Background: an optimization exercise with open tools, aiming at small area, a short achievable clock period and few clock cycles per item. Do not read the settings as production practice. RTL that was checked went through simulation tests only; none was proved equivalent to the original. The series may have gaps, and a smaller design here may also do less where the tests do not look. Only the layout flow was run in runs 1 and 2; the RTL was not checked for function there.

<file path="flow/flow/run.sh">
#!/bin/bash
# Standard layout (standard.sh), with timing repair aiming for 6.8 ns of setup slack.
set -euo pipefail
bash standard.sh SETUP_SLACK_MARGIN=6.8 finish > standard_flow.log 2>&1
</file>
<file path="flow/standard.sh">
#!/bin/bash
# synth_recipe.tcl (not shown) runs the flow's synth.tcl, then flattens the netlist and writes it again
# the make line also repeats each setting of config.mk as NAME=value (left out here)
make -C /OpenROAD-flow-scripts/flow DESIGN_CONFIG=/design/flow/config.mk WORK_HOME=/design/flow/orfs CLKGATE_MAP_FILE= SYNTH_SCRIPT=/design/flow/synth_recipe.tcl "${@:-finish}"
</file>
<file path="flow/config.mk">
export PLATFORM = sky130hd
export DESIGN_NAME = ntt256
export DESIGN_NICKNAME = ntt256
export VERILOG_FILES = /design/flow/design.v
export SDC_FILE = /design/flow/constraint.sdc
export NUM_CORES = 4
export LEC_CHECK = 0
export ABC_AREA = 1
export CAP_MARGIN = 20
export CORE_MARGIN = 2
export CORE_UTILIZATION = 40
export SLEW_MARGIN = 20
export SYNTH_MEMORY_MAX_BITS = 8192
</file>
<file path="flow/constraint.sdc">
create_clock -name core_clock -period 10.0 [get_ports {clk}]
set_input_delay 2.0000 -clock core_clock [delete_from_list [all_inputs] [get_ports {clk}]]
set_output_delay 2.0000 -clock core_clock [all_outputs]
set_load 0.01 [all_outputs]
</file>
<file path="flow/design.v">
`timescale 1ns / 1ps
module mod_add #(
    parameter WIDTH = 23
)(
    input  wire [WIDTH-1:0] a,
    input  wire [WIDTH-1:0] b,
    input  wire [WIDTH-1:0] q,
    output wire [WIDTH-1:0] res
);
    wire [WIDTH:0]   sum  = a + b;
    wire [WIDTH+1:0] diff = {1'b0, sum} - {2'b00, q};
    assign res = diff[WIDTH+1] ? sum[WIDTH-1:0] : diff[WIDTH-1:0];
endmodule
`timescale 1ns / 1ps
module mod_sub #(
    parameter WIDTH = 23
)(
    input  wire [WIDTH-1:0] a,
    input  wire [WIDTH-1:0] b,
    input  wire [WIDTH-1:0] q,
    output wire [WIDTH-1:0] res
);
    wire [WIDTH:0] diff = {1'b0, a} - {1'b0, b};
    wire [WIDTH:0] corr = diff + {1'b0, q};
    assign res = diff[WIDTH] ? corr[WIDTH-1:0] : diff[WIDTH-1:0];
endmodule
`timescale 1ns / 1ps
module booth_enc (
    input  wire [22:0] b,
    output wire [35:0] bd
);
    assign bd[0] = b[1] & ~(b[0] & 1'b0);
    assign bd[1] = b[0] ^ 1'b0;
    assign bd[2] = (b[1] & ~b[0] & ~1'b0) | (~b[1] & b[0] & 1'b0);
    assign bd[3] = b[3] & ~(b[2] & b[1]);
    assign bd[4] = b[2] ^ b[1];
    assign bd[5] = (b[3] & ~b[2] & ~b[1]) | (~b[3] & b[2] & b[1]);
    assign bd[6] = b[5] & ~(b[4] & b[3]);
    assign bd[7] = b[4] ^ b[3];
    assign bd[8] = (b[5] & ~b[4] & ~b[3]) | (~b[5] & b[4] & b[3]);
    assign bd[9] = b[7] & ~(b[6] & b[5]);
    assign bd[10] = b[6] ^ b[5];
    assign bd[11] = (b[7] & ~b[6] & ~b[5]) | (~b[7] & b[6] & b[5]);
    assign bd[12] = b[9] & ~(b[8] & b[7]);
    assign bd[13] = b[8] ^ b[7];
    assign bd[14] = (b[9] & ~b[8] & ~b[7]) | (~b[9] & b[8] & b[7]);
    assign bd[15] = b[11] & ~(b[10] & b[9]);
    assign bd[16] = b[10] ^ b[9];
    assign bd[17] = (b[11] & ~b[10] & ~b[9]) | (~b[11] & b[10] & b[9]);
    assign bd[18] = b[13] & ~(b[12] & b[11]);
    assign bd[19] = b[12] ^ b[11];
    assign bd[20] = (b[13] & ~b[12] & ~b[11]) | (~b[13] & b[12] & b[11]);
    assign bd[21] = b[15] & ~(b[14] & b[13]);
    assign bd[22] = b[14] ^ b[13];
    assign bd[23] = (b[15] & ~b[14] & ~b[13]) | (~b[15] & b[14] & b[13]);
    assign bd[24] = b[17] & ~(b[16] & b[15]);
    assign bd[25] = b[16] ^ b[15];
    assign bd[26] = (b[17] & ~b[16] & ~b[15]) | (~b[17] & b[16] & b[15]);
    assign bd[27] = b[19] & ~(b[18] & b[17]);
    assign bd[28] = b[18] ^ b[17];
    assign bd[29] = (b[19] & ~b[18] & ~b[17]) | (~b[19] & b[18] & b[17]);
    assign bd[30] = b[21] & ~(b[20] & b[19]);
    assign bd[31] = b[20] ^ b[19];
    assign bd[32] = (b[21] & ~b[20] & ~b[19]) | (~b[21] & b[20] & b[19]);
    assign bd[33] = 1'b0 & ~(b[22] & b[21]);
    assign bd[34] = b[22] ^ b[21];
    assign bd[35] = (1'b0 & ~b[22] & ~b[21]) | (~1'b0 & b[22] & b[21]);
endmodule
module mul_cs (
    input  wire [22:0] a,
    input  wire [35:0] bd,
    output wire [45:0] s,
    output wire [45:0] c,
    output wire [45:0] d
);
    wire n1 = ((bd[1] & a[0]) | (bd[2] & 1'b0)) ^ bd[0];
    wire n2 = ((bd[1] & a[1]) | (bd[2] & a[0])) ^ bd[0];
    wire n3 = ((bd[1] & a[2]) | (bd[2] & a[1])) ^ bd[0];
    wire n4 = ((bd[1] & a[3]) | (bd[2] & a[2])) ^ bd[0];
    wire n5 = ((bd[1] & a[4]) | (bd[2] & a[3])) ^ bd[0];
    wire n6 = ((bd[1] & a[5]) | (bd[2] & a[4])) ^ bd[0];
    wire n7 = ((bd[1] & a[6]) | (bd[2] & a[5])) ^ bd[0];
    wire n8 = ((bd[1] & a[7]) | (bd[2] & a[6])) ^ bd[0];
    wire n9 = ((bd[1] & a[8]) | (bd[2] & a[7])) ^ bd[0];
    wire n10 = ((bd[1] & a[9]) | (bd[2] & a[8])) ^ bd[0];
    wire n11 = ((bd[1] & a[10]) | (bd[2] & a[9])) ^ bd[0];
    wire n12 = ((bd[1] & a[11]) | (bd[2] & a[10])) ^ bd[0];
    wire n13 = ((bd[1] & a[12]) | (bd[2] & a[11])) ^ bd[0];
    wire n14 = ((bd[1] & a[13]) | (bd[2] & a[12])) ^ bd[0];
    wire n15 = ((bd[1] & a[14]) | (bd[2] & a[13])) ^ bd[0];
    wire n16 = ((bd[1] & a[15]) | (bd[2] & a[14])) ^ bd[0];
    wire n17 = ((bd[1] & a[16]) | (bd[2] & a[15])) ^ bd[0];
    wire n18 = ((bd[1] & a[17]) | (bd[2] & a[16])) ^ bd[0];
    wire n19 = ((bd[1] & a[18]) | (bd[2] & a[17])) ^ bd[0];
    wire n20 = ((bd[1] & a[19]) | (bd[2] & a[18])) ^ bd[0];
    wire n21 = ((bd[1] & a[20]) | (bd[2] & a[19])) ^ bd[0];
    wire n22 = ((bd[1] & a[21]) | (bd[2] & a[20])) ^ bd[0];
    wire n23 = ((bd[1] & a[22]) | (bd[2] & a[21])) ^ bd[0];
    wire n24 = ((bd[1] & 1'b0) | (bd[2] & a[22])) ^ bd[0];
    wire n25 = ~bd[0];
    wire n26 = ((bd[4] & a[0]) | (bd[5] & 1'b0)) ^ bd[3];
    wire n27 = ((bd[4] & a[1]) | (bd[5] & a[0])) ^ bd[3];
    wire n28 = ((bd[4] & a[2]) | (bd[5] & a[1])) ^ bd[3];
    wire n29 = ((bd[4] & a[3]) | (bd[5] & a[2])) ^ bd[3];
    wire n30 = ((bd[4] & a[4]) | (bd[5] & a[3])) ^ bd[3];
    wire n31 = ((bd[4] & a[5]) | (bd[5] & a[4])) ^ bd[3];
    wire n32 = ((bd[4] & a[6]) | (bd[5] & a[5])) ^ bd[3];
    wire n33 = ((bd[4] & a[7]) | (bd[5] & a[6])) ^ bd[3];
    wire n34 = ((bd[4] & a[8]) | (bd[5] & a[7])) ^ bd[3];
    wire n35 = ((bd[4] & a[9]) | (bd[5] & a[8])) ^ bd[3];
    wire n36 = ((bd[4] & a[10]) | (bd[5] & a[9])) ^ bd[3];
    wire n37 = ((bd[4] & a[11]) | (bd[5] & a[10])) ^ bd[3];
    wire n38 = ((bd[4] & a[12]) | (bd[5] & a[11])) ^ bd[3];
    wire n39 = ((bd[4] & a[13]) | (bd[5] & a[12])) ^ bd[3];
    wire n40 = ((bd[4] & a[14]) | (bd[5] & a[13])) ^ bd[3];
    wire n41 = ((bd[4] & a[15]) | (bd[5] & a[14])) ^ bd[3];
    wire n42 = ((bd[4] & a[16]) | (bd[5] & a[15])) ^ bd[3];
    wire n43 = ((bd[4] & a[17]) | (bd[5] & a[16])) ^ bd[3];
    wire n44 = ((bd[4] & a[18]) | (bd[5] & a[17])) ^ bd[3];
    wire n45 = ((bd[4] & a[19]) | (bd[5] & a[18])) ^ bd[3];
    wire n46 = ((bd[4] & a[20]) | (bd[5] & a[19])) ^ bd[3];
    wire n47 = ((bd[4] & a[21]) | (bd[5] & a[20])) ^ bd[3];
    wire n48 = ((bd[4] & a[22]) | (bd[5] & a[21])) ^ bd[3];
    wire n49 = ((bd[4] & 1'b0) | (bd[5] & a[22])) ^ bd[3];
    wire n50 = ~bd[3];
    wire n51 = ((bd[7] & a[0]) | (bd[8] & 1'b0)) ^ bd[6];
    wire n52 = ((bd[7] & a[1]) | (bd[8] & a[0])) ^ bd[6];
    wire n53 = ((bd[7] & a[2]) | (bd[8] & a[1])) ^ bd[6];
    wire n54 = ((bd[7] & a[3]) | (bd[8] & a[2])) ^ bd[6];
    wire n55 = ((bd[7] & a[4]) | (bd[8] & a[3])) ^ bd[6];
    wire n56 = ((bd[7] & a[5]) | (bd[8] & a[4])) ^ bd[6];
    wire n57 = ((bd[7] & a[6]) | (bd[8] & a[5])) ^ bd[6];
    wire n58 = ((bd[7] & a[7]) | (bd[8] & a[6])) ^ bd[6];
    wire n59 = ((bd[7] & a[8]) | (bd[8] & a[7])) ^ bd[6];
    wire n60 = ((bd[7] & a[9]) | (bd[8] & a[8])) ^ bd[6];
    wire n61 = ((bd[7] & a[10]) | (bd[8] & a[9])) ^ bd[6];
    wire n62 = ((bd[7] & a[11]) | (bd[8] & a[10])) ^ bd[6];
    wire n63 = ((bd[7] & a[12]) | (bd[8] & a[11])) ^ bd[6];
    wire n64 = ((bd[7] & a[13]) | (bd[8] & a[12])) ^ bd[6];
    wire n65 = ((bd[7] & a[14]) | (bd[8] & a[13])) ^ bd[6];
    wire n66 = ((bd[7] & a[15]) | (bd[8] & a[14])) ^ bd[6];
    wire n67 = ((bd[7] & a[16]) | (bd[8] & a[15])) ^ bd[6];
    wire n68 = ((bd[7] & a[17]) | (bd[8] & a[16])) ^ bd[6];
    wire n69 = ((bd[7] & a[18]) | (bd[8] & a[17])) ^ bd[6];
    wire n70 = ((bd[7] & a[19]) | (bd[8] & a[18])) ^ bd[6];
    wire n71 = ((bd[7] & a[20]) | (bd[8] & a[19])) ^ bd[6];
    wire n72 = ((bd[7] & a[21]) | (bd[8] & a[20])) ^ bd[6];
    wire n73 = ((bd[7] & a[22]) | (bd[8] & a[21])) ^ bd[6];
    wire n74 = ((bd[7] & 1'b0) | (bd[8] & a[22])) ^ bd[6];
    wire n75 = ~bd[6];
    wire n76 = ((bd[10] & a[0]) | (bd[11] & 1'b0)) ^ bd[9];
    wire n77 = ((bd[10] & a[1]) | (bd[11] & a[0])) ^ bd[9];
    wire n78 = ((bd[10] & a[2]) | (bd[11] & a[1])) ^ bd[9];
    wire n79 = ((bd[10] & a[3]) | (bd[11] & a[2])) ^ bd[9];
    wire n80 = ((bd[10] & a[4]) | (bd[11] & a[3])) ^ bd[9];
    wire n81 = ((bd[10] & a[5]) | (bd[11] & a[4])) ^ bd[9];
    wire n82 = ((bd[10] & a[6]) | (bd[11] & a[5])) ^ bd[9];
    wire n83 = ((bd[10] & a[7]) | (bd[11] & a[6])) ^ bd[9];
    wire n84 = ((bd[10] & a[8]) | (bd[11] & a[7])) ^ bd[9];
    wire n85 = ((bd[10] & a[9]) | (bd[11] & a[8])) ^ bd[9];
    wire n86 = ((bd[10] & a[10]) | (bd[11] & a[9])) ^ bd[9];
    wire n87 = ((bd[10] & a[11]) | (bd[11] & a[10])) ^ bd[9];
    wire n88 = ((bd[10] & a[12]) | (bd[11] & a[11])) ^ bd[9];
    wire n89 = ((bd[10] & a[13]) | (bd[11] & a[12])) ^ bd[9];
    wire n90 = ((bd[10] & a[14]) | (bd[11] & a[13])) ^ bd[9];
    wire n91 = ((bd[10] & a[15]) | (bd[11] & a[14])) ^ bd[9];
    wire n92 = ((bd[10] & a[16]) | (bd[11] & a[15])) ^ bd[9];
    wire n93 = ((bd[10] & a[17]) | (bd[11] & a[16])) ^ bd[9];
    wire n94 = ((bd[10] & a[18]) | (bd[11] & a[17])) ^ bd[9];
    wire n95 = ((bd[10] & a[19]) | (bd[11] & a[18])) ^ bd[9];
    wire n96 = ((bd[10] & a[20]) | (bd[11] & a[19])) ^ bd[9];
    wire n97 = ((bd[10] & a[21]) | (bd[11] & a[20])) ^ bd[9];
    wire n98 = ((bd[10] & a[22]) | (bd[11] & a[21])) ^ bd[9];
    wire n99 = ((bd[10] & 1'b0) | (bd[11] & a[22])) ^ bd[9];
    wire n100 = ~bd[9];
    wire n101 = ((bd[13] & a[0]) | (bd[14] & 1'b0)) ^ bd[12];
    wire n102 = ((bd[13] & a[1]) | (bd[14] & a[0])) ^ bd[12];
    wire n103 = ((bd[13] & a[2]) | (bd[14] & a[1])) ^ bd[12];
    wire n104 = ((bd[13] & a[3]) | (bd[14] & a[2])) ^ bd[12];
    wire n105 = ((bd[13] & a[4]) | (bd[14] & a[3])) ^ bd[12];
    wire n106 = ((bd[13] & a[5]) | (bd[14] & a[4])) ^ bd[12];
    wire n107 = ((bd[13] & a[6]) | (bd[14] & a[5])) ^ bd[12];
    wire n108 = ((bd[13] & a[7]) | (bd[14] & a[6])) ^ bd[12];
    wire n109 = ((bd[13] & a[8]) | (bd[14] & a[7])) ^ bd[12];
    wire n110 = ((bd[13] & a[9]) | (bd[14] & a[8])) ^ bd[12];
    wire n111 = ((bd[13] & a[10]) | (bd[14] & a[9])) ^ bd[12];
    wire n112 = ((bd[13] & a[11]) | (bd[14] & a[10])) ^ bd[12];
    wire n113 = ((bd[13] & a[12]) | (bd[14] & a[11])) ^ bd[12];
    wire n114 = ((bd[13] & a[13]) | (bd[14] & a[12])) ^ bd[12];
    wire n115 = ((bd[13] & a[14]) | (bd[14] & a[13])) ^ bd[12];
    wire n116 = ((bd[13] & a[15]) | (bd[14] & a[14])) ^ bd[12];
    wire n117 = ((bd[13] & a[16]) | (bd[14] & a[15])) ^ bd[12];
    wire n118 = ((bd[13] & a[17]) | (bd[14] & a[16])) ^ bd[12];
    wire n119 = ((bd[13] & a[18]) | (bd[14] & a[17])) ^ bd[12];
    wire n120 = ((bd[13] & a[19]) | (bd[14] & a[18])) ^ bd[12];
    wire n121 = ((bd[13] & a[20]) | (bd[14] & a[19])) ^ bd[12];
    wire n122 = ((bd[13] & a[21]) | (bd[14] & a[20])) ^ bd[12];
    wire n123 = ((bd[13] & a[22]) | (bd[14] & a[21])) ^ bd[12];
    wire n124 = ((bd[13] & 1'b0) | (bd[14] & a[22])) ^ bd[12];
    wire n125 = ~bd[12];
    wire n126 = ((bd[16] & a[0]) | (bd[17] & 1'b0)) ^ bd[15];
    wire n127 = ((bd[16] & a[1]) | (bd[17] & a[0])) ^ bd[15];
    wire n128 = ((bd[16] & a[2]) | (bd[17] & a[1])) ^ bd[15];
    wire n129 = ((bd[16] & a[3]) | (bd[17] & a[2])) ^ bd[15];
    wire n130 = ((bd[16] & a[4]) | (bd[17] & a[3])) ^ bd[15];
    wire n131 = ((bd[16] & a[5]) | (bd[17] & a[4])) ^ bd[15];
    wire n132 = ((bd[16] & a[6]) | (bd[17] & a[5])) ^ bd[15];
    wire n133 = ((bd[16] & a[7]) | (bd[17] & a[6])) ^ bd[15];
    wire n134 = ((bd[16] & a[8]) | (bd[17] & a[7])) ^ bd[15];
    wire n135 = ((bd[16] & a[9]) | (bd[17] & a[8])) ^ bd[15];
    wire n136 = ((bd[16] & a[10]) | (bd[17] & a[9])) ^ bd[15];
    wire n137 = ((bd[16] & a[11]) | (bd[17] & a[10])) ^ bd[15];
    wire n138 = ((bd[16] & a[12]) | (bd[17] & a[11])) ^ bd[15];
    wire n139 = ((bd[16] & a[13]) | (bd[17] & a[12])) ^ bd[15];
    wire n140 = ((bd[16] & a[14]) | (bd[17] & a[13])) ^ bd[15];
    wire n141 = ((bd[16] & a[15]) | (bd[17] & a[14])) ^ bd[15];
    wire n142 = ((bd[16] & a[16]) | (bd[17] & a[15])) ^ bd[15];
    wire n143 = ((bd[16] & a[17]) | (bd[17] & a[16])) ^ bd[15];
    wire n144 = ((bd[16] & a[18]) | (bd[17] & a[17])) ^ bd[15];
    wire n145 = ((bd[16] & a[19]) | (bd[17] & a[18])) ^ bd[15];
    wire n146 = ((bd[16] & a[20]) | (bd[17] & a[19])) ^ bd[15];
    wire n147 = ((bd[16] & a[21]) | (bd[17] & a[20])) ^ bd[15];
    wire n148 = ((bd[16] & a[22]) | (bd[17] & a[21])) ^ bd[15];
    wire n149 = ((bd[16] & 1'b0) | (bd[17] & a[22])) ^ bd[15];
    wire n150 = ~bd[15];
    wire n151 = ((bd[19] & a[0]) | (bd[20] & 1'b0)) ^ bd[18];
    wire n152 = ((bd[19] & a[1]) | (bd[20] & a[0])) ^ bd[18];
    wire n153 = ((bd[19] & a[2]) | (bd[20] & a[1])) ^ bd[18];
    wire n154 = ((bd[19] & a[3]) | (bd[20] & a[2])) ^ bd[18];
    wire n155 = ((bd[19] & a[4]) | (bd[20] & a[3])) ^ bd[18];
    wire n156 = ((bd[19] & a[5]) | (bd[20] & a[4])) ^ bd[18];
    wire n157 = ((bd[19] & a[6]) | (bd[20] & a[5])) ^ bd[18];
    wire n158 = ((bd[19] & a[7]) | (bd[20] & a[6])) ^ bd[18];
    wire n159 = ((bd[19] & a[8]) | (bd[20] & a[7])) ^ bd[18];
    wire n160 = ((bd[19] & a[9]) | (bd[20] & a[8])) ^ bd[18];
    wire n161 = ((bd[19] & a[10]) | (bd[20] & a[9])) ^ bd[18];
    wire n162 = ((bd[19] & a[11]) | (bd[20] & a[10])) ^ bd[18];
    wire n163 = ((bd[19] & a[12]) | (bd[20] & a[11])) ^ bd[18];
    wire n164 = ((bd[19] & a[13]) | (bd[20] & a[12])) ^ bd[18];
    wire n165 = ((bd[19] & a[14]) | (bd[20] & a[13])) ^ bd[18];
    wire n166 = ((bd[19] & a[15]) | (bd[20] & a[14])) ^ bd[18];
    wire n167 = ((bd[19] & a[16]) | (bd[20] & a[15])) ^ bd[18];
    wire n168 = ((bd[19] & a[17]) | (bd[20] & a[16])) ^ bd[18];
    wire n169 = ((bd[19] & a[18]) | (bd[20] & a[17])) ^ bd[18];
    wire n170 = ((bd[19] & a[19]) | (bd[20] & a[18])) ^ bd[18];
    wire n171 = ((bd[19] & a[20]) | (bd[20] & a[19])) ^ bd[18];
    wire n172 = ((bd[19] & a[21]) | (bd[20] & a[20])) ^ bd[18];
    wire n173 = ((bd[19] & a[22]) | (bd[20] & a[21])) ^ bd[18];
    wire n174 = ((bd[19] & 1'b0) | (bd[20] & a[22])) ^ bd[18];
    wire n175 = ~bd[18];
    wire n176 = ((bd[22] & a[0]) | (bd[23] & 1'b0)) ^ bd[21];
    wire n177 = ((bd[22] & a[1]) | (bd[23] & a[0])) ^ bd[21];
    wire n178 = ((bd[22] & a[2]) | (bd[23] & a[1])) ^ bd[21];
    wire n179 = ((bd[22] & a[3]) | (bd[23] & a[2])) ^ bd[21];
    wire n180 = ((bd[22] & a[4]) | (bd[23] & a[3])) ^ bd[21];
    wire n181 = ((bd[22] & a[5]) | (bd[23] & a[4])) ^ bd[21];
    wire n182 = ((bd[22] & a[6]) | (bd[23] & a[5])) ^ bd[21];
    wire n183 = ((bd[22] & a[7]) | (bd[23] & a[6])) ^ bd[21];
    wire n184 = ((bd[22] & a[8]) | (bd[23] & a[7])) ^ bd[21];
    wire n185 = ((bd[22] & a[9]) | (bd[23] & a[8])) ^ bd[21];
    wire n186 = ((bd[22] & a[10]) | (bd[23] & a[9])) ^ bd[21];
    wire n187 = ((bd[22] & a[11]) | (bd[23] & a[10])) ^ bd[21];
    wire n188 = ((bd[22] & a[12]) | (bd[23] & a[11])) ^ bd[21];
    wire n189 = ((bd[22] & a[13]) | (bd[23] & a[12])) ^ bd[21];
    wire n190 = ((bd[22] & a[14]) | (bd[23] & a[13])) ^ bd[21];
    wire n191 = ((bd[22] & a[15]) | (bd[23] & a[14])) ^ bd[21];
    wire n192 = ((bd[22] & a[16]) | (bd[23] & a[15])) ^ bd[21];
    wire n193 = ((bd[22] & a[17]) | (bd[23] & a[16])) ^ bd[21];
    wire n194 = ((bd[22] & a[18]) | (bd[23] & a[17])) ^ bd[21];
    wire n195 = ((bd[22] & a[19]) | (bd[23] & a[18])) ^ bd[21];
    wire n196 = ((bd[22] & a[20]) | (bd[23] & a[19])) ^ bd[21];
    wire n197 = ((bd[22] & a[21]) | (bd[23] & a[20])) ^ bd[21];
    wire n198 = ((bd[22] & a[22]) | (bd[23] & a[21])) ^ bd[21];
    wire n199 = ((bd[22] & 1'b0) | (bd[23] & a[22])) ^ bd[21];
    wire n200 = ~bd[21];
    wire n201 = ((bd[25] & a[0]) | (bd[26] & 1'b0)) ^ bd[24];
    wire n202 = ((bd[25] & a[1]) | (bd[26] & a[0])) ^ bd[24];
    wire n203 = ((bd[25] & a[2]) | (bd[26] & a[1])) ^ bd[24];
    wire n204 = ((bd[25] & a[3]) | (bd[26] & a[2])) ^ bd[24];
    wire n205 = ((bd[25] & a[4]) | (bd[26] & a[3])) ^ bd[24];
    wire n206 = ((bd[25] & a[5]) | (bd[26] & a[4])) ^ bd[24];
    wire n207 = ((bd[25] & a[6]) | (bd[26] & a[5])) ^ bd[24];
    wire n208 = ((bd[25] & a[7]) | (bd[26] & a[6])) ^ bd[24];
    wire n209 = ((bd[25] & a[8]) | (bd[26] & a[7])) ^ bd[24];
    wire n210 = ((bd[25] & a[9]) | (bd[26] & a[8])) ^ bd[24];
    wire n211 = ((bd[25] & a[10]) | (bd[26] & a[9])) ^ bd[24];
    wire n212 = ((bd[25] & a[11]) | (bd[26] & a[10])) ^ bd[24];
    wire n213 = ((bd[25] & a[12]) | (bd[26] & a[11])) ^ bd[24];
    wire n214 = ((bd[25] & a[13]) | (bd[26] & a[12])) ^ bd[24];
    wire n215 = ((bd[25] & a[14]) | (bd[26] & a[13])) ^ bd[24];
    wire n216 = ((bd[25] & a[15]) | (bd[26] & a[14])) ^ bd[24];
    wire n217 = ((bd[25] & a[16]) | (bd[26] & a[15])) ^ bd[24];
    wire n218 = ((bd[25] & a[17]) | (bd[26] & a[16])) ^ bd[24];
    wire n219 = ((bd[25] & a[18]) | (bd[26] & a[17])) ^ bd[24];
    wire n220 = ((bd[25] & a[19]) | (bd[26] & a[18])) ^ bd[24];
    wire n221 = ((bd[25] & a[20]) | (bd[26] & a[19])) ^ bd[24];
    wire n222 = ((bd[25] & a[21]) | (bd[26] & a[20])) ^ bd[24];
    wire n223 = ((bd[25] & a[22]) | (bd[26] & a[21])) ^ bd[24];
    wire n224 = ((bd[25] & 1'b0) | (bd[26] & a[22])) ^ bd[24];
    wire n225 = ~bd[24];
    wire n226 = ((bd[28] & a[0]) | (bd[29] & 1'b0)) ^ bd[27];
    wire n227 = ((bd[28] & a[1]) | (bd[29] & a[0])) ^ bd[27];
    wire n228 = ((bd[28] & a[2]) | (bd[29] & a[1])) ^ bd[27];
    wire n229 = ((bd[28] & a[3]) | (bd[29] & a[2])) ^ bd[27];
    wire n230 = ((bd[28] & a[4]) | (bd[29] & a[3])) ^ bd[27];
    wire n231 = ((bd[28] & a[5]) | (bd[29] & a[4])) ^ bd[27];
    wire n232 = ((bd[28] & a[6]) | (bd[29] & a[5])) ^ bd[27];
    wire n233 = ((bd[28] & a[7]) | (bd[29] & a[6])) ^ bd[27];
    wire n234 = ((bd[28] & a[8]) | (bd[29] & a[7])) ^ bd[27];
    wire n235 = ((bd[28] & a[9]) | (bd[29] & a[8])) ^ bd[27];
    wire n236 = ((bd[28] & a[10]) | (bd[29] & a[9])) ^ bd[27];
    wire n237 = ((bd[28] & a[11]) | (bd[29] & a[10])) ^ bd[27];
    wire n238 = ((bd[28] & a[12]) | (bd[29] & a[11])) ^ bd[27];
    wire n239 = ((bd[28] & a[13]) | (bd[29] & a[12])) ^ bd[27];
    wire n240 = ((bd[28] & a[14]) | (bd[29] & a[13])) ^ bd[27];
    wire n241 = ((bd[28] & a[15]) | (bd[29] & a[14])) ^ bd[27];
    wire n242 = ((bd[28] & a[16]) | (bd[29] & a[15])) ^ bd[27];
    wire n243 = ((bd[28] & a[17]) | (bd[29] & a[16])) ^ bd[27];
    wire n244 = ((bd[28] & a[18]) | (bd[29] & a[17])) ^ bd[27];
    wire n245 = ((bd[28] & a[19]) | (bd[29] & a[18])) ^ bd[27];
    wire n246 = ((bd[28] & a[20]) | (bd[29] & a[19])) ^ bd[27];
    wire n247 = ((bd[28] & a[21]) | (bd[29] & a[20])) ^ bd[27];
    wire n248 = ((bd[28] & a[22]) | (bd[29] & a[21])) ^ bd[27];
    wire n249 = ((bd[28] & 1'b0) | (bd[29] & a[22])) ^ bd[27];
    wire n250 = ~bd[27];
    wire n251 = ((bd[31] & a[0]) | (bd[32] & 1'b0)) ^ bd[30];
    wire n252 = ((bd[31] & a[1]) | (bd[32] & a[0])) ^ bd[30];
    wire n253 = ((bd[31] & a[2]) | (bd[32] & a[1])) ^ bd[30];
    wire n254 = ((bd[31] & a[3]) | (bd[32] & a[2])) ^ bd[30];
    wire n255 = ((bd[31] & a[4]) | (bd[32] & a[3])) ^ bd[30];
    wire n256 = ((bd[31] & a[5]) | (bd[32] & a[4])) ^ bd[30];
    wire n257 = ((bd[31] & a[6]) | (bd[32] & a[5])) ^ bd[30];
    wire n258 = ((bd[31] & a[7]) | (bd[32] & a[6])) ^ bd[30];
    wire n259 = ((bd[31] & a[8]) | (bd[32] & a[7])) ^ bd[30];
    wire n260 = ((bd[31] & a[9]) | (bd[32] & a[8])) ^ bd[30];
    wire n261 = ((bd[31] & a[10]) | (bd[32] & a[9])) ^ bd[30];
    wire n262 = ((bd[31] & a[11]) | (bd[32] & a[10])) ^ bd[30];
    wire n263 = ((bd[31] & a[12]) | (bd[32] & a[11])) ^ bd[30];
    wire n264 = ((bd[31] & a[13]) | (bd[32] & a[12])) ^ bd[30];
    wire n265 = ((bd[31] & a[14]) | (bd[32] & a[13])) ^ bd[30];
    wire n266 = ((bd[31] & a[15]) | (bd[32] & a[14])) ^ bd[30];
    wire n267 = ((bd[31] & a[16]) | (bd[32] & a[15])) ^ bd[30];
    wire n268 = ((bd[31] & a[17]) | (bd[32] & a[16])) ^ bd[30];
    wire n269 = ((bd[31] & a[18]) | (bd[32] & a[17])) ^ bd[30];
    wire n270 = ((bd[31] & a[19]) | (bd[32] & a[18])) ^ bd[30];
    wire n271 = ((bd[31] & a[20]) | (bd[32] & a[19])) ^ bd[30];
    wire n272 = ((bd[31] & a[21]) | (bd[32] & a[20])) ^ bd[30];
    wire n273 = ((bd[31] & a[22]) | (bd[32] & a[21])) ^ bd[30];
    wire n274 = ((bd[31] & 1'b0) | (bd[32] & a[22])) ^ bd[30];
    wire n275 = ~bd[30];
    wire n276 = ((bd[34] & a[0]) | (bd[35] & 1'b0)) ^ bd[33];
    wire n277 = ((bd[34] & a[1]) | (bd[35] & a[0])) ^ bd[33];
    wire n278 = ((bd[34] & a[2]) | (bd[35] & a[1])) ^ bd[33];
    wire n279 = ((bd[34] & a[3]) | (bd[35] & a[2])) ^ bd[33];
    wire n280 = ((bd[34] & a[4]) | (bd[35] & a[3])) ^ bd[33];
    wire n281 = ((bd[34] & a[5]) | (bd[35] & a[4])) ^ bd[33];
    wire n282 = ((bd[34] & a[6]) | (bd[35] & a[5])) ^ bd[33];
    wire n283 = ((bd[34] & a[7]) | (bd[35] & a[6])) ^ bd[33];
    wire n284 = ((bd[34] & a[8]) | (bd[35] & a[7])) ^ bd[33];
    wire n285 = ((bd[34] & a[9]) | (bd[35] & a[8])) ^ bd[33];
    wire n286 = ((bd[34] & a[10]) | (bd[35] & a[9])) ^ bd[33];
    wire n287 = ((bd[34] & a[11]) | (bd[35] & a[10])) ^ bd[33];
    wire n288 = ((bd[34] & a[12]) | (bd[35] & a[11])) ^ bd[33];
    wire n289 = ((bd[34] & a[13]) | (bd[35] & a[12])) ^ bd[33];
    wire n290 = ((bd[34] & a[14]) | (bd[35] & a[13])) ^ bd[33];
    wire n291 = ((bd[34] & a[15]) | (bd[35] & a[14])) ^ bd[33];
    wire n292 = ((bd[34] & a[16]) | (bd[35] & a[15])) ^ bd[33];
    wire n293 = ((bd[34] & a[17]) | (bd[35] & a[16])) ^ bd[33];
    wire n294 = ((bd[34] & a[18]) | (bd[35] & a[17])) ^ bd[33];
    wire n295 = ((bd[34] & a[19]) | (bd[35] & a[18])) ^ bd[33];
    wire n296 = ((bd[34] & a[20]) | (bd[35] & a[19])) ^ bd[33];
    wire n297 = ((bd[34] & a[21]) | (bd[35] & a[20])) ^ bd[33];
    wire n298 = ((bd[34] & a[22]) | (bd[35] & a[21])) ^ bd[33];
    wire n299 = ((bd[34] & 1'b0) | (bd[35] & a[22])) ^ bd[33];
    wire n300 = n17 ^ n40;
    wire n301 = n17 & n40;
    wire n302 = n18 ^ n41;
    wire n303 = n18 & n41;
    wire n304 = n19 ^ n42 ^ n65;
    wire n305 = (n19 & n42) | (n19 & n65) | (n42 & n65);
    wire n306 = n88 ^ n111;
    wire n307 = n88 & n111;
    wire n308 = n20 ^ n43 ^ n66;
    wire n309 = (n20 & n43) | (n20 & n66) | (n43 & n66);
    wire n310 = n89 ^ n112;
    wire n311 = n89 & n112;
    wire n312 = n21 ^ n44 ^ n67;
    wire n313 = (n21 & n44) | (n21 & n67) | (n44 & n67);
    wire n314 = n90 ^ n113 ^ n136;
    wire n315 = (n90 & n113) | (n90 & n136) | (n113 & n136);
    wire n316 = n159 ^ n182;
    wire n317 = n159 & n182;
    wire n318 = n22 ^ n45 ^ n68;
    wire n319 = (n22 & n45) | (n22 & n68) | (n45 & n68);
    wire n320 = n91 ^ n114 ^ n137;
    wire n321 = (n91 & n114) | (n91 & n137) | (n114 & n137);
    wire n322 = n160 ^ n183;
    wire n323 = n160 & n183;
    wire n324 = n23 ^ n46 ^ n69;
    wire n325 = (n23 & n46) | (n23 & n69) | (n46 & n69);
    wire n326 = n92 ^ n115 ^ n138;
    wire n327 = (n92 & n115) | (n92 & n138) | (n115 & n138);
    wire n328 = n161 ^ n184 ^ n207;
    wire n329 = (n161 & n184) | (n161 & n207) | (n184 & n207);
    wire n330 = n230 ^ n253;
    wire n331 = n230 & n253;
    wire n332 = n24 ^ n47 ^ n70;
    wire n333 = (n24 & n47) | (n24 & n70) | (n47 & n70);
    wire n334 = n93 ^ n116 ^ n139;
    wire n335 = (n93 & n116) | (n93 & n139) | (n116 & n139);
    wire n336 = n162 ^ n185 ^ n208;
    wire n337 = (n162 & n185) | (n162 & n208) | (n185 & n208);
    wire n338 = n231 ^ n254;
    wire n339 = n231 & n254;
    wire n340 = n25 ^ n48 ^ n71;
    wire n341 = (n25 & n48) | (n25 & n71) | (n48 & n71);
    wire n342 = n94 ^ n117 ^ n140;
    wire n343 = (n94 & n117) | (n94 & n140) | (n117 & n140);
    wire n344 = n163 ^ n186 ^ n209;
    wire n345 = (n163 & n186) | (n163 & n209) | (n186 & n209);
    wire n346 = n232 ^ n255 ^ n278;
    wire n347 = (n232 & n255) | (n232 & n278) | (n255 & n278);
    wire n348 = n49 ^ n72 ^ n95;
    wire n349 = (n49 & n72) | (n49 & n95) | (n72 & n95);
    wire n350 = n118 ^ n141 ^ n164;
    wire n351 = (n118 & n141) | (n118 & n164) | (n141 & n164);
    wire n352 = n187 ^ n210 ^ n233;
    wire n353 = (n187 & n210) | (n187 & n233) | (n210 & n233);
    wire n354 = n256 ^ n279;
    wire n355 = n256 & n279;
    wire n356 = n50 ^ n73 ^ n96;
    wire n357 = (n50 & n73) | (n50 & n96) | (n73 & n96);
    wire n358 = n119 ^ n142 ^ n165;
    wire n359 = (n119 & n142) | (n119 & n165) | (n142 & n165);
    wire n360 = n188 ^ n211 ^ n234;
    wire n361 = (n188 & n211) | (n188 & n234) | (n211 & n234);
    wire n362 = n74 ^ n97 ^ n120;
    wire n363 = (n74 & n97) | (n74 & n120) | (n97 & n120);
    wire n364 = n143 ^ n166 ^ n189;
    wire n365 = (n143 & n166) | (n143 & n189) | (n166 & n189);
    wire n366 = n212 ^ n235;
    wire n367 = n212 & n235;
    wire n368 = n75 ^ n98 ^ n121;
    wire n369 = (n75 & n98) | (n75 & n121) | (n98 & n121);
    wire n370 = n144 ^ n167 ^ n190;
    wire n371 = (n144 & n167) | (n144 & n190) | (n167 & n190);
    wire n372 = n99 ^ n122 ^ n145;
    wire n373 = (n99 & n122) | (n99 & n145) | (n122 & n145);
    wire n374 = n168 ^ n191;
    wire n375 = n168 & n191;
    wire n376 = n100 ^ n123 ^ n146;
    wire n377 = (n100 & n123) | (n100 & n146) | (n123 & n146);
    wire n378 = n124 ^ n147;
    wire n379 = n124 & n147;
    wire n380 = n11 ^ n34;
    wire n381 = n11 & n34;
    wire n382 = n12 ^ n35;
    wire n383 = n12 & n35;
    wire n384 = n13 ^ n36 ^ n59;
    wire n385 = (n13 & n36) | (n13 & n59) | (n36 & n59);
    wire n386 = n82 ^ n105;
    wire n387 = n82 & n105;
    wire n388 = n14 ^ n37 ^ n60;
    wire n389 = (n14 & n37) | (n14 & n60) | (n37 & n60);
    wire n390 = n83 ^ n106;
    wire n391 = n83 & n106;
    wire n392 = n15 ^ n38 ^ n61;
    wire n393 = (n15 & n38) | (n15 & n61) | (n38 & n61);
    wire n394 = n84 ^ n107 ^ n130;
    wire n395 = (n84 & n107) | (n84 & n130) | (n107 & n130);
    wire n396 = n153 ^ n176;
    wire n397 = n153 & n176;
    wire n398 = n16 ^ n39 ^ n62;
    wire n399 = (n16 & n39) | (n16 & n62) | (n39 & n62);
    wire n400 = n85 ^ n108 ^ n131;
    wire n401 = (n85 & n108) | (n85 & n131) | (n108 & n131);
    wire n402 = n154 ^ n177;
    wire n403 = n154 & n177;
    wire n404 = n300 ^ n63 ^ n86;
    wire n405 = (n300 & n63) | (n300 & n86) | (n63 & n86);
    wire n406 = n109 ^ n132 ^ n155;
    wire n407 = (n109 & n132) | (n109 & n155) | (n132 & n155);
    wire n408 = n178 ^ n201 ^ bd[24];
    wire n409 = (n178 & n201) | (n178 & bd[24]) | (n201 & bd[24]);
    wire n410 = n301 ^ n302 ^ n64;
    wire n411 = (n301 & n302) | (n301 & n64) | (n302 & n64);
    wire n412 = n87 ^ n110 ^ n133;
    wire n413 = (n87 & n110) | (n87 & n133) | (n110 & n133);
    wire n414 = n156 ^ n179 ^ n202;
    wire n415 = (n156 & n179) | (n156 & n202) | (n179 & n202);
    wire n416 = n303 ^ n304 ^ n306;
    wire n417 = (n303 & n304) | (n303 & n306) | (n304 & n306);
    wire n418 = n134 ^ n157 ^ n180;
    wire n419 = (n134 & n157) | (n134 & n180) | (n157 & n180);
    wire n420 = n203 ^ n226 ^ bd[27];
    wire n421 = (n203 & n226) | (n203 & bd[27]) | (n226 & bd[27]);
    wire n422 = n305 ^ n307 ^ n308;
    wire n423 = (n305 & n307) | (n305 & n308) | (n307 & n308);
    wire n424 = n310 ^ n135 ^ n158;
    wire n425 = (n310 & n135) | (n310 & n158) | (n135 & n158);
    wire n426 = n181 ^ n204 ^ n227;
    wire n427 = (n181 & n204) | (n181 & n227) | (n204 & n227);
    wire n428 = n309 ^ n311 ^ n312;
    wire n429 = (n309 & n311) | (n309 & n312) | (n311 & n312);
    wire n430 = n314 ^ n316 ^ n205;
    wire n431 = (n314 & n316) | (n314 & n205) | (n316 & n205);
    wire n432 = n228 ^ n251 ^ bd[30];
    wire n433 = (n228 & n251) | (n228 & bd[30]) | (n251 & bd[30]);
    wire n434 = n313 ^ n315 ^ n317;
    wire n435 = (n313 & n315) | (n313 & n317) | (n315 & n317);
    wire n436 = n318 ^ n320 ^ n322;
    wire n437 = (n318 & n320) | (n318 & n322) | (n320 & n322);
    wire n438 = n206 ^ n229 ^ n252;
    wire n439 = (n206 & n229) | (n206 & n252) | (n229 & n252);
    wire n440 = n319 ^ n321 ^ n323;
    wire n441 = (n319 & n321) | (n319 & n323) | (n321 & n323);
    wire n442 = n324 ^ n326 ^ n328;
    wire n443 = (n324 & n326) | (n324 & n328) | (n326 & n328);
    wire n444 = n330 ^ n276 ^ bd[33];
    wire n445 = (n330 & n276) | (n330 & bd[33]) | (n276 & bd[33]);
    wire n446 = n325 ^ n327 ^ n329;
    wire n447 = (n325 & n327) | (n325 & n329) | (n327 & n329);
    wire n448 = n331 ^ n332 ^ n334;
    wire n449 = (n331 & n332) | (n331 & n334) | (n332 & n334);
    wire n450 = n336 ^ n338 ^ n277;
    wire n451 = (n336 & n338) | (n336 & n277) | (n338 & n277);
    wire n452 = n333 ^ n335 ^ n337;
    wire n453 = (n333 & n335) | (n333 & n337) | (n335 & n337);
    wire n454 = n339 ^ n340 ^ n342;
    wire n455 = (n339 & n340) | (n339 & n342) | (n340 & n342);
    wire n456 = n344 ^ n346 ^ 1'b1;
    wire n457 = (n344 & n346) | (n344 & 1'b1) | (n346 & 1'b1);
    wire n458 = n341 ^ n343 ^ n345;
    wire n459 = (n341 & n343) | (n341 & n345) | (n343 & n345);
    wire n460 = n347 ^ n348 ^ n350;
    wire n461 = (n347 & n348) | (n347 & n350) | (n348 & n350);
    wire n462 = n352 ^ n354 ^ 1'b1;
    wire n463 = (n352 & n354) | (n352 & 1'b1) | (n354 & 1'b1);
    wire n464 = n349 ^ n351 ^ n353;
    wire n465 = (n349 & n351) | (n349 & n353) | (n351 & n353);
    wire n466 = n355 ^ n356 ^ n358;
    wire n467 = (n355 & n356) | (n355 & n358) | (n356 & n358);
    wire n468 = n360 ^ n257 ^ n280;
    wire n469 = (n360 & n257) | (n360 & n280) | (n257 & n280);
    wire n470 = n357 ^ n359 ^ n361;
    wire n471 = (n357 & n359) | (n357 & n361) | (n359 & n361);
    wire n472 = n362 ^ n364 ^ n366;
    wire n473 = (n362 & n364) | (n362 & n366) | (n364 & n366);
    wire n474 = n258 ^ n281 ^ 1'b1;
    wire n475 = (n258 & n281) | (n258 & 1'b1) | (n281 & 1'b1);
    wire n476 = n363 ^ n365 ^ n367;
    wire n477 = (n363 & n365) | (n363 & n367) | (n365 & n367);
    wire n478 = n368 ^ n370 ^ n213;
    wire n479 = (n368 & n370) | (n368 & n213) | (n370 & n213);
    wire n480 = n236 ^ n259 ^ n282;
    wire n481 = (n236 & n259) | (n236 & n282) | (n259 & n282);
    wire n482 = n369 ^ n371 ^ n372;
    wire n483 = (n369 & n371) | (n369 & n372) | (n371 & n372);
    wire n484 = n374 ^ n214 ^ n237;
    wire n485 = (n374 & n214) | (n374 & n237) | (n214 & n237);
    wire n486 = n260 ^ n283 ^ 1'b1;
    wire n487 = (n260 & n283) | (n260 & 1'b1) | (n283 & 1'b1);
    wire n488 = n373 ^ n375 ^ n376;
    wire n489 = (n373 & n375) | (n373 & n376) | (n375 & n376);
    wire n490 = n169 ^ n192 ^ n215;
    wire n491 = (n169 & n192) | (n169 & n215) | (n192 & n215);
    wire n492 = n238 ^ n261 ^ n284;
    wire n493 = (n238 & n261) | (n238 & n284) | (n261 & n284);
    wire n494 = n377 ^ n378 ^ n170;
    wire n495 = (n377 & n378) | (n377 & n170) | (n378 & n170);
    wire n496 = n193 ^ n216 ^ n239;
    wire n497 = (n193 & n216) | (n193 & n239) | (n216 & n239);
    wire n498 = n262 ^ n285 ^ 1'b1;
    wire n499 = (n262 & n285) | (n262 & 1'b1) | (n285 & 1'b1);
    wire n500 = n379 ^ n125 ^ n148;
    wire n501 = (n379 & n125) | (n379 & n148) | (n125 & n148);
    wire n502 = n171 ^ n194 ^ n217;
    wire n503 = (n171 & n194) | (n171 & n217) | (n194 & n217);
    wire n504 = n240 ^ n263 ^ n286;
    wire n505 = (n240 & n263) | (n240 & n286) | (n263 & n286);
    wire n506 = n149 ^ n172 ^ n195;
    wire n507 = (n149 & n172) | (n149 & n195) | (n172 & n195);
    wire n508 = n218 ^ n241 ^ n264;
    wire n509 = (n218 & n241) | (n218 & n264) | (n241 & n264);
    wire n510 = n287 ^ 1'b1;
    wire n511 = n287 & 1'b1;
    wire n512 = n150 ^ n173 ^ n196;
    wire n513 = (n150 & n173) | (n150 & n196) | (n173 & n196);
    wire n514 = n219 ^ n242 ^ n265;
    wire n515 = (n219 & n242) | (n219 & n265) | (n242 & n265);
    wire n516 = n174 ^ n197 ^ n220;
    wire n517 = (n174 & n197) | (n174 & n220) | (n197 & n220);
    wire n518 = n243 ^ n266;
    wire n519 = n243 & n266;
    wire n520 = n175 ^ n198 ^ n221;
    wire n521 = (n175 & n198) | (n175 & n221) | (n198 & n221);
    wire n522 = n199 ^ n222;
    wire n523 = n199 & n222;
    wire n524 = n7 ^ n30;
    wire n525 = n7 & n30;
    wire n526 = n8 ^ n31;
    wire n527 = n8 & n31;
    wire n528 = n9 ^ n32 ^ n55;
    wire n529 = (n9 & n32) | (n9 & n55) | (n32 & n55);
    wire n530 = n78 ^ n101;
    wire n531 = n78 & n101;
    wire n532 = n10 ^ n33 ^ n56;
    wire n533 = (n10 & n33) | (n10 & n56) | (n33 & n56);
    wire n534 = n79 ^ n102;
    wire n535 = n79 & n102;
    wire n536 = n380 ^ n57 ^ n80;
    wire n537 = (n380 & n57) | (n380 & n80) | (n57 & n80);
    wire n538 = n103 ^ n126 ^ bd[15];
    wire n539 = (n103 & n126) | (n103 & bd[15]) | (n126 & bd[15]);
    wire n540 = n381 ^ n382 ^ n58;
    wire n541 = (n381 & n382) | (n381 & n58) | (n382 & n58);
    wire n542 = n81 ^ n104 ^ n127;
    wire n543 = (n81 & n104) | (n81 & n127) | (n104 & n127);
    wire n544 = n383 ^ n384 ^ n386;
    wire n545 = (n383 & n384) | (n383 & n386) | (n384 & n386);
    wire n546 = n128 ^ n151 ^ bd[18];
    wire n547 = (n128 & n151) | (n128 & bd[18]) | (n151 & bd[18]);
    wire n548 = n385 ^ n387 ^ n388;
    wire n549 = (n385 & n387) | (n385 & n388) | (n387 & n388);
    wire n550 = n390 ^ n129 ^ n152;
    wire n551 = (n390 & n129) | (n390 & n152) | (n129 & n152);
    wire n552 = n389 ^ n391 ^ n392;
    wire n553 = (n389 & n391) | (n389 & n392) | (n391 & n392);
    wire n554 = n394 ^ n396 ^ bd[21];
    wire n555 = (n394 & n396) | (n394 & bd[21]) | (n396 & bd[21]);
    wire n556 = n393 ^ n395 ^ n397;
    wire n557 = (n393 & n395) | (n393 & n397) | (n395 & n397);
    wire n558 = n398 ^ n400 ^ n402;
    wire n559 = (n398 & n400) | (n398 & n402) | (n400 & n402);
    wire n560 = n399 ^ n401 ^ n403;
    wire n561 = (n399 & n401) | (n399 & n403) | (n401 & n403);
    wire n562 = n404 ^ n406 ^ n408;
    wire n563 = (n404 & n406) | (n404 & n408) | (n406 & n408);
    wire n564 = n405 ^ n407 ^ n409;
    wire n565 = (n405 & n407) | (n405 & n409) | (n407 & n409);
    wire n566 = n410 ^ n412 ^ n414;
    wire n567 = (n410 & n412) | (n410 & n414) | (n412 & n414);
    wire n568 = n411 ^ n413 ^ n415;
    wire n569 = (n411 & n413) | (n411 & n415) | (n413 & n415);
    wire n570 = n416 ^ n418 ^ n420;
    wire n571 = (n416 & n418) | (n416 & n420) | (n418 & n420);
    wire n572 = n417 ^ n419 ^ n421;
    wire n573 = (n417 & n419) | (n417 & n421) | (n419 & n421);
    wire n574 = n422 ^ n424 ^ n426;
    wire n575 = (n422 & n424) | (n422 & n426) | (n424 & n426);
    wire n576 = n423 ^ n425 ^ n427;
    wire n577 = (n423 & n425) | (n423 & n427) | (n425 & n427);
    wire n578 = n428 ^ n430 ^ n432;
    wire n579 = (n428 & n430) | (n428 & n432) | (n430 & n432);
    wire n580 = n429 ^ n431 ^ n433;
    wire n581 = (n429 & n431) | (n429 & n433) | (n431 & n433);
    wire n582 = n434 ^ n436 ^ n438;
    wire n583 = (n434 & n436) | (n434 & n438) | (n436 & n438);
    wire n584 = n435 ^ n437 ^ n439;
    wire n585 = (n435 & n437) | (n435 & n439) | (n437 & n439);
    wire n586 = n440 ^ n442 ^ n444;
    wire n587 = (n440 & n442) | (n440 & n444) | (n442 & n444);
    wire n588 = n441 ^ n443 ^ n445;
    wire n589 = (n441 & n443) | (n441 & n445) | (n443 & n445);
    wire n590 = n446 ^ n448 ^ n450;
    wire n591 = (n446 & n448) | (n446 & n450) | (n448 & n450);
    wire n592 = n447 ^ n449 ^ n451;
    wire n593 = (n447 & n449) | (n447 & n451) | (n449 & n451);
    wire n594 = n452 ^ n454 ^ n456;
    wire n595 = (n452 & n454) | (n452 & n456) | (n454 & n456);
    wire n596 = n453 ^ n455 ^ n457;
    wire n597 = (n453 & n455) | (n453 & n457) | (n455 & n457);
    wire n598 = n458 ^ n460 ^ n462;
    wire n599 = (n458 & n460) | (n458 & n462) | (n460 & n462);
    wire n600 = n459 ^ n461 ^ n463;
    wire n601 = (n459 & n461) | (n459 & n463) | (n461 & n463);
    wire n602 = n464 ^ n466 ^ n468;
    wire n603 = (n464 & n466) | (n464 & n468) | (n466 & n468);
    wire n604 = n465 ^ n467 ^ n469;
    wire n605 = (n465 & n467) | (n465 & n469) | (n467 & n469);
    wire n606 = n470 ^ n472 ^ n474;
    wire n607 = (n470 & n472) | (n470 & n474) | (n472 & n474);
    wire n608 = n471 ^ n473 ^ n475;
    wire n609 = (n471 & n473) | (n471 & n475) | (n473 & n475);
    wire n610 = n476 ^ n478 ^ n480;
    wire n611 = (n476 & n478) | (n476 & n480) | (n478 & n480);
    wire n612 = n477 ^ n479 ^ n481;
    wire n613 = (n477 & n479) | (n477 & n481) | (n479 & n481);
    wire n614 = n482 ^ n484 ^ n486;
    wire n615 = (n482 & n484) | (n482 & n486) | (n484 & n486);
    wire n616 = n483 ^ n485 ^ n487;
    wire n617 = (n483 & n485) | (n483 & n487) | (n485 & n487);
    wire n618 = n488 ^ n490 ^ n492;
    wire n619 = (n488 & n490) | (n488 & n492) | (n490 & n492);
    wire n620 = n489 ^ n491 ^ n493;
    wire n621 = (n489 & n491) | (n489 & n493) | (n491 & n493);
    wire n622 = n494 ^ n496 ^ n498;
    wire n623 = (n494 & n496) | (n494 & n498) | (n496 & n498);
    wire n624 = n495 ^ n497 ^ n499;
    wire n625 = (n495 & n497) | (n495 & n499) | (n497 & n499);
    wire n626 = n500 ^ n502 ^ n504;
    wire n627 = (n500 & n502) | (n500 & n504) | (n502 & n504);
    wire n628 = n501 ^ n503 ^ n505;
    wire n629 = (n501 & n503) | (n501 & n505) | (n503 & n505);
    wire n630 = n506 ^ n508 ^ n510;
    wire n631 = (n506 & n508) | (n506 & n510) | (n508 & n510);
    wire n632 = n507 ^ n509 ^ n511;
    wire n633 = (n507 & n509) | (n507 & n511) | (n509 & n511);
    wire n634 = n512 ^ n514 ^ n288;
    wire n635 = (n512 & n514) | (n512 & n288) | (n514 & n288);
    wire n636 = n513 ^ n515 ^ n516;
    wire n637 = (n513 & n515) | (n513 & n516) | (n515 & n516);
    wire n638 = n518 ^ n289 ^ 1'b1;
    wire n639 = (n518 & n289) | (n518 & 1'b1) | (n289 & 1'b1);
    wire n640 = n517 ^ n519 ^ n520;
    wire n641 = (n517 & n519) | (n517 & n520) | (n519 & n520);
    wire n642 = n244 ^ n267 ^ n290;
    wire n643 = (n244 & n267) | (n244 & n290) | (n267 & n290);
    wire n644 = n521 ^ n522 ^ n245;
    wire n645 = (n521 & n522) | (n521 & n245) | (n522 & n245);
    wire n646 = n268 ^ n291 ^ 1'b1;
    wire n647 = (n268 & n291) | (n268 & 1'b1) | (n291 & 1'b1);
    wire n648 = n523 ^ n200 ^ n223;
    wire n649 = (n523 & n200) | (n523 & n223) | (n200 & n223);
    wire n650 = n246 ^ n269 ^ n292;
    wire n651 = (n246 & n269) | (n246 & n292) | (n269 & n292);
    wire n652 = n224 ^ n247 ^ n270;
    wire n653 = (n224 & n247) | (n224 & n270) | (n247 & n270);
    wire n654 = n293 ^ 1'b1;
    wire n655 = n293 & 1'b1;
    wire n656 = n225 ^ n248 ^ n271;
    wire n657 = (n225 & n248) | (n225 & n271) | (n248 & n271);
    wire n658 = n249 ^ n272;
    wire n659 = n249 & n272;
    wire n660 = n5 ^ n28;
    wire n661 = n5 & n28;
    wire n662 = n6 ^ n29;
    wire n663 = n6 & n29;
    wire n664 = n524 ^ n53 ^ n76;
    wire n665 = (n524 & n53) | (n524 & n76) | (n53 & n76);
    wire n666 = n525 ^ n526 ^ n54;
    wire n667 = (n525 & n526) | (n525 & n54) | (n526 & n54);
    wire n668 = n527 ^ n528 ^ n530;
    wire n669 = (n527 & n528) | (n527 & n530) | (n528 & n530);
    wire n670 = n529 ^ n531 ^ n532;
    wire n671 = (n529 & n531) | (n529 & n532) | (n531 & n532);
    wire n672 = n533 ^ n535 ^ n536;
    wire n673 = (n533 & n535) | (n533 & n536) | (n535 & n536);
    wire n674 = n537 ^ n539 ^ n540;
    wire n675 = (n537 & n539) | (n537 & n540) | (n539 & n540);
    wire n676 = n541 ^ n543 ^ n544;
    wire n677 = (n541 & n543) | (n541 & n544) | (n543 & n544);
    wire n678 = n545 ^ n547 ^ n548;
    wire n679 = (n545 & n547) | (n545 & n548) | (n547 & n548);
    wire n680 = n549 ^ n551 ^ n552;
    wire n681 = (n549 & n551) | (n549 & n552) | (n551 & n552);
    wire n682 = n553 ^ n555 ^ n556;
    wire n683 = (n553 & n555) | (n553 & n556) | (n555 & n556);
    wire n684 = n557 ^ n559 ^ n560;
    wire n685 = (n557 & n559) | (n557 & n560) | (n559 & n560);
    wire n686 = n561 ^ n563 ^ n564;
    wire n687 = (n561 & n563) | (n561 & n564) | (n563 & n564);
    wire n688 = n565 ^ n567 ^ n568;
    wire n689 = (n565 & n567) | (n565 & n568) | (n567 & n568);
    wire n690 = n569 ^ n571 ^ n572;
    wire n691 = (n569 & n571) | (n569 & n572) | (n571 & n572);
    wire n692 = n573 ^ n575 ^ n576;
    wire n693 = (n573 & n575) | (n573 & n576) | (n575 & n576);
    wire n694 = n577 ^ n579 ^ n580;
    wire n695 = (n577 & n579) | (n577 & n580) | (n579 & n580);
    wire n696 = n581 ^ n583 ^ n584;
    wire n697 = (n581 & n583) | (n581 & n584) | (n583 & n584);
    wire n698 = n585 ^ n587 ^ n588;
    wire n699 = (n585 & n587) | (n585 & n588) | (n587 & n588);
    wire n700 = n589 ^ n591 ^ n592;
    wire n701 = (n589 & n591) | (n589 & n592) | (n591 & n592);
    wire n702 = n593 ^ n595 ^ n596;
    wire n703 = (n593 & n595) | (n593 & n596) | (n595 & n596);
    wire n704 = n597 ^ n599 ^ n600;
    wire n705 = (n597 & n599) | (n597 & n600) | (n599 & n600);
    wire n706 = n601 ^ n603 ^ n604;
    wire n707 = (n601 & n603) | (n601 & n604) | (n603 & n604);
    wire n708 = n605 ^ n607 ^ n608;
    wire n709 = (n605 & n607) | (n605 & n608) | (n607 & n608);
    wire n710 = n609 ^ n611 ^ n612;
    wire n711 = (n609 & n611) | (n609 & n612) | (n611 & n612);
    wire n712 = n613 ^ n615 ^ n616;
    wire n713 = (n613 & n615) | (n613 & n616) | (n615 & n616);
    wire n714 = n617 ^ n619 ^ n620;
    wire n715 = (n617 & n619) | (n617 & n620) | (n619 & n620);
    wire n716 = n621 ^ n623 ^ n624;
    wire n717 = (n621 & n623) | (n621 & n624) | (n623 & n624);
    wire n718 = n625 ^ n627 ^ n628;
    wire n719 = (n625 & n627) | (n625 & n628) | (n627 & n628);
    wire n720 = n629 ^ n631 ^ n632;
    wire n721 = (n629 & n631) | (n629 & n632) | (n631 & n632);
    wire n722 = n633 ^ n635 ^ n636;
    wire n723 = (n633 & n635) | (n633 & n636) | (n635 & n636);
    wire n724 = n637 ^ n639 ^ n640;
    wire n725 = (n637 & n639) | (n637 & n640) | (n639 & n640);
    wire n726 = n641 ^ n643 ^ n644;
    wire n727 = (n641 & n643) | (n641 & n644) | (n643 & n644);
    wire n728 = n645 ^ n647 ^ n648;
    wire n729 = (n645 & n647) | (n645 & n648) | (n647 & n648);
    wire n730 = n649 ^ n651 ^ n652;
    wire n731 = (n649 & n651) | (n649 & n652) | (n651 & n652);
    wire n732 = n653 ^ n655 ^ n656;
    wire n733 = (n653 & n655) | (n653 & n656) | (n655 & n656);
    wire n734 = n657 ^ n658 ^ n295;
    wire n735 = (n657 & n658) | (n657 & n295) | (n658 & n295);
    wire n736 = n659 ^ n250 ^ n273;
    wire n737 = (n659 & n250) | (n659 & n273) | (n250 & n273);
    wire n738 = n274 ^ n297;
    wire n739 = n274 & n297;
    assign s = {n299, n739, n737, n735, n733, n731, n729, n727, n725, n723, n721, n719, n717, n715, n713, n711, n709, n707, n705, n703, n701, n699, n697, n695, n693, n691, n689, n687, n685, n683, n681, n679, n677, n675, n673, n671, n669, n667, n665, n663, n661, n660, n4, n3, n2, n1};
    assign c = {1'b1, n275, n738, n736, n734, n732, n730, n728, n726, n724, n722, n720, n718, n716, n714, n712, n710, n708, n706, n704, n702, n700, n698, n696, n694, n692, n690, n688, n686, n684, n682, n680, n678, n676, n674, n672, n670, n668, n666, n664, n662, n51, n27, n26, 1'b0, bd[0]};
    assign d = {1'b0, n298, 1'b1, n296, 1'b1, n294, n654, n650, n646, n642, n638, n634, n630, n626, n622, n618, n614, n610, n606, n602, n598, n594, n590, n586, n582, n578, n574, n570, n566, n562, n558, n554, n550, n546, n542, n538, n534, bd[12], n77, bd[9], n52, bd[6], 1'b0, bd[3], 1'b0, 1'b0};
endmodule
module add3_46 (
    input  wire [45:0] a,
    input  wire [45:0] b,
    input  wire [45:0] c,
    output wire [45:0] s
);
    wire n1 = a[0] ^ b[0];
    wire n2 = a[0] & b[0];
    wire n3 = a[1] ^ b[1] ^ c[1];
    wire n4 = (a[1] & b[1]) | (a[1] & c[1]) | (b[1] & c[1]);
    wire n5 = a[2] ^ b[2] ^ c[2];
    wire n6 = (a[2] & b[2]) | (a[2] & c[2]) | (b[2] & c[2]);
    wire n7 = a[3] ^ b[3] ^ c[3];
    wire n8 = (a[3] & b[3]) | (a[3] & c[3]) | (b[3] & c[3]);
    wire n9 = a[4] ^ b[4] ^ c[4];
    wire n10 = (a[4] & b[4]) | (a[4] & c[4]) | (b[4] & c[4]);
    wire n11 = a[5] ^ b[5] ^ c[5];
    wire n12 = (a[5] & b[5]) | (a[5] & c[5]) | (b[5] & c[5]);
    wire n13 = a[6] ^ b[6] ^ c[6];
    wire n14 = (a[6] & b[6]) | (a[6] & c[6]) | (b[6] & c[6]);
    wire n15 = a[7] ^ b[7] ^ c[7];
    wire n16 = (a[7] & b[7]) | (a[7] & c[7]) | (b[7] & c[7]);
    wire n17 = a[8] ^ b[8] ^ c[8];
    wire n18 = (a[8] & b[8]) | (a[8] & c[8]) | (b[8] & c[8]);
    wire n19 = a[9] ^ b[9] ^ c[9];
    wire n20 = (a[9] & b[9]) | (a[9] & c[9]) | (b[9] & c[9]);
    wire n21 = a[10] ^ b[10] ^ c[10];
    wire n22 = (a[10] & b[10]) | (a[10] & c[10]) | (b[10] & c[10]);
    wire n23 = a[11] ^ b[11] ^ c[11];
    wire n24 = (a[11] & b[11]) | (a[11] & c[11]) | (b[11] & c[11]);
    wire n25 = a[12] ^ b[12] ^ c[12];
    wire n26 = (a[12] & b[12]) | (a[12] & c[12]) | (b[12] & c[12]);
    wire n27 = a[13] ^ b[13] ^ c[13];
    wire n28 = (a[13] & b[13]) | (a[13] & c[13]) | (b[13] & c[13]);
    wire n29 = a[14] ^ b[14] ^ c[14];
    wire n30 = (a[14] & b[14]) | (a[14] & c[14]) | (b[14] & c[14]);
    wire n31 = a[15] ^ b[15] ^ c[15];
    wire n32 = (a[15] & b[15]) | (a[15] & c[15]) | (b[15] & c[15]);
    wire n33 = a[16] ^ b[16] ^ c[16];
    wire n34 = (a[16] & b[16]) | (a[16] & c[16]) | (b[16] & c[16]);
    wire n35 = a[17] ^ b[17] ^ c[17];
    wire n36 = (a[17] & b[17]) | (a[17] & c[17]) | (b[17] & c[17]);
    wire n37 = a[18] ^ b[18] ^ c[18];
    wire n38 = (a[18] & b[18]) | (a[18] & c[18]) | (b[18] & c[18]);
    wire n39 = a[19] ^ b[19] ^ c[19];
    wire n40 = (a[19] & b[19]) | (a[19] & c[19]) | (b[19] & c[19]);
    wire n41 = a[20] ^ b[20] ^ c[20];
    wire n42 = (a[20] & b[20]) | (a[20] & c[20]) | (b[20] & c[20]);
    wire n43 = a[21] ^ b[21] ^ c[21];
    wire n44 = (a[21] & b[21]) | (a[21] & c[21]) | (b[21] & c[21]);
    wire n45 = a[22] ^ b[22] ^ c[22];
    wire n46 = (a[22] & b[22]) | (a[22] & c[22]) | (b[22] & c[22]);
    wire n47 = a[23] ^ b[23] ^ c[23];
    wire n48 = (a[23] & b[23]) | (a[23] & c[23]) | (b[23] & c[23]);
    wire n49 = a[24] ^ b[24] ^ c[24];
    wire n50 = (a[24] & b[24]) | (a[24] & c[24]) | (b[24] & c[24]);
    wire n51 = a[25] ^ b[25] ^ c[25];
    wire n52 = (a[25] & b[25]) | (a[25] & c[25]) | (b[25] & c[25]);
    wire n53 = a[26] ^ b[26] ^ c[26];
    wire n54 = (a[26] & b[26]) | (a[26] & c[26]) | (b[26] & c[26]);
    wire n55 = a[27] ^ b[27] ^ c[27];
    wire n56 = (a[27] & b[27]) | (a[27] & c[27]) | (b[27] & c[27]);
    wire n57 = a[28] ^ b[28] ^ c[28];
    wire n58 = (a[28] & b[28]) | (a[28] & c[28]) | (b[28] & c[28]);
    wire n59 = a[29] ^ b[29] ^ c[29];
    wire n60 = (a[29] & b[29]) | (a[29] & c[29]) | (b[29] & c[29]);
    wire n61 = a[30] ^ b[30] ^ c[30];
    wire n62 = (a[30] & b[30]) | (a[30] & c[30]) | (b[30] & c[30]);
    wire n63 = a[31] ^ b[31] ^ c[31];
    wire n64 = (a[31] & b[31]) | (a[31] & c[31]) | (b[31] & c[31]);
    wire n65 = a[32] ^ b[32] ^ c[32];
    wire n66 = (a[32] & b[32]) | (a[32] & c[32]) | (b[32] & c[32]);
    wire n67 = a[33] ^ b[33] ^ c[33];
    wire n68 = (a[33] & b[33]) | (a[33] & c[33]) | (b[33] & c[33]);
    wire n69 = a[34] ^ b[34] ^ c[34];
    wire n70 = (a[34] & b[34]) | (a[34] & c[34]) | (b[34] & c[34]);
    wire n71 = a[35] ^ b[35] ^ c[35];
    wire n72 = (a[35] & b[35]) | (a[35] & c[35]) | (b[35] & c[35]);
    wire n73 = a[36] ^ b[36] ^ c[36];
    wire n74 = (a[36] & b[36]) | (a[36] & c[36]) | (b[36] & c[36]);
    wire n75 = a[37] ^ b[37] ^ c[37];
    wire n76 = (a[37] & b[37]) | (a[37] & c[37]) | (b[37] & c[37]);
    wire n77 = a[38] ^ b[38] ^ c[38];
    wire n78 = (a[38] & b[38]) | (a[38] & c[38]) | (b[38] & c[38]);
    wire n79 = a[39] ^ b[39] ^ c[39];
    wire n80 = (a[39] & b[39]) | (a[39] & c[39]) | (b[39] & c[39]);
    wire n81 = a[40] ^ b[40] ^ c[40];
    wire n82 = (a[40] & b[40]) | (a[40] & c[40]) | (b[40] & c[40]);
    wire n83 = a[41] ^ b[41] ^ c[41];
    wire n84 = (a[41] & b[41]) | (a[41] & c[41]) | (b[41] & c[41]);
    wire n85 = a[42] ^ b[42] ^ c[42];
    wire n86 = (a[42] & b[42]) | (a[42] & c[42]) | (b[42] & c[42]);
    wire n87 = a[43] ^ b[43] ^ c[43];
    wire n88 = (a[43] & b[43]) | (a[43] & c[43]) | (b[43] & c[43]);
    wire n89 = a[44] ^ b[44] ^ c[44];
    wire n90 = (a[44] & b[44]) | (a[44] & c[44]) | (b[44] & c[44]);
    wire n91 = a[45] ^ b[45] ^ c[45];
    wire n92 = (a[45] & b[45]) | (a[45] & c[45]) | (b[45] & c[45]);
    assign s = {n90, n88, n86, n84, n82, n80, n78, n76, n74, n72, n70, n68, n66, n64, n62, n60, n58, n56, n54, n52, n50, n48, n46, n44, n42, n40, n38, n36, n34, n32, n30, n28, n26, n24, n22, n20, n18, n16, n14, n12, n10, n8, n6, n4, n2, n1} + {n91, n89, n87, n85, n83, n81, n79, n77, n75, n73, n71, n69, n67, n65, n63, n61, n59, n57, n55, n53, n51, n49, n47, n45, n43, n41, n39, n37, n35, n33, n31, n29, n27, n25, n23, n21, n19, n17, n15, n13, n11, n9, n7, n5, n3, c[0]};
endmodule
module modq_fold1 (
    input  wire [45:0] p,
    output wire [26:0] r
);
    wire n1 = p[13] ^ p[23];
    wire n2 = p[13] & p[23];
    wire n3 = p[14] ^ p[24];
    wire n4 = p[14] & p[24];
    wire n5 = p[15] ^ p[25] ^ p[35];
    wire n6 = (p[15] & p[25]) | (p[15] & p[35]) | (p[25] & p[35]);
    wire n7 = p[16] ^ p[26] ^ p[36];
    wire n8 = (p[16] & p[26]) | (p[16] & p[36]) | (p[26] & p[36]);
    wire n9 = p[17] ^ p[27] ^ p[37];
    wire n10 = (p[17] & p[27]) | (p[17] & p[37]) | (p[27] & p[37]);
    wire n11 = p[18] ^ p[28] ^ p[38];
    wire n12 = (p[18] & p[28]) | (p[18] & p[38]) | (p[28] & p[38]);
    wire n13 = p[19] ^ p[29] ^ p[39];
    wire n14 = (p[19] & p[29]) | (p[19] & p[39]) | (p[29] & p[39]);
    wire n15 = p[20] ^ p[30] ^ p[40];
    wire n16 = (p[20] & p[30]) | (p[20] & p[40]) | (p[30] & p[40]);
    wire n17 = p[21] ^ p[31] ^ p[41];
    wire n18 = (p[21] & p[31]) | (p[21] & p[41]) | (p[31] & p[41]);
    wire n19 = p[22] ^ p[32] ^ p[42];
    wire n20 = (p[22] & p[32]) | (p[22] & p[42]) | (p[32] & p[42]);
    wire n21 = p[2] ^ ~p[35];
    wire n22 = p[2] & ~p[35];
    wire n23 = p[3] ^ ~p[36];
    wire n24 = p[3] & ~p[36];
    wire n25 = p[4] ^ ~p[37];
    wire n26 = p[4] & ~p[37];
    wire n27 = p[5] ^ ~p[38];
    wire n28 = p[5] & ~p[38];
    wire n29 = p[6] ^ ~p[39];
    wire n30 = p[6] & ~p[39];
    wire n31 = p[7] ^ ~p[40];
    wire n32 = p[7] & ~p[40];
    wire n33 = p[8] ^ ~p[41];
    wire n34 = p[8] & ~p[41];
    wire n35 = p[9] ^ ~p[42];
    wire n36 = p[9] & ~p[42];
    wire n37 = p[10] ^ ~p[43];
    wire n38 = p[10] & ~p[43];
    wire n39 = p[11] ^ ~p[44];
    wire n40 = p[11] & ~p[44];
    wire n41 = p[12] ^ ~p[45];
    wire n42 = p[12] & ~p[45];
    wire n43 = n1 ^ p[33] ^ ~p[36];
    wire n44 = (n1 & p[33]) | (n1 & ~p[36]) | (p[33] & ~p[36]);
    wire n45 = n2 ^ n3 ^ p[34];
    wire n46 = (n2 & n3) | (n2 & p[34]) | (n3 & p[34]);
    wire n47 = n4 ^ n5 ^ ~p[38];
    wire n48 = (n4 & n5) | (n4 & ~p[38]) | (n5 & ~p[38]);
    wire n49 = n6 ^ n7 ^ ~p[39];
    wire n50 = (n6 & n7) | (n6 & ~p[39]) | (n7 & ~p[39]);
    wire n51 = n8 ^ n9 ^ ~p[40];
    wire n52 = (n8 & n9) | (n8 & ~p[40]) | (n9 & ~p[40]);
    wire n53 = n10 ^ n11 ^ ~p[41];
    wire n54 = (n10 & n11) | (n10 & ~p[41]) | (n11 & ~p[41]);
    wire n55 = n12 ^ n13 ^ ~p[42];
    wire n56 = (n12 & n13) | (n12 & ~p[42]) | (n13 & ~p[42]);
    wire n57 = n14 ^ n15 ^ ~p[43];
    wire n58 = (n14 & n15) | (n14 & ~p[43]) | (n15 & ~p[43]);
    wire n59 = n16 ^ n17 ^ ~p[44];
    wire n60 = (n16 & n17) | (n16 & ~p[44]) | (n17 & ~p[44]);
    wire n61 = n18 ^ n19 ^ ~p[45];
    wire n62 = (n18 & n19) | (n18 & ~p[45]) | (n19 & ~p[45]);
    wire n63 = p[0] ^ ~p[33];
    wire n64 = p[0] & ~p[33];
    wire n65 = p[1] ^ ~p[34] ^ ~p[24];
    wire n66 = (p[1] & ~p[34]) | (p[1] & ~p[24]) | (~p[34] & ~p[24]);
    wire n67 = n21 ^ ~p[25] ^ 1'b1;
    wire n68 = (n21 & ~p[25]) | (n21 & 1'b1) | (~p[25] & 1'b1);
    wire n69 = n22 ^ n23 ^ ~p[26];
    wire n70 = (n22 & n23) | (n22 & ~p[26]) | (n23 & ~p[26]);
    wire n71 = n24 ^ n25 ^ ~p[27];
    wire n72 = (n24 & n25) | (n24 & ~p[27]) | (n25 & ~p[27]);
    wire n73 = n26 ^ n27 ^ ~p[28];
    wire n74 = (n26 & n27) | (n26 & ~p[28]) | (n27 & ~p[28]);
    wire n75 = n28 ^ n29 ^ ~p[29];
    wire n76 = (n28 & n29) | (n28 & ~p[29]) | (n29 & ~p[29]);
    wire n77 = n30 ^ n31 ^ ~p[30];
    wire n78 = (n30 & n31) | (n30 & ~p[30]) | (n31 & ~p[30]);
    wire n79 = n32 ^ n33 ^ ~p[31];
    wire n80 = (n32 & n33) | (n32 & ~p[31]) | (n33 & ~p[31]);
    wire n81 = n34 ^ n35 ^ ~p[32];
    wire n82 = (n34 & n35) | (n34 & ~p[32]) | (n35 & ~p[32]);
    wire n83 = n36 ^ n37 ^ ~p[33];
    wire n84 = (n36 & n37) | (n36 & ~p[33]) | (n37 & ~p[33]);
    wire n85 = n38 ^ n39 ^ ~p[34];
    wire n86 = (n38 & n39) | (n38 & ~p[34]) | (n39 & ~p[34]);
    wire n87 = n40 ^ n41 ^ ~p[35];
    wire n88 = (n40 & n41) | (n40 & ~p[35]) | (n41 & ~p[35]);
    wire n89 = n42 ^ n43 ^ 1'b1;
    wire n90 = (n42 & n43) | (n42 & 1'b1) | (n43 & 1'b1);
    wire n91 = n44 ^ n45 ^ ~p[37];
    wire n92 = (n44 & n45) | (n44 & ~p[37]) | (n45 & ~p[37]);
    wire n93 = n46 ^ n47 ^ 1'b1;
    wire n94 = (n46 & n47) | (n46 & 1'b1) | (n47 & 1'b1);
    wire n95 = n48 ^ n49 ^ 1'b1;
    wire n96 = (n48 & n49) | (n48 & 1'b1) | (n49 & 1'b1);
    wire n97 = n50 ^ n51 ^ 1'b1;
    wire n98 = (n50 & n51) | (n50 & 1'b1) | (n51 & 1'b1);
    wire n99 = n52 ^ n53 ^ 1'b1;
    wire n100 = (n52 & n53) | (n52 & 1'b1) | (n53 & 1'b1);
    wire n101 = n54 ^ n55 ^ 1'b1;
    wire n102 = (n54 & n55) | (n54 & 1'b1) | (n55 & 1'b1);
    wire n103 = n56 ^ n57 ^ 1'b1;
    wire n104 = (n56 & n57) | (n56 & 1'b1) | (n57 & 1'b1);
    wire n105 = n58 ^ n59 ^ 1'b1;
    wire n106 = (n58 & n59) | (n58 & 1'b1) | (n59 & 1'b1);
    wire n107 = n60 ^ n61 ^ 1'b1;
    wire n108 = (n60 & n61) | (n60 & 1'b1) | (n61 & 1'b1);
    wire n109 = n62 ^ n20 ^ p[43];
    wire n110 = (n62 & n20) | (n62 & p[43]) | (n20 & p[43]);
    assign r = {1'b0, p[45], n110, n108, n106, n104, n102, n100, n98, n96, n94, n92, n90, n88, n86, n84, n82, n80, n78, n76, n74, n72, n70, n68, n66, n64, n63} + {1'b0, 1'b0, p[44], n109, n107, n105, n103, n101, n99, n97, n95, n93, n91, n89, n87, n85, n83, n81, n79, n77, n75, n73, n71, n69, n67, n65, ~p[23]};
endmodule
module modq_fold2 (
    input  wire [26:0] r,
    output wire [22:0] t
);
    wire n1 = r[0] ^ ~r[23];
    wire n2 = r[0] & ~r[23];
    wire n3 = r[1] ^ ~r[24];
    wire n4 = r[1] & ~r[24];
    wire n5 = r[2] ^ ~r[25];
    wire n6 = r[2] & ~r[25];
    wire n7 = r[3] ^ ~r[26];
    wire n8 = r[3] & ~r[26];
    wire n9 = r[4] ^ 1'b1;
    wire n10 = r[4] & 1'b1;
    wire n11 = r[5] ^ 1'b1;
    wire n12 = r[5] & 1'b1;
    wire n13 = r[6] ^ 1'b1;
    wire n14 = r[6] & 1'b1;
    wire n15 = r[7] ^ 1'b1;
    wire n16 = r[7] & 1'b1;
    wire n17 = r[8] ^ 1'b1;
    wire n18 = r[8] & 1'b1;
    wire n19 = r[9] ^ 1'b1;
    wire n20 = r[9] & 1'b1;
    wire n21 = r[10] ^ 1'b1;
    wire n22 = r[10] & 1'b1;
    wire n23 = r[11] ^ 1'b1;
    wire n24 = r[11] & 1'b1;
    wire n25 = r[12] ^ 1'b1;
    wire n26 = r[12] & 1'b1;
    wire n27 = r[13] ^ r[23] ^ 1'b1;
    wire n28 = (r[13] & r[23]) | (r[13] & 1'b1) | (r[23] & 1'b1);
    wire n29 = r[14] ^ r[24] ^ 1'b1;
    wire n30 = (r[14] & r[24]) | (r[14] & 1'b1) | (r[24] & 1'b1);
    wire n31 = r[15] ^ r[25] ^ 1'b1;
    wire n32 = (r[15] & r[25]) | (r[15] & 1'b1) | (r[25] & 1'b1);
    wire n33 = r[16] ^ r[26] ^ 1'b1;
    wire n34 = (r[16] & r[26]) | (r[16] & 1'b1) | (r[26] & 1'b1);
    wire n35 = r[17] ^ 1'b1;
    wire n36 = r[17] & 1'b1;
    wire n37 = r[18] ^ 1'b1;
    wire n38 = r[18] & 1'b1;
    wire n39 = r[19] ^ 1'b1;
    wire n40 = r[19] & 1'b1;
    wire n41 = r[20] ^ 1'b1;
    wire n42 = r[20] & 1'b1;
    wire n43 = r[21] ^ 1'b1;
    wire n44 = r[21] & 1'b1;
    wire n45 = r[22] ^ 1'b1;
    wire n46 = r[22] & 1'b1;
    wire [25:0] s = {1'b1, 1'b1, n46, n44, n42, n40, n38, n36, n34, n32, n30, n28, n26, n24, n22, n20, n18, n16, n14, n12, n10, n8, n6, n4, n2, n1} + {1'b0, 1'b0, 1'b1, n45, n43, n41, n39, n37, n35, n33, n31, n29, n27, n25, n23, n21, n19, n17, n15, n13, n11, n9, n7, n5, n3, 1'b1};
    wire [25:0] sm = {1'b1, 1'b1, 1'b1, r[22], r[21], r[20], r[19], r[18], r[17], r[16], r[15], r[14], r[13], r[12], r[11], r[10], r[9], r[8], r[7], r[6], r[5], r[4], r[3], r[2], r[1], r[0]} + {1'b0, 1'b0, 1'b0, 1'b0, 1'b0, 1'b0, 1'b0, 1'b0, 1'b0, r[26], r[25], r[24], r[23], 1'b1, 1'b1, 1'b1, 1'b1, 1'b1, 1'b1, 1'b1, 1'b1, 1'b1, ~r[26], ~r[25], ~r[24], ~r[23]};
    assign t = sm[25] ? s[22:0] : sm[22:0];
endmodule
module modq_addsub (
    input  wire [22:0] u,
    input  wire [22:0] t,
    output wire [22:0] x,
    output wire [22:0] y
);
    wire [24:0] s = {1'b0, 1'b0, u[22], u[21], u[20], u[19], u[18], u[17], u[16], u[15], u[14], u[13], u[12], u[11], u[10], u[9], u[8], u[7], u[6], u[5], u[4], u[3], u[2], u[1], u[0]} + {1'b0, 1'b0, t[22], t[21], t[20], t[19], t[18], t[17], t[16], t[15], t[14], t[13], t[12], t[11], t[10], t[9], t[8], t[7], t[6], t[5], t[4], t[3], t[2], t[1], t[0]};
    wire n1 = u[0] ^ t[0];
    wire n2 = u[0] & t[0];
    wire n3 = u[1] ^ t[1] ^ 1'b1;
    wire n4 = (u[1] & t[1]) | (u[1] & 1'b1) | (t[1] & 1'b1);
    wire n5 = u[2] ^ t[2] ^ 1'b1;
    wire n6 = (u[2] & t[2]) | (u[2] & 1'b1) | (t[2] & 1'b1);
    wire n7 = u[3] ^ t[3] ^ 1'b1;
    wire n8 = (u[3] & t[3]) | (u[3] & 1'b1) | (t[3] & 1'b1);
    wire n9 = u[4] ^ t[4] ^ 1'b1;
    wire n10 = (u[4] & t[4]) | (u[4] & 1'b1) | (t[4] & 1'b1);
    wire n11 = u[5] ^ t[5] ^ 1'b1;
    wire n12 = (u[5] & t[5]) | (u[5] & 1'b1) | (t[5] & 1'b1);
    wire n13 = u[6] ^ t[6] ^ 1'b1;
    wire n14 = (u[6] & t[6]) | (u[6] & 1'b1) | (t[6] & 1'b1);
    wire n15 = u[7] ^ t[7] ^ 1'b1;
    wire n16 = (u[7] & t[7]) | (u[7] & 1'b1) | (t[7] & 1'b1);
    wire n17 = u[8] ^ t[8] ^ 1'b1;
    wire n18 = (u[8] & t[8]) | (u[8] & 1'b1) | (t[8] & 1'b1);
    wire n19 = u[9] ^ t[9] ^ 1'b1;
    wire n20 = (u[9] & t[9]) | (u[9] & 1'b1) | (t[9] & 1'b1);
    wire n21 = u[10] ^ t[10] ^ 1'b1;
    wire n22 = (u[10] & t[10]) | (u[10] & 1'b1) | (t[10] & 1'b1);
    wire n23 = u[11] ^ t[11] ^ 1'b1;
    wire n24 = (u[11] & t[11]) | (u[11] & 1'b1) | (t[11] & 1'b1);
    wire n25 = u[12] ^ t[12] ^ 1'b1;
    wire n26 = (u[12] & t[12]) | (u[12] & 1'b1) | (t[12] & 1'b1);
    wire n27 = u[13] ^ t[13];
    wire n28 = u[13] & t[13];
    wire n29 = u[14] ^ t[14];
    wire n30 = u[14] & t[14];
    wire n31 = u[15] ^ t[15];
    wire n32 = u[15] & t[15];
    wire n33 = u[16] ^ t[16];
    wire n34 = u[16] & t[16];
    wire n35 = u[17] ^ t[17];
    wire n36 = u[17] & t[17];
    wire n37 = u[18] ^ t[18];
    wire n38 = u[18] & t[18];
    wire n39 = u[19] ^ t[19];
    wire n40 = u[19] & t[19];
    wire n41 = u[20] ^ t[20];
    wire n42 = u[20] & t[20];
    wire n43 = u[21] ^ t[21];
    wire n44 = u[21] & t[21];
    wire n45 = u[22] ^ t[22];
    wire n46 = u[22] & t[22];
    wire [24:0] sm = {1'b1, n46, n44, n42, n40, n38, n36, n34, n32, n30, n28, n26, n24, n22, n20, n18, n16, n14, n12, n10, n8, n6, n4, n2, n1} + {1'b0, 1'b1, n45, n43, n41, n39, n37, n35, n33, n31, n29, n27, n25, n23, n21, n19, n17, n15, n13, n11, n9, n7, n5, n3, 1'b1};
    wire n47 = u[0] ^ ~t[0];
    wire n48 = u[0] & ~t[0];
    wire n49 = u[1] ^ ~t[1];
    wire n50 = u[1] & ~t[1];
    wire n51 = u[2] ^ ~t[2];
    wire n52 = u[2] & ~t[2];
    wire n53 = u[3] ^ ~t[3];
    wire n54 = u[3] & ~t[3];
    wire n55 = u[4] ^ ~t[4];
    wire n56 = u[4] & ~t[4];
    wire n57 = u[5] ^ ~t[5];
    wire n58 = u[5] & ~t[5];
    wire n59 = u[6] ^ ~t[6];
    wire n60 = u[6] & ~t[6];
    wire n61 = u[7] ^ ~t[7];
    wire n62 = u[7] & ~t[7];
    wire n63 = u[8] ^ ~t[8];
    wire n64 = u[8] & ~t[8];
    wire n65 = u[9] ^ ~t[9];
    wire n66 = u[9] & ~t[9];
    wire n67 = u[10] ^ ~t[10];
    wire n68 = u[10] & ~t[10];
    wire n69 = u[11] ^ ~t[11];
    wire n70 = u[11] & ~t[11];
    wire n71 = u[12] ^ ~t[12];
    wire n72 = u[12] & ~t[12];
    wire n73 = u[13] ^ ~t[13];
    wire n74 = u[13] & ~t[13];
    wire n75 = u[14] ^ ~t[14];
    wire n76 = u[14] & ~t[14];
    wire n77 = u[15] ^ ~t[15];
    wire n78 = u[15] & ~t[15];
    wire n79 = u[16] ^ ~t[16];
    wire n80 = u[16] & ~t[16];
    wire n81 = u[17] ^ ~t[17];
    wire n82 = u[17] & ~t[17];
    wire n83 = u[18] ^ ~t[18];
    wire n84 = u[18] & ~t[18];
    wire n85 = u[19] ^ ~t[19];
    wire n86 = u[19] & ~t[19];
    wire n87 = u[20] ^ ~t[20];
    wire n88 = u[20] & ~t[20];
    wire n89 = u[21] ^ ~t[21];
    wire n90 = u[21] & ~t[21];
    wire n91 = u[22] ^ ~t[22];
    wire n92 = u[22] & ~t[22];
    wire [24:0] d = {1'b1, n92, n90, n88, n86, n84, n82, n80, n78, n76, n74, n72, n70, n68, n66, n64, n62, n60, n58, n56, n54, n52, n50, n48, n47} + {1'b0, 1'b1, n91, n89, n87, n85, n83, n81, n79, n77, n75, n73, n71, n69, n67, n65, n63, n61, n59, n57, n55, n53, n51, n49, 1'b1};
    wire n93 = u[1] ^ ~t[1];
    wire n94 = u[1] & ~t[1];
    wire n95 = u[2] ^ ~t[2];
    wire n96 = u[2] & ~t[2];
    wire n97 = u[3] ^ ~t[3];
    wire n98 = u[3] & ~t[3];
    wire n99 = u[4] ^ ~t[4];
    wire n100 = u[4] & ~t[4];
    wire n101 = u[5] ^ ~t[5];
    wire n102 = u[5] & ~t[5];
    wire n103 = u[6] ^ ~t[6];
    wire n104 = u[6] & ~t[6];
    wire n105 = u[7] ^ ~t[7];
    wire n106 = u[7] & ~t[7];
    wire n107 = u[8] ^ ~t[8];
    wire n108 = u[8] & ~t[8];
    wire n109 = u[9] ^ ~t[9];
    wire n110 = u[9] & ~t[9];
    wire n111 = u[10] ^ ~t[10];
    wire n112 = u[10] & ~t[10];
    wire n113 = u[11] ^ ~t[11];
    wire n114 = u[11] & ~t[11];
    wire n115 = u[12] ^ ~t[12];
    wire n116 = u[12] & ~t[12];
    wire n117 = u[13] ^ ~t[13] ^ 1'b1;
    wire n118 = (u[13] & ~t[13]) | (u[13] & 1'b1) | (~t[13] & 1'b1);
    wire n119 = u[14] ^ ~t[14] ^ 1'b1;
    wire n120 = (u[14] & ~t[14]) | (u[14] & 1'b1) | (~t[14] & 1'b1);
    wire n121 = u[15] ^ ~t[15] ^ 1'b1;
    wire n122 = (u[15] & ~t[15]) | (u[15] & 1'b1) | (~t[15] & 1'b1);
    wire n123 = u[16] ^ ~t[16] ^ 1'b1;
    wire n124 = (u[16] & ~t[16]) | (u[16] & 1'b1) | (~t[16] & 1'b1);
    wire n125 = u[17] ^ ~t[17] ^ 1'b1;
    wire n126 = (u[17] & ~t[17]) | (u[17] & 1'b1) | (~t[17] & 1'b1);
    wire n127 = u[18] ^ ~t[18] ^ 1'b1;
    wire n128 = (u[18] & ~t[18]) | (u[18] & 1'b1) | (~t[18] & 1'b1);
    wire n129 = u[19] ^ ~t[19] ^ 1'b1;
    wire n130 = (u[19] & ~t[19]) | (u[19] & 1'b1) | (~t[19] & 1'b1);
    wire n131 = u[20] ^ ~t[20] ^ 1'b1;
    wire n132 = (u[20] & ~t[20]) | (u[20] & 1'b1) | (~t[20] & 1'b1);
    wire n133 = u[21] ^ ~t[21] ^ 1'b1;
    wire n134 = (u[21] & ~t[21]) | (u[21] & 1'b1) | (~t[21] & 1'b1);
    wire n135 = u[22] ^ ~t[22] ^ 1'b1;
    wire n136 = (u[22] & ~t[22]) | (u[22] & 1'b1) | (~t[22] & 1'b1);
    wire [24:0] dp = {1'b1, n136, n134, n132, n130, n128, n126, n124, n122, n120, n118, n116, n114, n112, n110, n108, n106, n104, n102, n100, n98, n96, n94, n93, u[0]} + {1'b0, 1'b1, n135, n133, n131, n129, n127, n125, n123, n121, n119, n117, n115, n113, n111, n109, n107, n105, n103, n101, n99, n97, n95, 1'b1, ~t[0]};
    assign x = sm[24] ? s[22:0] : sm[22:0];
    assign y = d[24] ? dp[22:0] : d[22:0];
endmodule
`timescale 1ns / 1ps
module g1_rom(
    input  wire [7:0]  e,
    output reg  [22:0] w
);
    always @(*) begin
        case (e)
            8'd0: w = 23'd1;
            8'd1: w = 23'd1753;
            8'd2: w = 23'd3073009;
            8'd3: w = 23'd6757063;
            8'd4: w = 23'd3602218;
            8'd5: w = 23'd4234153;
            8'd6: w = 23'd5801164;
            8'd7: w = 23'd3994671;
            8'd8: w = 23'd5010068;
            8'd9: w = 23'd8352605;
            8'd10: w = 23'd1528066;
            8'd11: w = 23'd5346675;
            8'd12: w = 23'd3415069;
            8'd13: w = 23'd2998219;
            8'd14: w = 23'd1356448;
            8'd15: w = 23'd6195333;
            8'd16: w = 23'd7778734;
            8'd17: w = 23'd1182243;
            8'd18: w = 23'd2508980;
            8'd19: w = 23'd6903432;
            8'd20: w = 23'd394148;
            8'd21: w = 23'd3747250;
            8'd22: w = 23'd7062739;
            8'd23: w = 23'd3105558;
            8'd24: w = 23'd5152541;
            8'd25: w = 23'd6695264;
            8'd26: w = 23'd4213992;
            8'd27: w = 23'd3980599;
            8'd28: w = 23'd5483103;
            8'd29: w = 23'd7921677;
            8'd30: w = 23'd348812;
            8'd31: w = 23'd8077412;
            8'd32: w = 23'd5178923;
            8'd33: w = 23'd2660408;
            8'd34: w = 23'd4183372;
            8'd35: w = 23'd586241;
            8'd36: w = 23'd5269599;
            8'd37: w = 23'd2387513;
            8'd38: w = 23'd3482206;
            8'd39: w = 23'd3363542;
            8'd40: w = 23'd4855975;
            8'd41: w = 23'd6400920;
            8'd42: w = 23'd7814814;
            8'd43: w = 23'd5767564;
            8'd44: w = 23'd3756790;
            8'd45: w = 23'd7025525;
            8'd46: w = 23'd4912752;
            8'd47: w = 23'd5365997;
            8'd48: w = 23'd3764867;
            8'd49: w = 23'd4423672;
            8'd50: w = 23'd2811291;
            8'd51: w = 23'd507927;
            8'd52: w = 23'd2071829;
            8'd53: w = 23'd3195676;
            8'd54: w = 23'd3901472;
            8'd55: w = 23'd860144;
            8'd56: w = 23'd7737789;
            8'd57: w = 23'd4829411;
            8'd58: w = 23'd1736313;
            8'd59: w = 23'd1665318;
            8'd60: w = 23'd2917338;
            8'd61: w = 23'd2039144;
            8'd62: w = 23'd4561790;
            8'd63: w = 23'd1900052;
            8'd64: w = 23'd3765607;
            8'd65: w = 23'd5720892;
            8'd66: w = 23'd5744944;
            8'd67: w = 23'd6006015;
            8'd68: w = 23'd2740543;
            8'd69: w = 23'd2192938;
            8'd70: w = 23'd5989328;
            8'd71: w = 23'd7009900;
            8'd72: w = 23'd2663378;
            8'd73: w = 23'd1009365;
            8'd74: w = 23'd1148858;
            8'd75: w = 23'd2647994;
            8'd76: w = 23'd7562881;
            8'd77: w = 23'd8291116;
            8'd78: w = 23'd2683270;
            8'd79: w = 23'd2358373;
            8'd80: w = 23'd2682288;
            8'd81: w = 23'd636927;
            8'd82: w = 23'd1937570;
            8'd83: w = 23'd2491325;
            8'd84: w = 23'd1095468;
            8'd85: w = 23'd1239911;
            8'd86: w = 23'd3035980;
            8'd87: w = 23'd508145;
            8'd88: w = 23'd2453983;
            8'd89: w = 23'd2678278;
            8'd90: w = 23'd1987814;
            8'd91: w = 23'd6764887;
            8'd92: w = 23'd556856;
            8'd93: w = 23'd4040196;
            8'd94: w = 23'd1011223;
            8'd95: w = 23'd4405932;
            8'd96: w = 23'd5234739;
            8'd97: w = 23'd8321269;
            8'd98: w = 23'd5258977;
            8'd99: w = 23'd527981;
            8'd100: w = 23'd3704823;
            8'd101: w = 23'd8111961;
            8'd102: w = 23'd7080401;
            8'd103: w = 23'd545376;
            8'd104: w = 23'd676590;
            8'd105: w = 23'd4423473;
            8'd106: w = 23'd2462444;
            8'd107: w = 23'd749577;
            8'd108: w = 23'd6663429;
            8'd109: w = 23'd7070156;
            8'd110: w = 23'd7727142;
            8'd111: w = 23'd2926054;
            8'd112: w = 23'd557458;
            8'd113: w = 23'd5095502;
            8'd114: w = 23'd7270901;
            8'd115: w = 23'd7655613;
            8'd116: w = 23'd3241972;
            8'd117: w = 23'd1254190;
            8'd118: w = 23'd2925816;
            8'd119: w = 23'd140244;
            8'd120: w = 23'd2815639;
            8'd121: w = 23'd8129971;
            8'd122: w = 23'd5130263;
            8'd123: w = 23'd1163598;
            8'd124: w = 23'd3345963;
            8'd125: w = 23'd7561656;
            8'd126: w = 23'd6143691;
            8'd127: w = 23'd1054478;
            8'd128: w = 23'd4808194;
            8'd129: w = 23'd6444997;
            8'd130: w = 23'd1277625;
            8'd131: w = 23'd2105286;
            8'd132: w = 23'd3182878;
            8'd133: w = 23'd6607829;
            8'd134: w = 23'd1787943;
            8'd135: w = 23'd8368538;
            8'd136: w = 23'd4317364;
            8'd137: w = 23'd822541;
            8'd138: w = 23'd482649;
            8'd139: w = 23'd8041997;
            8'd140: w = 23'd1759347;
            8'd141: w = 23'd141835;
            8'd142: w = 23'd5604662;
            8'd143: w = 23'd3123762;
            8'd144: w = 23'd3542485;
            8'd145: w = 23'd87208;
            8'd146: w = 23'd2028118;
            8'd147: w = 23'd1994046;
            8'd148: w = 23'd928749;
            8'd149: w = 23'd2296099;
            8'd150: w = 23'd2461387;
            8'd151: w = 23'd7277073;
            8'd152: w = 23'd1714295;
            8'd153: w = 23'd4969849;
            8'd154: w = 23'd4892034;
            8'd155: w = 23'd2569011;
            8'd156: w = 23'd3192354;
            8'd157: w = 23'd6458423;
            8'd158: w = 23'd8052569;
            8'd159: w = 23'd3531229;
            8'd160: w = 23'd5496691;
            8'd161: w = 23'd6600190;
            8'd162: w = 23'd5157610;
            8'd163: w = 23'd7200804;
            8'd164: w = 23'd2101410;
            8'd165: w = 23'd4768667;
            8'd166: w = 23'd4197502;
            8'd167: w = 23'd214880;
            8'd168: w = 23'd7946292;
            8'd169: w = 23'd1596822;
            8'd170: w = 23'd169688;
            8'd171: w = 23'd4148469;
            8'd172: w = 23'd6444618;
            8'd173: w = 23'd613238;
            8'd174: w = 23'd2312838;
            8'd175: w = 23'd6663603;
            8'd176: w = 23'd7375178;
            8'd177: w = 23'd6084020;
            8'd178: w = 23'd5396636;
            8'd179: w = 23'd7192532;
            8'd180: w = 23'd4361428;
            8'd181: w = 23'd2642980;
            8'd182: w = 23'd7153756;
            8'd183: w = 23'd3430436;
            8'd184: w = 23'd4795319;
            8'd185: w = 23'd635956;
            8'd186: w = 23'd235407;
            8'd187: w = 23'd2028038;
            8'd188: w = 23'd1853806;
            8'd189: w = 23'd6500539;
            8'd190: w = 23'd6458164;
            8'd191: w = 23'd7598542;
            8'd192: w = 23'd3761513;
            8'd193: w = 23'd6924527;
            8'd194: w = 23'd3852015;
            8'd195: w = 23'd6346610;
            8'd196: w = 23'd4793971;
            8'd197: w = 23'd6653329;
            8'd198: w = 23'd6125690;
            8'd199: w = 23'd3020393;
            8'd200: w = 23'd6705802;
            8'd201: w = 23'd5926272;
            8'd202: w = 23'd5418153;
            8'd203: w = 23'd3009748;
            8'd204: w = 23'd4805951;
            8'd205: w = 23'd2513018;
            8'd206: w = 23'd5601629;
            8'd207: w = 23'd6187330;
            8'd208: w = 23'd2129892;
            8'd209: w = 23'd4415111;
            8'd210: w = 23'd4564692;
            8'd211: w = 23'd6987258;
            8'd212: w = 23'd4874037;
            8'd213: w = 23'd4541938;
            8'd214: w = 23'd621164;
            8'd215: w = 23'd7826699;
            8'd216: w = 23'd1460718;
            8'd217: w = 23'd4611469;
            8'd218: w = 23'd5183169;
            8'd219: w = 23'd1723229;
            8'd220: w = 23'd3870317;
            8'd221: w = 23'd4908348;
            8'd222: w = 23'd6026202;
            8'd223: w = 23'd4606686;
            8'd224: w = 23'd5178987;
            8'd225: w = 23'd2772600;
            8'd226: w = 23'd8106357;
            8'd227: w = 23'd5637006;
            8'd228: w = 23'd1159875;
            8'd229: w = 23'd5199961;
            8'd230: w = 23'd6018354;
            8'd231: w = 23'd7609976;
            8'd232: w = 23'd7044481;
            8'd233: w = 23'd4620952;
            8'd234: w = 23'd5046034;
            8'd235: w = 23'd4357667;
            8'd236: w = 23'd4430364;
            8'd237: w = 23'd6161950;
            8'd238: w = 23'd7921254;
            8'd239: w = 23'd7987710;
            8'd240: w = 23'd7159240;
            8'd241: w = 23'd4663471;
            8'd242: w = 23'd4158088;
            8'd243: w = 23'd6545891;
            8'd244: w = 23'd2156050;
            8'd245: w = 23'd8368000;
            8'd246: w = 23'd3374250;
            8'd247: w = 23'd6866265;
            8'd248: w = 23'd2283733;
            8'd249: w = 23'd5925040;
            8'd250: w = 23'd3258457;
            8'd251: w = 23'd5011144;
            8'd252: w = 23'd1858416;
            8'd253: w = 23'd6201452;
            8'd254: w = 23'd1744507;
            8'd255: w = 23'd7648983;
        endcase
    end
endmodule
`timescale 1ns / 1ps
module ntt_core #(
    parameter WIDTH = 24
)(
    input  wire          clk,
    input  wire          rst_n,
    input  wire          start,
    output reg           done,
    output reg  [7:0]    ram_addr_a,
    output reg           ram_we_a,
    output wire [WIDTH-1:0] ram_wdata_a,
    input  wire [WIDTH-1:0] ram_rdata_a,
    output reg  [7:0]    ram_addr_b,
    output reg           ram_we_b,
    output wire [WIDTH-1:0] ram_wdata_b,
    input  wire [WIDTH-1:0] ram_rdata_b
);
    localparam [22:0] Q = 23'd8380417;
    localparam [10:0] T_END = 11'd1039;    
    function [7:0] rd_addr(input [1:0] P, input [5:0] g, input [1:0] k);
        begin
            case (P)
                2'd0: rd_addr = {k[0], k[1], g[2], g[3], g[4], g[5], g[1], ~(g[0] ^ g[1])};
                2'd1: rd_addr = {g[5], g[4], k[0], k[1], g[1], ~(g[0] ^ g[1]), g[3], g[2]};
                2'd2: rd_addr = {g[5], g[4], k[1], k[0], g[1], g[0], g[3], g[2]};
                2'd3: rd_addr = {k[1], k[0], g[1], g[0], g[5], g[4], g[3], g[2]};
            endcase
        end
    endfunction
    function [7:0] wr_addr(input [1:0] P, input [5:0] g, input [1:0] k);
        begin
            case (P)
                2'd0: wr_addr = {~(g[0] ^ g[1]), g[1], g[2], g[3], g[4], g[5], k[1], k[0]};
                2'd1: wr_addr = {g[5], g[4], ~(g[0] ^ g[1]), g[1], k[1], k[0], g[3], g[2]};
                2'd2: wr_addr = {g[5], g[4], k[1], k[0], g[1], g[0], g[3], g[2]};
                2'd3: wr_addr = {k[1], k[0], g[1], g[0], g[5], g[4], g[3], g[2]};
            endcase
        end
    endfunction
    function [7:0] tw_exp(input [1:0] P, input [5:0] g, input [1:0] sel);
        reg [7:0] m;
        begin
            m = 8'd0;
            case (P)
                2'd0: m = {1'b0, 1'b0, 1'b0, 1'b0, 1'b0, 1'b0, 1'b0, 1'b0};
                2'd1: m = {1'b0, 1'b0, 1'b0, 1'b0, 1'b0, 1'b0, g[3], g[2]};
                2'd2: m = {1'b0, 1'b0, 1'b0, 1'b0, g[1], g[0], g[3], g[2]};
                2'd3: m = {1'b0, 1'b0, g[1], g[0], g[5], g[4], g[3], g[2]};
            endcase
            case (P)
                2'd0: tw_exp = (sel == 2'd0) ? (((m << 1) | 8'd1) << 7) :
                             (sel == 2'd1) ? (((m << 1) | 8'd1) << 6) :
                                             (((m << 1) | 8'd3) << 6);
                2'd1: tw_exp = (sel == 2'd0) ? (((m << 1) | 8'd1) << 5) :
                             (sel == 2'd1) ? (((m << 1) | 8'd1) << 4) :
                                             (((m << 1) | 8'd9) << 4);
                2'd2: tw_exp = (sel == 2'd0) ? (((m << 1) | 8'd1) << 3) :
                             (sel == 2'd1) ? (((m << 1) | 8'd1) << 2) :
                                             (((m << 1) | 8'd33) << 2);
                2'd3: tw_exp = (sel == 2'd0) ? (((m << 1) | 8'd1) << 1) :
                             (sel == 2'd1) ? (((m << 1) | 8'd1) << 0) :
                                             (((m << 1) | 8'd129) << 0);
            endcase
        end
    endfunction
    localparam [7:0] IDLE_B = 8'd193;     
    reg         running;
    reg  [10:0] t;
    wire [10:0] n   = t + 11'd1;          
    wire [1:0]  ph  = n[1:0];
    wire [8:0]  qn  = n[10:2];
    wire [8:0]  g1  = qn - 9'd1;
    wire [8:0]  g2  = qn - 9'd2;
    wire [8:0]  g3  = qn - 9'd3;
    wire [8:0]  g4  = qn - 9'd4;
    reg  [7:0] nxt_a, nxt_b;
    reg        nxt_we;
    always @(*) begin
        nxt_a  = 8'd0;
        nxt_b  = IDLE_B;
        nxt_we = 1'b0;
        case (ph)
            2'd0: begin
                if (!qn[8]) nxt_b = rd_addr(qn[7:6], qn[5:0], 2'd3);
                if (!g1[8]) nxt_a = rd_addr(g1[7:6], g1[5:0], 2'd2);
            end
            2'd1: begin
                if (!g1[8]) nxt_b = rd_addr(g1[7:6], g1[5:0], 2'd1);
                if (!g2[8]) nxt_a = rd_addr(g2[7:6], g2[5:0], 2'd0);
            end
            2'd3: if (!g3[8]) begin
                nxt_a  = wr_addr(g3[7:6], g3[5:0], 2'd0);
                nxt_b  = wr_addr(g3[7:6], g3[5:0], 2'd2);
                nxt_we = 1'b1;
            end
            default: if (!g4[8]) begin
                nxt_a  = wr_addr(g4[7:6], g4[5:0], 2'd1);
                nxt_b  = wr_addr(g4[7:6], g4[5:0], 2'd3);
                nxt_we = 1'b1;
            end
        endcase
    end
    always @(posedge clk or negedge rst_n) begin
        if (!rst_n) begin
            running    <= 1'b0;
            done       <= 1'b0;
            t          <= 11'd0;
            ram_addr_a <= 8'd0;
            ram_addr_b <= IDLE_B;
            ram_we_a   <= 1'b0;
            ram_we_b   <= 1'b0;
        end else begin
            ram_addr_a <= nxt_a;
            ram_addr_b <= nxt_b;
            ram_we_a   <= nxt_we & running;
            ram_we_b   <= nxt_we & running;
            if (running) begin
                if (n == T_END) begin
                    running <= 1'b0;
                    done    <= 1'b1;
                    t       <= 11'd0;
                end else begin
                    t <= n;
                end
            end else if (start) begin
                running <= 1'b1;
                done    <= 1'b0;
                t       <= 11'd1;
            end
        end
    end
    wire [10:0] te  = t + 11'd3;
    wire [1:0]  phe = te[1:0];
    reg  [8:0]  ge;
    reg  [1:0]  sel;
    always @(*) begin
        case (phe)
            2'd3:    begin ge = te[10:2];          sel = 2'd0; end
            2'd0:    begin ge = te[10:2] - 9'd2;   sel = 2'd0; end
            2'd2:    begin ge = te[10:2] - 9'd2;   sel = 2'd1; end
            default: begin ge = te[10:2] - 9'd3;   sel = 2'd2; end
        endcase
    end
    reg  [7:0]  e;
    reg  [22:0] wr;
    reg  [35:0] w;                    
    wire [22:0] rom_w;
    wire [35:0] w_enc;
    g1_rom   u_rom  ( .e(e), .w(rom_w) );
    booth_enc u_enc ( .b(wr), .bd(w_enc) );
    reg  [22:0] rd_a, rd_b;           
    reg  [22:0] v;                    
    reg  [22:0] ua;                   
    reg  [22:0] h1, h2, h3;           
    reg  [45:0] ms, mc, md;           
    reg  [45:0] prod;
    reg  [26:0] r1;
    reg  [22:0] tm;
    reg  [22:0] x, y;
    wire [26:0] fold1_out;
    wire [22:0] fold2_out;
    wire [22:0] add_out, sub_out;
    wire [45:0] mul_s, mul_c, mul_d, prod_sum;
    mul_cs     u_mul   ( .a(v), .bd(w), .s(mul_s), .c(mul_c), .d(mul_d) );
    add3_46    u_add3  ( .a(ms), .b(mc), .c(md), .s(prod_sum) );
    modq_fold1 u_fold1 ( .p(prod), .r(fold1_out) );
    modq_fold2 u_fold2 ( .r(r1), .t(fold2_out) );
    modq_addsub u_as   ( .u(ua), .t(tm), .x(add_out), .y(sub_out) );
    always @(posedge clk) begin
        e    <= tw_exp(ge[7:6], ge[5:0], sel);
        wr   <= rom_w;
        w    <= w_enc;
        rd_a <= ram_rdata_a[22:0];
        rd_b <= ram_rdata_b[22:0];
        case (ph)
            2'd2:    begin v <= h2;   ua <= x;    end
            2'd1:    begin v <= h3;   ua <= h1;   end
            default: begin v <= rd_b; ua <= rd_a; end
        endcase
        h2 <= x;                      
        case (t[1:0])
            2'd0: h3 <= y;
            2'd1: h1 <= y;
            default: ;
        endcase
        ms   <= mul_s;
        mc   <= mul_c;
        md   <= mul_d;
        prod <= prod_sum;
        r1   <= fold1_out;
        tm   <= fold2_out;
        x    <= add_out;
        y    <= sub_out;
    end
    assign ram_wdata_a = {1'b0, x};
    assign ram_wdata_b = {1'b0, y};
endmodule
`timescale 1ns / 1ps
module ntt256 (
    input  wire        clk,
    input  wire        rst_n,
    input  wire        start,
    output wire        done,
    output wire [7:0]  ram_addr_a,
    output wire        ram_we_a,
    output wire [23:0] ram_wdata_a,
    input  wire [23:0] ram_rdata_a,
    output wire [7:0]  ram_addr_b,
    output wire        ram_we_b,
    output wire [23:0] ram_wdata_b,
    input  wire [23:0] ram_rdata_b
);
    ntt_core #( .WIDTH(24) ) u_ntt (
        .clk(clk), .rst_n(rst_n), .start(start), .done(done),
        .ram_addr_a(ram_addr_a), .ram_we_a(ram_we_a), .ram_wdata_a(ram_wdata_a), .ram_rdata_a(ram_rdata_a),
        .ram_addr_b(ram_addr_b), .ram_we_b(ram_we_b), .ram_wdata_b(ram_wdata_b), .ram_rdata_b(ram_rdata_b)
    );
endmodule
</file>
run_1/class_map.png
Scale bar: 100 um.
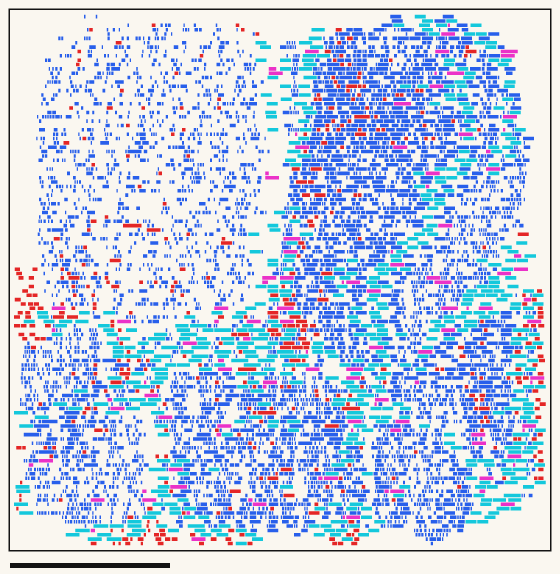
Key: clock drivers and dummy loads = magenta [cells 110, share of their area 4.0%]; remaining logic cells = blue [cells 5010, share of their area 66%]; remaining buffers and delay cells = red [cells 424, share of their area 7.9%]; registers = cyan [cells 529, share of their area 22%]
row count: 122
fraction of area in registers: 21.1%
Non-Filler Cell Area, Final: 54600 um2
core footprint: 110000 um2

run_1/floorplan.png
Scale bar: 100 um. Pins as bars on the die edge.
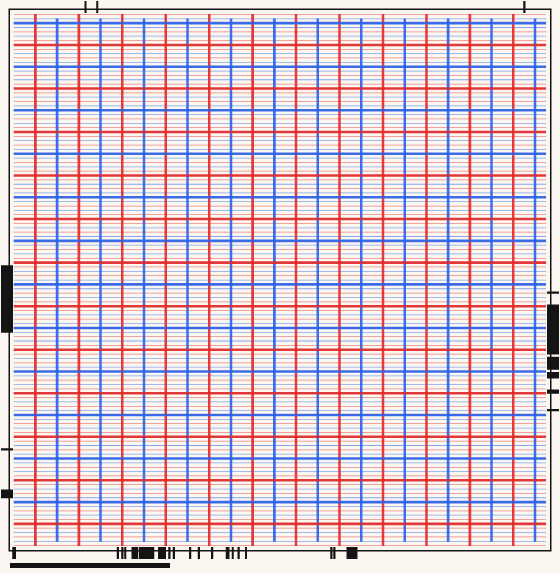
Key: VSS = red; VDD = blue
24 straps on met4. The core has 122 rows. 24 straps on met5. 118 signal pins sit on the boundary. 123 met1 rails follow the rows.
Die X: 337 um
Die Y: 337 um

==> summary.txt, run 1 <==
outcome=finished clean; io pins=118; largest net degree at the start of global routing=66; Mapped Area=44400 um2; Metal-1 WL=84.4 mm; root buffer cell=clkbuf_16; Max Fanout on Critical Path=1; Starting Density=40.3%; synth top area cells=dfxtp_1 (20%), fa_1 (12%), ha_1 (9.8%); Hold Vio Cnt, Final=0; Avg Synthesized Cell Area=7.71 um2; Placed Area=47000 um2; DR WL met2=88.7 mm; multi-input logic area=31500 um2; Worst Hold Launch=u_ntt.wr[0]$_DFF_P_; Layout non-clock buf frac=7.63%; Synth top area share=20.4%; FF-to-FF setup slack=6.66 ns; Sink Count=529; post-CTS setup buffer count=151; Iteration-0 DRC Markers=5376; die area=114000 um2; GR Overflow Total=0; PortBufs=113; CP startpoint kind=register; M3 GR Usage=8.07%; clock buffer count from CTS=60; WS Path Type=register to output port; first-pass GRT wire length=294 mm; reg2reg path depth=15; FF+latch count=529; count of multi-input gates=4175; commonest non-fill, non-tap cell in the layout=nand2_1; top layer in use=met4; max incr delay on CP=0.54 ns; CTS tree=built; number of hold buffers added after cts=0; ys async rst share=5.67%; Buffers excl. clock=424; 1st-pass router iterations=6; commonest non-fill, non-tap cells in the layout=nand2_1 (923), inv_1 (687), xor2_1 (359), nand3_1 (357), dfxtp_1 (340); # DRC=0; routed length on met3=20.5 mm; hold slack=0.325 ns; PostCTS Resize Cnt=842; Synth Area in Simple Gates=17.6%; H-tree depth=2; placer congestion estimate=1.06; fin util=49.5%; Critical Path Slowest Stage Cell=dfstp_2; largest class=multi-input gates; sequential fraction of the synthesis area=25.2%; f_max=299 MHz; Cells after DPL=7178; top post-synthesis cells by count=nand2_1 (966), inv_1 (776), dfxtp_1 (453); post-synthesis mux area share=0.121%; vias in the first global route=42493; CTS Buffer Depth=3; Post-Synth XOR/XNOR Area=9.03%; dpl ws=5.18 ns; nets=6689; fin crit share=33.4%; multi-input combinational area share=57.6%; RR Endpoint=u_ntt.r1[23]$_DFF_P_; CP Capture Type=output port; Ys Warns=2; Clock buffer cells=74; Reg clk slew, reported paths=0.06 ns; Slew Viols, Final=0; post-synthesis compound-gate area fraction=17.2%; Layout Cells excl Fill=7563; Final Skew=0.0648 ns; Largest regs=u_ntt.ms (46), u_ntt.prod (46), u_ntt.mc (44); main combinational cell family by area after synthesis=adder cells; Synth Area in Adders=21.8%; CP startpoint=u_ntt.ram_addr_b[6]$_DFF_PN1_; initial antenna violation count=14; Hold Crit Class=register to register
run_1/layers.png
Only two layers are drawn.
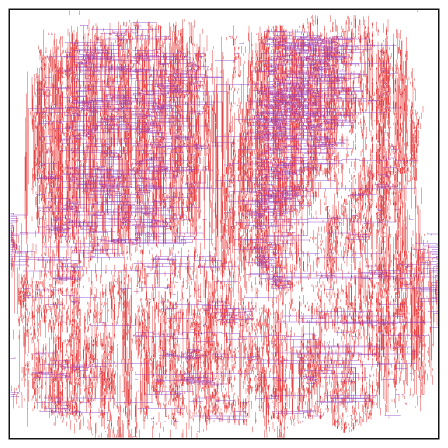
Key: M3 = purple [wire length 20.5 mm]; M2 = red [wire length 88.7 mm]
drt wl/cell: 27.8 um
Routed WL: 210 mm
detailed-route via count: 44576
GRT Total Usage: 35.6%

run_1/congestion_map.png
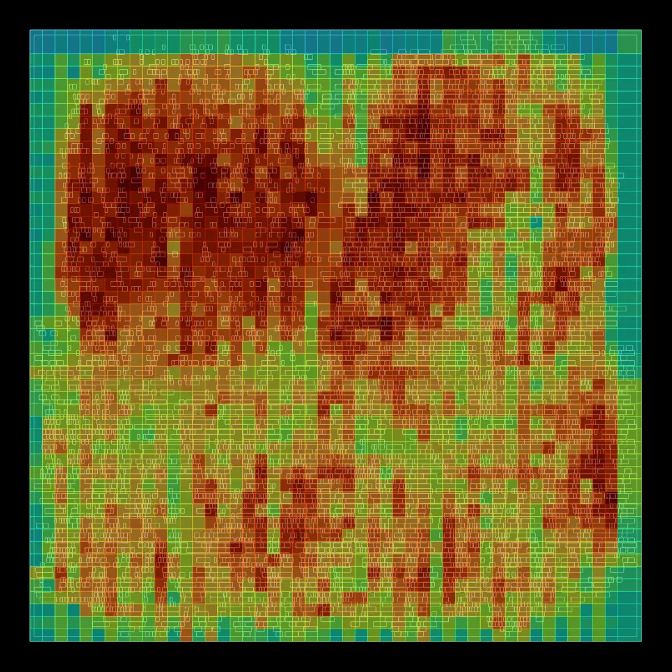

==> inputs of run 2 (changes only) <==
--- a/flow/config.mk
+++ b/flow/config.mk
@@ -6,8 +6,8 @@
 export NUM_CORES = 4
 export LEC_CHECK = 0
 export ABC_AREA = 1
-export CAP_MARGIN = 20
+export CAP_MARGIN = 5
 export CORE_MARGIN = 2
 export CORE_UTILIZATION = 40
-export SLEW_MARGIN = 20
+export SLEW_MARGIN = 5
 export SYNTH_MEMORY_MAX_BITS = 8192
run_2/congestion_map.png
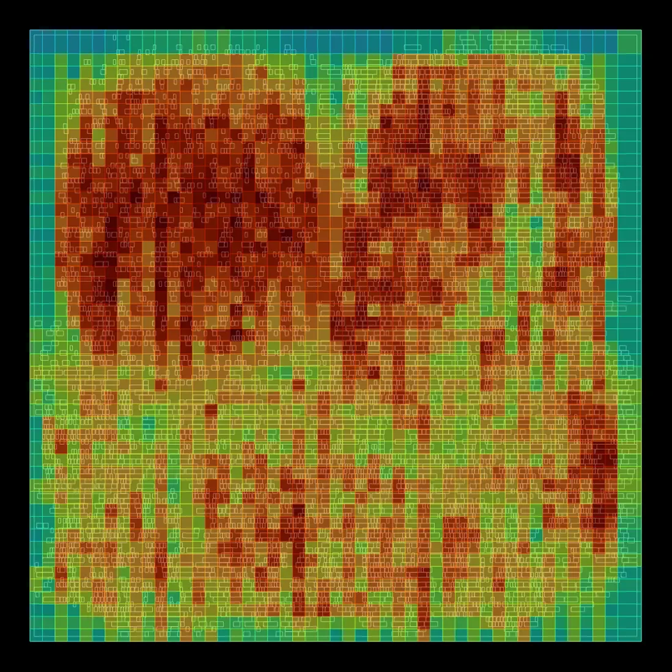
M3 GR Usage: 7.34%
fin util: 48.9%
drt wl/cell: 27.4 um
busiest grt layer: met2
met2 usage: 53.7%

run_2/clock_wires.png
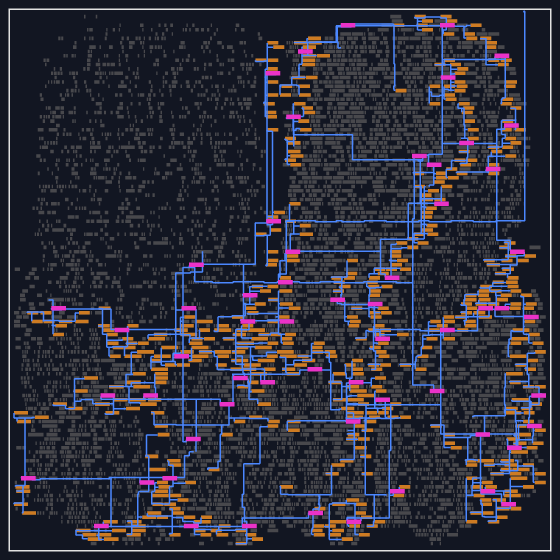
Key: clock wires = blue [length 7700 um]; flip-flops = orange [count 529]; clock-net drivers = magenta [count 59]
There are 60 routed clock nets.
clock latency (worst-skew pair): 0.73 ns
Final Skew: 0.0903 ns

run_2/class_map.png
Scale bar: 100 um.
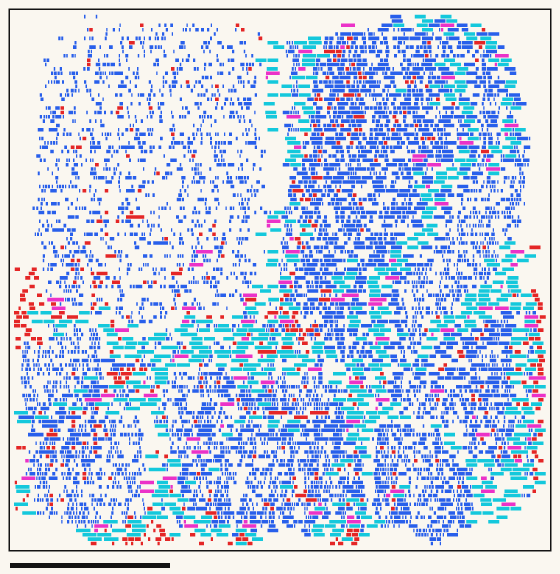
Key: remaining logic cells = blue [cells 5013, share of their area 66%]; registers = cyan [cells 529, share of their area 22%]; clock drivers and dummy loads = magenta [cells 111, share of their area 4.0%]; remaining buffers and delay cells = red [cells 424, share of their area 7.6%]
fraction of area in registers: 21.3%
Non-Filler Cell Area, Final: 54000 um2

run_2/layers.png
Only two layers are drawn.
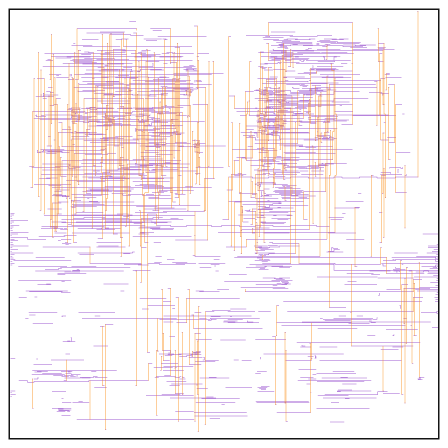
Key: M3 = purple [wire length 20.2 mm]; M4 = orange [wire length 14700 um]
detailed-route via count: 44239
Routed WL: 208 mm
GRT Total Usage: 35.4%

==> run 2 against run 1 <==
  * Setup slack worse by 0.0064 ns
  * Synthesized cell count unchanged
  * Still clean on timing, DRC and antenna
  * First-iteration DRC count decreased by 5.9%
  * Non-clock buffer count unchanged
  * Sequential cell count stayed put
  * Design area is 1.2% lower
  * Clock skew up 0.025 ns
  * Global-route usage decreased by 0.12 points
  * Critical path depth increased by 12
  * Largest cell class unchanged
==> summary.txt, run 2 <==
outcome=finished clean; H-tree depth=2 (unchanged); top layer in use=met5; first-pass GRT wire length=294 mm (about the same); Mapped Area=44400 um2 (unchanged); antenna diode count=3; leading area contributor after synthesis=dfxtp_1; Iteration-0 DRC Markers=5060 (-5.9%); hold slack=0.376 ns (+0.0507 ns); area grow syn2layout=21.5%; Largest regs=u_ntt.ms (46), u_ntt.prod (46), u_ntt.mc (44); DR WL met2=89.0 mm (+0.34%); Synth Area in Adders=21.8% (unchanged); Clock buffer cells=76 (+2.7%); die area=114000 um2 (unchanged); CP startpoint=u_ntt.e[2]$_DFF_P_; WHS Endpoint=u_ntt.h2[19]$_DFF_P_; CTS Buffer Depth=3 (unchanged); top post-synthesis cells by count=nand2_1 (966), inv_1 (776), dfxtp_1 (453); RR Endpoint=u_ntt.wr[4]$_DFF_P_; Avg Synthesized Cell Area=7.71 um2 (unchanged); number of hold buffers added after cts=0 (unchanged); routed length on met3=20.2 mm (-1.6%); f_max=299 MHz (-0.19%); Metal-1 WL=83.7 mm (-0.82%); ys async rst share=5.67% (unchanged); final worst slack=6.65 ns; Slew Viols, Final=0 (unchanged); Placed Area=47000 um2 (about the same); 1st-pass router iterations=8 (+2); Post-Synth XOR/XNOR Area=9.03% (unchanged); post-CTS setup buffer count=143 (-5.3%); PostCTS Resize Cnt=791 (-6.1%); ratio of cells with drive above 1 in the final layout=18.2%; # DRC=0 (unchanged); count of multi-input gates=4176 (+0.024%); max incr delay on CP=0.52 ns (-0.02 ns); multi-input combinational area share=57.6% (-0.091 points); Layout Cells excl Fill=7568 (+0.066%); Starting Density=40.3% (unchanged); io pins=118 (unchanged); Reg clk slew, reported paths=0.06 ns (about the same); commonest non-fill, non-tap cell in the layout=nand2_1; reg-to-reg startpoint=u_ntt.e[2]$_DFF_P_; reg2reg path depth=13 (-2); Synth Area in Simple Gates=17.6% (unchanged); row count=122 (unchanged); fin crit share=33.5% (+0.064 points); Worst Tran Pin Value=1.16 ns; largest class=multi-input gates; Die X=337 um (unchanged); Critical Path Slowest Stage Cell=nor2_1; commonest non-fill, non-tap cells in the layout=nand2_1 (923), inv_1 (696), xor2_1 (369), nand3_1 (357), dfxtp_1 (335); RSZ-0062 raised after global routing=yes; Sink Count=529 (unchanged); nets=6691 (+0.030%); FF+latch count=529 (unchanged); CTS tree=built; Hold Crit Class=register to register; GR Overflow Total=0 (unchanged); FF-to-FF setup slack=6.65 ns (about the same); Hold Vio Cnt, Final=0 (unchanged); clock buffer count from CTS=59 (-1.7%); Max Fanout on Critical Path=23 (+22); Synth top area share=20.4% (unchanged); CP Capture Type=register; vias in the first global route=42441 (-0.12%); Buffers excl. clock=424 (unchanged); main combinational cell family by area after synthesis=adder cells; PortBufs=113 (unchanged); Ys Warns=2 (unchanged); post-synthesis compound-gate area fraction=17.2% (unchanged); root buffer cell=clkbuf_16; WS Path Type=register to register; Cells after DPL=7177 (-0.014%); largest net degree at the start of global routing=66 (unchanged); Layout non-clock buf frac=7.33% (-0.30 points); sequential fraction of the synthesis area=25.2% (unchanged); multi-input logic area=31100 um2 (-1.4%); initial antenna violation count=15 (+1); placer congestion estimate=1.06 (unchanged); synth top area cells=dfxtp_1 (20%), fa_1 (12%), ha_1 (9.8%); CP startpoint kind=register; dpl ws=5.28 ns (+0.106 ns); Die Y=337 um (unchanged); Synth Register Bits=529; core footprint=110000 um2 (unchanged); Worst Hold Launch=u_ntt.x[19]$_DFF_P_
run_2/critical_path.png
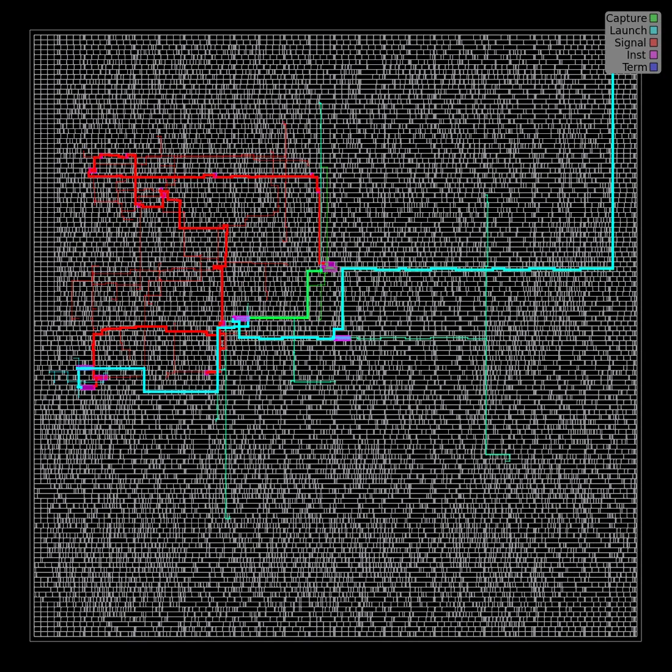

==> inputs of run 3 (changes only) <==
--- a/flow/design.v
+++ b/flow/design.v
@@ -1680,10 +1680,9 @@
             2'd1:    begin v <= h3;   ua <= h1;   end
             default: begin v <= rd_b; ua <= rd_a; end
         endcase
-        h2 <= x;                      
         case (t[1:0])
-            2'd0: h3 <= y;
-            2'd1: h1 <= y;
+            2'd0: begin h2 <= x; h3 <= y; end
+            2'd1: begin h1 <= y; end
             default: ;
         endcase
         ms   <= mul_s;
==> flow/flow/run.sh (replaced) <==
#!/bin/bash
# Standard layout (standard.sh), with timing repair aiming for 7.1 ns of setup slack.
set -euo pipefail
bash standard.sh SETUP_SLACK_MARGIN=7.1 finish > standard_flow.log 2>&1
--- a/flow/config.mk
+++ b/flow/config.mk
@@ -6,8 +6,8 @@
 export NUM_CORES = 4
 export LEC_CHECK = 0
 export ABC_AREA = 1
-export CAP_MARGIN = 5
+export CAP_MARGIN = 20
 export CORE_MARGIN = 2
 export CORE_UTILIZATION = 40
-export SLEW_MARGIN = 5
+export SLEW_MARGIN = 20
 export SYNTH_MEMORY_MAX_BITS = 8192
run_3/critical_path.png
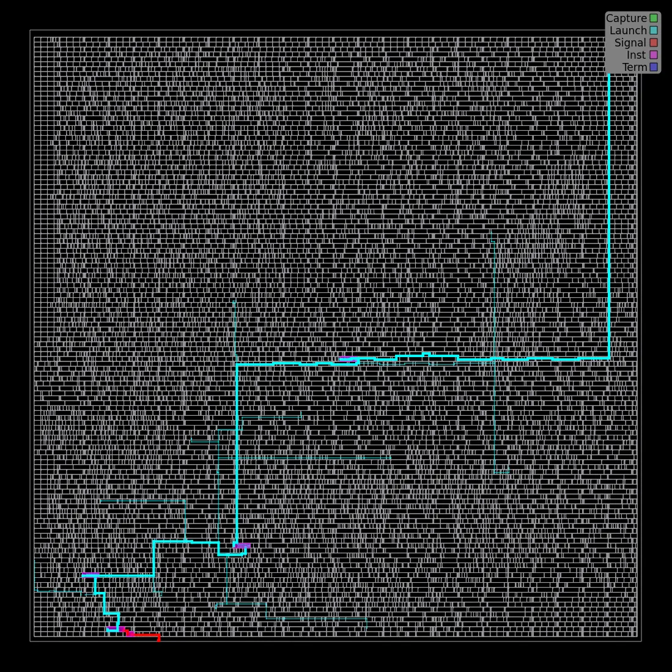
setup_tns: 0 ns
fin crit period: 3.33 ns
Layout Cells excl Fill: 7749

run_3/floorplan.png
Scale bar: 100 um. Pins as bars on the die edge.
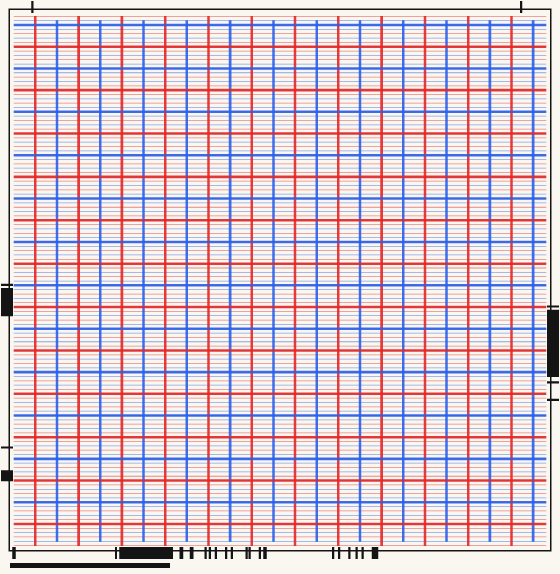
Key: VSS = red; VDD = blue
123 met1 rails follow the rows. 118 signal pins sit on the boundary. 24 straps on met4. The core has 122 rows.
Die X: 339 um
core footprint: 111000 um2
Die Y: 339 um

run_3/layers.png
Only two layers are drawn.
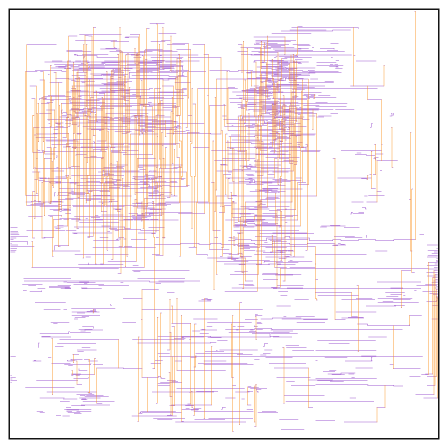
Key: M3 = purple [wire length 19900 um]; M4 = orange [wire length 17200 um]
detailed-route via count: 45810
Routed WL: 216 mm
GRT Total Usage: 35.5%

run_3/congestion_map.png
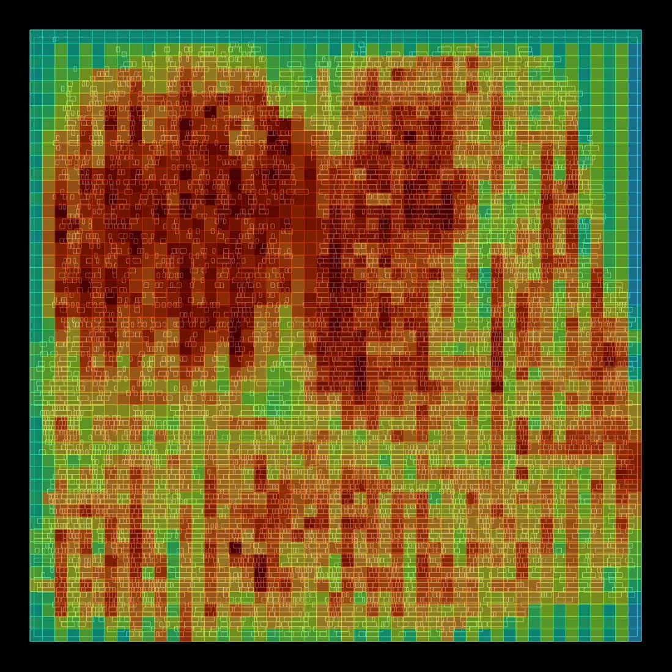
met1 Use GR: 46.0%
fin util: 53.4%
met2 usage: 54.5%

==> run 3 against run 2 <==
  * Still clean
  * Clock skew is 0.028 ns lower
  * Global-route usage rose by 0.068 points
  * Design area grew 9.6%
  * Die area up 0.72%
==> summary.txt, run 3 <==
outcome=finished clean; f_max=301 MHz (+0.70%); Worst Hold Launch=u_ntt.wr[0]$_DFF_P_; number of hold buffers added after cts=0 (unchanged); Worst Tran Pin Value=0.924 ns (-0.232 ns); Hold Vio Cnt, Final=0 (unchanged); H-tree depth=2 (unchanged); CP startpoint=u_ntt.ram_addr_b[0]$_DFF_PN1_; Hold Crit Class=register to register; leading area contributor after synthesis=dfxtp_1; antenna diode count=6 (+3); Buffers excl. clock=599 (+41%); post-synthesis mux area share=0.0978%; count leader, synth=nand2_1; top post-synthesis cells by count=nand2_1 (905), inv_1 (804), dfxtp_1 (430); filler instances=10332; multi-input logic area=33700 um2 (+8.6%); GR Overflow Total=0 (unchanged); Max Fanout on Critical Path=1 (-96%); Synth Flop Type=dfxtp_1; Iteration-0 DRC Markers=5143 (+1.6%); ratio of cells with drive above 1 in the final layout=29.0% (+11 points); Setup-failing EPs final=0; WHS Endpoint=u_ntt.w[1]$_DFF_P_; Synth Area in Simple Gates=16.8% (-0.81 points); crit-path cells=buf_6; Synth cell types=78; post-CTS setup buffer count=245 (+71%); ys async rst share=5.67% (unchanged); placer congestion estimate=1.05 (-0.27%); count of multi-input gates=4153 (-0.55%); Synth Area in Adders=21.6% (-0.13 points); FF-to-FF setup slack=6.74 ns (+0.09 ns); Critical Path Slowest Stage Cell=dfstp_2; WS Path Type=register to output port; # DRC=0 (unchanged); fraction of area in registers=20.0% (-1.3 points); Placed Area=47600 um2 (+1.2%); io pins=118 (unchanged); Register Area=11800 um2; Final Skew=0.0626 ns (-0.0276 ns); max-cap violation count=0; Slew headroom=38.2%; root buffer cell=clkbuf_16; Critical path destination=ram_addr_b[0]; PostCTS Resize Cnt=1283 (+62%); initial antenna violation count=17 (+2); nets=6870 (+2.7%); DR WL met2=93.4 mm (+4.9%); Reg clk slew, reported paths=0.06 ns (about the same); Starting Density=40.4% (+0.12 points); final worst slack=6.67 ns (+0.0233 ns); clk tree area frac=3.63%; row count=122 (unchanged); 1st-pass router iterations=8 (unchanged); dpl ws=5.23 ns (-0.0568 ns); CP startpoint kind=register; clock latency (worst-skew pair)=0.71 ns (-0.02 ns); commonest non-fill, non-tap cells in the layout=nand2_1 (791), inv_1 (647), buf_4 (354), xor2_1 (347), nor2_1 (303); Worst EP arrival=1.33 ns; synth top area cells=dfxtp_1 (19%), fa_1 (12%), ha_1 (9.8%); CP Capture Type=output port; Layout non-clock buf frac=10.1% (+2.7 points); Ys Warns=2 (unchanged); Synth Register Bits=529 (unchanged); Mapped Area=44800 um2 (+0.73%); DP HPWL=146 mm; CTS Buffer Depth=3 (unchanged); drt via density=5.91; cells after synthesis=5776; Metal-1 WL=85.1 mm (+1.7%); largest class=multi-input gates; largest net degree at the start of global routing=73 (+11%); M3 GR Usage=6.75% (-0.58 points); Worst path top cell family by delay=flip-flops; Sink Count=529 (unchanged); top layer in use=met5; reg-to-reg startpoint=u_ntt.prod[24]$_DFF_P_; Largest regs=u_ntt.ms (46), u_ntt.prod (46), u_ntt.mc (44); first-pass GRT wire length=302 mm (+2.7%); sequential fraction of the synthesis area=25.5% (+0.33 points); main combinational cell family by area after synthesis=adder cells; clock buffer count from CTS=61 (+3.4%); hold slack=0.365 ns (-0.0111 ns); routed length on met3=19.9 mm (-1.3%); vias in the first global route=43711 (+3.0%); FF+latch count=529 (unchanged); area grow syn2layout=32.2%; reg2reg path depth=15 (+2); post-synthesis compound-gate area fraction=17.8% (+0.62 points); Synth top area share=19.2% (-1.2 points); drt wl/cell=27.8 um (+1.5%); EDFF count, synth=69; Cells after DPL=7193 (+0.22%); Final ANT Viol Nets=0; die area=115000 um2 (+0.72%); RSZ-0062 raised after global routing=yes; CP Depth=1; CTS tree=built; RR Endpoint=u_ntt.r1[20]$_DFF_P_; busiest grt layer=met2; fin crit share=33.3% (-0.23 points); max incr delay on CP=0.53 ns (about the same); Avg Synthesized Cell Area=7.75 um2 (+0.52%); Slew Viols, Final=0 (unchanged); WHS Path Cells=0; Non-Filler Cell Area, Final=59200 um2 (+9.6%); Post-Synth XOR/XNOR Area=8.76% (-0.26 points); Worst Path Required=8.00 ns; commonest non-fill, non-tap cell in the layout=nand2_1; Well Taps=1488; Clock buffer cells=75 (-1.3%); Logic inverters=861; PortBufs=113 (unchanged); multi-input combinational area share=57.0% (-0.56 points); Worst Path Buf+Inv=1
Testbench counts for the RTL of run 3, summed over its fixed seeds: cycles 18,702, ntts 18.
run_3/class_map.png
Scale bar: 100 um.
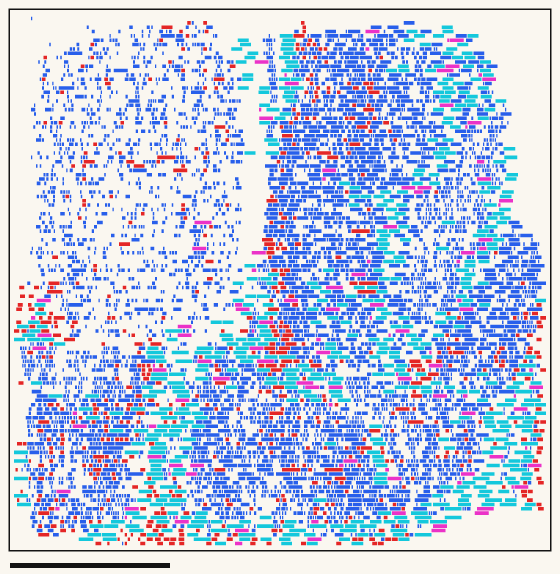

==> inputs of run 4 (changes only) <==
--- a/flow/design.v
+++ b/flow/design.v
@@ -1238,268 +1238,54 @@
 `timescale 1ns / 1ps
 module g1_rom(
     input  wire [7:0]  e,
-    output reg  [22:0] w
+    output wire [22:0] w
 );
-    always @(*) begin
-        case (e)
-            8'd0: w = 23'd1;
-            8'd1: w = 23'd1753;
-            8'd2: w = 23'd3073009;
-            8'd3: w = 23'd6757063;
-            8'd4: w = 23'd3602218;
-            8'd5: w = 23'd4234153;
-            8'd6: w = 23'd5801164;
-            8'd7: w = 23'd3994671;
-            8'd8: w = 23'd5010068;
-            8'd9: w = 23'd8352605;
-            8'd10: w = 23'd1528066;
-            8'd11: w = 23'd5346675;
-            8'd12: w = 23'd3415069;
-            8'd13: w = 23'd2998219;
-            8'd14: w = 23'd1356448;
-            8'd15: w = 23'd6195333;
-            8'd16: w = 23'd7778734;
-            8'd17: w = 23'd1182243;
-            8'd18: w = 23'd2508980;
-            8'd19: w = 23'd6903432;
-            8'd20: w = 23'd394148;
-            8'd21: w = 23'd3747250;
-            8'd22: w = 23'd7062739;
-            8'd23: w = 23'd3105558;
-            8'd24: w = 23'd5152541;
-            8'd25: w = 23'd6695264;
-            8'd26: w = 23'd4213992;
-            8'd27: w = 23'd3980599;
-            8'd28: w = 23'd5483103;
-            8'd29: w = 23'd7921677;
-            8'd30: w = 23'd348812;
-            8'd31: w = 23'd8077412;
-            8'd32: w = 23'd5178923;
-            8'd33: w = 23'd2660408;
-            8'd34: w = 23'd4183372;
-            8'd35: w = 23'd586241;
-            8'd36: w = 23'd5269599;
-            8'd37: w = 23'd2387513;
-            8'd38: w = 23'd3482206;
-            8'd39: w = 23'd3363542;
-            8'd40: w = 23'd4855975;
-            8'd41: w = 23'd6400920;
-            8'd42: w = 23'd7814814;
-            8'd43: w = 23'd5767564;
-            8'd44: w = 23'd3756790;
-            8'd45: w = 23'd7025525;
-            8'd46: w = 23'd4912752;
-            8'd47: w = 23'd5365997;
-            8'd48: w = 23'd3764867;
-            8'd49: w = 23'd4423672;
-            8'd50: w = 23'd2811291;
-            8'd51: w = 23'd507927;
-            8'd52: w = 23'd2071829;
-            8'd53: w = 23'd3195676;
-            8'd54: w = 23'd3901472;
-            8'd55: w = 23'd860144;
-            8'd56: w = 23'd7737789;
-            8'd57: w = 23'd4829411;
-            8'd58: w = 23'd1736313;
-            8'd59: w = 23'd1665318;
-            8'd60: w = 23'd2917338;
-            8'd61: w = 23'd2039144;
-            8'd62: w = 23'd4561790;
-            8'd63: w = 23'd1900052;
-            8'd64: w = 23'd3765607;
-            8'd65: w = 23'd5720892;
-            8'd66: w = 23'd5744944;
-            8'd67: w = 23'd6006015;
-            8'd68: w = 23'd2740543;
-            8'd69: w = 23'd2192938;
-            8'd70: w = 23'd5989328;
-            8'd71: w = 23'd7009900;
-            8'd72: w = 23'd2663378;
-            8'd73: w = 23'd1009365;
-            8'd74: w = 23'd1148858;
-            8'd75: w = 23'd2647994;
-            8'd76: w = 23'd7562881;
-            8'd77: w = 23'd8291116;
-            8'd78: w = 23'd2683270;
-            8'd79: w = 23'd2358373;
-            8'd80: w = 23'd2682288;
-            8'd81: w = 23'd636927;
-            8'd82: w = 23'd1937570;
-            8'd83: w = 23'd2491325;
-            8'd84: w = 23'd1095468;
-            8'd85: w = 23'd1239911;
-            8'd86: w = 23'd3035980;
-            8'd87: w = 23'd508145;
-            8'd88: w = 23'd2453983;
-            8'd89: w = 23'd2678278;
-            8'd90: w = 23'd1987814;
-            8'd91: w = 23'd6764887;
-            8'd92: w = 23'd556856;
-            8'd93: w = 23'd4040196;
-            8'd94: w = 23'd1011223;
-            8'd95: w = 23'd4405932;
-            8'd96: w = 23'd5234739;
-            8'd97: w = 23'd8321269;
-            8'd98: w = 23'd5258977;
-            8'd99: w = 23'd527981;
-            8'd100: w = 23'd3704823;
-            8'd101: w = 23'd8111961;
-            8'd102: w = 23'd7080401;
-            8'd103: w = 23'd545376;
-            8'd104: w = 23'd676590;
-            8'd105: w = 23'd4423473;
-            8'd106: w = 23'd2462444;
-            8'd107: w = 23'd749577;
-            8'd108: w = 23'd6663429;
-            8'd109: w = 23'd7070156;
-            8'd110: w = 23'd7727142;
-            8'd111: w = 23'd2926054;
-            8'd112: w = 23'd557458;
-            8'd113: w = 23'd5095502;
-            8'd114: w = 23'd7270901;
-            8'd115: w = 23'd7655613;
-            8'd116: w = 23'd3241972;
-            8'd117: w = 23'd1254190;
-            8'd118: w = 23'd2925816;
-            8'd119: w = 23'd140244;
-            8'd120: w = 23'd2815639;
-            8'd121: w = 23'd8129971;
-            8'd122: w = 23'd5130263;
-            8'd123: w = 23'd1163598;
-            8'd124: w = 23'd3345963;
-            8'd125: w = 23'd7561656;
-            8'd126: w = 23'd6143691;
-            8'd127: w = 23'd1054478;
-            8'd128: w = 23'd4808194;
-            8'd129: w = 23'd6444997;
-            8'd130: w = 23'd1277625;
-            8'd131: w = 23'd2105286;
-            8'd132: w = 23'd3182878;
-            8'd133: w = 23'd6607829;
-            8'd134: w = 23'd1787943;
-            8'd135: w = 23'd8368538;
-            8'd136: w = 23'd4317364;
-            8'd137: w = 23'd822541;
-            8'd138: w = 23'd482649;
-            8'd139: w = 23'd8041997;
-            8'd140: w = 23'd1759347;
-            8'd141: w = 23'd141835;
-            8'd142: w = 23'd5604662;
-            8'd143: w = 23'd3123762;
-            8'd144: w = 23'd3542485;
-            8'd145: w = 23'd87208;
-            8'd146: w = 23'd2028118;
-            8'd147: w = 23'd1994046;
-            8'd148: w = 23'd928749;
-            8'd149: w = 23'd2296099;
-            8'd150: w = 23'd2461387;
-            8'd151: w = 23'd7277073;
-            8'd152: w = 23'd1714295;
-            8'd153: w = 23'd4969849;
-            8'd154: w = 23'd4892034;
-            8'd155: w = 23'd2569011;
-            8'd156: w = 23'd3192354;
-            8'd157: w = 23'd6458423;
-            8'd158: w = 23'd8052569;
-            8'd159: w = 23'd3531229;
-            8'd160: w = 23'd5496691;
-            8'd161: w = 23'd6600190;
-            8'd162: w = 23'd5157610;
-            8'd163: w = 23'd7200804;
-            8'd164: w = 23'd2101410;
-            8'd165: w = 23'd4768667;
-            8'd166: w = 23'd4197502;
-            8'd167: w = 23'd214880;
-            8'd168: w = 23'd7946292;
-            8'd169: w = 23'd1596822;
-            8'd170: w = 23'd169688;
-            8'd171: w = 23'd4148469;
-            8'd172: w = 23'd6444618;
-            8'd173: w = 23'd613238;
-            8'd174: w = 23'd2312838;
-            8'd175: w = 23'd6663603;
-            8'd176: w = 23'd7375178;
-            8'd177: w = 23'd6084020;
-            8'd178: w = 23'd5396636;
-            8'd179: w = 23'd7192532;
-            8'd180: w = 23'd4361428;
-            8'd181: w = 23'd2642980;
-            8'd182: w = 23'd7153756;
-            8'd183: w = 23'd3430436;
-            8'd184: w = 23'd4795319;
-            8'd185: w = 23'd635956;
-            8'd186: w = 23'd235407;
-            8'd187: w = 23'd2028038;
-            8'd188: w = 23'd1853806;
-            8'd189: w = 23'd6500539;
-            8'd190: w = 23'd6458164;
-            8'd191: w = 23'd7598542;
-            8'd192: w = 23'd3761513;
-            8'd193: w = 23'd6924527;
-            8'd194: w = 23'd3852015;
-            8'd195: w = 23'd6346610;
-            8'd196: w = 23'd4793971;
-            8'd197: w = 23'd6653329;
-            8'd198: w = 23'd6125690;
-            8'd199: w = 23'd3020393;
-            8'd200: w = 23'd6705802;
-            8'd201: w = 23'd5926272;
-            8'd202: w = 23'd5418153;
-            8'd203: w = 23'd3009748;
-            8'd204: w = 23'd4805951;
-            8'd205: w = 23'd2513018;
-            8'd206: w = 23'd5601629;
-            8'd207: w = 23'd6187330;
-            8'd208: w = 23'd2129892;
-            8'd209: w = 23'd4415111;
-            8'd210: w = 23'd4564692;
-            8'd211: w = 23'd6987258;
-            8'd212: w = 23'd4874037;
-            8'd213: w = 23'd4541938;
-            8'd214: w = 23'd621164;
-            8'd215: w = 23'd7826699;
-            8'd216: w = 23'd1460718;
-            8'd217: w = 23'd4611469;
-            8'd218: w = 23'd5183169;
-            8'd219: w = 23'd1723229;
-            8'd220: w = 23'd3870317;
-            8'd221: w = 23'd4908348;
-            8'd222: w = 23'd6026202;
-            8'd223: w = 23'd4606686;
-            8'd224: w = 23'd5178987;
-            8'd225: w = 23'd2772600;
-            8'd226: w = 23'd8106357;
-            8'd227: w = 23'd5637006;
-            8'd228: w = 23'd1159875;
-            8'd229: w = 23'd5199961;
-            8'd230: w = 23'd6018354;
-            8'd231: w = 23'd7609976;
-            8'd232: w = 23'd7044481;
-            8'd233: w = 23'd4620952;
-            8'd234: w = 23'd5046034;
-            8'd235: w = 23'd4357667;
-            8'd236: w = 23'd4430364;
-            8'd237: w = 23'd6161950;
-            8'd238: w = 23'd7921254;
-            8'd239: w = 23'd7987710;
-            8'd240: w = 23'd7159240;
-            8'd241: w = 23'd4663471;
-            8'd242: w = 23'd4158088;
-            8'd243: w = 23'd6545891;
-            8'd244: w = 23'd2156050;
-            8'd245: w = 23'd8368000;
-            8'd246: w = 23'd3374250;
-            8'd247: w = 23'd6866265;
-            8'd248: w = 23'd2283733;
-            8'd249: w = 23'd5925040;
-            8'd250: w = 23'd3258457;
-            8'd251: w = 23'd5011144;
-            8'd252: w = 23'd1858416;
-            8'd253: w = 23'd6201452;
-            8'd254: w = 23'd1744507;
-            8'd255: w = 23'd7648983;
-        endcase
-    end
+    localparam [255:0] T0 = 256'hc58a09351e9254b725008821ebf13e66570c1a7f49aa9219071da1393942baaf;
+    localparam [255:0] T1 = 256'hc05aec59c1aab15ebd01f2773d6cf0d9df23c1114f264d395a0d15d118e32c98;
+    localparam [255:0] T2 = 256'ha102f00cbb575806dffe6b4aa11d4b7a8dbef51aef7ae29bc938bdd4f99593c8;
+    localparam [255:0] T3 = 256'h6cc7b2abfbc875c7b4451466c25a2e94f86a2d28915a2cba75268e77750932f2;
+    localparam [255:0] T4 = 256'hd790b6e6e83c7878635eaf63eb8dd5b427dd0273598b0f5ed5be76f219e41b06;
+    localparam [255:0] T5 = 256'h724ac8c7317934df73a2a9df3b3ad144327cc79f94bfacbf6fc2f1238e3748b4;
+    localparam [255:0] T6 = 256'hfd89c0b7dd6de8df90593cc7c355142a48d6a5fe0de283c97682f0d496402a4e;
+    localparam [255:0] T7 = 256'h8b6f8318c72f0f26a51ece36845301ae63dda556858f5f4813879f80447de16e;
+    localparam [255:0] T8 = 256'h10a9854c6bb9d229d50ba2a3ce3946baaab5b270197b6d5779b62a040bb12e34;
+    localparam [255:0] T9 = 256'hd8347e9bdc57019c4d0874a558d4a82fd1b007bcf27a3fe2d4a376e9519a633e;
+    localparam [255:0] T10 = 256'hc8f16dc336bf1ebd063a9ec3764b4e0fd350923c76139ea9a49644250d6838d2;
+    localparam [255:0] T11 = 256'h57635da29bfbee4251ddea4161f9b64d5600524eda218006ecd207321f26b028;
+    localparam [255:0] T12 = 256'hdd455df4465b71c8aeae36175a061cbfc11c0f869f56c0b1e793758e49097fb8;
+    localparam [255:0] T13 = 256'hae7f8d1460c5ce53ab48800e9d1ca98461f4fa07f933dbed8e07e6783aa16394;
+    localparam [255:0] T14 = 256'h1bdccd62ebf3fb4d98a67ba9c20e15672d1e6ba357e1daf38c2fd0bce4cc0794;
+    localparam [255:0] T15 = 256'he5b8d654600c0c2ece1b842ff644dbb0494ff43322b7e59cd27cc20e3941e8f4;
+    localparam [255:0] T16 = 256'h046f917554e65873a748e9898ae2c5c578327e21e986967f6adbb6c5d0e82e08;
+    localparam [255:0] T17 = 256'h636e3b6fff9aa784ec145c856fbdbcc635a42b23cce8b2ce255e658593d7861c;
+    localparam [255:0] T18 = 256'hb82726a987a4e9e018ca880e88ddc6a0464ed4436dcc2206f19804654b95f79c;
+    localparam [255:0] T19 = 256'h7aa5e5677c589ad71b6a2b2c479c9ac14747a9fb76476bd9bed5790fa9e8a3c4;
+    localparam [255:0] T20 = 256'hf664e0dc5980c64598870b01d10d58d4fa3840362434344fad719cd4b823ded0;
+    localparam [255:0] T21 = 256'h85fdc186108929afe0e9d91af8e188ba335cf4722b49f9b1116536e6aaed329c;
+    localparam [255:0] T22 = 256'haaabffede6bed77ae15f916f668049a3660e7267880030ce4302ef11b7498b68;
+    assign w[0] = T0[e];
+    assign w[1] = T1[e];
+    assign w[2] = T2[e];
+    assign w[3] = T3[e];
+    assign w[4] = T4[e];
+    assign w[5] = T5[e];
+    assign w[6] = T6[e];
+    assign w[7] = T7[e];
+    assign w[8] = T8[e];
+    assign w[9] = T9[e];
+    assign w[10] = T10[e];
+    assign w[11] = T11[e];
+    assign w[12] = T12[e];
+    assign w[13] = T13[e];
+    assign w[14] = T14[e];
+    assign w[15] = T15[e];
+    assign w[16] = T16[e];
+    assign w[17] = T17[e];
+    assign w[18] = T18[e];
+    assign w[19] = T19[e];
+    assign w[20] = T20[e];
+    assign w[21] = T21[e];
+    assign w[22] = T22[e];
 endmodule
 `timescale 1ns / 1ps
 module ntt_core #(
==> flow/flow/run.sh (replaced) <==
#!/bin/bash
# Standard layout (standard.sh), with timing repair aiming for 6.8 ns of setup slack.
set -euo pipefail
bash standard.sh SETUP_SLACK_MARGIN=6.8 finish > standard_flow.log 2>&1
--- a/flow/config.mk
+++ b/flow/config.mk
@@ -8,6 +8,5 @@
 export ABC_AREA = 1
 export CAP_MARGIN = 20
 export CORE_MARGIN = 2
-export CORE_UTILIZATION = 40
+export CORE_UTILIZATION = 50
 export SLEW_MARGIN = 20
-export SYNTH_MEMORY_MAX_BITS = 8192
run_4/class_map.png
Scale bar: 100 um.
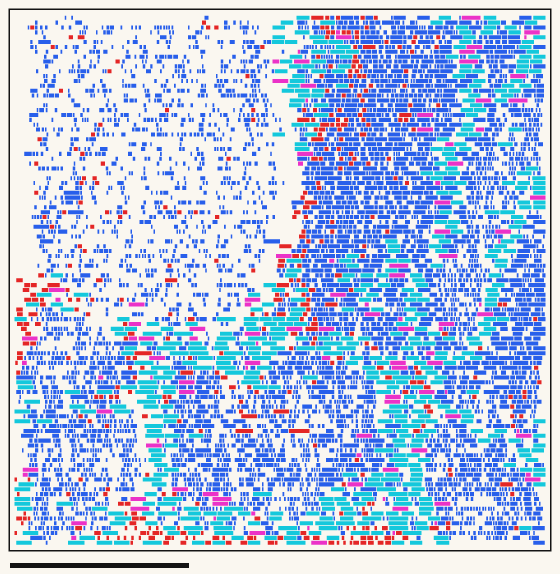
Key: remaining logic cells = blue [cells 4956, share of their area 66%]; registers = cyan [cells 529, share of their area 23%]; clock drivers and dummy loads = magenta [cells 110, share of their area 4.0%]; remaining buffers and delay cells = red [cells 407, share of their area 6.9%]
core footprint: 88200 um2
row count: 109
Non-Filler Cell Area, Final: 53200 um2

run_4/clock_wires.png
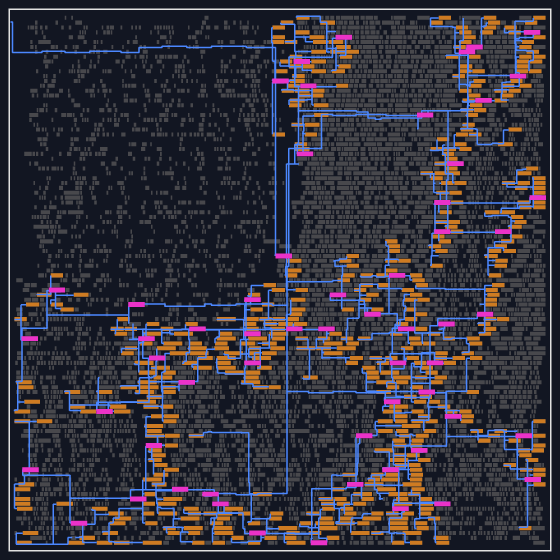
Key: clock-net drivers = magenta [count 58]; clock wires = blue [length 6880 um]; flip-flops = orange [count 529]
Position of the flops: spread over the die. There are 59 routed clock nets.
Final Skew: 0.0446 ns
clock latency (worst-skew pair): 0.70 ns

run_4/floorplan.png
Scale bar: 100 um. Pins as bars on the die edge.
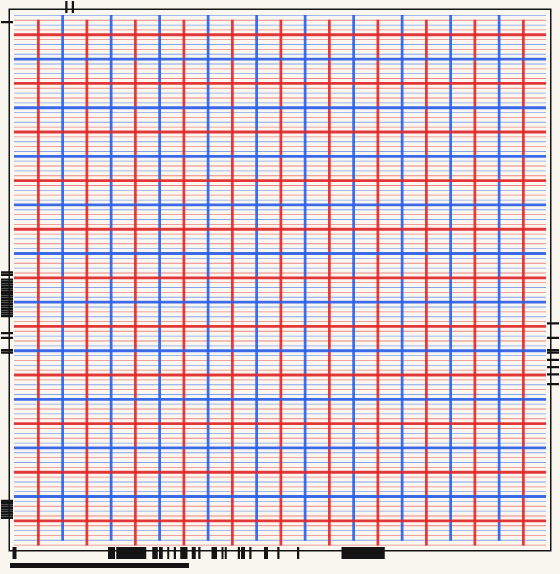
Key: VDD = blue; VSS = red
21 straps on met5. 21 straps on met4.
Die Y: 302 um
Die X: 302 um

run_4/critical_path.png
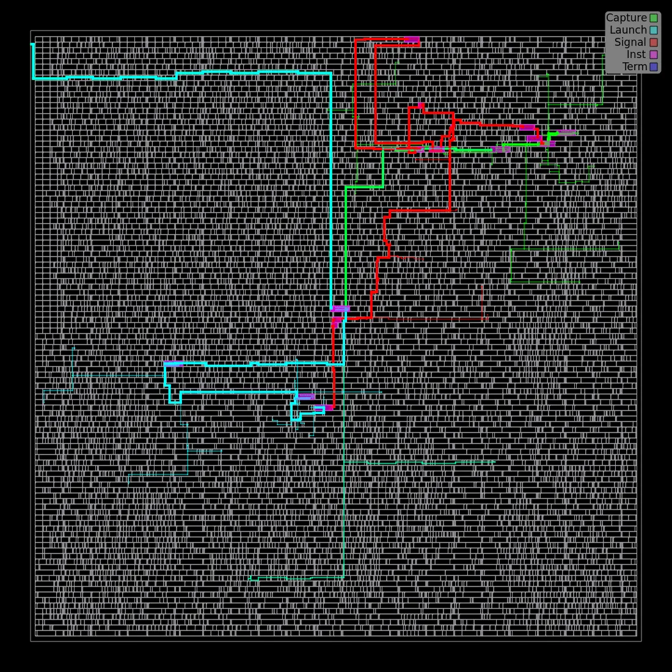
Layout Cells excl Fill: 7174
final worst slack: 6.35 ns
fin crit period: 3.65 ns

==> run 4 against run 3 <==
  * Synthesized cell count decreased by 1.3%
  * Routed wire length decreased by 8.2%
  * Core utilization increased by 6.8 points
  * Maximum frequency decreased by 8.9%
  * Critical endpoint is now u_ntt.mc[29]$_DFF_P_
==> summary.txt, run 4 <==
outcome=finished clean; post-synthesis mux area share=0.0985% (+0.00067 points); sequential fraction of the synthesis area=25.7% (+0.18 points); Starting Density=50.4% (+10 points); RSZ-0062 raised after global routing=yes; drt wl/cell=27.6 um (-0.86%); GR Overflow Total=0 (unchanged); initial antenna violation count=12 (-5); main combinational cell family by area after synthesis=adder cells; Mapped Area=44500 um2 (-0.68%); Metal-1 WL=75.7 mm (-11%); commonest non-fill, non-tap cell in the layout=nand2_1; count leader, synth=nand2_1; Final ANT Viol Nets=0 (unchanged); dpl ws=5.50 ns (+0.272 ns); Post-Synth XOR/XNOR Area=8.93% (+0.16 points); Cells after DPL=6808 (-5.4%); fraction of area in registers=22.1% (+2.1 points); placer congestion estimate=1.06 (+0.30%); PortBufs=113 (unchanged); Slew headroom=39.9% (+1.7 points); top layer in use=met5; Worst Tran Pin Value=0.899 ns (-0.0246 ns); CP Depth=9 (+8); Reg clk slew, reported paths=0.06 ns (about the same); ratio of cells with drive above 1 in the final layout=18.2% (-11 points); Layout non-clock buf frac=6.71% (-3.3 points); vias in the first global route=43023 (-1.6%); leading area contributor after synthesis=dfxtp_1; Routed WL=198 mm (-8.2%); Logic inverters=851 (-1.2%); drt via density=6.23 (+5.4%); CP startpoint=u_ntt.v[16]$_DFF_P_; Critical path destination=u_ntt.mc[29]$_DFF_P_; filler instances=7655 (-26%); Worst Path Buf+Inv=3 (+2); crit-path cells=clkinvlp_4 -> buf_6 -> o22ai_1 -> xor2_1 -> fa_1 -> fa_1 -> inv_1 -> fa_1 -> fa_1; Clock buffer cells=72 (-4.0%); Critical Path Slowest Stage Cell=fa_1; 1st-pass router iterations=15 (+7); reg2reg path depth=9 (-6); FF-to-FF setup slack=6.35 ns (-0.39 ns); DR WL met2=84.5 mm (-9.6%); setup_tns=0 ns (unchanged); WS Path Type=register to register; count of multi-input gates=4105 (-1.2%); clock buffer count from CTS=58 (-4.9%); largest class=multi-input gates; Register Area=11700 um2 (-0.88%); Ys Warns=1 (-1); multi-input logic area=30800 um2 (-8.8%); Synth cell types=77 (-1.3%); M3 GR Usage=12.5% (+5.8 points); WHS Path Cells=0 (unchanged); f_max=274 MHz (-8.9%); Placed Area=46700 um2 (-1.8%); Hold Crit Class=register to register; Synth top area share=19.4% (+0.13 points); commonest non-fill, non-tap cells in the layout=nand2_1 (854), inv_1 (712), xor2_1 (374), nor2_1 (344), dfxtp_1 (314); Synth Register Bits=529 (unchanged); RR Endpoint=u_ntt.mc[29]$_DFF_P_; busiest grt layer=met2; max-cap violation count=0 (unchanged); Setup-failing EPs final=0 (unchanged); post-synthesis compound-gate area fraction=17.9% (+0.066 points); CTS Buffer Depth=3 (unchanged); Synth Flop Type=dfxtp_1; Synth Area in Adders=21.6% (-0.048 points)
Testbench counts for the RTL of run 4, summed over its fixed seeds: cycles 18,702, ntts 18.
run_4/congestion_map.png
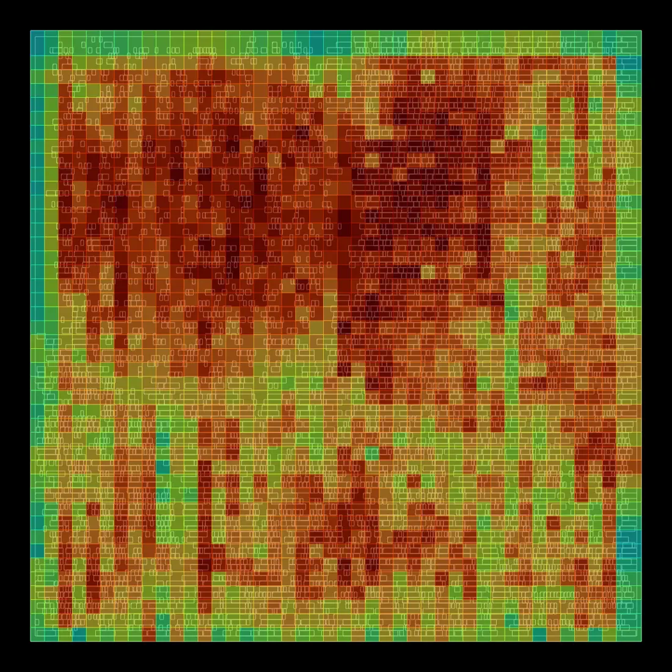

==> inputs of run 5 (changes only) <==
--- a/flow/config.mk
+++ b/flow/config.mk
@@ -8,5 +8,5 @@
 export ABC_AREA = 1
 export CAP_MARGIN = 20
 export CORE_MARGIN = 2
-export CORE_UTILIZATION = 50
+export CORE_UTILIZATION = 40
 export SLEW_MARGIN = 20
run_5/congestion_map.png
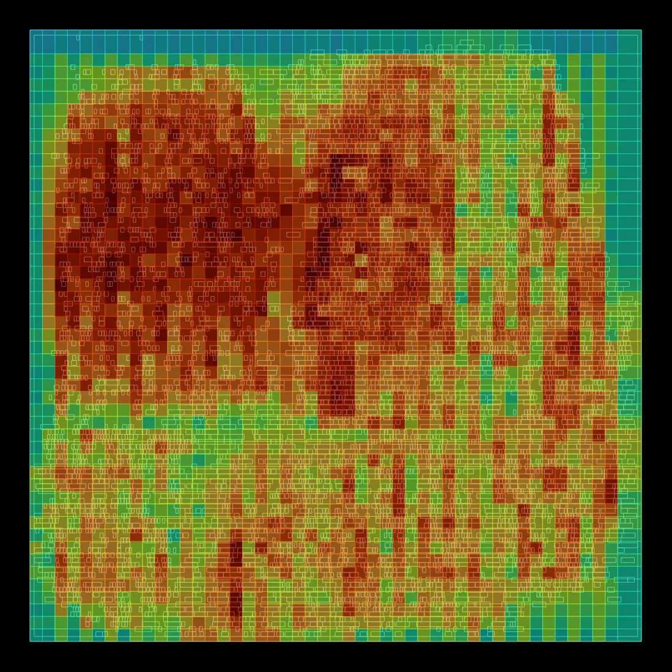
fin util: 48.0%
met2 usage: 53.4%
M3 GR Usage: 6.64%
drt wl/cell: 26.8 um

run_5/layers.png
Only two layers are drawn.
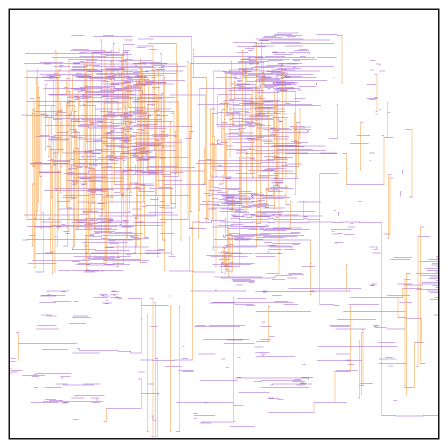
Key: M4 = orange [wire length 14200 um]; M3 = purple [wire length 17600 um]
GRT Total Usage: 34.2%
Routed WL: 200 mm
detailed-route via count: 43491

==> run 5 against run 4 <==
  * Still clean
  * Via count is 2.7% lower
  * Critical path depth is the same
  * Register-to-register slack better by 0.20 ns
  * Maximum frequency increased by 5.9%
  * Core utilization fell by 12 points
  * Critical path type unchanged
  * Largest cell class unchanged
  * Highest routed layer unchanged
==> summary.txt, run 5 <==
count of multi-input gates=4105 (unchanged); count leader, synth=nand2_1; clock buffer count from CTS=61 (+5.2%); Iteration-0 DRC Markers=5113; fin crit share=34.4%; sequential fraction of the synthesis area=25.7% (unchanged); Placed Area=47100 um2 (+0.85%); Critical path destination=u_ntt.wr[12]$_DFF_P_; ratio of cells with drive above 1 in the final layout=17.6% (-0.60 points); Max Fanout on Critical Path=9; Reg clk slew, reported paths=0.06 ns (about the same); commonest non-fill, non-tap cell in the layout=nand2_1; area grow syn2layout=19.3%; # DRC=0; Worst path top cell family by delay=simple AND/OR/NAND/NOR gates; fin crit period=3.44 ns (-0.205 ns); Layout non-clock buf frac=6.46% (-0.26 points); DP HPWL=141 mm; RSZ-0062 raised after global routing=yes; setup_tns=0 ns (unchanged); Worst EP arrival=3.92 ns; Post-Synth XOR/XNOR Area=8.93% (unchanged); post-synthesis mux area share=0.0985% (unchanged); Ys Warns=1 (unchanged); clk tree area frac=3.97%; CTS tree=built; outcome=finished clean; Synth cell types=77 (unchanged); busiest grt layer=met2; Logic inverters=844 (-0.82%); post-synthesis compound-gate area fraction=17.9% (unchanged); largest class=multi-input gates; Worst Path Buf+Inv=3 (unchanged); main combinational cell family by area after synthesis=adder cells; fraction of area in registers=22.0% (-0.11 points); cells after synthesis=5701; Synth Register Bits=529 (unchanged); Mapped Area=44500 um2 (unchanged); Clock buffer cells=74 (+2.8%); crit-path cells=buf_12 -> clkinvlp_4 -> ha_2 -> nor2_2 -> inv_1 -> nand2_1 -> nand4_1 -> a31oi_1 -> o21ai_1; multi-input logic area=30600 um2 (-0.74%); max-cap violation count=0 (unchanged); Metal-1 WL=80.5 mm (+6.3%); Hold Vio Cnt, Final=0; Worst Hold Launch=u_ntt.wr[0]$_DFF_P_; filler instances=11080 (+45%); Slew headroom=18.2% (-22 points); PortBufs=113 (unchanged); top layer in use=met5; io pins=118; CTS Buffer Depth=3 (unchanged); Hold Crit Class=register to register; multi-input combinational area share=57.6%; GR Overflow Total=0 (unchanged); Final Skew=0.0542 ns (+0.00963 ns); drt via density=5.82 (-6.6%); row count=122 (+12%); CP Capture Type=register; Setup-failing EPs final=0 (unchanged); max incr delay on CP=0.56 ns; Non-Filler Cell Area, Final=53000 um2 (-0.19%); Critical Path Slowest Stage Cell=nor2_2; root buffer cell=clkbuf_16; placer congestion estimate=1.02 (-3.0%); Register Area=11700 um2 (-0.68%); Slew Viols, Final=0; initial antenna violation count=8 (-4); die area=114000 um2; reg-to-reg startpoint=u_ntt.e[1]$_DFF_P_; clock latency (worst-skew pair)=0.68 ns (-0.02 ns); Worst Path Required=10.48 ns; DR WL met2=87.7 mm (+3.8%); routed length on met3=17.6 mm; hold slack=0.344 ns; Largest regs=u_ntt.ms (46), u_ntt.prod (46), u_ntt.mc (44); H-tree depth=2; leading area contributor after synthesis=dfxtp_1; Worst Tran Pin Value=1.23 ns (+0.329 ns); commonest non-fill, non-tap cells in the layout=nand2_1 (863), inv_1 (716), xor2_1 (373), nor2_1 (337), dfxtp_1 (325); Synth top area share=19.4% (unchanged); vias in the first global route=41966 (-2.5%); f_max=290 MHz (+5.9%); WHS Endpoint=u_ntt.w[1]$_DFF_P_; PostCTS Resize Cnt=687; Avg Synthesized Cell Area=7.80 um2; met1 Use GR=44.1%; ys async rst share=5.67%; Synth Area in Adders=21.6% (unchanged); CP startpoint kind=register; Starting Density=40.2% (-10 points); RR Endpoint=u_ntt.wr[12]$_DFF_P_; Synth Area in Simple Gates=16.7%; first-pass GRT wire length=286 mm; Well Taps=1488; WS Path Type=register to register; dpl ws=5.59 ns (+0.0854 ns); Synth Flop Type=dfxtp_1; FF-to-FF setup slack=6.56 ns (+0.20 ns); CP startpoint=u_ntt.e[1]$_DFF_P_; Final ANT Viol Nets=0 (unchanged); post-CTS setup buffer count=122; synth top area cells=dfxtp_1 (19%), fa_1 (12%), ha_1 (9.7%); nets=6590; top post-synthesis cells by count=nand2_1 (883), inv_1 (782), dfxtp_1 (430); 1st-pass router iterations=6 (-9); Cells after DPL=7132 (+4.8%); largest net degree at the start of global routing=66; Buffers excl. clock=391; reg2reg path depth=9 (unchanged); FF+latch count=529; CP Depth=9 (unchanged); Sink Count=529; number of hold buffers added after cts=0; WHS Path Cells=0 (unchanged); EDFF count, synth=69; antenna diode count=1
run_5/floorplan.png
Scale bar: 100 um. Pins as bars on the die edge.
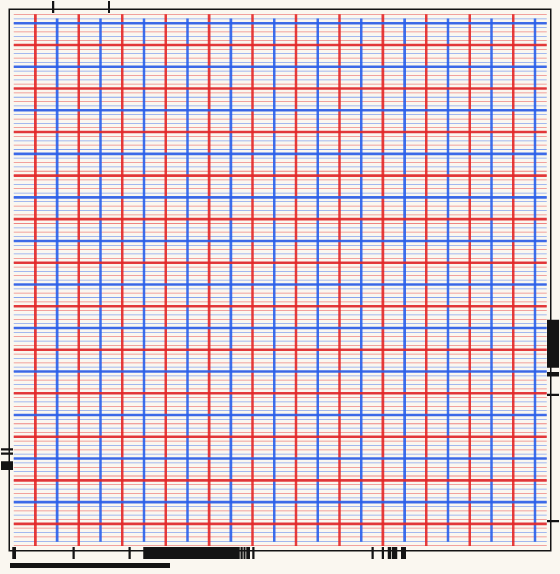
Key: VSS = red; VDD = blue
24 straps on met4. 24 straps on met5.
core footprint: 111000 um2
Die X: 337 um
Die Y: 337 um

run_5/critical_path.png
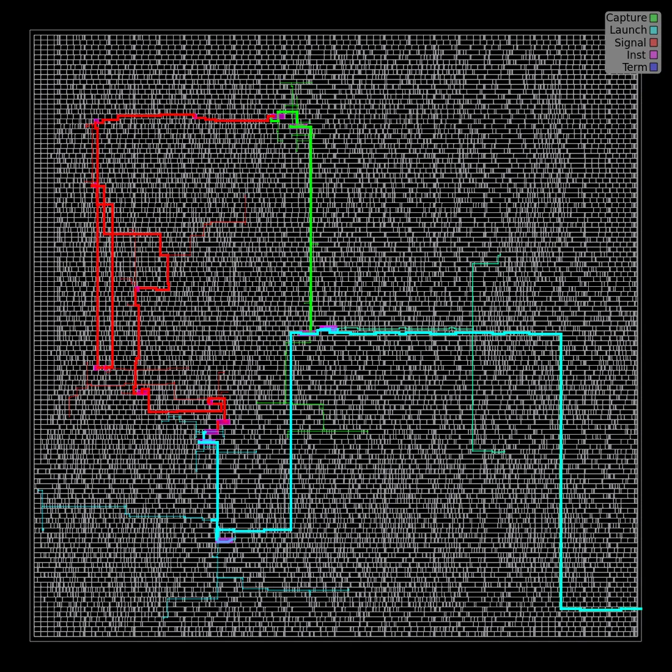
Layout Cells excl Fill: 7473
final worst slack: 6.56 ns

==> static timing again, ports no longer ideal <==
The flow's constraints put no driver on any port. The routed layouts listed below were extracted and timed again, unchanged, in two steps.
Step 1 (the two cells are an assumption about what drives the block):
set clk [get_ports {clk}]
set_driving_cell -lib_cell sky130_fd_sc_hd__clkbuf_16 $clk
set_driving_cell -lib_cell sky130_fd_sc_hd__buf_2 [delete_from_list [all_inputs] $clk]
Step 2 times the ports against the registers' clock, not the clock port: input delays grow and output delays shrink by t, the midpoint of the rising clock arrivals with the driver on.
Three values: ideal ports, drivers, drivers and shift; two values: the first two.
| run | t, ns | setup slack, ns | worst data-port slew with drivers (ns) | cell pins on the clock port's net |
|---|---|---|---|---|
| run 1 | 0.765 | 6.657 / 6.578 / 6.551 | 0.14 | 1 |
| run 2 | 0.760 | 6.651 / 6.616 / 6.519 | 0.12 | 1 |
| run 3 | 0.754 | 6.674 / 6.598 / 6.657 | 0.12 | 1 |
| run 4 | 0.750 | 6.351 / 6.351 / 6.308 | 0.14 | 1 |
| run 5 | 0.734 | 6.556 / 6.556 / 6.556 | 0.11 | 1 |
After both steps setup and hold are still met in every run listed. The setup slack of run 2, which loses most, moves by -0.035 ns with the drivers and by -0.132 ns with both steps.
